From an optimization exercise on the open Yosys and OpenROAD flow, aimed at small area and a short achievable clock period; shortcuts taken in it are not production practice. The series may have gaps, and a smaller design here may also do less where the tests do not look. Function was not checked in any run shown here: the RTL went through the layout flow alone.

**flow/design.v**
```verilog
`timescale 1ns / 1ps
module eq_streaming #(
	parameter integer C_S_AXI_DATA_WIDTH = 32
)
(
    input aclk,
    input aresetn,
    input [C_S_AXI_DATA_WIDTH-1:0] D_READY,
    input [C_S_AXI_DATA_WIDTH-1:0] FFT_PTNS,
    input [C_S_AXI_DATA_WIDTH-1:0] FFT_BKTS,
    input [C_S_AXI_DATA_WIDTH-1:0] my_reg0,
    input [C_S_AXI_DATA_WIDTH-1:0] my_reg1,
    input [C_S_AXI_DATA_WIDTH-1:0] my_reg2,
    input [C_S_AXI_DATA_WIDTH-1:0] my_reg3,
    input [C_S_AXI_DATA_WIDTH-1:0] my_reg4,
    input [C_S_AXI_DATA_WIDTH-1:0] my_reg5,
    input [C_S_AXI_DATA_WIDTH-1:0] my_reg6,
    input [C_S_AXI_DATA_WIDTH-1:0] my_reg7,
    input [C_S_AXI_DATA_WIDTH-1:0] my_reg8,
    input [C_S_AXI_DATA_WIDTH-1:0] my_reg9,
    input [C_S_AXI_DATA_WIDTH-1:0] my_reg10,
    input [C_S_AXI_DATA_WIDTH-1:0] my_reg11,
    input [C_S_AXI_DATA_WIDTH-1:0] my_reg12,
    input [C_S_AXI_DATA_WIDTH-1:0] s_axis_data,
    output reg s_axis_ready,
    input s_axis_valid,
    output reg [C_S_AXI_DATA_WIDTH-1:0] m_axis_data,
    input m_axis_ready,
    output reg m_axis_valid
);
wire acc = s_axis_valid & m_axis_ready;
reg v0, v1, r0, r1;
always @(posedge aclk) begin
    if (!aresetn) begin
        v0 <= 1'b0; v1 <= 1'b0; m_axis_valid <= 1'b0;
        r0 <= 1'b0; r1 <= 1'b0; s_axis_ready <= 1'b0;
    end else begin
        v0 <= s_axis_valid; v1 <= v0; m_axis_valid <= v1;
        r0 <= m_axis_ready; r1 <= r0; s_axis_ready <= r1;
    end
end
reg [3:0] nb;
always @(posedge aclk) nb <= FFT_BKTS[3:0];
reg [16:0] rem;
reg z;
reg [11:0] n;
wire [12:0] n1 = {1'b0, n} + 13'd1;
wire wrap = n1[nb];
always @(posedge aclk) begin
    if (!aresetn) begin
        rem <= FFT_PTNS[16:0];
        z <= 1'b1;
        n <= 12'd1;
    end else if (acc) begin
        if (rem == 17'd1) begin
            rem <= FFT_PTNS[16:0];
            z <= 1'b1;
        end else begin
            rem <= rem - 17'd1;
            z <= 1'b0;
        end
        if (!z)
            n <= wrap ? 12'd1 : n1[11:0];
    end
end
wire [11:0] lead;
genvar k;
generate for (k = 0; k < 12; k = k + 1) begin : g_lead
    if (k == 11) begin : g_top
        assign lead[k] = n[k];
    end else begin : g_low
        assign lead[k] = n[k] & ~|n[11:k+1];
    end
end endgenerate
wire [12:0] sel = z ? 13'd1 : {lead, 1'b0};
wire [23:0] gsel =
      ({24{sel[0]}}  & my_reg0[23:0])  | ({24{sel[1]}}  & my_reg1[23:0])
    | ({24{sel[2]}}  & my_reg2[23:0])  | ({24{sel[3]}}  & my_reg3[23:0])
    | ({24{sel[4]}}  & my_reg4[23:0])  | ({24{sel[5]}}  & my_reg5[23:0])
    | ({24{sel[6]}}  & my_reg6[23:0])  | ({24{sel[7]}}  & my_reg7[23:0])
    | ({24{sel[8]}}  & my_reg8[23:0])  | ({24{sel[9]}}  & my_reg9[23:0])
    | ({24{sel[10]}} & my_reg10[23:0]) | ({24{sel[11]}} & my_reg11[23:0])
    | ({24{sel[12]}} & my_reg12[23:0]);
reg [23:0] g;
always @(posedge aclk) g <= gsel;
reg [15:0] re_x;
always @(posedge aclk) re_x <= s_axis_data[15:0];
wire re_one0 = (re_x[0] ^ 1'b0);
wire re_two0 = ((re_x[0] & 1'b0 & ~re_x[1]) | (~re_x[0] & ~1'b0 & re_x[1]));
wire re_neg0 = re_x[1];
wire re_one1 = (re_x[2] ^ re_x[1]);
wire re_two1 = ((re_x[2] & re_x[1] & ~re_x[3]) | (~re_x[2] & ~re_x[1] & re_x[3]));
wire re_neg1 = re_x[3];
wire re_one2 = (re_x[4] ^ re_x[3]);
wire re_two2 = ((re_x[4] & re_x[3] & ~re_x[5]) | (~re_x[4] & ~re_x[3] & re_x[5]));
wire re_neg2 = re_x[5];
wire re_one3 = (re_x[6] ^ re_x[5]);
wire re_two3 = ((re_x[6] & re_x[5] & ~re_x[7]) | (~re_x[6] & ~re_x[5] & re_x[7]));
wire re_neg3 = re_x[7];
wire re_one4 = (re_x[8] ^ re_x[7]);
wire re_two4 = ((re_x[8] & re_x[7] & ~re_x[9]) | (~re_x[8] & ~re_x[7] & re_x[9]));
wire re_neg4 = re_x[9];
wire re_one5 = (re_x[10] ^ re_x[9]);
wire re_two5 = ((re_x[10] & re_x[9] & ~re_x[11]) | (~re_x[10] & ~re_x[9] & re_x[11]));
wire re_neg5 = re_x[11];
wire re_one6 = (re_x[12] ^ re_x[11]);
wire re_two6 = ((re_x[12] & re_x[11] & ~re_x[13]) | (~re_x[12] & ~re_x[11] & re_x[13]));
wire re_neg6 = re_x[13];
wire re_one7 = (re_x[14] ^ re_x[13]);
wire re_two7 = ((re_x[14] & re_x[13] & ~re_x[15]) | (~re_x[14] & ~re_x[13] & re_x[15]));
wire re_neg7 = re_x[15];
wire re_w0 = ((re_one0 & g[0]) ^ re_neg0);
wire re_w1 = (((re_one0 & g[1]) | (re_two0 & g[0])) ^ re_neg0);
wire re_w2 = (((re_one0 & g[2]) | (re_two0 & g[1])) ^ re_neg0);
wire re_w3 = (((re_one0 & g[3]) | (re_two0 & g[2])) ^ re_neg0);
wire re_w4 = (((re_one0 & g[4]) | (re_two0 & g[3])) ^ re_neg0);
wire re_w5 = (((re_one0 & g[5]) | (re_two0 & g[4])) ^ re_neg0);
wire re_w6 = (((re_one0 & g[6]) | (re_two0 & g[5])) ^ re_neg0);
wire re_w7 = (((re_one0 & g[7]) | (re_two0 & g[6])) ^ re_neg0);
wire re_w8 = (((re_one0 & g[8]) | (re_two0 & g[7])) ^ re_neg0);
wire re_w9 = (((re_one0 & g[9]) | (re_two0 & g[8])) ^ re_neg0);
wire re_w10 = (((re_one0 & g[10]) | (re_two0 & g[9])) ^ re_neg0);
wire re_w11 = (((re_one0 & g[11]) | (re_two0 & g[10])) ^ re_neg0);
wire re_w12 = (((re_one0 & g[12]) | (re_two0 & g[11])) ^ re_neg0);
wire re_w13 = (((re_one0 & g[13]) | (re_two0 & g[12])) ^ re_neg0);
wire re_w14 = (((re_one0 & g[14]) | (re_two0 & g[13])) ^ re_neg0);
wire re_w15 = (((re_one0 & g[15]) | (re_two0 & g[14])) ^ re_neg0);
wire re_w16 = (((re_one0 & g[16]) | (re_two0 & g[15])) ^ re_neg0);
wire re_w17 = (((re_one0 & g[17]) | (re_two0 & g[16])) ^ re_neg0);
wire re_w18 = (((re_one0 & g[18]) | (re_two0 & g[17])) ^ re_neg0);
wire re_w19 = (((re_one0 & g[19]) | (re_two0 & g[18])) ^ re_neg0);
wire re_w20 = (((re_one0 & g[20]) | (re_two0 & g[19])) ^ re_neg0);
wire re_w21 = (((re_one0 & g[21]) | (re_two0 & g[20])) ^ re_neg0);
wire re_w22 = (((re_one0 & g[22]) | (re_two0 & g[21])) ^ re_neg0);
wire re_w23 = (((re_one0 & g[23]) | (re_two0 & g[22])) ^ re_neg0);
wire re_w24 = ((re_one1 & g[0]) ^ re_neg1);
wire re_w25 = (((re_one1 & g[1]) | (re_two1 & g[0])) ^ re_neg1);
wire re_w26 = (((re_one1 & g[2]) | (re_two1 & g[1])) ^ re_neg1);
wire re_w27 = (((re_one1 & g[3]) | (re_two1 & g[2])) ^ re_neg1);
wire re_w28 = (((re_one1 & g[4]) | (re_two1 & g[3])) ^ re_neg1);
wire re_w29 = (((re_one1 & g[5]) | (re_two1 & g[4])) ^ re_neg1);
wire re_w30 = (((re_one1 & g[6]) | (re_two1 & g[5])) ^ re_neg1);
wire re_w31 = (((re_one1 & g[7]) | (re_two1 & g[6])) ^ re_neg1);
wire re_w32 = (((re_one1 & g[8]) | (re_two1 & g[7])) ^ re_neg1);
wire re_w33 = (((re_one1 & g[9]) | (re_two1 & g[8])) ^ re_neg1);
wire re_w34 = (((re_one1 & g[10]) | (re_two1 & g[9])) ^ re_neg1);
wire re_w35 = (((re_one1 & g[11]) | (re_two1 & g[10])) ^ re_neg1);
wire re_w36 = (((re_one1 & g[12]) | (re_two1 & g[11])) ^ re_neg1);
wire re_w37 = (((re_one1 & g[13]) | (re_two1 & g[12])) ^ re_neg1);
wire re_w38 = (((re_one1 & g[14]) | (re_two1 & g[13])) ^ re_neg1);
wire re_w39 = (((re_one1 & g[15]) | (re_two1 & g[14])) ^ re_neg1);
wire re_w40 = (((re_one1 & g[16]) | (re_two1 & g[15])) ^ re_neg1);
wire re_w41 = (((re_one1 & g[17]) | (re_two1 & g[16])) ^ re_neg1);
wire re_w42 = (((re_one1 & g[18]) | (re_two1 & g[17])) ^ re_neg1);
wire re_w43 = (((re_one1 & g[19]) | (re_two1 & g[18])) ^ re_neg1);
wire re_w44 = (((re_one1 & g[20]) | (re_two1 & g[19])) ^ re_neg1);
wire re_w45 = (((re_one1 & g[21]) | (re_two1 & g[20])) ^ re_neg1);
wire re_w46 = ((re_one2 & g[0]) ^ re_neg2);
wire re_w47 = (((re_one2 & g[1]) | (re_two2 & g[0])) ^ re_neg2);
wire re_w48 = (((re_one2 & g[2]) | (re_two2 & g[1])) ^ re_neg2);
wire re_w49 = (((re_one2 & g[3]) | (re_two2 & g[2])) ^ re_neg2);
wire re_w50 = (((re_one2 & g[4]) | (re_two2 & g[3])) ^ re_neg2);
wire re_w51 = (((re_one2 & g[5]) | (re_two2 & g[4])) ^ re_neg2);
wire re_w52 = (((re_one2 & g[6]) | (re_two2 & g[5])) ^ re_neg2);
wire re_w53 = (((re_one2 & g[7]) | (re_two2 & g[6])) ^ re_neg2);
wire re_w54 = (((re_one2 & g[8]) | (re_two2 & g[7])) ^ re_neg2);
wire re_w55 = (((re_one2 & g[9]) | (re_two2 & g[8])) ^ re_neg2);
wire re_w56 = (((re_one2 & g[10]) | (re_two2 & g[9])) ^ re_neg2);
wire re_w57 = (((re_one2 & g[11]) | (re_two2 & g[10])) ^ re_neg2);
wire re_w58 = (((re_one2 & g[12]) | (re_two2 & g[11])) ^ re_neg2);
wire re_w59 = (((re_one2 & g[13]) | (re_two2 & g[12])) ^ re_neg2);
wire re_w60 = (((re_one2 & g[14]) | (re_two2 & g[13])) ^ re_neg2);
wire re_w61 = (((re_one2 & g[15]) | (re_two2 & g[14])) ^ re_neg2);
wire re_w62 = (((re_one2 & g[16]) | (re_two2 & g[15])) ^ re_neg2);
wire re_w63 = (((re_one2 & g[17]) | (re_two2 & g[16])) ^ re_neg2);
wire re_w64 = (((re_one2 & g[18]) | (re_two2 & g[17])) ^ re_neg2);
wire re_w65 = (((re_one2 & g[19]) | (re_two2 & g[18])) ^ re_neg2);
wire re_w66 = ((re_one3 & g[0]) ^ re_neg3);
wire re_w67 = (((re_one3 & g[1]) | (re_two3 & g[0])) ^ re_neg3);
wire re_w68 = (((re_one3 & g[2]) | (re_two3 & g[1])) ^ re_neg3);
wire re_w69 = (((re_one3 & g[3]) | (re_two3 & g[2])) ^ re_neg3);
wire re_w70 = (((re_one3 & g[4]) | (re_two3 & g[3])) ^ re_neg3);
wire re_w71 = (((re_one3 & g[5]) | (re_two3 & g[4])) ^ re_neg3);
wire re_w72 = (((re_one3 & g[6]) | (re_two3 & g[5])) ^ re_neg3);
wire re_w73 = (((re_one3 & g[7]) | (re_two3 & g[6])) ^ re_neg3);
wire re_w74 = (((re_one3 & g[8]) | (re_two3 & g[7])) ^ re_neg3);
wire re_w75 = (((re_one3 & g[9]) | (re_two3 & g[8])) ^ re_neg3);
wire re_w76 = (((re_one3 & g[10]) | (re_two3 & g[9])) ^ re_neg3);
wire re_w77 = (((re_one3 & g[11]) | (re_two3 & g[10])) ^ re_neg3);
wire re_w78 = (((re_one3 & g[12]) | (re_two3 & g[11])) ^ re_neg3);
wire re_w79 = (((re_one3 & g[13]) | (re_two3 & g[12])) ^ re_neg3);
wire re_w80 = (((re_one3 & g[14]) | (re_two3 & g[13])) ^ re_neg3);
wire re_w81 = (((re_one3 & g[15]) | (re_two3 & g[14])) ^ re_neg3);
wire re_w82 = (((re_one3 & g[16]) | (re_two3 & g[15])) ^ re_neg3);
wire re_w83 = (((re_one3 & g[17]) | (re_two3 & g[16])) ^ re_neg3);
wire re_w84 = ((re_one4 & g[0]) ^ re_neg4);
wire re_w85 = (((re_one4 & g[1]) | (re_two4 & g[0])) ^ re_neg4);
wire re_w86 = (((re_one4 & g[2]) | (re_two4 & g[1])) ^ re_neg4);
wire re_w87 = (((re_one4 & g[3]) | (re_two4 & g[2])) ^ re_neg4);
wire re_w88 = (((re_one4 & g[4]) | (re_two4 & g[3])) ^ re_neg4);
wire re_w89 = (((re_one4 & g[5]) | (re_two4 & g[4])) ^ re_neg4);
wire re_w90 = (((re_one4 & g[6]) | (re_two4 & g[5])) ^ re_neg4);
wire re_w91 = (((re_one4 & g[7]) | (re_two4 & g[6])) ^ re_neg4);
wire re_w92 = (((re_one4 & g[8]) | (re_two4 & g[7])) ^ re_neg4);
wire re_w93 = (((re_one4 & g[9]) | (re_two4 & g[8])) ^ re_neg4);
wire re_w94 = (((re_one4 & g[10]) | (re_two4 & g[9])) ^ re_neg4);
wire re_w95 = (((re_one4 & g[11]) | (re_two4 & g[10])) ^ re_neg4);
wire re_w96 = (((re_one4 & g[12]) | (re_two4 & g[11])) ^ re_neg4);
wire re_w97 = (((re_one4 & g[13]) | (re_two4 & g[12])) ^ re_neg4);
wire re_w98 = (((re_one4 & g[14]) | (re_two4 & g[13])) ^ re_neg4);
wire re_w99 = (((re_one4 & g[15]) | (re_two4 & g[14])) ^ re_neg4);
wire re_w100 = ((re_one5 & g[0]) ^ re_neg5);
wire re_w101 = (((re_one5 & g[1]) | (re_two5 & g[0])) ^ re_neg5);
wire re_w102 = (((re_one5 & g[2]) | (re_two5 & g[1])) ^ re_neg5);
wire re_w103 = (((re_one5 & g[3]) | (re_two5 & g[2])) ^ re_neg5);
wire re_w104 = (((re_one5 & g[4]) | (re_two5 & g[3])) ^ re_neg5);
wire re_w105 = (((re_one5 & g[5]) | (re_two5 & g[4])) ^ re_neg5);
wire re_w106 = (((re_one5 & g[6]) | (re_two5 & g[5])) ^ re_neg5);
wire re_w107 = (((re_one5 & g[7]) | (re_two5 & g[6])) ^ re_neg5);
wire re_w108 = (((re_one5 & g[8]) | (re_two5 & g[7])) ^ re_neg5);
wire re_w109 = (((re_one5 & g[9]) | (re_two5 & g[8])) ^ re_neg5);
wire re_w110 = (((re_one5 & g[10]) | (re_two5 & g[9])) ^ re_neg5);
wire re_w111 = (((re_one5 & g[11]) | (re_two5 & g[10])) ^ re_neg5);
wire re_w112 = (((re_one5 & g[12]) | (re_two5 & g[11])) ^ re_neg5);
wire re_w113 = (((re_one5 & g[13]) | (re_two5 & g[12])) ^ re_neg5);
wire re_w114 = ((re_one6 & g[0]) ^ re_neg6);
wire re_w115 = (((re_one6 & g[1]) | (re_two6 & g[0])) ^ re_neg6);
wire re_w116 = (((re_one6 & g[2]) | (re_two6 & g[1])) ^ re_neg6);
wire re_w117 = (((re_one6 & g[3]) | (re_two6 & g[2])) ^ re_neg6);
wire re_w118 = (((re_one6 & g[4]) | (re_two6 & g[3])) ^ re_neg6);
wire re_w119 = (((re_one6 & g[5]) | (re_two6 & g[4])) ^ re_neg6);
wire re_w120 = (((re_one6 & g[6]) | (re_two6 & g[5])) ^ re_neg6);
wire re_w121 = (((re_one6 & g[7]) | (re_two6 & g[6])) ^ re_neg6);
wire re_w122 = (((re_one6 & g[8]) | (re_two6 & g[7])) ^ re_neg6);
wire re_w123 = (((re_one6 & g[9]) | (re_two6 & g[8])) ^ re_neg6);
wire re_w124 = (((re_one6 & g[10]) | (re_two6 & g[9])) ^ re_neg6);
wire re_w125 = (((re_one6 & g[11]) | (re_two6 & g[10])) ^ re_neg6);
wire re_w126 = ((re_one7 & g[0]) ^ re_neg7);
wire re_w127 = (((re_one7 & g[1]) | (re_two7 & g[0])) ^ re_neg7);
wire re_w128 = (((re_one7 & g[2]) | (re_two7 & g[1])) ^ re_neg7);
wire re_w129 = (((re_one7 & g[3]) | (re_two7 & g[2])) ^ re_neg7);
wire re_w130 = (((re_one7 & g[4]) | (re_two7 & g[3])) ^ re_neg7);
wire re_w131 = (((re_one7 & g[5]) | (re_two7 & g[4])) ^ re_neg7);
wire re_w132 = (((re_one7 & g[6]) | (re_two7 & g[5])) ^ re_neg7);
wire re_w133 = (((re_one7 & g[7]) | (re_two7 & g[6])) ^ re_neg7);
wire re_w134 = (((re_one7 & g[8]) | (re_two7 & g[7])) ^ re_neg7);
wire re_w135 = (((re_one7 & g[9]) | (re_two7 & g[8])) ^ re_neg7);
wire re_w136 = re_neg0 ^ re_w0;
wire re_w137 = re_neg0 & re_w0;
wire re_w138 = re_w1 ^ re_w137;
wire re_w139 = re_w1 & re_w137;
wire re_w140 = re_neg1 ^ re_w2 ^ re_w24;
wire re_w141 = (re_neg1 & re_w2) | (re_neg1 & re_w24) | (re_w2 & re_w24);
wire re_w142 = re_w140 ^ re_w139;
wire re_w143 = re_w140 & re_w139;
wire re_w144 = re_w3 ^ re_w25 ^ re_w141;
wire re_w145 = (re_w3 & re_w25) | (re_w3 & re_w141) | (re_w25 & re_w141);
wire re_w146 = re_w143 ^ re_w144;
wire re_w147 = re_w143 & re_w144;
wire re_w148 = re_neg2 ^ re_w4 ^ re_w26;
wire re_w149 = (re_neg2 & re_w4) | (re_neg2 & re_w26) | (re_w4 & re_w26);
wire re_w150 = re_w46 ^ re_w148 ^ re_w145;
wire re_w151 = (re_w46 & re_w148) | (re_w46 & re_w145) | (re_w148 & re_w145);
wire re_w152 = re_w147 ^ re_w150;
wire re_w153 = re_w147 & re_w150;
wire re_w154 = re_w5 ^ re_w27 ^ re_w47;
wire re_w155 = (re_w5 & re_w27) | (re_w5 & re_w47) | (re_w27 & re_w47);
wire re_w156 = re_w149 ^ re_w154 ^ re_w151;
wire re_w157 = (re_w149 & re_w154) | (re_w149 & re_w151) | (re_w154 & re_w151);
wire re_w158 = re_w153 ^ re_w156;
wire re_w159 = re_w153 & re_w156;
wire re_w160 = re_neg3 ^ re_w6 ^ re_w28;
wire re_w161 = (re_neg3 & re_w6) | (re_neg3 & re_w28) | (re_w6 & re_w28);
wire re_w162 = re_w48 ^ re_w66 ^ re_w155;
wire re_w163 = (re_w48 & re_w66) | (re_w48 & re_w155) | (re_w66 & re_w155);
wire re_w164 = re_w160 ^ re_w162 ^ re_w157;
wire re_w165 = (re_w160 & re_w162) | (re_w160 & re_w157) | (re_w162 & re_w157);
wire re_w166 = re_w159 ^ re_w164;
wire re_w167 = re_w159 & re_w164;
wire re_w168 = re_w7 ^ re_w29 ^ re_w49;
wire re_w169 = (re_w7 & re_w29) | (re_w7 & re_w49) | (re_w29 & re_w49);
wire re_w170 = re_w67 ^ re_w161 ^ re_w168;
wire re_w171 = (re_w67 & re_w161) | (re_w67 & re_w168) | (re_w161 & re_w168);
wire re_w172 = re_w163 ^ re_w170 ^ re_w165;
wire re_w173 = (re_w163 & re_w170) | (re_w163 & re_w165) | (re_w170 & re_w165);
wire re_w174 = re_w167 ^ re_w172;
wire re_w175 = re_w167 & re_w172;
wire re_w176 = re_neg4 ^ re_w8 ^ re_w30;
wire re_w177 = (re_neg4 & re_w8) | (re_neg4 & re_w30) | (re_w8 & re_w30);
wire re_w178 = re_w50 ^ re_w68 ^ re_w84;
wire re_w179 = (re_w50 & re_w68) | (re_w50 & re_w84) | (re_w68 & re_w84);
wire re_w180 = re_w169 ^ re_w176 ^ re_w178;
wire re_w181 = (re_w169 & re_w176) | (re_w169 & re_w178) | (re_w176 & re_w178);
wire re_w182 = re_w171 ^ re_w180 ^ re_w173;
wire re_w183 = (re_w171 & re_w180) | (re_w171 & re_w173) | (re_w180 & re_w173);
wire re_w184 = re_w9 ^ re_w31 ^ re_w51;
wire re_w185 = (re_w9 & re_w31) | (re_w9 & re_w51) | (re_w31 & re_w51);
wire re_w186 = re_w69 ^ re_w85 ^ re_w177;
wire re_w187 = (re_w69 & re_w85) | (re_w69 & re_w177) | (re_w85 & re_w177);
wire re_w188 = re_w179 ^ re_w184 ^ re_w181;
wire re_w189 = (re_w179 & re_w184) | (re_w179 & re_w181) | (re_w184 & re_w181);
wire re_w190 = re_w186 ^ re_w188;
wire re_w191 = re_w186 & re_w188;
wire re_w192 = re_neg5 ^ re_w10 ^ re_w32;
wire re_w193 = (re_neg5 & re_w10) | (re_neg5 & re_w32) | (re_w10 & re_w32);
wire re_w194 = re_w52 ^ re_w70 ^ re_w86;
wire re_w195 = (re_w52 & re_w70) | (re_w52 & re_w86) | (re_w70 & re_w86);
wire re_w196 = re_w100 ^ re_w185 ^ re_w192;
wire re_w197 = (re_w100 & re_w185) | (re_w100 & re_w192) | (re_w185 & re_w192);
wire re_w198 = re_w194 ^ re_w187 ^ re_w196;
wire re_w199 = (re_w194 & re_w187) | (re_w194 & re_w196) | (re_w187 & re_w196);
wire re_w200 = re_w189 ^ re_w198;
wire re_w201 = re_w189 & re_w198;
wire re_w202 = re_w11 ^ re_w33 ^ re_w53;
wire re_w203 = (re_w11 & re_w33) | (re_w11 & re_w53) | (re_w33 & re_w53);
wire re_w204 = re_w71 ^ re_w87 ^ re_w101;
wire re_w205 = (re_w71 & re_w87) | (re_w71 & re_w101) | (re_w87 & re_w101);
wire re_w206 = re_w193 ^ re_w195 ^ re_w202;
wire re_w207 = (re_w193 & re_w195) | (re_w193 & re_w202) | (re_w195 & re_w202);
wire re_w208 = re_w204 ^ re_w197 ^ re_w206;
wire re_w209 = (re_w204 & re_w197) | (re_w204 & re_w206) | (re_w197 & re_w206);
wire re_w210 = re_w199 ^ re_w208;
wire re_w211 = re_w199 & re_w208;
wire re_w212 = re_neg6 ^ re_w12 ^ re_w34;
wire re_w213 = (re_neg6 & re_w12) | (re_neg6 & re_w34) | (re_w12 & re_w34);
wire re_w214 = re_w54 ^ re_w72 ^ re_w88;
wire re_w215 = (re_w54 & re_w72) | (re_w54 & re_w88) | (re_w72 & re_w88);
wire re_w216 = re_w102 ^ re_w114 ^ re_w203;
wire re_w217 = (re_w102 & re_w114) | (re_w102 & re_w203) | (re_w114 & re_w203);
wire re_w218 = re_w205 ^ re_w212 ^ re_w214;
wire re_w219 = (re_w205 & re_w212) | (re_w205 & re_w214) | (re_w212 & re_w214);
wire re_w220 = re_w207 ^ re_w216 ^ re_w218;
wire re_w221 = (re_w207 & re_w216) | (re_w207 & re_w218) | (re_w216 & re_w218);
wire re_w222 = re_w209 ^ re_w220;
wire re_w223 = re_w209 & re_w220;
wire re_w224 = re_w13 ^ re_w35 ^ re_w55;
wire re_w225 = (re_w13 & re_w35) | (re_w13 & re_w55) | (re_w35 & re_w55);
wire re_w226 = re_w73 ^ re_w89 ^ re_w103;
wire re_w227 = (re_w73 & re_w89) | (re_w73 & re_w103) | (re_w89 & re_w103);
wire re_w228 = re_w115 ^ re_w213 ^ re_w215;
wire re_w229 = (re_w115 & re_w213) | (re_w115 & re_w215) | (re_w213 & re_w215);
wire re_w230 = re_w224 ^ re_w226 ^ re_w217;
wire re_w231 = (re_w224 & re_w226) | (re_w224 & re_w217) | (re_w226 & re_w217);
wire re_w232 = re_w219 ^ re_w228 ^ re_w230;
wire re_w233 = (re_w219 & re_w228) | (re_w219 & re_w230) | (re_w228 & re_w230);
wire re_w234 = re_w221 ^ re_w223;
wire re_w235 = re_w221 & re_w223;
wire re_w236 = re_neg7 ^ re_w14 ^ re_w36;
wire re_w237 = (re_neg7 & re_w14) | (re_neg7 & re_w36) | (re_w14 & re_w36);
wire re_w238 = re_w56 ^ re_w74 ^ re_w90;
wire re_w239 = (re_w56 & re_w74) | (re_w56 & re_w90) | (re_w74 & re_w90);
wire re_w240 = re_w104 ^ re_w116 ^ re_w126;
wire re_w241 = (re_w104 & re_w116) | (re_w104 & re_w126) | (re_w116 & re_w126);
wire re_w242 = re_w225 ^ re_w227 ^ re_w236;
wire re_w243 = (re_w225 & re_w227) | (re_w225 & re_w236) | (re_w227 & re_w236);
wire re_w244 = re_w238 ^ re_w240 ^ re_w229;
wire re_w245 = (re_w238 & re_w240) | (re_w238 & re_w229) | (re_w240 & re_w229);
wire re_w246 = re_w242 ^ re_w231 ^ re_w244;
wire re_w247 = (re_w242 & re_w231) | (re_w242 & re_w244) | (re_w231 & re_w244);
wire re_w248 = re_w233 ^ re_w246;
wire re_w249 = re_w233 & re_w246;
wire re_w250 = re_w15 ^ re_w37 ^ re_w57;
wire re_w251 = (re_w15 & re_w37) | (re_w15 & re_w57) | (re_w37 & re_w57);
wire re_w252 = re_w75 ^ re_w91 ^ re_w105;
wire re_w253 = (re_w75 & re_w91) | (re_w75 & re_w105) | (re_w91 & re_w105);
wire re_w254 = re_w117 ^ re_w127 ^ re_w237;
wire re_w255 = (re_w117 & re_w127) | (re_w117 & re_w237) | (re_w127 & re_w237);
wire re_w256 = re_w239 ^ re_w241 ^ re_w250;
wire re_w257 = (re_w239 & re_w241) | (re_w239 & re_w250) | (re_w241 & re_w250);
wire re_w258 = re_w252 ^ re_w243 ^ re_w254;
wire re_w259 = (re_w252 & re_w243) | (re_w252 & re_w254) | (re_w243 & re_w254);
wire re_w260 = re_w256 ^ re_w245 ^ re_w258;
wire re_w261 = (re_w256 & re_w245) | (re_w256 & re_w258) | (re_w245 & re_w258);
wire re_w262 = re_w247 ^ re_w260;
wire re_w263 = re_w247 & re_w260;
wire re_w264 = re_w16 ^ re_w38 ^ re_w58;
wire re_w265 = (re_w16 & re_w38) | (re_w16 & re_w58) | (re_w38 & re_w58);
wire re_w266 = re_w76 ^ re_w92 ^ re_w106;
wire re_w267 = (re_w76 & re_w92) | (re_w76 & re_w106) | (re_w92 & re_w106);
wire re_w268 = re_w118 ^ re_w128 ^ re_w251;
wire re_w269 = (re_w118 & re_w128) | (re_w118 & re_w251) | (re_w128 & re_w251);
wire re_w270 = re_w253 ^ re_w264 ^ re_w266;
wire re_w271 = (re_w253 & re_w264) | (re_w253 & re_w266) | (re_w264 & re_w266);
wire re_w272 = re_w255 ^ re_w257 ^ re_w268;
wire re_w273 = (re_w255 & re_w257) | (re_w255 & re_w268) | (re_w257 & re_w268);
wire re_w274 = re_w270 ^ re_w259 ^ re_w272;
wire re_w275 = (re_w270 & re_w259) | (re_w270 & re_w272) | (re_w259 & re_w272);
wire re_w276 = re_w261 ^ re_w274;
wire re_w277 = re_w261 & re_w274;
wire re_w278 = re_w17 ^ re_w39 ^ re_w59;
wire re_w279 = (re_w17 & re_w39) | (re_w17 & re_w59) | (re_w39 & re_w59);
wire re_w280 = re_w77 ^ re_w93 ^ re_w107;
wire re_w281 = (re_w77 & re_w93) | (re_w77 & re_w107) | (re_w93 & re_w107);
wire re_w282 = re_w119 ^ re_w129 ^ re_w265;
wire re_w283 = (re_w119 & re_w129) | (re_w119 & re_w265) | (re_w129 & re_w265);
wire re_w284 = re_w267 ^ re_w278 ^ re_w280;
wire re_w285 = (re_w267 & re_w278) | (re_w267 & re_w280) | (re_w278 & re_w280);
wire re_w286 = re_w269 ^ re_w271 ^ re_w282;
wire re_w287 = (re_w269 & re_w271) | (re_w269 & re_w282) | (re_w271 & re_w282);
wire re_w288 = re_w284 ^ re_w273 ^ re_w286;
wire re_w289 = (re_w284 & re_w273) | (re_w284 & re_w286) | (re_w273 & re_w286);
wire re_w290 = re_w275 ^ re_w288;
wire re_w291 = re_w275 & re_w288;
wire re_w292 = re_w18 ^ re_w40 ^ re_w60;
wire re_w293 = (re_w18 & re_w40) | (re_w18 & re_w60) | (re_w40 & re_w60);
wire re_w294 = re_w78 ^ re_w94 ^ re_w108;
wire re_w295 = (re_w78 & re_w94) | (re_w78 & re_w108) | (re_w94 & re_w108);
wire re_w296 = re_w120 ^ re_w130 ^ re_w279;
wire re_w297 = (re_w120 & re_w130) | (re_w120 & re_w279) | (re_w130 & re_w279);
wire re_w298 = re_w281 ^ re_w292 ^ re_w294;
wire re_w299 = (re_w281 & re_w292) | (re_w281 & re_w294) | (re_w292 & re_w294);
wire re_w300 = re_w283 ^ re_w285 ^ re_w296;
wire re_w301 = (re_w283 & re_w285) | (re_w283 & re_w296) | (re_w285 & re_w296);
wire re_w302 = re_w298 ^ re_w287 ^ re_w300;
wire re_w303 = (re_w298 & re_w287) | (re_w298 & re_w300) | (re_w287 & re_w300);
wire re_w304 = re_w289 ^ re_w302;
wire re_w305 = re_w289 & re_w302;
wire re_w306 = re_w19 ^ re_w41 ^ re_w61;
wire re_w307 = (re_w19 & re_w41) | (re_w19 & re_w61) | (re_w41 & re_w61);
wire re_w308 = re_w79 ^ re_w95 ^ re_w109;
wire re_w309 = (re_w79 & re_w95) | (re_w79 & re_w109) | (re_w95 & re_w109);
wire re_w310 = re_w121 ^ re_w131 ^ re_w293;
wire re_w311 = (re_w121 & re_w131) | (re_w121 & re_w293) | (re_w131 & re_w293);
wire re_w312 = re_w295 ^ re_w306 ^ re_w308;
wire re_w313 = (re_w295 & re_w306) | (re_w295 & re_w308) | (re_w306 & re_w308);
wire re_w314 = re_w297 ^ re_w299 ^ re_w310;
wire re_w315 = (re_w297 & re_w299) | (re_w297 & re_w310) | (re_w299 & re_w310);
wire re_w316 = re_w312 ^ re_w301 ^ re_w314;
wire re_w317 = (re_w312 & re_w301) | (re_w312 & re_w314) | (re_w301 & re_w314);
wire re_w318 = re_w303 ^ re_w316;
wire re_w319 = re_w303 & re_w316;
wire re_w320 = re_w20 ^ re_w42 ^ re_w62;
wire re_w321 = (re_w20 & re_w42) | (re_w20 & re_w62) | (re_w42 & re_w62);
wire re_w322 = re_w80 ^ re_w96 ^ re_w110;
wire re_w323 = (re_w80 & re_w96) | (re_w80 & re_w110) | (re_w96 & re_w110);
wire re_w324 = re_w122 ^ re_w132 ^ re_w307;
wire re_w325 = (re_w122 & re_w132) | (re_w122 & re_w307) | (re_w132 & re_w307);
wire re_w326 = re_w309 ^ re_w320 ^ re_w322;
wire re_w327 = (re_w309 & re_w320) | (re_w309 & re_w322) | (re_w320 & re_w322);
wire re_w328 = re_w311 ^ re_w313 ^ re_w324;
wire re_w329 = (re_w311 & re_w313) | (re_w311 & re_w324) | (re_w313 & re_w324);
wire re_w330 = re_w326 ^ re_w315 ^ re_w328;
wire re_w331 = (re_w326 & re_w315) | (re_w326 & re_w328) | (re_w315 & re_w328);
wire re_w332 = re_w317 ^ re_w330;
wire re_w333 = re_w317 & re_w330;
wire re_w334 = re_w21 ^ re_w43 ^ re_w63;
wire re_w335 = (re_w21 & re_w43) | (re_w21 & re_w63) | (re_w43 & re_w63);
wire re_w336 = re_w81 ^ re_w97 ^ re_w111;
wire re_w337 = (re_w81 & re_w97) | (re_w81 & re_w111) | (re_w97 & re_w111);
wire re_w338 = re_w123 ^ re_w133 ^ re_w321;
wire re_w339 = (re_w123 & re_w133) | (re_w123 & re_w321) | (re_w133 & re_w321);
wire re_w340 = re_w323 ^ re_w334 ^ re_w336;
wire re_w341 = (re_w323 & re_w334) | (re_w323 & re_w336) | (re_w334 & re_w336);
wire re_w342 = re_w325 ^ re_w327 ^ re_w338;
wire re_w343 = (re_w325 & re_w327) | (re_w325 & re_w338) | (re_w327 & re_w338);
wire re_w344 = re_w340 ^ re_w329 ^ re_w342;
wire re_w345 = (re_w340 & re_w329) | (re_w340 & re_w342) | (re_w329 & re_w342);
wire re_w346 = re_w331 ^ re_w344;
wire re_w347 = re_w331 & re_w344;
wire re_w348 = re_w22 ^ re_w44 ^ re_w64;
wire re_w349 = (re_w22 & re_w44) | (re_w22 & re_w64) | (re_w44 & re_w64);
wire re_w350 = re_w82 ^ re_w98 ^ re_w112;
wire re_w351 = (re_w82 & re_w98) | (re_w82 & re_w112) | (re_w98 & re_w112);
wire re_w352 = re_w124 ^ re_w134 ^ re_w335;
wire re_w353 = (re_w124 & re_w134) | (re_w124 & re_w335) | (re_w134 & re_w335);
wire re_w354 = re_w337 ^ re_w348 ^ re_w350;
wire re_w355 = (re_w337 & re_w348) | (re_w337 & re_w350) | (re_w348 & re_w350);
wire re_w356 = re_w339 ^ re_w341 ^ re_w352;
wire re_w357 = (re_w339 & re_w341) | (re_w339 & re_w352) | (re_w341 & re_w352);
wire re_w358 = re_w354 ^ re_w343 ^ re_w356;
wire re_w359 = (re_w354 & re_w343) | (re_w354 & re_w356) | (re_w343 & re_w356);
wire re_w360 = re_w345 ^ re_w358;
wire re_w361 = re_w345 & re_w358;
wire re_w362 = re_w23 ^ re_w45 ^ re_w65;
wire re_w363 = (re_w23 & re_w45) | (re_w23 & re_w65) | (re_w45 & re_w65);
wire re_w364 = re_w83 ^ re_w99 ^ re_w113;
wire re_w365 = (re_w83 & re_w99) | (re_w83 & re_w113) | (re_w99 & re_w113);
wire re_w366 = re_w125 ^ re_w135 ^ re_w349;
wire re_w367 = (re_w125 & re_w135) | (re_w125 & re_w349) | (re_w135 & re_w349);
wire re_w368 = re_w351 ^ re_w362 ^ re_w364;
wire re_w369 = (re_w351 & re_w362) | (re_w351 & re_w364) | (re_w362 & re_w364);
wire re_w370 = re_w353 ^ re_w355 ^ re_w366;
wire re_w371 = (re_w353 & re_w355) | (re_w353 & re_w366) | (re_w355 & re_w366);
wire re_w372 = re_w368 ^ re_w357 ^ re_w370;
wire re_w373 = (re_w368 & re_w357) | (re_w368 & re_w370) | (re_w357 & re_w370);
wire re_w374 = re_w359 ^ re_w372;
wire re_w375 = re_w359 & re_w372;
reg re_q8_0;
reg re_q8_1;
reg re_q9_0;
reg re_q9_1;
reg re_q10_0;
reg re_q10_1;
reg re_q11_0;
reg re_q11_1;
reg re_q12_0;
reg re_q12_1;
reg re_q13_0;
reg re_q13_1;
reg re_q14_0;
reg re_q14_1;
reg re_q15_0;
reg re_q15_1;
reg re_q16_0;
reg re_q16_1;
reg re_q17_0;
reg re_q17_1;
reg re_q18_0;
reg re_q18_1;
reg re_q19_0;
reg re_q19_1;
reg re_q20_0;
reg re_q20_1;
reg re_q21_0;
reg re_q21_1;
reg re_q22_0;
reg re_q22_1;
reg re_q23_0;
reg re_q23_1;
always @(posedge aclk) begin
    re_q8_0 <= re_w175;
    re_q8_1 <= re_w182;
    re_q9_0 <= re_w183;
    re_q9_1 <= re_w190;
    re_q10_0 <= re_w191;
    re_q10_1 <= re_w200;
    re_q11_0 <= re_w201;
    re_q11_1 <= re_w210;
    re_q12_0 <= re_w211;
    re_q12_1 <= re_w222;
    re_q13_0 <= re_w232;
    re_q13_1 <= re_w234;
    re_q14_0 <= re_w235;
    re_q14_1 <= re_w248;
    re_q15_0 <= re_w249;
    re_q15_1 <= re_w262;
    re_q16_0 <= re_w263;
    re_q16_1 <= re_w276;
    re_q17_0 <= re_w277;
    re_q17_1 <= re_w290;
    re_q18_0 <= re_w291;
    re_q18_1 <= re_w304;
    re_q19_0 <= re_w305;
    re_q19_1 <= re_w318;
    re_q20_0 <= re_w319;
    re_q20_1 <= re_w332;
    re_q21_0 <= re_w333;
    re_q21_1 <= re_w346;
    re_q22_0 <= re_w347;
    re_q22_1 <= re_w360;
    re_q23_0 <= re_w361;
    re_q23_1 <= re_w374;
end
wire [15:0] re_sum = {re_q23_0, re_q22_0, re_q21_0, re_q20_0, re_q19_0, re_q18_0, re_q17_0, re_q16_0, re_q15_0, re_q14_0, re_q13_0, re_q12_0, re_q11_0, re_q10_0, re_q9_0, re_q8_0} + {re_q23_1, re_q22_1, re_q21_1, re_q20_1, re_q19_1, re_q18_1, re_q17_1, re_q16_1, re_q15_1, re_q14_1, re_q13_1, re_q12_1, re_q11_1, re_q10_1, re_q9_1, re_q8_1};
reg [15:0] im_x;
always @(posedge aclk) im_x <= s_axis_data[31:16];
wire im_one0 = (im_x[0] ^ 1'b0);
wire im_two0 = ((im_x[0] & 1'b0 & ~im_x[1]) | (~im_x[0] & ~1'b0 & im_x[1]));
wire im_neg0 = im_x[1];
wire im_one1 = (im_x[2] ^ im_x[1]);
wire im_two1 = ((im_x[2] & im_x[1] & ~im_x[3]) | (~im_x[2] & ~im_x[1] & im_x[3]));
wire im_neg1 = im_x[3];
wire im_one2 = (im_x[4] ^ im_x[3]);
wire im_two2 = ((im_x[4] & im_x[3] & ~im_x[5]) | (~im_x[4] & ~im_x[3] & im_x[5]));
wire im_neg2 = im_x[5];
wire im_one3 = (im_x[6] ^ im_x[5]);
wire im_two3 = ((im_x[6] & im_x[5] & ~im_x[7]) | (~im_x[6] & ~im_x[5] & im_x[7]));
wire im_neg3 = im_x[7];
wire im_one4 = (im_x[8] ^ im_x[7]);
wire im_two4 = ((im_x[8] & im_x[7] & ~im_x[9]) | (~im_x[8] & ~im_x[7] & im_x[9]));
wire im_neg4 = im_x[9];
wire im_one5 = (im_x[10] ^ im_x[9]);
wire im_two5 = ((im_x[10] & im_x[9] & ~im_x[11]) | (~im_x[10] & ~im_x[9] & im_x[11]));
wire im_neg5 = im_x[11];
wire im_one6 = (im_x[12] ^ im_x[11]);
wire im_two6 = ((im_x[12] & im_x[11] & ~im_x[13]) | (~im_x[12] & ~im_x[11] & im_x[13]));
wire im_neg6 = im_x[13];
wire im_one7 = (im_x[14] ^ im_x[13]);
wire im_two7 = ((im_x[14] & im_x[13] & ~im_x[15]) | (~im_x[14] & ~im_x[13] & im_x[15]));
wire im_neg7 = im_x[15];
wire im_w0 = ((im_one0 & g[0]) ^ im_neg0);
wire im_w1 = (((im_one0 & g[1]) | (im_two0 & g[0])) ^ im_neg0);
wire im_w2 = (((im_one0 & g[2]) | (im_two0 & g[1])) ^ im_neg0);
wire im_w3 = (((im_one0 & g[3]) | (im_two0 & g[2])) ^ im_neg0);
wire im_w4 = (((im_one0 & g[4]) | (im_two0 & g[3])) ^ im_neg0);
wire im_w5 = (((im_one0 & g[5]) | (im_two0 & g[4])) ^ im_neg0);
wire im_w6 = (((im_one0 & g[6]) | (im_two0 & g[5])) ^ im_neg0);
wire im_w7 = (((im_one0 & g[7]) | (im_two0 & g[6])) ^ im_neg0);
wire im_w8 = (((im_one0 & g[8]) | (im_two0 & g[7])) ^ im_neg0);
wire im_w9 = (((im_one0 & g[9]) | (im_two0 & g[8])) ^ im_neg0);
wire im_w10 = (((im_one0 & g[10]) | (im_two0 & g[9])) ^ im_neg0);
wire im_w11 = (((im_one0 & g[11]) | (im_two0 & g[10])) ^ im_neg0);
wire im_w12 = (((im_one0 & g[12]) | (im_two0 & g[11])) ^ im_neg0);
wire im_w13 = (((im_one0 & g[13]) | (im_two0 & g[12])) ^ im_neg0);
wire im_w14 = (((im_one0 & g[14]) | (im_two0 & g[13])) ^ im_neg0);
wire im_w15 = (((im_one0 & g[15]) | (im_two0 & g[14])) ^ im_neg0);
wire im_w16 = (((im_one0 & g[16]) | (im_two0 & g[15])) ^ im_neg0);
wire im_w17 = (((im_one0 & g[17]) | (im_two0 & g[16])) ^ im_neg0);
wire im_w18 = (((im_one0 & g[18]) | (im_two0 & g[17])) ^ im_neg0);
wire im_w19 = (((im_one0 & g[19]) | (im_two0 & g[18])) ^ im_neg0);
wire im_w20 = (((im_one0 & g[20]) | (im_two0 & g[19])) ^ im_neg0);
wire im_w21 = (((im_one0 & g[21]) | (im_two0 & g[20])) ^ im_neg0);
wire im_w22 = (((im_one0 & g[22]) | (im_two0 & g[21])) ^ im_neg0);
wire im_w23 = (((im_one0 & g[23]) | (im_two0 & g[22])) ^ im_neg0);
wire im_w24 = ((im_one1 & g[0]) ^ im_neg1);
wire im_w25 = (((im_one1 & g[1]) | (im_two1 & g[0])) ^ im_neg1);
wire im_w26 = (((im_one1 & g[2]) | (im_two1 & g[1])) ^ im_neg1);
wire im_w27 = (((im_one1 & g[3]) | (im_two1 & g[2])) ^ im_neg1);
wire im_w28 = (((im_one1 & g[4]) | (im_two1 & g[3])) ^ im_neg1);
wire im_w29 = (((im_one1 & g[5]) | (im_two1 & g[4])) ^ im_neg1);
wire im_w30 = (((im_one1 & g[6]) | (im_two1 & g[5])) ^ im_neg1);
wire im_w31 = (((im_one1 & g[7]) | (im_two1 & g[6])) ^ im_neg1);
wire im_w32 = (((im_one1 & g[8]) | (im_two1 & g[7])) ^ im_neg1);
wire im_w33 = (((im_one1 & g[9]) | (im_two1 & g[8])) ^ im_neg1);
wire im_w34 = (((im_one1 & g[10]) | (im_two1 & g[9])) ^ im_neg1);
wire im_w35 = (((im_one1 & g[11]) | (im_two1 & g[10])) ^ im_neg1);
wire im_w36 = (((im_one1 & g[12]) | (im_two1 & g[11])) ^ im_neg1);
wire im_w37 = (((im_one1 & g[13]) | (im_two1 & g[12])) ^ im_neg1);
wire im_w38 = (((im_one1 & g[14]) | (im_two1 & g[13])) ^ im_neg1);
wire im_w39 = (((im_one1 & g[15]) | (im_two1 & g[14])) ^ im_neg1);
wire im_w40 = (((im_one1 & g[16]) | (im_two1 & g[15])) ^ im_neg1);
wire im_w41 = (((im_one1 & g[17]) | (im_two1 & g[16])) ^ im_neg1);
wire im_w42 = (((im_one1 & g[18]) | (im_two1 & g[17])) ^ im_neg1);
wire im_w43 = (((im_one1 & g[19]) | (im_two1 & g[18])) ^ im_neg1);
wire im_w44 = (((im_one1 & g[20]) | (im_two1 & g[19])) ^ im_neg1);
wire im_w45 = (((im_one1 & g[21]) | (im_two1 & g[20])) ^ im_neg1);
wire im_w46 = ((im_one2 & g[0]) ^ im_neg2);
wire im_w47 = (((im_one2 & g[1]) | (im_two2 & g[0])) ^ im_neg2);
wire im_w48 = (((im_one2 & g[2]) | (im_two2 & g[1])) ^ im_neg2);
wire im_w49 = (((im_one2 & g[3]) | (im_two2 & g[2])) ^ im_neg2);
wire im_w50 = (((im_one2 & g[4]) | (im_two2 & g[3])) ^ im_neg2);
wire im_w51 = (((im_one2 & g[5]) | (im_two2 & g[4])) ^ im_neg2);
wire im_w52 = (((im_one2 & g[6]) | (im_two2 & g[5])) ^ im_neg2);
wire im_w53 = (((im_one2 & g[7]) | (im_two2 & g[6])) ^ im_neg2);
wire im_w54 = (((im_one2 & g[8]) | (im_two2 & g[7])) ^ im_neg2);
wire im_w55 = (((im_one2 & g[9]) | (im_two2 & g[8])) ^ im_neg2);
wire im_w56 = (((im_one2 & g[10]) | (im_two2 & g[9])) ^ im_neg2);
wire im_w57 = (((im_one2 & g[11]) | (im_two2 & g[10])) ^ im_neg2);
wire im_w58 = (((im_one2 & g[12]) | (im_two2 & g[11])) ^ im_neg2);
wire im_w59 = (((im_one2 & g[13]) | (im_two2 & g[12])) ^ im_neg2);
wire im_w60 = (((im_one2 & g[14]) | (im_two2 & g[13])) ^ im_neg2);
wire im_w61 = (((im_one2 & g[15]) | (im_two2 & g[14])) ^ im_neg2);
wire im_w62 = (((im_one2 & g[16]) | (im_two2 & g[15])) ^ im_neg2);
wire im_w63 = (((im_one2 & g[17]) | (im_two2 & g[16])) ^ im_neg2);
wire im_w64 = (((im_one2 & g[18]) | (im_two2 & g[17])) ^ im_neg2);
wire im_w65 = (((im_one2 & g[19]) | (im_two2 & g[18])) ^ im_neg2);
wire im_w66 = ((im_one3 & g[0]) ^ im_neg3);
wire im_w67 = (((im_one3 & g[1]) | (im_two3 & g[0])) ^ im_neg3);
wire im_w68 = (((im_one3 & g[2]) | (im_two3 & g[1])) ^ im_neg3);
wire im_w69 = (((im_one3 & g[3]) | (im_two3 & g[2])) ^ im_neg3);
wire im_w70 = (((im_one3 & g[4]) | (im_two3 & g[3])) ^ im_neg3);
wire im_w71 = (((im_one3 & g[5]) | (im_two3 & g[4])) ^ im_neg3);
wire im_w72 = (((im_one3 & g[6]) | (im_two3 & g[5])) ^ im_neg3);
wire im_w73 = (((im_one3 & g[7]) | (im_two3 & g[6])) ^ im_neg3);
wire im_w74 = (((im_one3 & g[8]) | (im_two3 & g[7])) ^ im_neg3);
wire im_w75 = (((im_one3 & g[9]) | (im_two3 & g[8])) ^ im_neg3);
wire im_w76 = (((im_one3 & g[10]) | (im_two3 & g[9])) ^ im_neg3);
wire im_w77 = (((im_one3 & g[11]) | (im_two3 & g[10])) ^ im_neg3);
wire im_w78 = (((im_one3 & g[12]) | (im_two3 & g[11])) ^ im_neg3);
wire im_w79 = (((im_one3 & g[13]) | (im_two3 & g[12])) ^ im_neg3);
wire im_w80 = (((im_one3 & g[14]) | (im_two3 & g[13])) ^ im_neg3);
wire im_w81 = (((im_one3 & g[15]) | (im_two3 & g[14])) ^ im_neg3);
wire im_w82 = (((im_one3 & g[16]) | (im_two3 & g[15])) ^ im_neg3);
wire im_w83 = (((im_one3 & g[17]) | (im_two3 & g[16])) ^ im_neg3);
wire im_w84 = ((im_one4 & g[0]) ^ im_neg4);
wire im_w85 = (((im_one4 & g[1]) | (im_two4 & g[0])) ^ im_neg4);
wire im_w86 = (((im_one4 & g[2]) | (im_two4 & g[1])) ^ im_neg4);
wire im_w87 = (((im_one4 & g[3]) | (im_two4 & g[2])) ^ im_neg4);
wire im_w88 = (((im_one4 & g[4]) | (im_two4 & g[3])) ^ im_neg4);
wire im_w89 = (((im_one4 & g[5]) | (im_two4 & g[4])) ^ im_neg4);
wire im_w90 = (((im_one4 & g[6]) | (im_two4 & g[5])) ^ im_neg4);
wire im_w91 = (((im_one4 & g[7]) | (im_two4 & g[6])) ^ im_neg4);
wire im_w92 = (((im_one4 & g[8]) | (im_two4 & g[7])) ^ im_neg4);
wire im_w93 = (((im_one4 & g[9]) | (im_two4 & g[8])) ^ im_neg4);
wire im_w94 = (((im_one4 & g[10]) | (im_two4 & g[9])) ^ im_neg4);
wire im_w95 = (((im_one4 & g[11]) | (im_two4 & g[10])) ^ im_neg4);
wire im_w96 = (((im_one4 & g[12]) | (im_two4 & g[11])) ^ im_neg4);
wire im_w97 = (((im_one4 & g[13]) | (im_two4 & g[12])) ^ im_neg4);
wire im_w98 = (((im_one4 & g[14]) | (im_two4 & g[13])) ^ im_neg4);
wire im_w99 = (((im_one4 & g[15]) | (im_two4 & g[14])) ^ im_neg4);
wire im_w100 = ((im_one5 & g[0]) ^ im_neg5);
wire im_w101 = (((im_one5 & g[1]) | (im_two5 & g[0])) ^ im_neg5);
wire im_w102 = (((im_one5 & g[2]) | (im_two5 & g[1])) ^ im_neg5);
wire im_w103 = (((im_one5 & g[3]) | (im_two5 & g[2])) ^ im_neg5);
wire im_w104 = (((im_one5 & g[4]) | (im_two5 & g[3])) ^ im_neg5);
wire im_w105 = (((im_one5 & g[5]) | (im_two5 & g[4])) ^ im_neg5);
wire im_w106 = (((im_one5 & g[6]) | (im_two5 & g[5])) ^ im_neg5);
wire im_w107 = (((im_one5 & g[7]) | (im_two5 & g[6])) ^ im_neg5);
wire im_w108 = (((im_one5 & g[8]) | (im_two5 & g[7])) ^ im_neg5);
wire im_w109 = (((im_one5 & g[9]) | (im_two5 & g[8])) ^ im_neg5);
wire im_w110 = (((im_one5 & g[10]) | (im_two5 & g[9])) ^ im_neg5);
wire im_w111 = (((im_one5 & g[11]) | (im_two5 & g[10])) ^ im_neg5);
wire im_w112 = (((im_one5 & g[12]) | (im_two5 & g[11])) ^ im_neg5);
wire im_w113 = (((im_one5 & g[13]) | (im_two5 & g[12])) ^ im_neg5);
wire im_w114 = ((im_one6 & g[0]) ^ im_neg6);
wire im_w115 = (((im_one6 & g[1]) | (im_two6 & g[0])) ^ im_neg6);
wire im_w116 = (((im_one6 & g[2]) | (im_two6 & g[1])) ^ im_neg6);
wire im_w117 = (((im_one6 & g[3]) | (im_two6 & g[2])) ^ im_neg6);
wire im_w118 = (((im_one6 & g[4]) | (im_two6 & g[3])) ^ im_neg6);
wire im_w119 = (((im_one6 & g[5]) | (im_two6 & g[4])) ^ im_neg6);
wire im_w120 = (((im_one6 & g[6]) | (im_two6 & g[5])) ^ im_neg6);
wire im_w121 = (((im_one6 & g[7]) | (im_two6 & g[6])) ^ im_neg6);
wire im_w122 = (((im_one6 & g[8]) | (im_two6 & g[7])) ^ im_neg6);
wire im_w123 = (((im_one6 & g[9]) | (im_two6 & g[8])) ^ im_neg6);
wire im_w124 = (((im_one6 & g[10]) | (im_two6 & g[9])) ^ im_neg6);
wire im_w125 = (((im_one6 & g[11]) | (im_two6 & g[10])) ^ im_neg6);
wire im_w126 = ((im_one7 & g[0]) ^ im_neg7);
wire im_w127 = (((im_one7 & g[1]) | (im_two7 & g[0])) ^ im_neg7);
wire im_w128 = (((im_one7 & g[2]) | (im_two7 & g[1])) ^ im_neg7);
wire im_w129 = (((im_one7 & g[3]) | (im_two7 & g[2])) ^ im_neg7);
wire im_w130 = (((im_one7 & g[4]) | (im_two7 & g[3])) ^ im_neg7);
wire im_w131 = (((im_one7 & g[5]) | (im_two7 & g[4])) ^ im_neg7);
wire im_w132 = (((im_one7 & g[6]) | (im_two7 & g[5])) ^ im_neg7);
wire im_w133 = (((im_one7 & g[7]) | (im_two7 & g[6])) ^ im_neg7);
wire im_w134 = (((im_one7 & g[8]) | (im_two7 & g[7])) ^ im_neg7);
wire im_w135 = (((im_one7 & g[9]) | (im_two7 & g[8])) ^ im_neg7);
wire im_w136 = im_neg0 ^ im_w0;
wire im_w137 = im_neg0 & im_w0;
wire im_w138 = im_w1 ^ im_w137;
wire im_w139 = im_w1 & im_w137;
wire im_w140 = im_neg1 ^ im_w2 ^ im_w24;
wire im_w141 = (im_neg1 & im_w2) | (im_neg1 & im_w24) | (im_w2 & im_w24);
wire im_w142 = im_w140 ^ im_w139;
wire im_w143 = im_w140 & im_w139;
wire im_w144 = im_w3 ^ im_w25 ^ im_w141;
wire im_w145 = (im_w3 & im_w25) | (im_w3 & im_w141) | (im_w25 & im_w141);
wire im_w146 = im_w143 ^ im_w144;
wire im_w147 = im_w143 & im_w144;
wire im_w148 = im_neg2 ^ im_w4 ^ im_w26;
wire im_w149 = (im_neg2 & im_w4) | (im_neg2 & im_w26) | (im_w4 & im_w26);
wire im_w150 = im_w46 ^ im_w148 ^ im_w145;
wire im_w151 = (im_w46 & im_w148) | (im_w46 & im_w145) | (im_w148 & im_w145);
wire im_w152 = im_w147 ^ im_w150;
wire im_w153 = im_w147 & im_w150;
wire im_w154 = im_w5 ^ im_w27 ^ im_w47;
wire im_w155 = (im_w5 & im_w27) | (im_w5 & im_w47) | (im_w27 & im_w47);
wire im_w156 = im_w149 ^ im_w154 ^ im_w151;
wire im_w157 = (im_w149 & im_w154) | (im_w149 & im_w151) | (im_w154 & im_w151);
wire im_w158 = im_w153 ^ im_w156;
wire im_w159 = im_w153 & im_w156;
wire im_w160 = im_neg3 ^ im_w6 ^ im_w28;
wire im_w161 = (im_neg3 & im_w6) | (im_neg3 & im_w28) | (im_w6 & im_w28);
wire im_w162 = im_w48 ^ im_w66 ^ im_w155;
wire im_w163 = (im_w48 & im_w66) | (im_w48 & im_w155) | (im_w66 & im_w155);
wire im_w164 = im_w160 ^ im_w162 ^ im_w157;
wire im_w165 = (im_w160 & im_w162) | (im_w160 & im_w157) | (im_w162 & im_w157);
wire im_w166 = im_w159 ^ im_w164;
wire im_w167 = im_w159 & im_w164;
wire im_w168 = im_w7 ^ im_w29 ^ im_w49;
wire im_w169 = (im_w7 & im_w29) | (im_w7 & im_w49) | (im_w29 & im_w49);
wire im_w170 = im_w67 ^ im_w161 ^ im_w168;
wire im_w171 = (im_w67 & im_w161) | (im_w67 & im_w168) | (im_w161 & im_w168);
wire im_w172 = im_w163 ^ im_w170 ^ im_w165;
wire im_w173 = (im_w163 & im_w170) | (im_w163 & im_w165) | (im_w170 & im_w165);
wire im_w174 = im_w167 ^ im_w172;
wire im_w175 = im_w167 & im_w172;
wire im_w176 = im_neg4 ^ im_w8 ^ im_w30;
wire im_w177 = (im_neg4 & im_w8) | (im_neg4 & im_w30) | (im_w8 & im_w30);
wire im_w178 = im_w50 ^ im_w68 ^ im_w84;
wire im_w179 = (im_w50 & im_w68) | (im_w50 & im_w84) | (im_w68 & im_w84);
wire im_w180 = im_w169 ^ im_w176 ^ im_w178;
wire im_w181 = (im_w169 & im_w176) | (im_w169 & im_w178) | (im_w176 & im_w178);
wire im_w182 = im_w171 ^ im_w180 ^ im_w173;
wire im_w183 = (im_w171 & im_w180) | (im_w171 & im_w173) | (im_w180 & im_w173);
wire im_w184 = im_w9 ^ im_w31 ^ im_w51;
wire im_w185 = (im_w9 & im_w31) | (im_w9 & im_w51) | (im_w31 & im_w51);
wire im_w186 = im_w69 ^ im_w85 ^ im_w177;
wire im_w187 = (im_w69 & im_w85) | (im_w69 & im_w177) | (im_w85 & im_w177);
wire im_w188 = im_w179 ^ im_w184 ^ im_w181;
wire im_w189 = (im_w179 & im_w184) | (im_w179 & im_w181) | (im_w184 & im_w181);
wire im_w190 = im_w186 ^ im_w188;
wire im_w191 = im_w186 & im_w188;
wire im_w192 = im_neg5 ^ im_w10 ^ im_w32;
wire im_w193 = (im_neg5 & im_w10) | (im_neg5 & im_w32) | (im_w10 & im_w32);
wire im_w194 = im_w52 ^ im_w70 ^ im_w86;
wire im_w195 = (im_w52 & im_w70) | (im_w52 & im_w86) | (im_w70 & im_w86);
wire im_w196 = im_w100 ^ im_w185 ^ im_w192;
wire im_w197 = (im_w100 & im_w185) | (im_w100 & im_w192) | (im_w185 & im_w192);
wire im_w198 = im_w194 ^ im_w187 ^ im_w196;
wire im_w199 = (im_w194 & im_w187) | (im_w194 & im_w196) | (im_w187 & im_w196);
wire im_w200 = im_w189 ^ im_w198;
wire im_w201 = im_w189 & im_w198;
wire im_w202 = im_w11 ^ im_w33 ^ im_w53;
wire im_w203 = (im_w11 & im_w33) | (im_w11 & im_w53) | (im_w33 & im_w53);
wire im_w204 = im_w71 ^ im_w87 ^ im_w101;
wire im_w205 = (im_w71 & im_w87) | (im_w71 & im_w101) | (im_w87 & im_w101);
wire im_w206 = im_w193 ^ im_w195 ^ im_w202;
wire im_w207 = (im_w193 & im_w195) | (im_w193 & im_w202) | (im_w195 & im_w202);
wire im_w208 = im_w204 ^ im_w197 ^ im_w206;
wire im_w209 = (im_w204 & im_w197) | (im_w204 & im_w206) | (im_w197 & im_w206);
wire im_w210 = im_w199 ^ im_w208;
wire im_w211 = im_w199 & im_w208;
wire im_w212 = im_neg6 ^ im_w12 ^ im_w34;
wire im_w213 = (im_neg6 & im_w12) | (im_neg6 & im_w34) | (im_w12 & im_w34);
wire im_w214 = im_w54 ^ im_w72 ^ im_w88;
wire im_w215 = (im_w54 & im_w72) | (im_w54 & im_w88) | (im_w72 & im_w88);
wire im_w216 = im_w102 ^ im_w114 ^ im_w203;
wire im_w217 = (im_w102 & im_w114) | (im_w102 & im_w203) | (im_w114 & im_w203);
wire im_w218 = im_w205 ^ im_w212 ^ im_w214;
wire im_w219 = (im_w205 & im_w212) | (im_w205 & im_w214) | (im_w212 & im_w214);
wire im_w220 = im_w207 ^ im_w216 ^ im_w218;
wire im_w221 = (im_w207 & im_w216) | (im_w207 & im_w218) | (im_w216 & im_w218);
wire im_w222 = im_w209 ^ im_w220;
wire im_w223 = im_w209 & im_w220;
wire im_w224 = im_w13 ^ im_w35 ^ im_w55;
wire im_w225 = (im_w13 & im_w35) | (im_w13 & im_w55) | (im_w35 & im_w55);
wire im_w226 = im_w73 ^ im_w89 ^ im_w103;
wire im_w227 = (im_w73 & im_w89) | (im_w73 & im_w103) | (im_w89 & im_w103);
wire im_w228 = im_w115 ^ im_w213 ^ im_w215;
wire im_w229 = (im_w115 & im_w213) | (im_w115 & im_w215) | (im_w213 & im_w215);
wire im_w230 = im_w224 ^ im_w226 ^ im_w217;
wire im_w231 = (im_w224 & im_w226) | (im_w224 & im_w217) | (im_w226 & im_w217);
wire im_w232 = im_w219 ^ im_w228 ^ im_w230;
wire im_w233 = (im_w219 & im_w228) | (im_w219 & im_w230) | (im_w228 & im_w230);
wire im_w234 = im_w221 ^ im_w223;
wire im_w235 = im_w221 & im_w223;
wire im_w236 = im_neg7 ^ im_w14 ^ im_w36;
wire im_w237 = (im_neg7 & im_w14) | (im_neg7 & im_w36) | (im_w14 & im_w36);
wire im_w238 = im_w56 ^ im_w74 ^ im_w90;
wire im_w239 = (im_w56 & im_w74) | (im_w56 & im_w90) | (im_w74 & im_w90);
wire im_w240 = im_w104 ^ im_w116 ^ im_w126;
wire im_w241 = (im_w104 & im_w116) | (im_w104 & im_w126) | (im_w116 & im_w126);
wire im_w242 = im_w225 ^ im_w227 ^ im_w236;
wire im_w243 = (im_w225 & im_w227) | (im_w225 & im_w236) | (im_w227 & im_w236);
wire im_w244 = im_w238 ^ im_w240 ^ im_w229;
wire im_w245 = (im_w238 & im_w240) | (im_w238 & im_w229) | (im_w240 & im_w229);
wire im_w246 = im_w242 ^ im_w231 ^ im_w244;
wire im_w247 = (im_w242 & im_w231) | (im_w242 & im_w244) | (im_w231 & im_w244);
wire im_w248 = im_w233 ^ im_w246;
wire im_w249 = im_w233 & im_w246;
wire im_w250 = im_w15 ^ im_w37 ^ im_w57;
wire im_w251 = (im_w15 & im_w37) | (im_w15 & im_w57) | (im_w37 & im_w57);
wire im_w252 = im_w75 ^ im_w91 ^ im_w105;
wire im_w253 = (im_w75 & im_w91) | (im_w75 & im_w105) | (im_w91 & im_w105);
wire im_w254 = im_w117 ^ im_w127 ^ im_w237;
wire im_w255 = (im_w117 & im_w127) | (im_w117 & im_w237) | (im_w127 & im_w237);
wire im_w256 = im_w239 ^ im_w241 ^ im_w250;
wire im_w257 = (im_w239 & im_w241) | (im_w239 & im_w250) | (im_w241 & im_w250);
wire im_w258 = im_w252 ^ im_w243 ^ im_w254;
wire im_w259 = (im_w252 & im_w243) | (im_w252 & im_w254) | (im_w243 & im_w254);
wire im_w260 = im_w256 ^ im_w245 ^ im_w258;
wire im_w261 = (im_w256 & im_w245) | (im_w256 & im_w258) | (im_w245 & im_w258);
wire im_w262 = im_w247 ^ im_w260;
wire im_w263 = im_w247 & im_w260;
wire im_w264 = im_w16 ^ im_w38 ^ im_w58;
wire im_w265 = (im_w16 & im_w38) | (im_w16 & im_w58) | (im_w38 & im_w58);
wire im_w266 = im_w76 ^ im_w92 ^ im_w106;
wire im_w267 = (im_w76 & im_w92) | (im_w76 & im_w106) | (im_w92 & im_w106);
wire im_w268 = im_w118 ^ im_w128 ^ im_w251;
wire im_w269 = (im_w118 & im_w128) | (im_w118 & im_w251) | (im_w128 & im_w251);
wire im_w270 = im_w253 ^ im_w264 ^ im_w266;
wire im_w271 = (im_w253 & im_w264) | (im_w253 & im_w266) | (im_w264 & im_w266);
wire im_w272 = im_w255 ^ im_w257 ^ im_w268;
wire im_w273 = (im_w255 & im_w257) | (im_w255 & im_w268) | (im_w257 & im_w268);
wire im_w274 = im_w270 ^ im_w259 ^ im_w272;
wire im_w275 = (im_w270 & im_w259) | (im_w270 & im_w272) | (im_w259 & im_w272);
wire im_w276 = im_w261 ^ im_w274;
wire im_w277 = im_w261 & im_w274;
wire im_w278 = im_w17 ^ im_w39 ^ im_w59;
wire im_w279 = (im_w17 & im_w39) | (im_w17 & im_w59) | (im_w39 & im_w59);
wire im_w280 = im_w77 ^ im_w93 ^ im_w107;
wire im_w281 = (im_w77 & im_w93) | (im_w77 & im_w107) | (im_w93 & im_w107);
wire im_w282 = im_w119 ^ im_w129 ^ im_w265;
wire im_w283 = (im_w119 & im_w129) | (im_w119 & im_w265) | (im_w129 & im_w265);
wire im_w284 = im_w267 ^ im_w278 ^ im_w280;
wire im_w285 = (im_w267 & im_w278) | (im_w267 & im_w280) | (im_w278 & im_w280);
wire im_w286 = im_w269 ^ im_w271 ^ im_w282;
wire im_w287 = (im_w269 & im_w271) | (im_w269 & im_w282) | (im_w271 & im_w282);
wire im_w288 = im_w284 ^ im_w273 ^ im_w286;
wire im_w289 = (im_w284 & im_w273) | (im_w284 & im_w286) | (im_w273 & im_w286);
wire im_w290 = im_w275 ^ im_w288;
wire im_w291 = im_w275 & im_w288;
wire im_w292 = im_w18 ^ im_w40 ^ im_w60;
wire im_w293 = (im_w18 & im_w40) | (im_w18 & im_w60) | (im_w40 & im_w60);
wire im_w294 = im_w78 ^ im_w94 ^ im_w108;
wire im_w295 = (im_w78 & im_w94) | (im_w78 & im_w108) | (im_w94 & im_w108);
wire im_w296 = im_w120 ^ im_w130 ^ im_w279;
wire im_w297 = (im_w120 & im_w130) | (im_w120 & im_w279) | (im_w130 & im_w279);
wire im_w298 = im_w281 ^ im_w292 ^ im_w294;
wire im_w299 = (im_w281 & im_w292) | (im_w281 & im_w294) | (im_w292 & im_w294);
wire im_w300 = im_w283 ^ im_w285 ^ im_w296;
wire im_w301 = (im_w283 & im_w285) | (im_w283 & im_w296) | (im_w285 & im_w296);
wire im_w302 = im_w298 ^ im_w287 ^ im_w300;
wire im_w303 = (im_w298 & im_w287) | (im_w298 & im_w300) | (im_w287 & im_w300);
wire im_w304 = im_w289 ^ im_w302;
wire im_w305 = im_w289 & im_w302;
wire im_w306 = im_w19 ^ im_w41 ^ im_w61;
wire im_w307 = (im_w19 & im_w41) | (im_w19 & im_w61) | (im_w41 & im_w61);
wire im_w308 = im_w79 ^ im_w95 ^ im_w109;
wire im_w309 = (im_w79 & im_w95) | (im_w79 & im_w109) | (im_w95 & im_w109);
wire im_w310 = im_w121 ^ im_w131 ^ im_w293;
wire im_w311 = (im_w121 & im_w131) | (im_w121 & im_w293) | (im_w131 & im_w293);
wire im_w312 = im_w295 ^ im_w306 ^ im_w308;
wire im_w313 = (im_w295 & im_w306) | (im_w295 & im_w308) | (im_w306 & im_w308);
wire im_w314 = im_w297 ^ im_w299 ^ im_w310;
wire im_w315 = (im_w297 & im_w299) | (im_w297 & im_w310) | (im_w299 & im_w310);
wire im_w316 = im_w312 ^ im_w301 ^ im_w314;
wire im_w317 = (im_w312 & im_w301) | (im_w312 & im_w314) | (im_w301 & im_w314);
wire im_w318 = im_w303 ^ im_w316;
wire im_w319 = im_w303 & im_w316;
wire im_w320 = im_w20 ^ im_w42 ^ im_w62;
wire im_w321 = (im_w20 & im_w42) | (im_w20 & im_w62) | (im_w42 & im_w62);
wire im_w322 = im_w80 ^ im_w96 ^ im_w110;
wire im_w323 = (im_w80 & im_w96) | (im_w80 & im_w110) | (im_w96 & im_w110);
wire im_w324 = im_w122 ^ im_w132 ^ im_w307;
wire im_w325 = (im_w122 & im_w132) | (im_w122 & im_w307) | (im_w132 & im_w307);
wire im_w326 = im_w309 ^ im_w320 ^ im_w322;
wire im_w327 = (im_w309 & im_w320) | (im_w309 & im_w322) | (im_w320 & im_w322);
wire im_w328 = im_w311 ^ im_w313 ^ im_w324;
wire im_w329 = (im_w311 & im_w313) | (im_w311 & im_w324) | (im_w313 & im_w324);
wire im_w330 = im_w326 ^ im_w315 ^ im_w328;
wire im_w331 = (im_w326 & im_w315) | (im_w326 & im_w328) | (im_w315 & im_w328);
wire im_w332 = im_w317 ^ im_w330;
wire im_w333 = im_w317 & im_w330;
wire im_w334 = im_w21 ^ im_w43 ^ im_w63;
wire im_w335 = (im_w21 & im_w43) | (im_w21 & im_w63) | (im_w43 & im_w63);
wire im_w336 = im_w81 ^ im_w97 ^ im_w111;
wire im_w337 = (im_w81 & im_w97) | (im_w81 & im_w111) | (im_w97 & im_w111);
wire im_w338 = im_w123 ^ im_w133 ^ im_w321;
wire im_w339 = (im_w123 & im_w133) | (im_w123 & im_w321) | (im_w133 & im_w321);
wire im_w340 = im_w323 ^ im_w334 ^ im_w336;
wire im_w341 = (im_w323 & im_w334) | (im_w323 & im_w336) | (im_w334 & im_w336);
wire im_w342 = im_w325 ^ im_w327 ^ im_w338;
wire im_w343 = (im_w325 & im_w327) | (im_w325 & im_w338) | (im_w327 & im_w338);
wire im_w344 = im_w340 ^ im_w329 ^ im_w342;
wire im_w345 = (im_w340 & im_w329) | (im_w340 & im_w342) | (im_w329 & im_w342);
wire im_w346 = im_w331 ^ im_w344;
wire im_w347 = im_w331 & im_w344;
wire im_w348 = im_w22 ^ im_w44 ^ im_w64;
wire im_w349 = (im_w22 & im_w44) | (im_w22 & im_w64) | (im_w44 & im_w64);
wire im_w350 = im_w82 ^ im_w98 ^ im_w112;
wire im_w351 = (im_w82 & im_w98) | (im_w82 & im_w112) | (im_w98 & im_w112);
wire im_w352 = im_w124 ^ im_w134 ^ im_w335;
wire im_w353 = (im_w124 & im_w134) | (im_w124 & im_w335) | (im_w134 & im_w335);
wire im_w354 = im_w337 ^ im_w348 ^ im_w350;
wire im_w355 = (im_w337 & im_w348) | (im_w337 & im_w350) | (im_w348 & im_w350);
wire im_w356 = im_w339 ^ im_w341 ^ im_w352;
wire im_w357 = (im_w339 & im_w341) | (im_w339 & im_w352) | (im_w341 & im_w352);
wire im_w358 = im_w354 ^ im_w343 ^ im_w356;
wire im_w359 = (im_w354 & im_w343) | (im_w354 & im_w356) | (im_w343 & im_w356);
wire im_w360 = im_w345 ^ im_w358;
wire im_w361 = im_w345 & im_w358;
wire im_w362 = im_w23 ^ im_w45 ^ im_w65;
wire im_w363 = (im_w23 & im_w45) | (im_w23 & im_w65) | (im_w45 & im_w65);
wire im_w364 = im_w83 ^ im_w99 ^ im_w113;
wire im_w365 = (im_w83 & im_w99) | (im_w83 & im_w113) | (im_w99 & im_w113);
wire im_w366 = im_w125 ^ im_w135 ^ im_w349;
wire im_w367 = (im_w125 & im_w135) | (im_w125 & im_w349) | (im_w135 & im_w349);
wire im_w368 = im_w351 ^ im_w362 ^ im_w364;
wire im_w369 = (im_w351 & im_w362) | (im_w351 & im_w364) | (im_w362 & im_w364);
wire im_w370 = im_w353 ^ im_w355 ^ im_w366;
wire im_w371 = (im_w353 & im_w355) | (im_w353 & im_w366) | (im_w355 & im_w366);
wire im_w372 = im_w368 ^ im_w357 ^ im_w370;
wire im_w373 = (im_w368 & im_w357) | (im_w368 & im_w370) | (im_w357 & im_w370);
wire im_w374 = im_w359 ^ im_w372;
wire im_w375 = im_w359 & im_w372;
reg im_q8_0;
reg im_q8_1;
reg im_q9_0;
reg im_q9_1;
reg im_q10_0;
reg im_q10_1;
reg im_q11_0;
reg im_q11_1;
reg im_q12_0;
reg im_q12_1;
reg im_q13_0;
reg im_q13_1;
reg im_q14_0;
reg im_q14_1;
reg im_q15_0;
reg im_q15_1;
reg im_q16_0;
reg im_q16_1;
reg im_q17_0;
reg im_q17_1;
reg im_q18_0;
reg im_q18_1;
reg im_q19_0;
reg im_q19_1;
reg im_q20_0;
reg im_q20_1;
reg im_q21_0;
reg im_q21_1;
reg im_q22_0;
reg im_q22_1;
reg im_q23_0;
reg im_q23_1;
always @(posedge aclk) begin
    im_q8_0 <= im_w175;
    im_q8_1 <= im_w182;
    im_q9_0 <= im_w183;
    im_q9_1 <= im_w190;
    im_q10_0 <= im_w191;
    im_q10_1 <= im_w200;
    im_q11_0 <= im_w201;
    im_q11_1 <= im_w210;
    im_q12_0 <= im_w211;
    im_q12_1 <= im_w222;
    im_q13_0 <= im_w232;
    im_q13_1 <= im_w234;
    im_q14_0 <= im_w235;
    im_q14_1 <= im_w248;
    im_q15_0 <= im_w249;
    im_q15_1 <= im_w262;
    im_q16_0 <= im_w263;
    im_q16_1 <= im_w276;
    im_q17_0 <= im_w277;
    im_q17_1 <= im_w290;
    im_q18_0 <= im_w291;
    im_q18_1 <= im_w304;
    im_q19_0 <= im_w305;
    im_q19_1 <= im_w318;
    im_q20_0 <= im_w319;
    im_q20_1 <= im_w332;
    im_q21_0 <= im_w333;
    im_q21_1 <= im_w346;
    im_q22_0 <= im_w347;
    im_q22_1 <= im_w360;
    im_q23_0 <= im_w361;
    im_q23_1 <= im_w374;
end
wire [15:0] im_sum = {im_q23_0, im_q22_0, im_q21_0, im_q20_0, im_q19_0, im_q18_0, im_q17_0, im_q16_0, im_q15_0, im_q14_0, im_q13_0, im_q12_0, im_q11_0, im_q10_0, im_q9_0, im_q8_0} + {im_q23_1, im_q22_1, im_q21_1, im_q20_1, im_q19_1, im_q18_1, im_q17_1, im_q16_1, im_q15_1, im_q14_1, im_q13_1, im_q12_1, im_q11_1, im_q10_1, im_q9_1, im_q8_1};
always @(posedge aclk) begin
    if (!aresetn)
        m_axis_data <= 32'd0;
    else if (v1 & r1)
        m_axis_data <= {im_sum, re_sum};
end
endmodule
```
**flow/run.sh**
```bash
#!/bin/bash
# synth_recipe.tcl (not shown) runs the flow's synth.tcl, then flattens the netlist and writes it again
# the make line also repeats each setting of config.mk as NAME=value (left out here)
make -C /OpenROAD-flow-scripts/flow DESIGN_CONFIG=/design/flow/config.mk WORK_HOME=/design/flow/orfs CLKGATE_MAP_FILE= SYNTH_SCRIPT=/design/flow/synth_recipe.tcl finish
```
**flow/config.mk**
```make
export PLATFORM = sky130hd
export DESIGN_NAME = eq_streaming
export DESIGN_NICKNAME = eq_streaming
export VERILOG_FILES = /design/flow/design.v
export SDC_FILE = /design/flow/constraint.sdc
export NUM_CORES = 4
export LEC_CHECK = 0
export CAP_MARGIN = 20
export CORE_MARGIN = 2
export CORE_UTILIZATION = 45
export PLACE_DENSITY = 0.6
export SETUP_SLACK_MARGIN = 5
export SLEW_MARGIN = 20
```
**flow/constraint.sdc**
```tcl
create_clock -name core_clock -period 10.0 [get_ports {aclk}]
set_input_delay 2.0000 -clock core_clock [delete_from_list [all_inputs] [get_ports {aclk}]]
set_output_delay 2.0000 -clock core_clock [all_outputs]
set_load 0.01 [all_outputs]
```
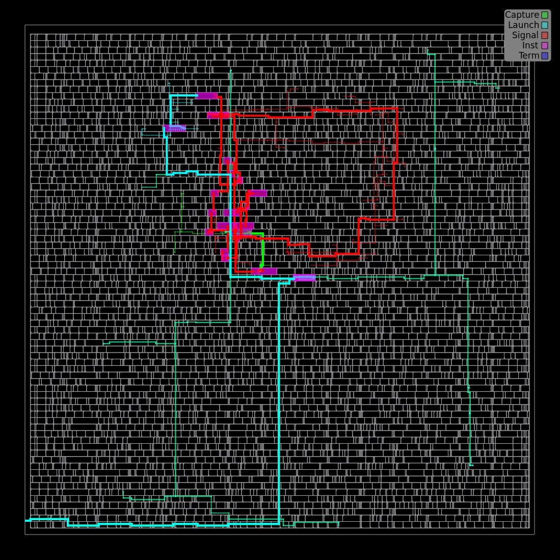
**Above:** run 1 (worst path highlighted).
Core Util, Final: 0.5710
Finished Layout Cells: 3075
Total Neg Setup Slack: 0 ns
fin crit period: 4.854 ns

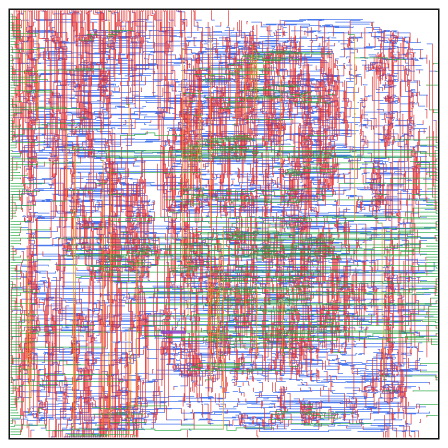
**Above:** run 1 (signal wires by layer).
metal 3 -> green  # wire length 9730 µm
metal 5 -> purple  # wire length 11.0 µm
metal 1 -> blue  # wire length 30.1 mm
metal 2 -> red  # wire length 33.8 mm
metal 4 -> orange  # wire length 2150 µm

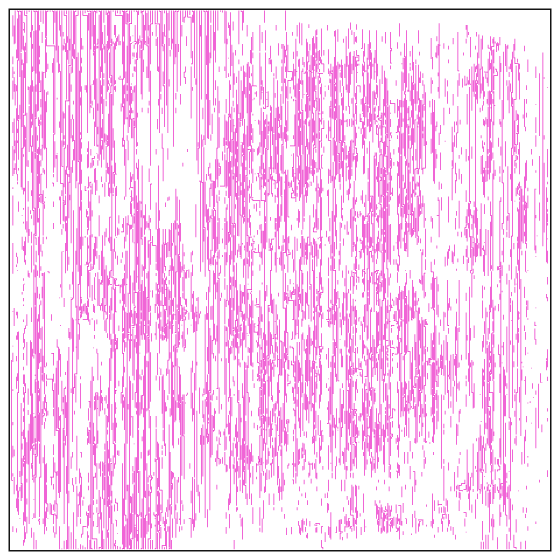
**Above:** run 1 (the metal 2 layer).
wire length on this layer = 33.8 mm
nets with wire on the layer = 2550
main direction = vertical

==> flow_summary.yaml, run 1 <==
run_status:
  status: "complete, no violations"
yosys:
  synth_area_leader_cell: "fa_1"
  avgSynthCellArea_um2: 8.903
  yosysSeqAreaShare: 0.2037
  synth_area_leaders: "fa_1 18%, dfxtp_1 18%, xnor2_1 11%"
  synth_warnings: 1
  synth_ff_type: "dfxtp_1"
  synth_top_area_share: 0.1849
  ys_ff_latch: 192
  synth_area_um2: 19700
  synth_cell_type_count: 88
  netlist_instances: 2213
  syn_nets: 3032
  synth_edf_count: 17
timing:
  hold_viol: 0
  setup_ws_ns: 5.146
  fin_hold_ws_ns: 0.4339
  tightest_slew_ns: 1.159
  fin_crit_sh: 0.4854
  slew_headroom: 0.2260
  setup_viol: 0
  fin_skew_ns: 0.01185
  rsz0062_at_grt: "true"
critical_path:
  worstReg2RegEnd: "re_q23_1"
  reg2reg_from: "re_x[3]"
  cp.required_ns: 10.42
  r2r_cells: 17
  worstPathArrival_ns: 5.27
  end_kind: "register"
  critPathLaunchType: "register"
  worst-path-max-fanout: 20
  reg2reg_setup_slack_ns: 5.15
die:
  fp.dieH_um: 213.2
  tap_cells: 585
  start_util: 0.4564
  core_um2: 43170
  dieArea_um2: 45470
  rows: 76
  die_x_um: 213.2
  ios: 582
layout:
  multiInputGateArea_um2: 14160
  n_all_buffers: 439
  final-clk-cell-share: 0.02370
  antennaDiodeCount: 6
  inverters: 208
  clkbuf_count: 24
  multiInputCombCellCount: 1615
  nonClkBufAreaFrac: 0.1757
  finalNetCount: 3292
  seq_cells: 192
  drive_gt1_frac: 0.05274
  syn_to_final_growth_pct: 25.12
  nFillCells: 4018
  largest_class: "multi-input combinational cells"
  design_area_um2: 24650
  register_area_um2: 4030
  largest_reg_flops: 32
  regMostFlops: "m_axis_data"
  reg_top3: "m_axis_data: 32 flops, g: 24 flops, rem: 17 flops"
  multi_input_area_share: 0.5746
detailed_routing:
  routed_wl_mm: 75.74
  vias: 18030
  route.detailed.drc: 0
  avgViaCountPerCell: 5.864
  wl_per_cell_um: 24.63
  ant_nets: 0
  dr.first_iter.drc_count: 1774
clocking:
  htree_levels: 4
  insertion_delay_ns: 0.49
  cts-resized-gates: 24
  cts-root-buf: "clkbuf_16"
  clockBufferDepth: 2
  cts_tree: "yes"
  hold_buffers: 0
  clk_pin_slew_ns: 0.07
  cts_sinks: 192
  cts_buffers: 17
  post_cts_buffers: 0
global_route:
  grt_pass1_vias: 17580
  antenna_found_initial: 9
  grt_pass1_wl_mm: 109.7
  grt_usage: 0.3314
  grt_max_degree: 54
  overflow: 0
place:
  placed_cell_area_um2: 23880
  numPortBuffers: 402
  dpl.cell_count: 3037
  gp_congestion: 0.9452
  dpl.hpwl_mm: 58.41
  pre_cts_ws_ns: 4.013
hold_path:
  hold_depth: 1
  worstHoldEndpoint: "v1"
  hold_path.class: "register to register"
  worstHoldStart: "v0"
run:
  timing.max_cap.violations: 0
run 1: layer usage:
metal | vias up | GRT usage | share of wire
met2 | 959 | 0.5066 | 0.45
met3 | 104 | 0.1488 | 0.13
met1 | 8776 | 0.4115 | 0.40
met5 | - | 0 | 0.00015
li1 | 8190 | - | -
met4 | 2 | 0.1202 | 0.028
run 1: layout by cell type, fill, tap and decap left out, types with 15 or more instances in the layout:
cell type	count
a21oi_1	73
inv_1	196
xor2_1	78
fa_1	182
a221o_1	22
clkbuf_16	18
edfxtp_1	17
nand3_1	31
ha_1	81
nor2_1	52
nand2_1	197
o21ai_0	67
clkdlybuf4s50_1	401
nor3_1	41
buf_4	31
a22oi_1	259
xnor2_1	237
a22o_1	15
and2_1	17
nand4_1	29
dfxtp_1	168
a221oi_1	37
run 1: worst max path at each step:
stage,depth (start not counted),endpoint,from,slack (ns)
detailed placement,16,im_q23_1,im_x[3],4.01
global placement,16,im_q23_1,im_x[3],4.05
floorplan,20,re_q23_1,re_x[5],5.03
finish,17,re_q23_1,re_x[3],5.15
global route,18,re_q23_1,re_x[7],4.96
CTS,18,re_q23_1,re_x[9],5.02
run 1: cells in the mapped netlist (all sizes together) (5+ instances only):
master / number
nand2b: 5
xor2: 78
and2: 17
a22o: 15
nand3: 33
a22oi: 260
o211ai: 14
inv: 205
a21o: 8
o21ai: 73
nand3b: 5
or3: 8
and3: 5
nand4: 29
mux2: 14
nor4b: 5
a221o: 22
dfxtp: 175
edfxtp: 17
nand2: 197
nor4: 12
a21oi: 73
clkbuf: 120
nor2: 54
o21a: 9
a211oi: 10
xnor2: 237
fa: 182
buf: 78
a221oi: 37
nor3: 43
o31ai: 14
ha: 89
run 1: critical path, stage by stage (launching register included):
cell and delay [ns]:
dfxtp_4 0.51, inv_4 0.19, ha_1 0.33, buf_4 0.29, a22oi_1 0.15, xnor2_1 0.20
fa_1 0.55, inv_1 0.07, fa_1 0.40, inv_1 0.09, fa_1 0.45, fa_1 0.46
xor2_1 0.17, xnor2_1 0.20, xnor2_1 0.17, xnor2_1 0.12, xnor2_1 0.27, xnor2_1 0.15
run 1: cells by family after synthesis:
family,share of synthesized area
DFF,0.2037
and+or+nand+nor,0.1108
muxes,0.01003
AOI/OAI and AO/OA,0.2111
adders and majority gates,0.2414
buffers and inverters,0.08287
xor gates and xnor gates,0.1400
**Run 1: cells by drive strength**

The bar under the picture is 50 µm long.
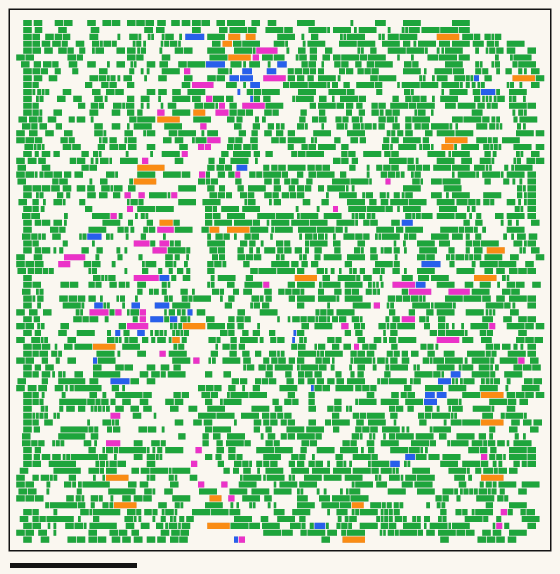

--- run 2 (changed files replaced; the others as in run 1) ---
removed: flow/run.sh
==> flow/design.v <==
`timescale 1ns / 1ps
module eq_streaming #(
	parameter integer C_S_AXI_DATA_WIDTH = 32
)
(
    input aclk,
    input aresetn,
    input [C_S_AXI_DATA_WIDTH-1:0] D_READY,
    input [C_S_AXI_DATA_WIDTH-1:0] FFT_PTNS,
    input [C_S_AXI_DATA_WIDTH-1:0] FFT_BKTS,
    input [C_S_AXI_DATA_WIDTH-1:0] my_reg0,
    input [C_S_AXI_DATA_WIDTH-1:0] my_reg1,
    input [C_S_AXI_DATA_WIDTH-1:0] my_reg2,
    input [C_S_AXI_DATA_WIDTH-1:0] my_reg3,
    input [C_S_AXI_DATA_WIDTH-1:0] my_reg4,
    input [C_S_AXI_DATA_WIDTH-1:0] my_reg5,
    input [C_S_AXI_DATA_WIDTH-1:0] my_reg6,
    input [C_S_AXI_DATA_WIDTH-1:0] my_reg7,
    input [C_S_AXI_DATA_WIDTH-1:0] my_reg8,
    input [C_S_AXI_DATA_WIDTH-1:0] my_reg9,
    input [C_S_AXI_DATA_WIDTH-1:0] my_reg10,
    input [C_S_AXI_DATA_WIDTH-1:0] my_reg11,
    input [C_S_AXI_DATA_WIDTH-1:0] my_reg12,
    input [C_S_AXI_DATA_WIDTH-1:0] s_axis_data,
    output reg s_axis_ready,
    input s_axis_valid,
    output reg [C_S_AXI_DATA_WIDTH-1:0] m_axis_data,
    input m_axis_ready,
    output reg m_axis_valid
);
wire acc = s_axis_valid & m_axis_ready;
reg v0, v1, r0, r1;
always @(posedge aclk) begin
    if (!aresetn) begin
        v0 <= 1'b0; v1 <= 1'b0; m_axis_valid <= 1'b0;
        r0 <= 1'b0; r1 <= 1'b0; s_axis_ready <= 1'b0;
    end else begin
        v0 <= s_axis_valid; v1 <= v0; m_axis_valid <= v1;
        r0 <= m_axis_ready; r1 <= r0; s_axis_ready <= r1;
    end
end
reg [3:0] nb;
always @(posedge aclk) nb <= FFT_BKTS[3:0];
reg [16:0] rem;
reg z;
reg [11:0] n;
wire [12:0] n1 = {1'b0, n} + 13'd1;
wire wrap = n1[nb];
always @(posedge aclk) begin
    if (!aresetn) begin
        rem <= FFT_PTNS[16:0];
        z <= 1'b1;
        n <= 12'd1;
    end else if (acc) begin
        if (rem == 17'd1) begin
            rem <= FFT_PTNS[16:0];
            z <= 1'b1;
        end else begin
            rem <= rem - 17'd1;
            z <= 1'b0;
        end
        if (!z)
            n <= wrap ? 12'd1 : n1[11:0];
    end
end
wire [11:0] lead;
genvar k;
generate for (k = 0; k < 12; k = k + 1) begin : g_lead
    if (k == 11) begin : g_top
        assign lead[k] = n[k];
    end else begin : g_low
        assign lead[k] = n[k] & ~|n[11:k+1];
    end
end endgenerate
wire [12:0] sel = z ? 13'd1 : {lead, 1'b0};
wire [23:0] gsel =
      ({24{sel[0]}}  & my_reg0[23:0])  | ({24{sel[1]}}  & my_reg1[23:0])
    | ({24{sel[2]}}  & my_reg2[23:0])  | ({24{sel[3]}}  & my_reg3[23:0])
    | ({24{sel[4]}}  & my_reg4[23:0])  | ({24{sel[5]}}  & my_reg5[23:0])
    | ({24{sel[6]}}  & my_reg6[23:0])  | ({24{sel[7]}}  & my_reg7[23:0])
    | ({24{sel[8]}}  & my_reg8[23:0])  | ({24{sel[9]}}  & my_reg9[23:0])
    | ({24{sel[10]}} & my_reg10[23:0]) | ({24{sel[11]}} & my_reg11[23:0])
    | ({24{sel[12]}} & my_reg12[23:0]);
reg [23:0] g;
always @(posedge aclk) g <= gsel;
reg [15:0] re_x;
always @(posedge aclk) re_x <= s_axis_data[15:0];
wire re_one0 = (re_x[0] ^ 1'b0);
wire re_two0 = ((re_x[0] & 1'b0 & ~re_x[1]) | (~re_x[0] & ~1'b0 & re_x[1]));
wire re_neg0 = re_x[1];
wire re_one1 = (re_x[2] ^ re_x[1]);
wire re_two1 = ((re_x[2] & re_x[1] & ~re_x[3]) | (~re_x[2] & ~re_x[1] & re_x[3]));
wire re_neg1 = re_x[3];
wire re_one2 = (re_x[4] ^ re_x[3]);
wire re_two2 = ((re_x[4] & re_x[3] & ~re_x[5]) | (~re_x[4] & ~re_x[3] & re_x[5]));
wire re_neg2 = re_x[5];
wire re_one3 = (re_x[6] ^ re_x[5]);
wire re_two3 = ((re_x[6] & re_x[5] & ~re_x[7]) | (~re_x[6] & ~re_x[5] & re_x[7]));
wire re_neg3 = re_x[7];
wire re_one4 = (re_x[8] ^ re_x[7]);
wire re_two4 = ((re_x[8] & re_x[7] & ~re_x[9]) | (~re_x[8] & ~re_x[7] & re_x[9]));
wire re_neg4 = re_x[9];
wire re_one5 = (re_x[10] ^ re_x[9]);
wire re_two5 = ((re_x[10] & re_x[9] & ~re_x[11]) | (~re_x[10] & ~re_x[9] & re_x[11]));
wire re_neg5 = re_x[11];
wire re_one6 = (re_x[12] ^ re_x[11]);
wire re_two6 = ((re_x[12] & re_x[11] & ~re_x[13]) | (~re_x[12] & ~re_x[11] & re_x[13]));
wire re_neg6 = re_x[13];
wire re_one7 = (re_x[14] ^ re_x[13]);
wire re_two7 = ((re_x[14] & re_x[13] & ~re_x[15]) | (~re_x[14] & ~re_x[13] & re_x[15]));
wire re_neg7 = re_x[15];
wire re_w0 = ((re_one0 & g[0]) ^ re_neg0);
wire re_w1 = (((re_one0 & g[1]) | (re_two0 & g[0])) ^ re_neg0);
wire re_w2 = (((re_one0 & g[2]) | (re_two0 & g[1])) ^ re_neg0);
wire re_w3 = (((re_one0 & g[3]) | (re_two0 & g[2])) ^ re_neg0);
wire re_w4 = (((re_one0 & g[4]) | (re_two0 & g[3])) ^ re_neg0);
wire re_w5 = (((re_one0 & g[5]) | (re_two0 & g[4])) ^ re_neg0);
wire re_w6 = (((re_one0 & g[6]) | (re_two0 & g[5])) ^ re_neg0);
wire re_w7 = (((re_one0 & g[7]) | (re_two0 & g[6])) ^ re_neg0);
wire re_w8 = (((re_one0 & g[8]) | (re_two0 & g[7])) ^ re_neg0);
wire re_w9 = (((re_one0 & g[9]) | (re_two0 & g[8])) ^ re_neg0);
wire re_w10 = (((re_one0 & g[10]) | (re_two0 & g[9])) ^ re_neg0);
wire re_w11 = (((re_one0 & g[11]) | (re_two0 & g[10])) ^ re_neg0);
wire re_w12 = (((re_one0 & g[12]) | (re_two0 & g[11])) ^ re_neg0);
wire re_w13 = (((re_one0 & g[13]) | (re_two0 & g[12])) ^ re_neg0);
wire re_w14 = (((re_one0 & g[14]) | (re_two0 & g[13])) ^ re_neg0);
wire re_w15 = (((re_one0 & g[15]) | (re_two0 & g[14])) ^ re_neg0);
wire re_w16 = (((re_one0 & g[16]) | (re_two0 & g[15])) ^ re_neg0);
wire re_w17 = (((re_one0 & g[17]) | (re_two0 & g[16])) ^ re_neg0);
wire re_w18 = (((re_one0 & g[18]) | (re_two0 & g[17])) ^ re_neg0);
wire re_w19 = (((re_one0 & g[19]) | (re_two0 & g[18])) ^ re_neg0);
wire re_w20 = (((re_one0 & g[20]) | (re_two0 & g[19])) ^ re_neg0);
wire re_w21 = (((re_one0 & g[21]) | (re_two0 & g[20])) ^ re_neg0);
wire re_w22 = (((re_one0 & g[22]) | (re_two0 & g[21])) ^ re_neg0);
wire re_w23 = (((re_one0 & g[23]) | (re_two0 & g[22])) ^ re_neg0);
wire re_w24 = ((re_one1 & g[0]) ^ re_neg1);
wire re_w25 = (((re_one1 & g[1]) | (re_two1 & g[0])) ^ re_neg1);
wire re_w26 = (((re_one1 & g[2]) | (re_two1 & g[1])) ^ re_neg1);
wire re_w27 = (((re_one1 & g[3]) | (re_two1 & g[2])) ^ re_neg1);
wire re_w28 = (((re_one1 & g[4]) | (re_two1 & g[3])) ^ re_neg1);
wire re_w29 = (((re_one1 & g[5]) | (re_two1 & g[4])) ^ re_neg1);
wire re_w30 = (((re_one1 & g[6]) | (re_two1 & g[5])) ^ re_neg1);
wire re_w31 = (((re_one1 & g[7]) | (re_two1 & g[6])) ^ re_neg1);
wire re_w32 = (((re_one1 & g[8]) | (re_two1 & g[7])) ^ re_neg1);
wire re_w33 = (((re_one1 & g[9]) | (re_two1 & g[8])) ^ re_neg1);
wire re_w34 = (((re_one1 & g[10]) | (re_two1 & g[9])) ^ re_neg1);
wire re_w35 = (((re_one1 & g[11]) | (re_two1 & g[10])) ^ re_neg1);
wire re_w36 = (((re_one1 & g[12]) | (re_two1 & g[11])) ^ re_neg1);
wire re_w37 = (((re_one1 & g[13]) | (re_two1 & g[12])) ^ re_neg1);
wire re_w38 = (((re_one1 & g[14]) | (re_two1 & g[13])) ^ re_neg1);
wire re_w39 = (((re_one1 & g[15]) | (re_two1 & g[14])) ^ re_neg1);
wire re_w40 = (((re_one1 & g[16]) | (re_two1 & g[15])) ^ re_neg1);
wire re_w41 = (((re_one1 & g[17]) | (re_two1 & g[16])) ^ re_neg1);
wire re_w42 = (((re_one1 & g[18]) | (re_two1 & g[17])) ^ re_neg1);
wire re_w43 = (((re_one1 & g[19]) | (re_two1 & g[18])) ^ re_neg1);
wire re_w44 = (((re_one1 & g[20]) | (re_two1 & g[19])) ^ re_neg1);
wire re_w45 = (((re_one1 & g[21]) | (re_two1 & g[20])) ^ re_neg1);
wire re_w46 = ((re_one2 & g[0]) ^ re_neg2);
wire re_w47 = (((re_one2 & g[1]) | (re_two2 & g[0])) ^ re_neg2);
wire re_w48 = (((re_one2 & g[2]) | (re_two2 & g[1])) ^ re_neg2);
wire re_w49 = (((re_one2 & g[3]) | (re_two2 & g[2])) ^ re_neg2);
wire re_w50 = (((re_one2 & g[4]) | (re_two2 & g[3])) ^ re_neg2);
wire re_w51 = (((re_one2 & g[5]) | (re_two2 & g[4])) ^ re_neg2);
wire re_w52 = (((re_one2 & g[6]) | (re_two2 & g[5])) ^ re_neg2);
wire re_w53 = (((re_one2 & g[7]) | (re_two2 & g[6])) ^ re_neg2);
wire re_w54 = (((re_one2 & g[8]) | (re_two2 & g[7])) ^ re_neg2);
wire re_w55 = (((re_one2 & g[9]) | (re_two2 & g[8])) ^ re_neg2);
wire re_w56 = (((re_one2 & g[10]) | (re_two2 & g[9])) ^ re_neg2);
wire re_w57 = (((re_one2 & g[11]) | (re_two2 & g[10])) ^ re_neg2);
wire re_w58 = (((re_one2 & g[12]) | (re_two2 & g[11])) ^ re_neg2);
wire re_w59 = (((re_one2 & g[13]) | (re_two2 & g[12])) ^ re_neg2);
wire re_w60 = (((re_one2 & g[14]) | (re_two2 & g[13])) ^ re_neg2);
wire re_w61 = (((re_one2 & g[15]) | (re_two2 & g[14])) ^ re_neg2);
wire re_w62 = (((re_one2 & g[16]) | (re_two2 & g[15])) ^ re_neg2);
wire re_w63 = (((re_one2 & g[17]) | (re_two2 & g[16])) ^ re_neg2);
wire re_w64 = (((re_one2 & g[18]) | (re_two2 & g[17])) ^ re_neg2);
wire re_w65 = (((re_one2 & g[19]) | (re_two2 & g[18])) ^ re_neg2);
wire re_w66 = ((re_one3 & g[0]) ^ re_neg3);
wire re_w67 = (((re_one3 & g[1]) | (re_two3 & g[0])) ^ re_neg3);
wire re_w68 = (((re_one3 & g[2]) | (re_two3 & g[1])) ^ re_neg3);
wire re_w69 = (((re_one3 & g[3]) | (re_two3 & g[2])) ^ re_neg3);
wire re_w70 = (((re_one3 & g[4]) | (re_two3 & g[3])) ^ re_neg3);
wire re_w71 = (((re_one3 & g[5]) | (re_two3 & g[4])) ^ re_neg3);
wire re_w72 = (((re_one3 & g[6]) | (re_two3 & g[5])) ^ re_neg3);
wire re_w73 = (((re_one3 & g[7]) | (re_two3 & g[6])) ^ re_neg3);
wire re_w74 = (((re_one3 & g[8]) | (re_two3 & g[7])) ^ re_neg3);
wire re_w75 = (((re_one3 & g[9]) | (re_two3 & g[8])) ^ re_neg3);
wire re_w76 = (((re_one3 & g[10]) | (re_two3 & g[9])) ^ re_neg3);
wire re_w77 = (((re_one3 & g[11]) | (re_two3 & g[10])) ^ re_neg3);
wire re_w78 = (((re_one3 & g[12]) | (re_two3 & g[11])) ^ re_neg3);
wire re_w79 = (((re_one3 & g[13]) | (re_two3 & g[12])) ^ re_neg3);
wire re_w80 = (((re_one3 & g[14]) | (re_two3 & g[13])) ^ re_neg3);
wire re_w81 = (((re_one3 & g[15]) | (re_two3 & g[14])) ^ re_neg3);
wire re_w82 = (((re_one3 & g[16]) | (re_two3 & g[15])) ^ re_neg3);
wire re_w83 = (((re_one3 & g[17]) | (re_two3 & g[16])) ^ re_neg3);
wire re_w84 = ((re_one4 & g[0]) ^ re_neg4);
wire re_w85 = (((re_one4 & g[1]) | (re_two4 & g[0])) ^ re_neg4);
wire re_w86 = (((re_one4 & g[2]) | (re_two4 & g[1])) ^ re_neg4);
wire re_w87 = (((re_one4 & g[3]) | (re_two4 & g[2])) ^ re_neg4);
wire re_w88 = (((re_one4 & g[4]) | (re_two4 & g[3])) ^ re_neg4);
wire re_w89 = (((re_one4 & g[5]) | (re_two4 & g[4])) ^ re_neg4);
wire re_w90 = (((re_one4 & g[6]) | (re_two4 & g[5])) ^ re_neg4);
wire re_w91 = (((re_one4 & g[7]) | (re_two4 & g[6])) ^ re_neg4);
wire re_w92 = (((re_one4 & g[8]) | (re_two4 & g[7])) ^ re_neg4);
wire re_w93 = (((re_one4 & g[9]) | (re_two4 & g[8])) ^ re_neg4);
wire re_w94 = (((re_one4 & g[10]) | (re_two4 & g[9])) ^ re_neg4);
wire re_w95 = (((re_one4 & g[11]) | (re_two4 & g[10])) ^ re_neg4);
wire re_w96 = (((re_one4 & g[12]) | (re_two4 & g[11])) ^ re_neg4);
wire re_w97 = (((re_one4 & g[13]) | (re_two4 & g[12])) ^ re_neg4);
wire re_w98 = (((re_one4 & g[14]) | (re_two4 & g[13])) ^ re_neg4);
wire re_w99 = (((re_one4 & g[15]) | (re_two4 & g[14])) ^ re_neg4);
wire re_w100 = ((re_one5 & g[0]) ^ re_neg5);
wire re_w101 = (((re_one5 & g[1]) | (re_two5 & g[0])) ^ re_neg5);
wire re_w102 = (((re_one5 & g[2]) | (re_two5 & g[1])) ^ re_neg5);
wire re_w103 = (((re_one5 & g[3]) | (re_two5 & g[2])) ^ re_neg5);
wire re_w104 = (((re_one5 & g[4]) | (re_two5 & g[3])) ^ re_neg5);
wire re_w105 = (((re_one5 & g[5]) | (re_two5 & g[4])) ^ re_neg5);
wire re_w106 = (((re_one5 & g[6]) | (re_two5 & g[5])) ^ re_neg5);
wire re_w107 = (((re_one5 & g[7]) | (re_two5 & g[6])) ^ re_neg5);
wire re_w108 = (((re_one5 & g[8]) | (re_two5 & g[7])) ^ re_neg5);
wire re_w109 = (((re_one5 & g[9]) | (re_two5 & g[8])) ^ re_neg5);
wire re_w110 = (((re_one5 & g[10]) | (re_two5 & g[9])) ^ re_neg5);
wire re_w111 = (((re_one5 & g[11]) | (re_two5 & g[10])) ^ re_neg5);
wire re_w112 = (((re_one5 & g[12]) | (re_two5 & g[11])) ^ re_neg5);
wire re_w113 = (((re_one5 & g[13]) | (re_two5 & g[12])) ^ re_neg5);
wire re_w114 = ((re_one6 & g[0]) ^ re_neg6);
wire re_w115 = (((re_one6 & g[1]) | (re_two6 & g[0])) ^ re_neg6);
wire re_w116 = (((re_one6 & g[2]) | (re_two6 & g[1])) ^ re_neg6);
wire re_w117 = (((re_one6 & g[3]) | (re_two6 & g[2])) ^ re_neg6);
wire re_w118 = (((re_one6 & g[4]) | (re_two6 & g[3])) ^ re_neg6);
wire re_w119 = (((re_one6 & g[5]) | (re_two6 & g[4])) ^ re_neg6);
wire re_w120 = (((re_one6 & g[6]) | (re_two6 & g[5])) ^ re_neg6);
wire re_w121 = (((re_one6 & g[7]) | (re_two6 & g[6])) ^ re_neg6);
wire re_w122 = (((re_one6 & g[8]) | (re_two6 & g[7])) ^ re_neg6);
wire re_w123 = (((re_one6 & g[9]) | (re_two6 & g[8])) ^ re_neg6);
wire re_w124 = (((re_one6 & g[10]) | (re_two6 & g[9])) ^ re_neg6);
wire re_w125 = (((re_one6 & g[11]) | (re_two6 & g[10])) ^ re_neg6);
wire re_w126 = ((re_one7 & g[0]) ^ re_neg7);
wire re_w127 = (((re_one7 & g[1]) | (re_two7 & g[0])) ^ re_neg7);
wire re_w128 = (((re_one7 & g[2]) | (re_two7 & g[1])) ^ re_neg7);
wire re_w129 = (((re_one7 & g[3]) | (re_two7 & g[2])) ^ re_neg7);
wire re_w130 = (((re_one7 & g[4]) | (re_two7 & g[3])) ^ re_neg7);
wire re_w131 = (((re_one7 & g[5]) | (re_two7 & g[4])) ^ re_neg7);
wire re_w132 = (((re_one7 & g[6]) | (re_two7 & g[5])) ^ re_neg7);
wire re_w133 = (((re_one7 & g[7]) | (re_two7 & g[6])) ^ re_neg7);
wire re_w134 = (((re_one7 & g[8]) | (re_two7 & g[7])) ^ re_neg7);
wire re_w135 = (((re_one7 & g[9]) | (re_two7 & g[8])) ^ re_neg7);
wire re_w136 = re_neg0 ^ re_w0;
wire re_w137 = re_neg0 & re_w0;
wire re_w138 = re_w1 ^ re_w137;
wire re_w139 = re_w1 & re_w137;
wire re_w140 = re_neg1 ^ re_w2 ^ re_w24;
wire re_w141 = (re_neg1 & re_w2) | (re_neg1 & re_w24) | (re_w2 & re_w24);
wire re_w142 = re_w139 ^ re_w140;
wire re_w143 = re_w139 & re_w140;
wire re_w144 = re_w3 ^ re_w25 ^ re_w141;
wire re_w145 = (re_w3 & re_w25) | (re_w3 & re_w141) | (re_w25 & re_w141);
wire re_w146 = re_w143 ^ re_w144;
wire re_w147 = re_w143 & re_w144;
wire re_w148 = re_neg2 ^ re_w4 ^ re_w26;
wire re_w149 = (re_neg2 & re_w4) | (re_neg2 & re_w26) | (re_w4 & re_w26);
wire re_w150 = re_w46 ^ re_w148 ^ re_w145;
wire re_w151 = (re_w46 & re_w148) | (re_w46 & re_w145) | (re_w148 & re_w145);
wire re_w152 = re_w147 ^ re_w150;
wire re_w153 = re_w147 & re_w150;
wire re_w154 = re_w5 ^ re_w27 ^ re_w47;
wire re_w155 = (re_w5 & re_w27) | (re_w5 & re_w47) | (re_w27 & re_w47);
wire re_w156 = re_w149 ^ re_w154 ^ re_w151;
wire re_w157 = (re_w149 & re_w154) | (re_w149 & re_w151) | (re_w154 & re_w151);
wire re_w158 = re_w153 ^ re_w156;
wire re_w159 = re_w153 & re_w156;
wire re_w160 = re_neg3 ^ re_w6 ^ re_w28;
wire re_w161 = (re_neg3 & re_w6) | (re_neg3 & re_w28) | (re_w6 & re_w28);
wire re_w162 = re_w48 ^ re_w66 ^ re_w155;
wire re_w163 = (re_w48 & re_w66) | (re_w48 & re_w155) | (re_w66 & re_w155);
wire re_w164 = re_w160 ^ re_w162 ^ re_w157;
wire re_w165 = (re_w160 & re_w162) | (re_w160 & re_w157) | (re_w162 & re_w157);
wire re_w166 = re_w159 ^ re_w164;
wire re_w167 = re_w159 & re_w164;
wire re_w168 = re_w7 ^ re_w29 ^ re_w49;
wire re_w169 = (re_w7 & re_w29) | (re_w7 & re_w49) | (re_w29 & re_w49);
wire re_w170 = re_w67 ^ re_w161 ^ re_w168;
wire re_w171 = (re_w67 & re_w161) | (re_w67 & re_w168) | (re_w161 & re_w168);
wire re_w172 = re_w163 ^ re_w170 ^ re_w165;
wire re_w173 = (re_w163 & re_w170) | (re_w163 & re_w165) | (re_w170 & re_w165);
wire re_w174 = re_w167 ^ re_w172;
wire re_w175 = re_w167 & re_w172;
wire re_w176 = re_neg4 ^ re_w8 ^ re_w30;
wire re_w177 = (re_neg4 & re_w8) | (re_neg4 & re_w30) | (re_w8 & re_w30);
wire re_w178 = re_w50 ^ re_w68 ^ re_w84;
wire re_w179 = (re_w50 & re_w68) | (re_w50 & re_w84) | (re_w68 & re_w84);
wire re_w180 = re_w169 ^ re_w176 ^ re_w178;
wire re_w181 = (re_w169 & re_w176) | (re_w169 & re_w178) | (re_w176 & re_w178);
wire re_w182 = re_w171 ^ re_w180;
wire re_w183 = re_w171 & re_w180;
wire re_w184 = re_w9 ^ re_w31 ^ re_w51;
wire re_w185 = (re_w9 & re_w31) | (re_w9 & re_w51) | (re_w31 & re_w51);
wire re_w186 = re_w69 ^ re_w85 ^ re_w177;
wire re_w187 = (re_w69 & re_w85) | (re_w69 & re_w177) | (re_w85 & re_w177);
wire re_w188 = re_w179 ^ re_w184 ^ re_w181;
wire re_w189 = (re_w179 & re_w184) | (re_w179 & re_w181) | (re_w184 & re_w181);
wire re_w190 = re_neg5 ^ re_w10 ^ re_w32;
wire re_w191 = (re_neg5 & re_w10) | (re_neg5 & re_w32) | (re_w10 & re_w32);
wire re_w192 = re_w52 ^ re_w70 ^ re_w86;
wire re_w193 = (re_w52 & re_w70) | (re_w52 & re_w86) | (re_w70 & re_w86);
wire re_w194 = re_w100 ^ re_w185 ^ re_w190;
wire re_w195 = (re_w100 & re_w185) | (re_w100 & re_w190) | (re_w185 & re_w190);
wire re_w196 = re_w192 ^ re_w187;
wire re_w197 = re_w192 & re_w187;
wire re_w198 = re_w11 ^ re_w33 ^ re_w53;
wire re_w199 = (re_w11 & re_w33) | (re_w11 & re_w53) | (re_w33 & re_w53);
wire re_w200 = re_w71 ^ re_w87 ^ re_w101;
wire re_w201 = (re_w71 & re_w87) | (re_w71 & re_w101) | (re_w87 & re_w101);
wire re_w202 = re_w191 ^ re_w193 ^ re_w198;
wire re_w203 = (re_w191 & re_w193) | (re_w191 & re_w198) | (re_w193 & re_w198);
wire re_w204 = re_w200 ^ re_w195;
wire re_w205 = re_w200 & re_w195;
wire re_w206 = re_neg6 ^ re_w12 ^ re_w34;
wire re_w207 = (re_neg6 & re_w12) | (re_neg6 & re_w34) | (re_w12 & re_w34);
wire re_w208 = re_w54 ^ re_w72 ^ re_w88;
wire re_w209 = (re_w54 & re_w72) | (re_w54 & re_w88) | (re_w72 & re_w88);
wire re_w210 = re_w102 ^ re_w114 ^ re_w199;
wire re_w211 = (re_w102 & re_w114) | (re_w102 & re_w199) | (re_w114 & re_w199);
wire re_w212 = re_w201 ^ re_w206 ^ re_w208;
wire re_w213 = (re_w201 & re_w206) | (re_w201 & re_w208) | (re_w206 & re_w208);
wire re_w214 = re_w203 ^ re_w210;
wire re_w215 = re_w203 & re_w210;
wire re_w216 = re_w13 ^ re_w35 ^ re_w55;
wire re_w217 = (re_w13 & re_w35) | (re_w13 & re_w55) | (re_w35 & re_w55);
wire re_w218 = re_w73 ^ re_w89 ^ re_w103;
wire re_w219 = (re_w73 & re_w89) | (re_w73 & re_w103) | (re_w89 & re_w103);
wire re_w220 = re_w115 ^ re_w207 ^ re_w209;
wire re_w221 = (re_w115 & re_w207) | (re_w115 & re_w209) | (re_w207 & re_w209);
wire re_w222 = re_w216 ^ re_w218 ^ re_w211;
wire re_w223 = (re_w216 & re_w218) | (re_w216 & re_w211) | (re_w218 & re_w211);
wire re_w224 = re_w213 ^ re_w220;
wire re_w225 = re_w213 & re_w220;
wire re_w226 = re_neg7 ^ re_w14 ^ re_w36;
wire re_w227 = (re_neg7 & re_w14) | (re_neg7 & re_w36) | (re_w14 & re_w36);
wire re_w228 = re_w56 ^ re_w74 ^ re_w90;
wire re_w229 = (re_w56 & re_w74) | (re_w56 & re_w90) | (re_w74 & re_w90);
wire re_w230 = re_w104 ^ re_w116 ^ re_w126;
wire re_w231 = (re_w104 & re_w116) | (re_w104 & re_w126) | (re_w116 & re_w126);
wire re_w232 = re_w217 ^ re_w219 ^ re_w226;
wire re_w233 = (re_w217 & re_w219) | (re_w217 & re_w226) | (re_w219 & re_w226);
wire re_w234 = re_w228 ^ re_w230 ^ re_w221;
wire re_w235 = (re_w228 & re_w230) | (re_w228 & re_w221) | (re_w230 & re_w221);
wire re_w236 = re_w232 ^ re_w225;
wire re_w237 = re_w232 & re_w225;
wire re_w238 = re_w15 ^ re_w37 ^ re_w57;
wire re_w239 = (re_w15 & re_w37) | (re_w15 & re_w57) | (re_w37 & re_w57);
wire re_w240 = re_w75 ^ re_w91 ^ re_w105;
wire re_w241 = (re_w75 & re_w91) | (re_w75 & re_w105) | (re_w91 & re_w105);
wire re_w242 = re_w117 ^ re_w127 ^ re_w227;
wire re_w243 = (re_w117 & re_w127) | (re_w117 & re_w227) | (re_w127 & re_w227);
wire re_w244 = re_w229 ^ re_w231 ^ re_w238;
wire re_w245 = (re_w229 & re_w231) | (re_w229 & re_w238) | (re_w231 & re_w238);
wire re_w246 = re_w240 ^ re_w233 ^ re_w242;
wire re_w247 = (re_w240 & re_w233) | (re_w240 & re_w242) | (re_w233 & re_w242);
wire re_w248 = re_w244 ^ re_w235;
wire re_w249 = re_w244 & re_w235;
wire re_w250 = re_w16 ^ re_w38 ^ re_w58;
wire re_w251 = (re_w16 & re_w38) | (re_w16 & re_w58) | (re_w38 & re_w58);
wire re_w252 = re_w76 ^ re_w92 ^ re_w106;
wire re_w253 = (re_w76 & re_w92) | (re_w76 & re_w106) | (re_w92 & re_w106);
wire re_w254 = re_w118 ^ re_w128 ^ re_w239;
wire re_w255 = (re_w118 & re_w128) | (re_w118 & re_w239) | (re_w128 & re_w239);
wire re_w256 = re_w241 ^ re_w250 ^ re_w252;
wire re_w257 = (re_w241 & re_w250) | (re_w241 & re_w252) | (re_w250 & re_w252);
wire re_w258 = re_w243 ^ re_w245 ^ re_w254;
wire re_w259 = (re_w243 & re_w245) | (re_w243 & re_w254) | (re_w245 & re_w254);
wire re_w260 = re_w256 ^ re_w247;
wire re_w261 = re_w256 & re_w247;
wire re_w262 = re_w17 ^ re_w39 ^ re_w59;
wire re_w263 = (re_w17 & re_w39) | (re_w17 & re_w59) | (re_w39 & re_w59);
wire re_w264 = re_w77 ^ re_w93 ^ re_w107;
wire re_w265 = (re_w77 & re_w93) | (re_w77 & re_w107) | (re_w93 & re_w107);
wire re_w266 = re_w119 ^ re_w129 ^ re_w251;
wire re_w267 = (re_w119 & re_w129) | (re_w119 & re_w251) | (re_w129 & re_w251);
wire re_w268 = re_w253 ^ re_w262 ^ re_w264;
wire re_w269 = (re_w253 & re_w262) | (re_w253 & re_w264) | (re_w262 & re_w264);
wire re_w270 = re_w255 ^ re_w257 ^ re_w266;
wire re_w271 = (re_w255 & re_w257) | (re_w255 & re_w266) | (re_w257 & re_w266);
wire re_w272 = re_w268 ^ re_w259;
wire re_w273 = re_w268 & re_w259;
wire re_w274 = re_w18 ^ re_w40 ^ re_w60;
wire re_w275 = (re_w18 & re_w40) | (re_w18 & re_w60) | (re_w40 & re_w60);
wire re_w276 = re_w78 ^ re_w94 ^ re_w108;
wire re_w277 = (re_w78 & re_w94) | (re_w78 & re_w108) | (re_w94 & re_w108);
wire re_w278 = re_w120 ^ re_w130 ^ re_w263;
wire re_w279 = (re_w120 & re_w130) | (re_w120 & re_w263) | (re_w130 & re_w263);
wire re_w280 = re_w265 ^ re_w274 ^ re_w276;
wire re_w281 = (re_w265 & re_w274) | (re_w265 & re_w276) | (re_w274 & re_w276);
wire re_w282 = re_w267 ^ re_w269 ^ re_w278;
wire re_w283 = (re_w267 & re_w269) | (re_w267 & re_w278) | (re_w269 & re_w278);
wire re_w284 = re_w280 ^ re_w271;
wire re_w285 = re_w280 & re_w271;
wire re_w286 = re_w19 ^ re_w41 ^ re_w61;
wire re_w287 = (re_w19 & re_w41) | (re_w19 & re_w61) | (re_w41 & re_w61);
wire re_w288 = re_w79 ^ re_w95 ^ re_w109;
wire re_w289 = (re_w79 & re_w95) | (re_w79 & re_w109) | (re_w95 & re_w109);
wire re_w290 = re_w121 ^ re_w131 ^ re_w275;
wire re_w291 = (re_w121 & re_w131) | (re_w121 & re_w275) | (re_w131 & re_w275);
wire re_w292 = re_w277 ^ re_w286 ^ re_w288;
wire re_w293 = (re_w277 & re_w286) | (re_w277 & re_w288) | (re_w286 & re_w288);
wire re_w294 = re_w279 ^ re_w281 ^ re_w290;
wire re_w295 = (re_w279 & re_w281) | (re_w279 & re_w290) | (re_w281 & re_w290);
wire re_w296 = re_w292 ^ re_w283;
wire re_w297 = re_w292 & re_w283;
wire re_w298 = re_w20 ^ re_w42 ^ re_w62;
wire re_w299 = (re_w20 & re_w42) | (re_w20 & re_w62) | (re_w42 & re_w62);
wire re_w300 = re_w80 ^ re_w96 ^ re_w110;
wire re_w301 = (re_w80 & re_w96) | (re_w80 & re_w110) | (re_w96 & re_w110);
wire re_w302 = re_w122 ^ re_w132 ^ re_w287;
wire re_w303 = (re_w122 & re_w132) | (re_w122 & re_w287) | (re_w132 & re_w287);
wire re_w304 = re_w289 ^ re_w298 ^ re_w300;
wire re_w305 = (re_w289 & re_w298) | (re_w289 & re_w300) | (re_w298 & re_w300);
wire re_w306 = re_w291 ^ re_w293 ^ re_w302;
wire re_w307 = (re_w291 & re_w293) | (re_w291 & re_w302) | (re_w293 & re_w302);
wire re_w308 = re_w304 ^ re_w295;
wire re_w309 = re_w304 & re_w295;
wire re_w310 = re_w21 ^ re_w43 ^ re_w63;
wire re_w311 = (re_w21 & re_w43) | (re_w21 & re_w63) | (re_w43 & re_w63);
wire re_w312 = re_w81 ^ re_w97 ^ re_w111;
wire re_w313 = (re_w81 & re_w97) | (re_w81 & re_w111) | (re_w97 & re_w111);
wire re_w314 = re_w123 ^ re_w133 ^ re_w299;
wire re_w315 = (re_w123 & re_w133) | (re_w123 & re_w299) | (re_w133 & re_w299);
wire re_w316 = re_w301 ^ re_w310 ^ re_w312;
wire re_w317 = (re_w301 & re_w310) | (re_w301 & re_w312) | (re_w310 & re_w312);
wire re_w318 = re_w303 ^ re_w305 ^ re_w314;
wire re_w319 = (re_w303 & re_w305) | (re_w303 & re_w314) | (re_w305 & re_w314);
wire re_w320 = re_w316 ^ re_w307;
wire re_w321 = re_w316 & re_w307;
wire re_w322 = re_w22 ^ re_w44 ^ re_w64;
wire re_w323 = (re_w22 & re_w44) | (re_w22 & re_w64) | (re_w44 & re_w64);
wire re_w324 = re_w82 ^ re_w98 ^ re_w112;
wire re_w325 = (re_w82 & re_w98) | (re_w82 & re_w112) | (re_w98 & re_w112);
wire re_w326 = re_w124 ^ re_w134 ^ re_w311;
wire re_w327 = (re_w124 & re_w134) | (re_w124 & re_w311) | (re_w134 & re_w311);
wire re_w328 = re_w313 ^ re_w322 ^ re_w324;
wire re_w329 = (re_w313 & re_w322) | (re_w313 & re_w324) | (re_w322 & re_w324);
wire re_w330 = re_w315 ^ re_w317 ^ re_w326;
wire re_w331 = (re_w315 & re_w317) | (re_w315 & re_w326) | (re_w317 & re_w326);
wire re_w332 = re_w328 ^ re_w319;
wire re_w333 = re_w328 & re_w319;
wire re_w334 = re_w23 ^ re_w45 ^ re_w65;
wire re_w335 = (re_w23 & re_w45) | (re_w23 & re_w65) | (re_w45 & re_w65);
wire re_w336 = re_w83 ^ re_w99 ^ re_w113;
wire re_w337 = (re_w83 & re_w99) | (re_w83 & re_w113) | (re_w99 & re_w113);
wire re_w338 = re_w125 ^ re_w135 ^ re_w334;
wire re_w339 = (re_w125 & re_w135) | (re_w125 & re_w334) | (re_w135 & re_w334);
wire re_w340 = re_w336 ^ re_w323 ^ re_w325;
wire re_w341 = (re_w336 & re_w323) | (re_w336 & re_w325) | (re_w323 & re_w325);
wire re_w342 = re_w338 ^ re_w340 ^ re_w327;
wire re_w343 = (re_w338 & re_w340) | (re_w338 & re_w327) | (re_w340 & re_w327);
wire re_w344 = re_w329 ^ re_w342;
wire re_w345 = re_w329 & re_w342;
reg re_q8_0;
reg re_q8_1;
reg re_q8_2;
reg re_q9_0;
reg re_q9_1;
reg re_q9_2;
reg re_q10_0;
reg re_q10_1;
reg re_q10_2;
reg re_q11_0;
reg re_q11_1;
reg re_q11_2;
reg re_q12_0;
reg re_q12_1;
reg re_q12_2;
reg re_q13_0;
reg re_q13_1;
reg re_q13_2;
reg re_q14_0;
reg re_q14_1;
reg re_q14_2;
reg re_q15_0;
reg re_q15_1;
reg re_q15_2;
reg re_q16_0;
reg re_q16_1;
reg re_q16_2;
reg re_q17_0;
reg re_q17_1;
reg re_q17_2;
reg re_q18_0;
reg re_q18_1;
reg re_q18_2;
reg re_q19_0;
reg re_q19_1;
reg re_q19_2;
reg re_q20_0;
reg re_q20_1;
reg re_q20_2;
reg re_q21_0;
reg re_q21_1;
reg re_q21_2;
reg re_q22_0;
reg re_q22_1;
reg re_q22_2;
reg re_q23_0;
reg re_q23_1;
reg re_q23_2;
always @(posedge aclk) begin
    re_q8_0 <= re_w173;
    re_q8_1 <= re_w175;
    re_q8_2 <= re_w182;
    re_q9_0 <= re_w186;
    re_q9_1 <= re_w183;
    re_q9_2 <= re_w188;
    re_q10_0 <= re_w194;
    re_q10_1 <= re_w189;
    re_q10_2 <= re_w196;
    re_q11_0 <= re_w202;
    re_q11_1 <= re_w197;
    re_q11_2 <= re_w204;
    re_q12_0 <= re_w212;
    re_q12_1 <= re_w205;
    re_q12_2 <= re_w214;
    re_q13_0 <= re_w215;
    re_q13_1 <= re_w222;
    re_q13_2 <= re_w224;
    re_q14_0 <= re_w223;
    re_q14_1 <= re_w234;
    re_q14_2 <= re_w236;
    re_q15_0 <= re_w237;
    re_q15_1 <= re_w246;
    re_q15_2 <= re_w248;
    re_q16_0 <= re_w258;
    re_q16_1 <= re_w249;
    re_q16_2 <= re_w260;
    re_q17_0 <= re_w270;
    re_q17_1 <= re_w261;
    re_q17_2 <= re_w272;
    re_q18_0 <= re_w282;
    re_q18_1 <= re_w273;
    re_q18_2 <= re_w284;
    re_q19_0 <= re_w294;
    re_q19_1 <= re_w285;
    re_q19_2 <= re_w296;
    re_q20_0 <= re_w306;
    re_q20_1 <= re_w297;
    re_q20_2 <= re_w308;
    re_q21_0 <= re_w318;
    re_q21_1 <= re_w309;
    re_q21_2 <= re_w320;
    re_q22_0 <= re_w330;
    re_q22_1 <= re_w321;
    re_q22_2 <= re_w332;
    re_q23_0 <= re_w331;
    re_q23_1 <= re_w333;
    re_q23_2 <= re_w344;
end
wire re_w346 = re_q8_0 ^ re_q8_1;
wire re_w347 = re_q8_0 & re_q8_1;
wire re_w348 = re_q9_0 ^ re_q9_1 ^ re_q9_2;
wire re_w349 = (re_q9_0 & re_q9_1) | (re_q9_0 & re_q9_2) | (re_q9_1 & re_q9_2);
wire re_w350 = re_q10_0 ^ re_q10_1 ^ re_q10_2;
wire re_w351 = (re_q10_0 & re_q10_1) | (re_q10_0 & re_q10_2) | (re_q10_1 & re_q10_2);
wire re_w352 = re_q11_0 ^ re_q11_1 ^ re_q11_2;
wire re_w353 = (re_q11_0 & re_q11_1) | (re_q11_0 & re_q11_2) | (re_q11_1 & re_q11_2);
wire re_w354 = re_q12_0 ^ re_q12_1 ^ re_q12_2;
wire re_w355 = (re_q12_0 & re_q12_1) | (re_q12_0 & re_q12_2) | (re_q12_1 & re_q12_2);
wire re_w356 = re_q13_0 ^ re_q13_1 ^ re_q13_2;
wire re_w357 = (re_q13_0 & re_q13_1) | (re_q13_0 & re_q13_2) | (re_q13_1 & re_q13_2);
wire re_w358 = re_q14_0 ^ re_q14_1 ^ re_q14_2;
wire re_w359 = (re_q14_0 & re_q14_1) | (re_q14_0 & re_q14_2) | (re_q14_1 & re_q14_2);
wire re_w360 = re_q15_0 ^ re_q15_1 ^ re_q15_2;
wire re_w361 = (re_q15_0 & re_q15_1) | (re_q15_0 & re_q15_2) | (re_q15_1 & re_q15_2);
wire re_w362 = re_q16_0 ^ re_q16_1 ^ re_q16_2;
wire re_w363 = (re_q16_0 & re_q16_1) | (re_q16_0 & re_q16_2) | (re_q16_1 & re_q16_2);
wire re_w364 = re_q17_0 ^ re_q17_1 ^ re_q17_2;
wire re_w365 = (re_q17_0 & re_q17_1) | (re_q17_0 & re_q17_2) | (re_q17_1 & re_q17_2);
wire re_w366 = re_q18_0 ^ re_q18_1 ^ re_q18_2;
wire re_w367 = (re_q18_0 & re_q18_1) | (re_q18_0 & re_q18_2) | (re_q18_1 & re_q18_2);
wire re_w368 = re_q19_0 ^ re_q19_1 ^ re_q19_2;
wire re_w369 = (re_q19_0 & re_q19_1) | (re_q19_0 & re_q19_2) | (re_q19_1 & re_q19_2);
wire re_w370 = re_q20_0 ^ re_q20_1 ^ re_q20_2;
wire re_w371 = (re_q20_0 & re_q20_1) | (re_q20_0 & re_q20_2) | (re_q20_1 & re_q20_2);
wire re_w372 = re_q21_0 ^ re_q21_1 ^ re_q21_2;
wire re_w373 = (re_q21_0 & re_q21_1) | (re_q21_0 & re_q21_2) | (re_q21_1 & re_q21_2);
wire re_w374 = re_q22_0 ^ re_q22_1 ^ re_q22_2;
wire re_w375 = (re_q22_0 & re_q22_1) | (re_q22_0 & re_q22_2) | (re_q22_1 & re_q22_2);
wire re_w376 = re_q23_0 ^ re_q23_1 ^ re_q23_2;
wire re_w377 = (re_q23_0 & re_q23_1) | (re_q23_0 & re_q23_2) | (re_q23_1 & re_q23_2);
wire [15:0] re_sum = {re_w375, re_w373, re_w371, re_w369, re_w367, re_w365, re_w363, re_w361, re_w359, re_w357, re_w355, re_w353, re_w351, re_w349, re_w347, re_q8_2} + {re_w376, re_w374, re_w372, re_w370, re_w368, re_w366, re_w364, re_w362, re_w360, re_w358, re_w356, re_w354, re_w352, re_w350, re_w348, re_w346};
reg [15:0] im_x;
always @(posedge aclk) im_x <= s_axis_data[31:16];
wire im_one0 = (im_x[0] ^ 1'b0);
wire im_two0 = ((im_x[0] & 1'b0 & ~im_x[1]) | (~im_x[0] & ~1'b0 & im_x[1]));
wire im_neg0 = im_x[1];
wire im_one1 = (im_x[2] ^ im_x[1]);
wire im_two1 = ((im_x[2] & im_x[1] & ~im_x[3]) | (~im_x[2] & ~im_x[1] & im_x[3]));
wire im_neg1 = im_x[3];
wire im_one2 = (im_x[4] ^ im_x[3]);
wire im_two2 = ((im_x[4] & im_x[3] & ~im_x[5]) | (~im_x[4] & ~im_x[3] & im_x[5]));
wire im_neg2 = im_x[5];
wire im_one3 = (im_x[6] ^ im_x[5]);
wire im_two3 = ((im_x[6] & im_x[5] & ~im_x[7]) | (~im_x[6] & ~im_x[5] & im_x[7]));
wire im_neg3 = im_x[7];
wire im_one4 = (im_x[8] ^ im_x[7]);
wire im_two4 = ((im_x[8] & im_x[7] & ~im_x[9]) | (~im_x[8] & ~im_x[7] & im_x[9]));
wire im_neg4 = im_x[9];
wire im_one5 = (im_x[10] ^ im_x[9]);
wire im_two5 = ((im_x[10] & im_x[9] & ~im_x[11]) | (~im_x[10] & ~im_x[9] & im_x[11]));
wire im_neg5 = im_x[11];
wire im_one6 = (im_x[12] ^ im_x[11]);
wire im_two6 = ((im_x[12] & im_x[11] & ~im_x[13]) | (~im_x[12] & ~im_x[11] & im_x[13]));
wire im_neg6 = im_x[13];
wire im_one7 = (im_x[14] ^ im_x[13]);
wire im_two7 = ((im_x[14] & im_x[13] & ~im_x[15]) | (~im_x[14] & ~im_x[13] & im_x[15]));
wire im_neg7 = im_x[15];
wire im_w0 = ((im_one0 & g[0]) ^ im_neg0);
wire im_w1 = (((im_one0 & g[1]) | (im_two0 & g[0])) ^ im_neg0);
wire im_w2 = (((im_one0 & g[2]) | (im_two0 & g[1])) ^ im_neg0);
wire im_w3 = (((im_one0 & g[3]) | (im_two0 & g[2])) ^ im_neg0);
wire im_w4 = (((im_one0 & g[4]) | (im_two0 & g[3])) ^ im_neg0);
wire im_w5 = (((im_one0 & g[5]) | (im_two0 & g[4])) ^ im_neg0);
wire im_w6 = (((im_one0 & g[6]) | (im_two0 & g[5])) ^ im_neg0);
wire im_w7 = (((im_one0 & g[7]) | (im_two0 & g[6])) ^ im_neg0);
wire im_w8 = (((im_one0 & g[8]) | (im_two0 & g[7])) ^ im_neg0);
wire im_w9 = (((im_one0 & g[9]) | (im_two0 & g[8])) ^ im_neg0);
wire im_w10 = (((im_one0 & g[10]) | (im_two0 & g[9])) ^ im_neg0);
wire im_w11 = (((im_one0 & g[11]) | (im_two0 & g[10])) ^ im_neg0);
wire im_w12 = (((im_one0 & g[12]) | (im_two0 & g[11])) ^ im_neg0);
wire im_w13 = (((im_one0 & g[13]) | (im_two0 & g[12])) ^ im_neg0);
wire im_w14 = (((im_one0 & g[14]) | (im_two0 & g[13])) ^ im_neg0);
wire im_w15 = (((im_one0 & g[15]) | (im_two0 & g[14])) ^ im_neg0);
wire im_w16 = (((im_one0 & g[16]) | (im_two0 & g[15])) ^ im_neg0);
wire im_w17 = (((im_one0 & g[17]) | (im_two0 & g[16])) ^ im_neg0);
wire im_w18 = (((im_one0 & g[18]) | (im_two0 & g[17])) ^ im_neg0);
wire im_w19 = (((im_one0 & g[19]) | (im_two0 & g[18])) ^ im_neg0);
wire im_w20 = (((im_one0 & g[20]) | (im_two0 & g[19])) ^ im_neg0);
wire im_w21 = (((im_one0 & g[21]) | (im_two0 & g[20])) ^ im_neg0);
wire im_w22 = (((im_one0 & g[22]) | (im_two0 & g[21])) ^ im_neg0);
wire im_w23 = (((im_one0 & g[23]) | (im_two0 & g[22])) ^ im_neg0);
wire im_w24 = ((im_one1 & g[0]) ^ im_neg1);
wire im_w25 = (((im_one1 & g[1]) | (im_two1 & g[0])) ^ im_neg1);
wire im_w26 = (((im_one1 & g[2]) | (im_two1 & g[1])) ^ im_neg1);
wire im_w27 = (((im_one1 & g[3]) | (im_two1 & g[2])) ^ im_neg1);
wire im_w28 = (((im_one1 & g[4]) | (im_two1 & g[3])) ^ im_neg1);
wire im_w29 = (((im_one1 & g[5]) | (im_two1 & g[4])) ^ im_neg1);
wire im_w30 = (((im_one1 & g[6]) | (im_two1 & g[5])) ^ im_neg1);
wire im_w31 = (((im_one1 & g[7]) | (im_two1 & g[6])) ^ im_neg1);
wire im_w32 = (((im_one1 & g[8]) | (im_two1 & g[7])) ^ im_neg1);
wire im_w33 = (((im_one1 & g[9]) | (im_two1 & g[8])) ^ im_neg1);
wire im_w34 = (((im_one1 & g[10]) | (im_two1 & g[9])) ^ im_neg1);
wire im_w35 = (((im_one1 & g[11]) | (im_two1 & g[10])) ^ im_neg1);
wire im_w36 = (((im_one1 & g[12]) | (im_two1 & g[11])) ^ im_neg1);
wire im_w37 = (((im_one1 & g[13]) | (im_two1 & g[12])) ^ im_neg1);
wire im_w38 = (((im_one1 & g[14]) | (im_two1 & g[13])) ^ im_neg1);
wire im_w39 = (((im_one1 & g[15]) | (im_two1 & g[14])) ^ im_neg1);
wire im_w40 = (((im_one1 & g[16]) | (im_two1 & g[15])) ^ im_neg1);
wire im_w41 = (((im_one1 & g[17]) | (im_two1 & g[16])) ^ im_neg1);
wire im_w42 = (((im_one1 & g[18]) | (im_two1 & g[17])) ^ im_neg1);
wire im_w43 = (((im_one1 & g[19]) | (im_two1 & g[18])) ^ im_neg1);
wire im_w44 = (((im_one1 & g[20]) | (im_two1 & g[19])) ^ im_neg1);
wire im_w45 = (((im_one1 & g[21]) | (im_two1 & g[20])) ^ im_neg1);
wire im_w46 = ((im_one2 & g[0]) ^ im_neg2);
wire im_w47 = (((im_one2 & g[1]) | (im_two2 & g[0])) ^ im_neg2);
wire im_w48 = (((im_one2 & g[2]) | (im_two2 & g[1])) ^ im_neg2);
wire im_w49 = (((im_one2 & g[3]) | (im_two2 & g[2])) ^ im_neg2);
wire im_w50 = (((im_one2 & g[4]) | (im_two2 & g[3])) ^ im_neg2);
wire im_w51 = (((im_one2 & g[5]) | (im_two2 & g[4])) ^ im_neg2);
wire im_w52 = (((im_one2 & g[6]) | (im_two2 & g[5])) ^ im_neg2);
wire im_w53 = (((im_one2 & g[7]) | (im_two2 & g[6])) ^ im_neg2);
wire im_w54 = (((im_one2 & g[8]) | (im_two2 & g[7])) ^ im_neg2);
wire im_w55 = (((im_one2 & g[9]) | (im_two2 & g[8])) ^ im_neg2);
wire im_w56 = (((im_one2 & g[10]) | (im_two2 & g[9])) ^ im_neg2);
wire im_w57 = (((im_one2 & g[11]) | (im_two2 & g[10])) ^ im_neg2);
wire im_w58 = (((im_one2 & g[12]) | (im_two2 & g[11])) ^ im_neg2);
wire im_w59 = (((im_one2 & g[13]) | (im_two2 & g[12])) ^ im_neg2);
wire im_w60 = (((im_one2 & g[14]) | (im_two2 & g[13])) ^ im_neg2);
wire im_w61 = (((im_one2 & g[15]) | (im_two2 & g[14])) ^ im_neg2);
wire im_w62 = (((im_one2 & g[16]) | (im_two2 & g[15])) ^ im_neg2);
wire im_w63 = (((im_one2 & g[17]) | (im_two2 & g[16])) ^ im_neg2);
wire im_w64 = (((im_one2 & g[18]) | (im_two2 & g[17])) ^ im_neg2);
wire im_w65 = (((im_one2 & g[19]) | (im_two2 & g[18])) ^ im_neg2);
wire im_w66 = ((im_one3 & g[0]) ^ im_neg3);
wire im_w67 = (((im_one3 & g[1]) | (im_two3 & g[0])) ^ im_neg3);
wire im_w68 = (((im_one3 & g[2]) | (im_two3 & g[1])) ^ im_neg3);
wire im_w69 = (((im_one3 & g[3]) | (im_two3 & g[2])) ^ im_neg3);
wire im_w70 = (((im_one3 & g[4]) | (im_two3 & g[3])) ^ im_neg3);
wire im_w71 = (((im_one3 & g[5]) | (im_two3 & g[4])) ^ im_neg3);
wire im_w72 = (((im_one3 & g[6]) | (im_two3 & g[5])) ^ im_neg3);
wire im_w73 = (((im_one3 & g[7]) | (im_two3 & g[6])) ^ im_neg3);
wire im_w74 = (((im_one3 & g[8]) | (im_two3 & g[7])) ^ im_neg3);
wire im_w75 = (((im_one3 & g[9]) | (im_two3 & g[8])) ^ im_neg3);
wire im_w76 = (((im_one3 & g[10]) | (im_two3 & g[9])) ^ im_neg3);
wire im_w77 = (((im_one3 & g[11]) | (im_two3 & g[10])) ^ im_neg3);
wire im_w78 = (((im_one3 & g[12]) | (im_two3 & g[11])) ^ im_neg3);
wire im_w79 = (((im_one3 & g[13]) | (im_two3 & g[12])) ^ im_neg3);
wire im_w80 = (((im_one3 & g[14]) | (im_two3 & g[13])) ^ im_neg3);
wire im_w81 = (((im_one3 & g[15]) | (im_two3 & g[14])) ^ im_neg3);
wire im_w82 = (((im_one3 & g[16]) | (im_two3 & g[15])) ^ im_neg3);
wire im_w83 = (((im_one3 & g[17]) | (im_two3 & g[16])) ^ im_neg3);
wire im_w84 = ((im_one4 & g[0]) ^ im_neg4);
wire im_w85 = (((im_one4 & g[1]) | (im_two4 & g[0])) ^ im_neg4);
wire im_w86 = (((im_one4 & g[2]) | (im_two4 & g[1])) ^ im_neg4);
wire im_w87 = (((im_one4 & g[3]) | (im_two4 & g[2])) ^ im_neg4);
wire im_w88 = (((im_one4 & g[4]) | (im_two4 & g[3])) ^ im_neg4);
wire im_w89 = (((im_one4 & g[5]) | (im_two4 & g[4])) ^ im_neg4);
wire im_w90 = (((im_one4 & g[6]) | (im_two4 & g[5])) ^ im_neg4);
wire im_w91 = (((im_one4 & g[7]) | (im_two4 & g[6])) ^ im_neg4);
wire im_w92 = (((im_one4 & g[8]) | (im_two4 & g[7])) ^ im_neg4);
wire im_w93 = (((im_one4 & g[9]) | (im_two4 & g[8])) ^ im_neg4);
wire im_w94 = (((im_one4 & g[10]) | (im_two4 & g[9])) ^ im_neg4);
wire im_w95 = (((im_one4 & g[11]) | (im_two4 & g[10])) ^ im_neg4);
wire im_w96 = (((im_one4 & g[12]) | (im_two4 & g[11])) ^ im_neg4);
wire im_w97 = (((im_one4 & g[13]) | (im_two4 & g[12])) ^ im_neg4);
wire im_w98 = (((im_one4 & g[14]) | (im_two4 & g[13])) ^ im_neg4);
wire im_w99 = (((im_one4 & g[15]) | (im_two4 & g[14])) ^ im_neg4);
wire im_w100 = ((im_one5 & g[0]) ^ im_neg5);
wire im_w101 = (((im_one5 & g[1]) | (im_two5 & g[0])) ^ im_neg5);
wire im_w102 = (((im_one5 & g[2]) | (im_two5 & g[1])) ^ im_neg5);
wire im_w103 = (((im_one5 & g[3]) | (im_two5 & g[2])) ^ im_neg5);
wire im_w104 = (((im_one5 & g[4]) | (im_two5 & g[3])) ^ im_neg5);
wire im_w105 = (((im_one5 & g[5]) | (im_two5 & g[4])) ^ im_neg5);
wire im_w106 = (((im_one5 & g[6]) | (im_two5 & g[5])) ^ im_neg5);
wire im_w107 = (((im_one5 & g[7]) | (im_two5 & g[6])) ^ im_neg5);
wire im_w108 = (((im_one5 & g[8]) | (im_two5 & g[7])) ^ im_neg5);
wire im_w109 = (((im_one5 & g[9]) | (im_two5 & g[8])) ^ im_neg5);
wire im_w110 = (((im_one5 & g[10]) | (im_two5 & g[9])) ^ im_neg5);
wire im_w111 = (((im_one5 & g[11]) | (im_two5 & g[10])) ^ im_neg5);
wire im_w112 = (((im_one5 & g[12]) | (im_two5 & g[11])) ^ im_neg5);
wire im_w113 = (((im_one5 & g[13]) | (im_two5 & g[12])) ^ im_neg5);
wire im_w114 = ((im_one6 & g[0]) ^ im_neg6);
wire im_w115 = (((im_one6 & g[1]) | (im_two6 & g[0])) ^ im_neg6);
wire im_w116 = (((im_one6 & g[2]) | (im_two6 & g[1])) ^ im_neg6);
wire im_w117 = (((im_one6 & g[3]) | (im_two6 & g[2])) ^ im_neg6);
wire im_w118 = (((im_one6 & g[4]) | (im_two6 & g[3])) ^ im_neg6);
wire im_w119 = (((im_one6 & g[5]) | (im_two6 & g[4])) ^ im_neg6);
wire im_w120 = (((im_one6 & g[6]) | (im_two6 & g[5])) ^ im_neg6);
wire im_w121 = (((im_one6 & g[7]) | (im_two6 & g[6])) ^ im_neg6);
wire im_w122 = (((im_one6 & g[8]) | (im_two6 & g[7])) ^ im_neg6);
wire im_w123 = (((im_one6 & g[9]) | (im_two6 & g[8])) ^ im_neg6);
wire im_w124 = (((im_one6 & g[10]) | (im_two6 & g[9])) ^ im_neg6);
wire im_w125 = (((im_one6 & g[11]) | (im_two6 & g[10])) ^ im_neg6);
wire im_w126 = ((im_one7 & g[0]) ^ im_neg7);
wire im_w127 = (((im_one7 & g[1]) | (im_two7 & g[0])) ^ im_neg7);
wire im_w128 = (((im_one7 & g[2]) | (im_two7 & g[1])) ^ im_neg7);
wire im_w129 = (((im_one7 & g[3]) | (im_two7 & g[2])) ^ im_neg7);
wire im_w130 = (((im_one7 & g[4]) | (im_two7 & g[3])) ^ im_neg7);
wire im_w131 = (((im_one7 & g[5]) | (im_two7 & g[4])) ^ im_neg7);
wire im_w132 = (((im_one7 & g[6]) | (im_two7 & g[5])) ^ im_neg7);
wire im_w133 = (((im_one7 & g[7]) | (im_two7 & g[6])) ^ im_neg7);
wire im_w134 = (((im_one7 & g[8]) | (im_two7 & g[7])) ^ im_neg7);
wire im_w135 = (((im_one7 & g[9]) | (im_two7 & g[8])) ^ im_neg7);
wire im_w136 = im_neg0 ^ im_w0;
wire im_w137 = im_neg0 & im_w0;
wire im_w138 = im_w1 ^ im_w137;
wire im_w139 = im_w1 & im_w137;
wire im_w140 = im_neg1 ^ im_w2 ^ im_w24;
wire im_w141 = (im_neg1 & im_w2) | (im_neg1 & im_w24) | (im_w2 & im_w24);
wire im_w142 = im_w139 ^ im_w140;
wire im_w143 = im_w139 & im_w140;
wire im_w144 = im_w3 ^ im_w25 ^ im_w141;
wire im_w145 = (im_w3 & im_w25) | (im_w3 & im_w141) | (im_w25 & im_w141);
wire im_w146 = im_w143 ^ im_w144;
wire im_w147 = im_w143 & im_w144;
wire im_w148 = im_neg2 ^ im_w4 ^ im_w26;
wire im_w149 = (im_neg2 & im_w4) | (im_neg2 & im_w26) | (im_w4 & im_w26);
wire im_w150 = im_w46 ^ im_w148 ^ im_w145;
wire im_w151 = (im_w46 & im_w148) | (im_w46 & im_w145) | (im_w148 & im_w145);
wire im_w152 = im_w147 ^ im_w150;
wire im_w153 = im_w147 & im_w150;
wire im_w154 = im_w5 ^ im_w27 ^ im_w47;
wire im_w155 = (im_w5 & im_w27) | (im_w5 & im_w47) | (im_w27 & im_w47);
wire im_w156 = im_w149 ^ im_w154 ^ im_w151;
wire im_w157 = (im_w149 & im_w154) | (im_w149 & im_w151) | (im_w154 & im_w151);
wire im_w158 = im_w153 ^ im_w156;
wire im_w159 = im_w153 & im_w156;
wire im_w160 = im_neg3 ^ im_w6 ^ im_w28;
wire im_w161 = (im_neg3 & im_w6) | (im_neg3 & im_w28) | (im_w6 & im_w28);
wire im_w162 = im_w48 ^ im_w66 ^ im_w155;
wire im_w163 = (im_w48 & im_w66) | (im_w48 & im_w155) | (im_w66 & im_w155);
wire im_w164 = im_w160 ^ im_w162 ^ im_w157;
wire im_w165 = (im_w160 & im_w162) | (im_w160 & im_w157) | (im_w162 & im_w157);
wire im_w166 = im_w159 ^ im_w164;
wire im_w167 = im_w159 & im_w164;
wire im_w168 = im_w7 ^ im_w29 ^ im_w49;
wire im_w169 = (im_w7 & im_w29) | (im_w7 & im_w49) | (im_w29 & im_w49);
wire im_w170 = im_w67 ^ im_w161 ^ im_w168;
wire im_w171 = (im_w67 & im_w161) | (im_w67 & im_w168) | (im_w161 & im_w168);
wire im_w172 = im_w163 ^ im_w170 ^ im_w165;
wire im_w173 = (im_w163 & im_w170) | (im_w163 & im_w165) | (im_w170 & im_w165);
wire im_w174 = im_w167 ^ im_w172;
wire im_w175 = im_w167 & im_w172;
wire im_w176 = im_neg4 ^ im_w8 ^ im_w30;
wire im_w177 = (im_neg4 & im_w8) | (im_neg4 & im_w30) | (im_w8 & im_w30);
wire im_w178 = im_w50 ^ im_w68 ^ im_w84;
wire im_w179 = (im_w50 & im_w68) | (im_w50 & im_w84) | (im_w68 & im_w84);
wire im_w180 = im_w169 ^ im_w176 ^ im_w178;
wire im_w181 = (im_w169 & im_w176) | (im_w169 & im_w178) | (im_w176 & im_w178);
wire im_w182 = im_w171 ^ im_w180;
wire im_w183 = im_w171 & im_w180;
wire im_w184 = im_w9 ^ im_w31 ^ im_w51;
wire im_w185 = (im_w9 & im_w31) | (im_w9 & im_w51) | (im_w31 & im_w51);
wire im_w186 = im_w69 ^ im_w85 ^ im_w177;
wire im_w187 = (im_w69 & im_w85) | (im_w69 & im_w177) | (im_w85 & im_w177);
wire im_w188 = im_w179 ^ im_w184 ^ im_w181;
wire im_w189 = (im_w179 & im_w184) | (im_w179 & im_w181) | (im_w184 & im_w181);
wire im_w190 = im_neg5 ^ im_w10 ^ im_w32;
wire im_w191 = (im_neg5 & im_w10) | (im_neg5 & im_w32) | (im_w10 & im_w32);
wire im_w192 = im_w52 ^ im_w70 ^ im_w86;
wire im_w193 = (im_w52 & im_w70) | (im_w52 & im_w86) | (im_w70 & im_w86);
wire im_w194 = im_w100 ^ im_w185 ^ im_w190;
wire im_w195 = (im_w100 & im_w185) | (im_w100 & im_w190) | (im_w185 & im_w190);
wire im_w196 = im_w192 ^ im_w187;
wire im_w197 = im_w192 & im_w187;
wire im_w198 = im_w11 ^ im_w33 ^ im_w53;
wire im_w199 = (im_w11 & im_w33) | (im_w11 & im_w53) | (im_w33 & im_w53);
wire im_w200 = im_w71 ^ im_w87 ^ im_w101;
wire im_w201 = (im_w71 & im_w87) | (im_w71 & im_w101) | (im_w87 & im_w101);
wire im_w202 = im_w191 ^ im_w193 ^ im_w198;
wire im_w203 = (im_w191 & im_w193) | (im_w191 & im_w198) | (im_w193 & im_w198);
wire im_w204 = im_w200 ^ im_w195;
wire im_w205 = im_w200 & im_w195;
wire im_w206 = im_neg6 ^ im_w12 ^ im_w34;
wire im_w207 = (im_neg6 & im_w12) | (im_neg6 & im_w34) | (im_w12 & im_w34);
wire im_w208 = im_w54 ^ im_w72 ^ im_w88;
wire im_w209 = (im_w54 & im_w72) | (im_w54 & im_w88) | (im_w72 & im_w88);
wire im_w210 = im_w102 ^ im_w114 ^ im_w199;
wire im_w211 = (im_w102 & im_w114) | (im_w102 & im_w199) | (im_w114 & im_w199);
wire im_w212 = im_w201 ^ im_w206 ^ im_w208;
wire im_w213 = (im_w201 & im_w206) | (im_w201 & im_w208) | (im_w206 & im_w208);
wire im_w214 = im_w203 ^ im_w210;
wire im_w215 = im_w203 & im_w210;
wire im_w216 = im_w13 ^ im_w35 ^ im_w55;
wire im_w217 = (im_w13 & im_w35) | (im_w13 & im_w55) | (im_w35 & im_w55);
wire im_w218 = im_w73 ^ im_w89 ^ im_w103;
wire im_w219 = (im_w73 & im_w89) | (im_w73 & im_w103) | (im_w89 & im_w103);
wire im_w220 = im_w115 ^ im_w207 ^ im_w209;
wire im_w221 = (im_w115 & im_w207) | (im_w115 & im_w209) | (im_w207 & im_w209);
wire im_w222 = im_w216 ^ im_w218 ^ im_w211;
wire im_w223 = (im_w216 & im_w218) | (im_w216 & im_w211) | (im_w218 & im_w211);
wire im_w224 = im_w213 ^ im_w220;
wire im_w225 = im_w213 & im_w220;
wire im_w226 = im_neg7 ^ im_w14 ^ im_w36;
wire im_w227 = (im_neg7 & im_w14) | (im_neg7 & im_w36) | (im_w14 & im_w36);
wire im_w228 = im_w56 ^ im_w74 ^ im_w90;
wire im_w229 = (im_w56 & im_w74) | (im_w56 & im_w90) | (im_w74 & im_w90);
wire im_w230 = im_w104 ^ im_w116 ^ im_w126;
wire im_w231 = (im_w104 & im_w116) | (im_w104 & im_w126) | (im_w116 & im_w126);
wire im_w232 = im_w217 ^ im_w219 ^ im_w226;
wire im_w233 = (im_w217 & im_w219) | (im_w217 & im_w226) | (im_w219 & im_w226);
wire im_w234 = im_w228 ^ im_w230 ^ im_w221;
wire im_w235 = (im_w228 & im_w230) | (im_w228 & im_w221) | (im_w230 & im_w221);
wire im_w236 = im_w232 ^ im_w225;
wire im_w237 = im_w232 & im_w225;
wire im_w238 = im_w15 ^ im_w37 ^ im_w57;
wire im_w239 = (im_w15 & im_w37) | (im_w15 & im_w57) | (im_w37 & im_w57);
wire im_w240 = im_w75 ^ im_w91 ^ im_w105;
wire im_w241 = (im_w75 & im_w91) | (im_w75 & im_w105) | (im_w91 & im_w105);
wire im_w242 = im_w117 ^ im_w127 ^ im_w227;
wire im_w243 = (im_w117 & im_w127) | (im_w117 & im_w227) | (im_w127 & im_w227);
wire im_w244 = im_w229 ^ im_w231 ^ im_w238;
wire im_w245 = (im_w229 & im_w231) | (im_w229 & im_w238) | (im_w231 & im_w238);
wire im_w246 = im_w240 ^ im_w233 ^ im_w242;
wire im_w247 = (im_w240 & im_w233) | (im_w240 & im_w242) | (im_w233 & im_w242);
wire im_w248 = im_w244 ^ im_w235;
wire im_w249 = im_w244 & im_w235;
wire im_w250 = im_w16 ^ im_w38 ^ im_w58;
wire im_w251 = (im_w16 & im_w38) | (im_w16 & im_w58) | (im_w38 & im_w58);
wire im_w252 = im_w76 ^ im_w92 ^ im_w106;
wire im_w253 = (im_w76 & im_w92) | (im_w76 & im_w106) | (im_w92 & im_w106);
wire im_w254 = im_w118 ^ im_w128 ^ im_w239;
wire im_w255 = (im_w118 & im_w128) | (im_w118 & im_w239) | (im_w128 & im_w239);
wire im_w256 = im_w241 ^ im_w250 ^ im_w252;
wire im_w257 = (im_w241 & im_w250) | (im_w241 & im_w252) | (im_w250 & im_w252);
wire im_w258 = im_w243 ^ im_w245 ^ im_w254;
wire im_w259 = (im_w243 & im_w245) | (im_w243 & im_w254) | (im_w245 & im_w254);
wire im_w260 = im_w256 ^ im_w247;
wire im_w261 = im_w256 & im_w247;
wire im_w262 = im_w17 ^ im_w39 ^ im_w59;
wire im_w263 = (im_w17 & im_w39) | (im_w17 & im_w59) | (im_w39 & im_w59);
wire im_w264 = im_w77 ^ im_w93 ^ im_w107;
wire im_w265 = (im_w77 & im_w93) | (im_w77 & im_w107) | (im_w93 & im_w107);
wire im_w266 = im_w119 ^ im_w129 ^ im_w251;
wire im_w267 = (im_w119 & im_w129) | (im_w119 & im_w251) | (im_w129 & im_w251);
wire im_w268 = im_w253 ^ im_w262 ^ im_w264;
wire im_w269 = (im_w253 & im_w262) | (im_w253 & im_w264) | (im_w262 & im_w264);
wire im_w270 = im_w255 ^ im_w257 ^ im_w266;
wire im_w271 = (im_w255 & im_w257) | (im_w255 & im_w266) | (im_w257 & im_w266);
wire im_w272 = im_w268 ^ im_w259;
wire im_w273 = im_w268 & im_w259;
wire im_w274 = im_w18 ^ im_w40 ^ im_w60;
wire im_w275 = (im_w18 & im_w40) | (im_w18 & im_w60) | (im_w40 & im_w60);
wire im_w276 = im_w78 ^ im_w94 ^ im_w108;
wire im_w277 = (im_w78 & im_w94) | (im_w78 & im_w108) | (im_w94 & im_w108);
wire im_w278 = im_w120 ^ im_w130 ^ im_w263;
wire im_w279 = (im_w120 & im_w130) | (im_w120 & im_w263) | (im_w130 & im_w263);
wire im_w280 = im_w265 ^ im_w274 ^ im_w276;
wire im_w281 = (im_w265 & im_w274) | (im_w265 & im_w276) | (im_w274 & im_w276);
wire im_w282 = im_w267 ^ im_w269 ^ im_w278;
wire im_w283 = (im_w267 & im_w269) | (im_w267 & im_w278) | (im_w269 & im_w278);
wire im_w284 = im_w280 ^ im_w271;
wire im_w285 = im_w280 & im_w271;
wire im_w286 = im_w19 ^ im_w41 ^ im_w61;
wire im_w287 = (im_w19 & im_w41) | (im_w19 & im_w61) | (im_w41 & im_w61);
wire im_w288 = im_w79 ^ im_w95 ^ im_w109;
wire im_w289 = (im_w79 & im_w95) | (im_w79 & im_w109) | (im_w95 & im_w109);
wire im_w290 = im_w121 ^ im_w131 ^ im_w275;
wire im_w291 = (im_w121 & im_w131) | (im_w121 & im_w275) | (im_w131 & im_w275);
wire im_w292 = im_w277 ^ im_w286 ^ im_w288;
wire im_w293 = (im_w277 & im_w286) | (im_w277 & im_w288) | (im_w286 & im_w288);
wire im_w294 = im_w279 ^ im_w281 ^ im_w290;
wire im_w295 = (im_w279 & im_w281) | (im_w279 & im_w290) | (im_w281 & im_w290);
wire im_w296 = im_w292 ^ im_w283;
wire im_w297 = im_w292 & im_w283;
wire im_w298 = im_w20 ^ im_w42 ^ im_w62;
wire im_w299 = (im_w20 & im_w42) | (im_w20 & im_w62) | (im_w42 & im_w62);
wire im_w300 = im_w80 ^ im_w96 ^ im_w110;
wire im_w301 = (im_w80 & im_w96) | (im_w80 & im_w110) | (im_w96 & im_w110);
wire im_w302 = im_w122 ^ im_w132 ^ im_w287;
wire im_w303 = (im_w122 & im_w132) | (im_w122 & im_w287) | (im_w132 & im_w287);
wire im_w304 = im_w289 ^ im_w298 ^ im_w300;
wire im_w305 = (im_w289 & im_w298) | (im_w289 & im_w300) | (im_w298 & im_w300);
wire im_w306 = im_w291 ^ im_w293 ^ im_w302;
wire im_w307 = (im_w291 & im_w293) | (im_w291 & im_w302) | (im_w293 & im_w302);
wire im_w308 = im_w304 ^ im_w295;
wire im_w309 = im_w304 & im_w295;
wire im_w310 = im_w21 ^ im_w43 ^ im_w63;
wire im_w311 = (im_w21 & im_w43) | (im_w21 & im_w63) | (im_w43 & im_w63);
wire im_w312 = im_w81 ^ im_w97 ^ im_w111;
wire im_w313 = (im_w81 & im_w97) | (im_w81 & im_w111) | (im_w97 & im_w111);
wire im_w314 = im_w123 ^ im_w133 ^ im_w299;
wire im_w315 = (im_w123 & im_w133) | (im_w123 & im_w299) | (im_w133 & im_w299);
wire im_w316 = im_w301 ^ im_w310 ^ im_w312;
wire im_w317 = (im_w301 & im_w310) | (im_w301 & im_w312) | (im_w310 & im_w312);
wire im_w318 = im_w303 ^ im_w305 ^ im_w314;
wire im_w319 = (im_w303 & im_w305) | (im_w303 & im_w314) | (im_w305 & im_w314);
wire im_w320 = im_w316 ^ im_w307;
wire im_w321 = im_w316 & im_w307;
wire im_w322 = im_w22 ^ im_w44 ^ im_w64;
wire im_w323 = (im_w22 & im_w44) | (im_w22 & im_w64) | (im_w44 & im_w64);
wire im_w324 = im_w82 ^ im_w98 ^ im_w112;
wire im_w325 = (im_w82 & im_w98) | (im_w82 & im_w112) | (im_w98 & im_w112);
wire im_w326 = im_w124 ^ im_w134 ^ im_w311;
wire im_w327 = (im_w124 & im_w134) | (im_w124 & im_w311) | (im_w134 & im_w311);
wire im_w328 = im_w313 ^ im_w322 ^ im_w324;
wire im_w329 = (im_w313 & im_w322) | (im_w313 & im_w324) | (im_w322 & im_w324);
wire im_w330 = im_w315 ^ im_w317 ^ im_w326;
wire im_w331 = (im_w315 & im_w317) | (im_w315 & im_w326) | (im_w317 & im_w326);
wire im_w332 = im_w328 ^ im_w319;
wire im_w333 = im_w328 & im_w319;
wire im_w334 = im_w23 ^ im_w45 ^ im_w65;
wire im_w335 = (im_w23 & im_w45) | (im_w23 & im_w65) | (im_w45 & im_w65);
wire im_w336 = im_w83 ^ im_w99 ^ im_w113;
wire im_w337 = (im_w83 & im_w99) | (im_w83 & im_w113) | (im_w99 & im_w113);
wire im_w338 = im_w125 ^ im_w135 ^ im_w334;
wire im_w339 = (im_w125 & im_w135) | (im_w125 & im_w334) | (im_w135 & im_w334);
wire im_w340 = im_w336 ^ im_w323 ^ im_w325;
wire im_w341 = (im_w336 & im_w323) | (im_w336 & im_w325) | (im_w323 & im_w325);
wire im_w342 = im_w338 ^ im_w340 ^ im_w327;
wire im_w343 = (im_w338 & im_w340) | (im_w338 & im_w327) | (im_w340 & im_w327);
wire im_w344 = im_w329 ^ im_w342;
wire im_w345 = im_w329 & im_w342;
reg im_q8_0;
reg im_q8_1;
reg im_q8_2;
reg im_q9_0;
reg im_q9_1;
reg im_q9_2;
reg im_q10_0;
reg im_q10_1;
reg im_q10_2;
reg im_q11_0;
reg im_q11_1;
reg im_q11_2;
reg im_q12_0;
reg im_q12_1;
reg im_q12_2;
reg im_q13_0;
reg im_q13_1;
reg im_q13_2;
reg im_q14_0;
reg im_q14_1;
reg im_q14_2;
reg im_q15_0;
reg im_q15_1;
reg im_q15_2;
reg im_q16_0;
reg im_q16_1;
reg im_q16_2;
reg im_q17_0;
reg im_q17_1;
reg im_q17_2;
reg im_q18_0;
reg im_q18_1;
reg im_q18_2;
reg im_q19_0;
reg im_q19_1;
reg im_q19_2;
reg im_q20_0;
reg im_q20_1;
reg im_q20_2;
reg im_q21_0;
reg im_q21_1;
reg im_q21_2;
reg im_q22_0;
reg im_q22_1;
reg im_q22_2;
reg im_q23_0;
reg im_q23_1;
reg im_q23_2;
always @(posedge aclk) begin
    im_q8_0 <= im_w173;
    im_q8_1 <= im_w175;
    im_q8_2 <= im_w182;
    im_q9_0 <= im_w186;
    im_q9_1 <= im_w183;
    im_q9_2 <= im_w188;
    im_q10_0 <= im_w194;
    im_q10_1 <= im_w189;
    im_q10_2 <= im_w196;
    im_q11_0 <= im_w202;
    im_q11_1 <= im_w197;
    im_q11_2 <= im_w204;
    im_q12_0 <= im_w212;
    im_q12_1 <= im_w205;
    im_q12_2 <= im_w214;
    im_q13_0 <= im_w215;
    im_q13_1 <= im_w222;
    im_q13_2 <= im_w224;
    im_q14_0 <= im_w223;
    im_q14_1 <= im_w234;
    im_q14_2 <= im_w236;
    im_q15_0 <= im_w237;
    im_q15_1 <= im_w246;
    im_q15_2 <= im_w248;
    im_q16_0 <= im_w258;
    im_q16_1 <= im_w249;
    im_q16_2 <= im_w260;
    im_q17_0 <= im_w270;
    im_q17_1 <= im_w261;
    im_q17_2 <= im_w272;
    im_q18_0 <= im_w282;
    im_q18_1 <= im_w273;
    im_q18_2 <= im_w284;
    im_q19_0 <= im_w294;
    im_q19_1 <= im_w285;
    im_q19_2 <= im_w296;
    im_q20_0 <= im_w306;
    im_q20_1 <= im_w297;
    im_q20_2 <= im_w308;
    im_q21_0 <= im_w318;
    im_q21_1 <= im_w309;
    im_q21_2 <= im_w320;
    im_q22_0 <= im_w330;
    im_q22_1 <= im_w321;
    im_q22_2 <= im_w332;
    im_q23_0 <= im_w331;
    im_q23_1 <= im_w333;
    im_q23_2 <= im_w344;
end
wire im_w346 = im_q8_0 ^ im_q8_1;
wire im_w347 = im_q8_0 & im_q8_1;
wire im_w348 = im_q9_0 ^ im_q9_1 ^ im_q9_2;
wire im_w349 = (im_q9_0 & im_q9_1) | (im_q9_0 & im_q9_2) | (im_q9_1 & im_q9_2);
wire im_w350 = im_q10_0 ^ im_q10_1 ^ im_q10_2;
wire im_w351 = (im_q10_0 & im_q10_1) | (im_q10_0 & im_q10_2) | (im_q10_1 & im_q10_2);
wire im_w352 = im_q11_0 ^ im_q11_1 ^ im_q11_2;
wire im_w353 = (im_q11_0 & im_q11_1) | (im_q11_0 & im_q11_2) | (im_q11_1 & im_q11_2);
wire im_w354 = im_q12_0 ^ im_q12_1 ^ im_q12_2;
wire im_w355 = (im_q12_0 & im_q12_1) | (im_q12_0 & im_q12_2) | (im_q12_1 & im_q12_2);
wire im_w356 = im_q13_0 ^ im_q13_1 ^ im_q13_2;
wire im_w357 = (im_q13_0 & im_q13_1) | (im_q13_0 & im_q13_2) | (im_q13_1 & im_q13_2);
wire im_w358 = im_q14_0 ^ im_q14_1 ^ im_q14_2;
wire im_w359 = (im_q14_0 & im_q14_1) | (im_q14_0 & im_q14_2) | (im_q14_1 & im_q14_2);
wire im_w360 = im_q15_0 ^ im_q15_1 ^ im_q15_2;
wire im_w361 = (im_q15_0 & im_q15_1) | (im_q15_0 & im_q15_2) | (im_q15_1 & im_q15_2);
wire im_w362 = im_q16_0 ^ im_q16_1 ^ im_q16_2;
wire im_w363 = (im_q16_0 & im_q16_1) | (im_q16_0 & im_q16_2) | (im_q16_1 & im_q16_2);
wire im_w364 = im_q17_0 ^ im_q17_1 ^ im_q17_2;
wire im_w365 = (im_q17_0 & im_q17_1) | (im_q17_0 & im_q17_2) | (im_q17_1 & im_q17_2);
wire im_w366 = im_q18_0 ^ im_q18_1 ^ im_q18_2;
wire im_w367 = (im_q18_0 & im_q18_1) | (im_q18_0 & im_q18_2) | (im_q18_1 & im_q18_2);
wire im_w368 = im_q19_0 ^ im_q19_1 ^ im_q19_2;
wire im_w369 = (im_q19_0 & im_q19_1) | (im_q19_0 & im_q19_2) | (im_q19_1 & im_q19_2);
wire im_w370 = im_q20_0 ^ im_q20_1 ^ im_q20_2;
wire im_w371 = (im_q20_0 & im_q20_1) | (im_q20_0 & im_q20_2) | (im_q20_1 & im_q20_2);
wire im_w372 = im_q21_0 ^ im_q21_1 ^ im_q21_2;
wire im_w373 = (im_q21_0 & im_q21_1) | (im_q21_0 & im_q21_2) | (im_q21_1 & im_q21_2);
wire im_w374 = im_q22_0 ^ im_q22_1 ^ im_q22_2;
wire im_w375 = (im_q22_0 & im_q22_1) | (im_q22_0 & im_q22_2) | (im_q22_1 & im_q22_2);
wire im_w376 = im_q23_0 ^ im_q23_1 ^ im_q23_2;
wire im_w377 = (im_q23_0 & im_q23_1) | (im_q23_0 & im_q23_2) | (im_q23_1 & im_q23_2);
wire [15:0] im_sum = {im_w375, im_w373, im_w371, im_w369, im_w367, im_w365, im_w363, im_w361, im_w359, im_w357, im_w355, im_w353, im_w351, im_w349, im_w347, im_q8_2} + {im_w376, im_w374, im_w372, im_w370, im_w368, im_w366, im_w364, im_w362, im_w360, im_w358, im_w356, im_w354, im_w352, im_w350, im_w348, im_w346};
always @(posedge aclk) begin
    if (!aresetn)
        m_axis_data <= 32'd0;
    else if (v1 & r1)
        m_axis_data <= {im_sum, re_sum};
end
endmodule
==> flow/flow/run.sh <==
#!/bin/bash
set -euo pipefail
MARGIN=$(cat flow/margin.txt)
bash standard.sh SETUP_SLACK_MARGIN=$MARGIN finish > make_finish.log 2>&1
==> flow/flow/margin.txt <==
7
==> flow/standard.sh <==
#!/bin/bash
# synth_recipe.tcl (not shown) runs the flow's synth.tcl, then flattens the netlist and writes it again
# the make line also repeats each setting of config.mk as NAME=value (left out here)
make -C /OpenROAD-flow-scripts/flow DESIGN_CONFIG=/design/flow/config.mk WORK_HOME=/design/flow/orfs CLKGATE_MAP_FILE= SYNTH_SCRIPT=/design/flow/synth_recipe.tcl "${@:-finish}"
==> flow/config.mk <==
export PLATFORM = sky130hd
export DESIGN_NAME = eq_streaming
export DESIGN_NICKNAME = eq_streaming
export VERILOG_FILES = /design/flow/design.v
export SDC_FILE = /design/flow/constraint.sdc
export NUM_CORES = 4
export LEC_CHECK = 0
export CAP_MARGIN = 20
export CORE_MARGIN = 2
export CORE_UTILIZATION = 45
export PLACE_DENSITY = 0.6
export SLEW_MARGIN = 20
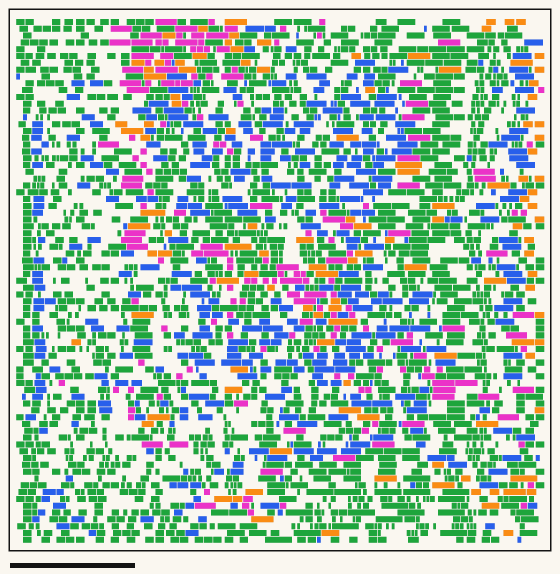
**Above:** run 2 (cells by drive strength).
The bar under the picture is 50 µm long.
_6 and larger -> orange  # cells 117, share 4.5%, most used buf_6
_0 and _1 cells -> green  # cells 1882, share 72%, most used clkdlybuf4s50_1
_2 cells -> blue  # cells 427, share 16%, most used a22oi_2
_3 and _4 cells -> magenta  # cells 179, share 6.9%, most used buf_4

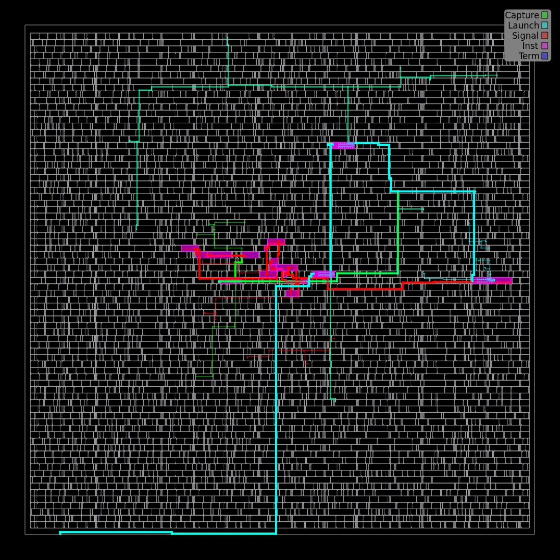
**Above:** run 2 (worst path highlighted).
Finished Layout Cells: 3210
setup ws final: 6.112 ns

==> run 2 against run 1 <==
Compared with the run above:
- worst hold slack gained 0.0061 ns
- clock skew rose by 0.029 ns
- sequential share of layout area up 0.47 points
- final area increased by 16%
- non-clock buffer count is 99 higher
- synthesized cell count unchanged
- clock-buffer cell count is 12 higher
- fmax rose by 25%
- flip-flop and latch count increased by 32
- critical endpoint is now re_q8_1
==> flow_summary.yaml, run 2 <==
clocking:
  clk_pin_slew_ns: 0.06
  cts-root-buf: "clkbuf_16"
  cts_sinks: 224
  cts_tree: "yes"
  insertion_delay_ns: 0.59
  cts_buffers: 27
  clockBufferDepth: 3
  htree_levels: 1
timing:
  fin_crit_sh: 0.3888
  fin_hold_ws_ns: 0.4399
  slew_headroom: 0.3203
  period_needed_ns: 3.888
  hold_viol: 0
  tightest_slew_ns: 1.020
  fin_skew_ns: 0.04092
  setup_viol: 0
  finalSetupTns_ns: 0
  rsz0062_at_grt: "true"
global_route:
  overflow: 0
  grt_pass1_wl_mm: 125.6
  antenna_found_initial: 24
  grt_pass1_vias: 18880
  grtUsageMet2: 0.5575
  grt_max_degree: 59
  grt_usage: 0.3669
  use_met3: 0.1524
  use_met1: 0.4629
yosys:
  synth_area_leader_cell: "dfxtp_1"
  synthTopCellsByCount: "256 x xnor2_1, 235 x a22oi_1, 207 x dfxtp_1, 182 x fa_1, 162 x clkbuf_1"
  avgSynthCellArea_um2: 9.102
  yosysSeqAreaShare: 0.2311
  synth_area_leaders: "dfxtp_1 21%, fa_1 18%, xnor2_1 11%"
  netlist_instances: 2213
  synth_area_um2: 20140
  ys_ff_latch: 224
  synth_ff_type: "dfxtp_1"
  synth_top_area_share: 0.2057
  syn_nets: 3034
  synth_cell_type_count: 66
  synth.most_common_cell: "xnor2_1"
  synth_edf_count: 17
die:
  rows: 77
  dieArea_um2: 46470
  ios: 582
  core_um2: 44220
  start_util: 0.4555
  fp.dieH_um: 215.6
  die_x_um: 215.6
detailed_routing:
  route.detailed.drc: 0
  wl_per_cell_um: 27.57
  dr.first_iter.drc_count: 1890
  vias: 19290
  ant_nets: 0
layout:
  finalNetCount: 3405
  reg_top3: "m_axis_data: 32 flops, g: 24 flops, rem: 17 flops"
  drive_gt1_frac: 0.2775
  largest_reg_flops: 32
  final_cell_mix: "306 x clkdlybuf4s50_1, 231 x xnor2_1, 144 x dfxtp_1, 128 x a22oi_1"
  regMostFlops: "m_axis_data"
  final_common_cell: "clkdlybuf4s50_1"
critical_path:
  reg2reg_setup_slack_ns: 6.11
  worst-path-max-fanout: 7
  end_kind: "register"
  cp.required_ns: 10.49
  critPathLaunchType: "register"
run:
  timing.max_cap.violations: 0
place:
  dpl.hpwl_mm: 64.69
  numPortBuffers: 402
  gp_congestion: 0.9693
hold_path:
  hold_path.class: "register to register"
run_status:
  status: "complete, no violations"
==> run 2: logic make-up after synthesis <==
logic type,synth area share
mux,0.01093
simple gates,0.09659
fa+ha+maj,0.2374
flops,0.2311
compound gates,0.2103
buf+inv,0.06932
xor+xnor,0.1444
==> run 2: per-stage QoR <==
| stage | instance area (µm²) | utilization | std cells | setup slack (ns) |
|---|---|---|---|---|
| 2_1_floorplan | 21160 | - | 2213 | 5.915 |
| 3_3_place_gp | 24960 | 0.5644 | 3028 | 5.308 |
| 3_5_place_dp | 24960 | 0.5644 | 3028 | 5.182 |
| 4_1_cts | 27660 | 0.6255 | 3167 | 6.181 |
| 5_1_grt | 28480 | 0.6439 | 3199 | 6.057 |
| 6_report | 28500 | 0.6446 | 3210 | 6.112 |
==> run 2: timing repair <==
action,CTS,global route
hold endpoints to repair,0,0
endpoints found under the setup margin,187,145
resized for setup,482,149
buffers inserted,85,27
gates cloned,4,2
pin swaps,171,110
hold buffers,0,0
==> run 2: layout make-up <==
cell class                 count  area (µm²)
antenna                       13       32.53
clock buffer                  36       749.5
clock inverter                14       160.2
fill                        3655       15720
inverter                     167       710.7
multi-input combinational   1625       15950
sequential                   224        4793
tap                          592       740.7
timing repair buffer         538        5354
timing repair inverter         1       8.758
==> run 2: layer usage <==
metal,part of all wire,routed length [µm],vias up
li1,-,-,8493
met3,0.15,12920,217
met1,0.38,33220,9384
met2,0.43,37910,1176
met5,0.0014,126,-
met4,0.049,4320,16
==> run 2: worst paths after layout <==
check | start | to | cells past startpoint
worst max-delay path | re_x[2] | re_q8_1 | 12
worst min-delay path | r0 | r1 | 1
worst max register to register | re_x[2] | re_q8_1 | 12
worst min register to register | r0 | r1 | 1
==> run 2: critical path, stage by stage (launching register included) <==
cell	delay, ns
dfxtp_2	0.42
inv_1	0.10
ha_4	0.17
mux2_4	0.30
buf_4	0.20
a22oi_1	0.18
xnor2_1	0.12
fa_1	0.52
inv_1	0.06
fa_1	0.53
fa_1	0.52
or4b_4	0.46
a2111oi_4	0.21
**Run 2: register map, names as in the netlist**

Other sequential cells in the stronger grey, the rest of the logic in the fainter grey.
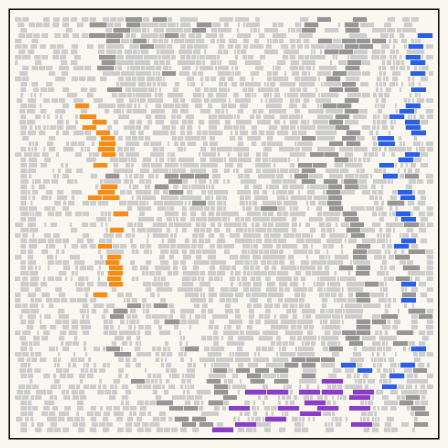

==> run 3: too many edits to list; what changed since run 2 <==
flow/design.v: 1098 -> 1100 lines; modules unchanged: 0
  eq_streaming: edited, 1097 -> 1099 lines
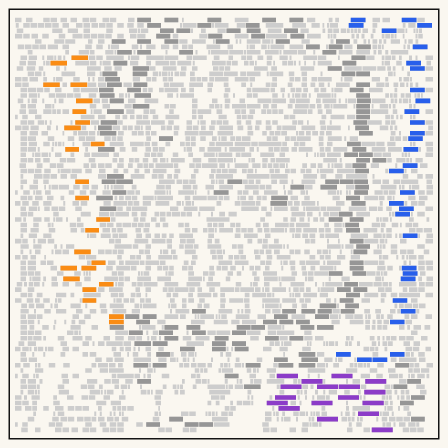
**Above:** run 3 (register map, names as in the netlist).
Other sequential cells in the stronger grey, the rest of the logic in the fainter grey.
`rem` -> purple  # sequential cells 17, where lower right
`m_axis_data` -> blue  # sequential cells 32, where a vertical strip on the right
`g` -> orange  # sequential cells 24

==> run 3 against run 2 <==
Compared with the run above:
- still clean
- die area up 0.23%
- critical path depth up 1
- core utilization down 3.9 points
- cell count down 4.2%
- first-iteration DRC count down 3.4%
- synthesized area up 0.23%
- fmax up 15%
- worst hold slack worse by 0.0028 ns
- non-clock buffer count down 66
- critical path type unchanged
- critical endpoint is now im_q8_1
==> flow_summary.yaml, run 3 <==
run_status:
  status: "complete, no violations"
clocking:
  cts_tree: "yes"
  cts_sinks: 240
  insertion_delay_ns: 0.57
  htree_levels: 1
  cts-root-buf: "clkbuf_16"
  hold_buffers: 0
  clk_pin_slew_ns: 0.06
  cts_buffers: 29
  clockBufferDepth: 3
global_route:
  grt_pass1_vias: 18470
  grt_pass1_wl_mm: 121.3
  overflow: 0
  grt_max_degree: 54
  grt_usage: 0.3488
  antenna_found_initial: 20
die:
  fp.dieH_um: 215.8
  start_util: 0.4566
  core_um2: 44220
  ios: 582
  rows: 77
  dieArea_um2: 46580
  die_x_um: 215.8
yosys:
  avgSynthCellArea_um2: 9.465
  netlist_instances: 2133
  ys_ff_latch: 240
  synth.most_common_cell: "a22oi_1"
  yosysSeqAreaShare: 0.2464
  synth_area_leader_cell: "dfxtp_1"
  syn_nets: 2954
  synth_cell_type_count: 73
  synth_area_leaders: "dfxtp_1 22%, fa_1 18%, a22oi_1 11%"
  synth_ff_type: "dfxtp_1"
  synth_edf_count: 17
  synth_warnings: 1
  async_flop_share: 0
  synth_area_um2: 20190
  synthTopCellsByCount: "294 x a22oi_1, 223 x dfxtp_1, 182 x fa_1, 173 x inv_1, 172 x xor2_1"
  synth_top_area_share: 0.2211
timing:
  max_freq_mhz: 294.8
  finalSetupTns_ns: 0
  fin_hold_ws_ns: 0.4372
  maxSlewViolCount: 0
  fin_crit_sh: 0.3392
  fin_skew_ns: 0.01394
  hold_viol: 0
  tightest_slew_ns: 0.9835
  rsz0062_at_grt: "true"
  setup_viol: 0
  slew_headroom: 0.3414
layout:
  final_cell_mix: "260 x clkdlybuf4s50_1, 254 x a22oi_1, 172 x xor2_1, 171 x fa_1, 170 x inv_1"
  final_common_cell: "clkdlybuf4s50_1"
  syn_to_final_growth_pct: 32.57
  largest_reg_flops: 32
  multiInputGateArea_um2: 14400
  design_area_um2: 26770
  reg_top3: "m_axis_data: 32 flops, g: 24 flops, rem: 17 flops"
  register_area_um2: 5151
  regMostFlops: "m_axis_data"
  nFillCells: 3844
  finalNetCount: 3268
  drive_gt1_frac: 0.1697
critical_path:
  cpPeakStageDelay_ns: 0.41
  worstPathArrival_ns: 3.84
  critPathLaunchType: "register"
  cp.required_ns: 10.45
  crit_top_cell: "fa_2"
  worst-path-max-fanout: 5
  path_class: "register to register"
  crit_path_top_delay_cell: "fa_2"
  critical_path.cell_chain: "buf_12, buf_4, a22oi_2, xor2_1, fa_2, fa_2, fa_2, fa_2, inv_2, fa_1, nor4b_2, nand2_1, a211oi_2"
  end_kind: "register"
detailed_routing:
  dr.first_iter.drc_count: 1825
  wl_per_cell_um: 26.88
  vias: 18150
  route.detailed.drc: 0
  avgViaCountPerCell: 5.899
  routed_wl_mm: 82.68
  ant_nets: 0
  first_pass_iters: 5
hold_path:
  hold_path.class: "register to register"
place:
  dpl.cell_count: 2971
  dpl.hpwl_mm: 61.88
  gp_congestion: 0.9220
  placed_cell_area_um2: 24800
  numPortBuffers: 402
  pre_cts_ws_ns: 5.799
run:
  timing.max_cap.violations: 0
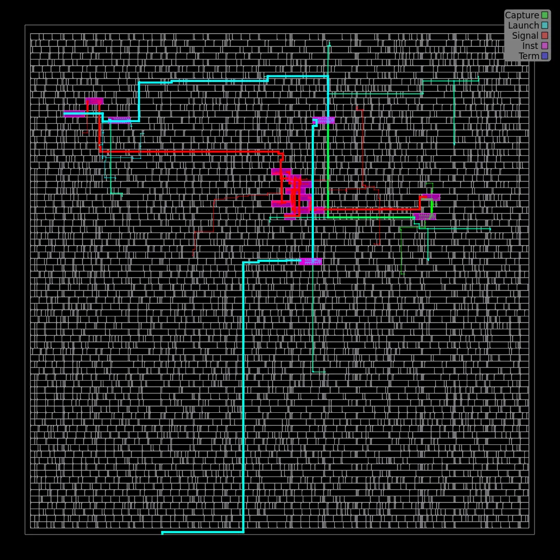
**Above:** run 3 (worst path highlighted).
fin crit period: 3.392 ns
Core Util, Final: 0.6053
setup ws final: 6.608 ns
Finished Layout Cells: 3076

-- run 3: cell count changes after synthesis, sizes merged, moves of 36 or more --
| cell | delta |
|---|---|
| a21oi | -79 |
| a22oi | +69 |
| nand2 | +53 |
| nor2 | -59 |
| nor3 | -36 |
| xnor2 | -95 |
| xor2 | +96 |
-- run 3: layer usage --
layer | global-route usage | routed length, µm | vias to the layer above
met5 | 0 | 23 | -
met4 | 0.1161 | 2934 | 4
met3 | 0.1447 | 11880 | 148
met2 | 0.5058 | 34250 | 1031
met1 | 0.4682 | 33600 | 8871
li1 | - | - | 8092
-- run 3: cell families (layout without fill, tap and decap cells) --
| group | Yosys count | count (layout) | synth area share |
|---|---|---|---|
| AOI/OAI and AO/OA | 552 | 552 | 0.2039 |
| xor gates and xnor gates | 333 | 333 | 0.1445 |
| adders and majority gates | 273 | 273 | 0.2369 |
| buffers and inverters | 367 | 701 | 0.07083 |
| DFF | 240 | 240 | 0.2464 |
| muxes | 24 | 24 | 0.01419 |
| other | 0 | 15 | 0 |
| and+or+nand+nor | 344 | 346 | 0.08335 |
-- run 3: path summary, 6_finish.rpt --
check / startpoint / end / slack [ns] / cells after the start
hold reg to reg: v0 / v1 / 0.44 / 1
hold / removal: v0 / v1 / 0.44 / 1
setup reg to reg: g[2] / im_q8_1 / 6.61 / 13
setup / recovery: g[2] / im_q8_1 / 6.61 / 13
-- run 3: area by class of cell --
class                   instances  area share
diodes                         15    0.001402
clock buffers                  45     0.03235
clock inverters                 8    0.005469
inverters                     176     0.02468
multi-input cells            1528      0.5380
flip-flops and latches        240      0.1925
well taps                     592     0.02767
repair buffers                472      0.1780
-- run 3: what timing repair did --
item / in CTS / in global routing
pin swaps: 93 / 72
endpoints found under the hold margin: 0 / 0
gates resized for setup: 431 / 126
setup endpoints to repair: 185 / 90
buffers inserted: 24 / 5
gates cloned: 5 / 3
-- run 3: worst max-delay path, delay by kind of cell, from the launching register on --
kind	cells	cell delay [ns]
simple gates	2	0.27
buf+inv	3	0.37
compound gates	2	0.50
xor+xnor	1	0.12
flops	1	0.36
fa+ha+maj	5	1.65
**Run 3: the metal 2 layer**

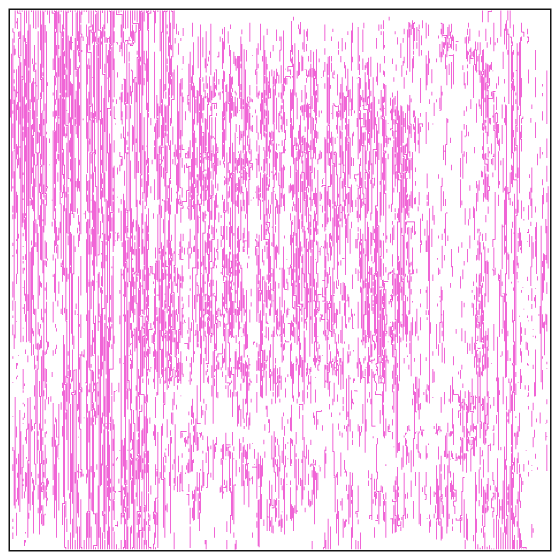

## Run 4: large edit since run 3, in outline
flow/design.v: 1100 -> 1070 lines; modules unchanged: 0
  eq_streaming: edited, 1099 -> 1069 lines
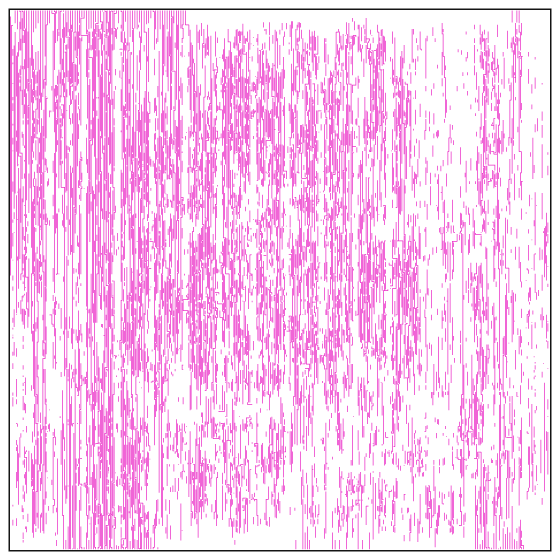
**Above:** run 4 (the metal 2 layer).
wire length on this layer = 36.2 mm
nets with wire on the layer = 2760
main direction = vertical

==> run 4 against run 3 <==
Compared with the run above:
- critical path depth stayed put
- flip-flop and latch count fell by 30
- synthesized area about the same
==> flow_summary.yaml, run 4 <==
yosys:
  synth_warnings: 1
  synth.mux.area_fraction: 0.008794
  synth_compound_area_frac: 0.2073
  synth_area_um2: 20200
  synth_ff_type: "dfxtp_1"
  synthAdderAreaFrac: 0.2582
  synthTopCellsByCount: "305 x a22oi_1, 196 x inv_1, 193 x dfxtp_1, 183 x xor2_1, 170 x fa_1"
  synth_edf_count: 17
  synth_area_leader_cell: "dfxtp_1"
  synth_area_leaders: "dfxtp_1 19%, fa_1 17%, a22oi_1 11%"
  yosysSeqAreaShare: 0.2165
  yosys.area_share.xor_xnor: 0.1443
  avgSynthCellArea_um2: 9.285
  synth.most_common_cell: "a22oi_1"
  synth_top_family_by_area: "adder cells"
  yosys.area_share.simple: 0.08738
  ys_ff_latch: 210
  syn_nets: 3039
  synth_top_area_share: 0.1912
  netlist_instances: 2176
  async_flop_share: 0
  synth_cell_type_count: 79
layout:
  finalNetCount: 3457
  syn_to_final_growth_pct: 42.46
  final_cell_mix: "258 x clkdlybuf4s50_1, 185 x a22oi_1, 171 x xor2_1, 154 x nand2_1, 138 x inv_1"
  design_area_um2: 28780
  regMostFlops: "m_axis_data"
  final_common_cell: "clkdlybuf4s50_1"
  reg_top3: "m_axis_data: 32 flops, g: 24 flops, rem: 17 flops"
  drive_gt1_frac: 0.2912
  largest_reg_flops: 32
critical_path:
  cp.required_ns: 10.44
  worstPathArrival_ns: 3.90
  worst-path-max-fanout: 6
  reg2reg_setup_slack_ns: 6.54
  cp_top_family: "adder cells"
  crit_path_top_delay_cell: "fa_1"
  crit_top_cell: "buf_6"
  end_kind: "register"
  critical_path.cell_chain: "buf_6, buf_6, buf_6, buf_6, a22oi_2, xnor2_2, fa_2, inv_2, fa_1, fa_1, fa_1, inv_2, ha_4"
  path_class: "register to register"
  crit_buf_inv: 6
  critPathLaunchType: "register"
  cpPeakStageDelay_ns: 0.57
die:
  rows: 77
  die_x_um: 215.9
  fp.dieH_um: 215.9
  start_util: 0.4569
  dieArea_um2: 46610
  core_um2: 44220
  ios: 582
global_route:
  overflow: 0
  grt_max_degree: 54
  grt_pass1_wl_mm: 123.8
  grt_usage: 0.3554
  grt_pass1_vias: 19340
  antenna_found_initial: 18
detailed_routing:
  wl_per_cell_um: 26.75
  first_pass_iters: 6
  avgViaCountPerCell: 5.981
  routed_wl_mm: 85.96
  dr.first_iter.drc_count: 1720
  vias: 19220
  ant_nets: 0
  route.detailed.drc: 0
timing:
  rsz0062_at_grt: "true"
  maxSlewViolCount: 0
  max_freq_mhz: 289.0
  setup_viol: 0
  hold_viol: 0
  fin_skew_ns: 0.02859
  finalSetupTns_ns: 0
  slew_headroom: 0.2688
  tightest_slew_ns: 1.096
  fin_crit_sh: 0.3460
clocking:
  cts_buffers: 26
  clockBufferDepth: 3
  insertion_delay_ns: 0.57
  htree_levels: 1
  hold_buffers: 0
  cts_sinks: 210
  cts_tree: "yes"
  cts-root-buf: "clkbuf_16"
  clk_pin_slew_ns: 0.06
place:
  gp_congestion: 0.9306
  dpl.cell_count: 3008
  placed_cell_area_um2: 25050
  dpl.hpwl_mm: 60.09
  pre_cts_ws_ns: 5.808
  numPortBuffers: 402
hold_path:
  hold_path.class: "register to register"
run:
  timing.max_cap.violations: 0
run_status:
  status: "complete, no violations"
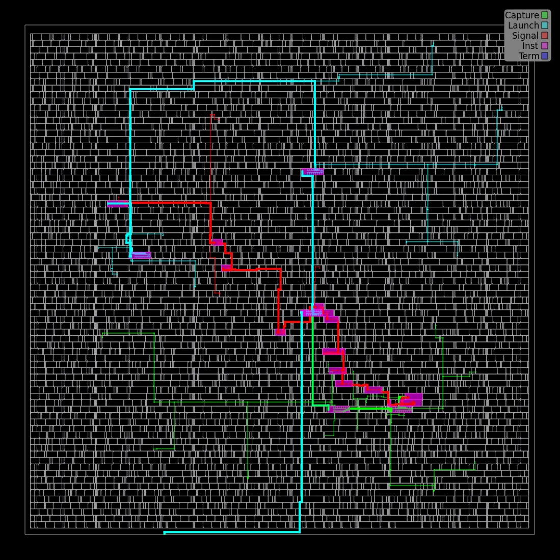
**Above:** run 4 (worst path highlighted).
Core Util, Final: 0.6509
setup ws final: 6.540 ns
Finished Layout Cells: 3213
fin crit period: 3.460 ns

==> run 4: changes by cell type in the layout (fill, tap and decap cells not counted), moves of 23 or more <==
cell / previous run / this run
dfxtp_1: 142 / 108
a22oi_2: 50 / 125
buf_4: 39 / 100
inv_2: 5 / 57
ha_1: 91 / 123
fa_2: 11 / 62
a22oi_1: 254 / 185
buf_6: 48 / 71
inv_1: 170 / 138
fa_1: 171 / 108
==> run 4: stage by stage <==
step	util	hold slack, ns
after global placement	0.5665	0.4145
final	0.6509	0.4321
after global routing	0.6508	0.4457
after detailed placement	0.5665	0.4209
after CTS	0.6342	0.4350
after floorplan	-	0.4119
==> run 4: path summary, 6_finish.rpt <==
kind | startpoint | end | cells after the start
setup / recovery | g[12] | re_q15_1 | 13
hold / removal | r0 | r1 | 1
setup reg to reg | g[12] | re_q15_1 | 13
hold reg to reg | r0 | r1 | 1
==> run 4: worst reg2reg max path: stages, from the launching register on <==
cell	delay, ns
dfxtp_4	0.39
buf_6	0.13
buf_6	0.11
buf_6	0.12
buf_6	0.10
a22oi_2	0.17
xnor2_2	0.10
fa_2	0.37
inv_2	0.07
fa_1	0.44
fa_1	0.53
fa_1	0.57
inv_2	0.05
ha_4	0.20
==> run 4: layout make-up <==
cell class / instances / area (µm²)
Multi-Input combinational cell: 1574 / 15750
Fill cell: 3642 / 15440
Timing Repair Buffer: 586 / 6087
Sequential cell: 210 / 4583
Tap cell: 592 / 740.7
Inverter: 196 / 739.5
Clock buffer: 33 / 728.2
Clock inverter: 14 / 135.1
Antenna cell: 8 / 20.02
==> run 4: layer usage <==
layer	vias to the layer above	track usage	share of wire
met5	-	0	0.000093
met2	1155	0.5249	0.42
met3	192	0.1378	0.14
met1	9390	0.4738	0.40
li1	8477	-	-
met4	2	0.1217	0.038
==> run 4: what timing repair did <==
item | in CTS | in global routing
cloned | 9 | 3
resized for setup | 608 | 169
pin swaps | 188 | 153
endpoints found under the hold margin | 0 | 0
setup buffers | 108 | 30
setup endpoints to repair | 174 | 115

-- re-timing with driven ports --
No port has a modelled driver above. Below, the same layouts with a new extraction and two added sets of constraints. Step 1: set_driving_cell puts a clkbuf_16 on aclk and a buf_2 on each other input, an assumption about the parent block. Step 2, shift: input delay + t, output delay - t, t = (earliest + latest rising clock arrival at the registers) / 2. This alone moves slack from input paths to output paths. Three values: no drivers, after step 1, after step 2; two values: the first two.
run | shift t [ns] | setup WS [ns] | worst hold slack (ns) | worst register clock-pin slew, ns
run 1 | 0.544 | 5.146 / 5.146 / 5.146 | 0.434 / 0.434 / 0.434 | 0.07 / 0.07
run 2 | 0.625 | 6.112 / 6.112 / 6.112 | 0.440 / 0.440 / 0.440 | 0.06 / 0.06
run 3 | 0.611 | 6.608 / 6.608 / 6.383 | 0.437 / 0.437 / 0.437 | 0.06 / 0.06
run 4 | 0.604 | 6.540 / 6.540 / 6.299 | 0.432 / 0.432 / 0.432 | 0.08 / 0.08
After both steps setup and hold are still met in every run listed. The setup slack of run 4, which loses most, moves by 0.000 ns with the drivers and by -0.241 ns with both steps.
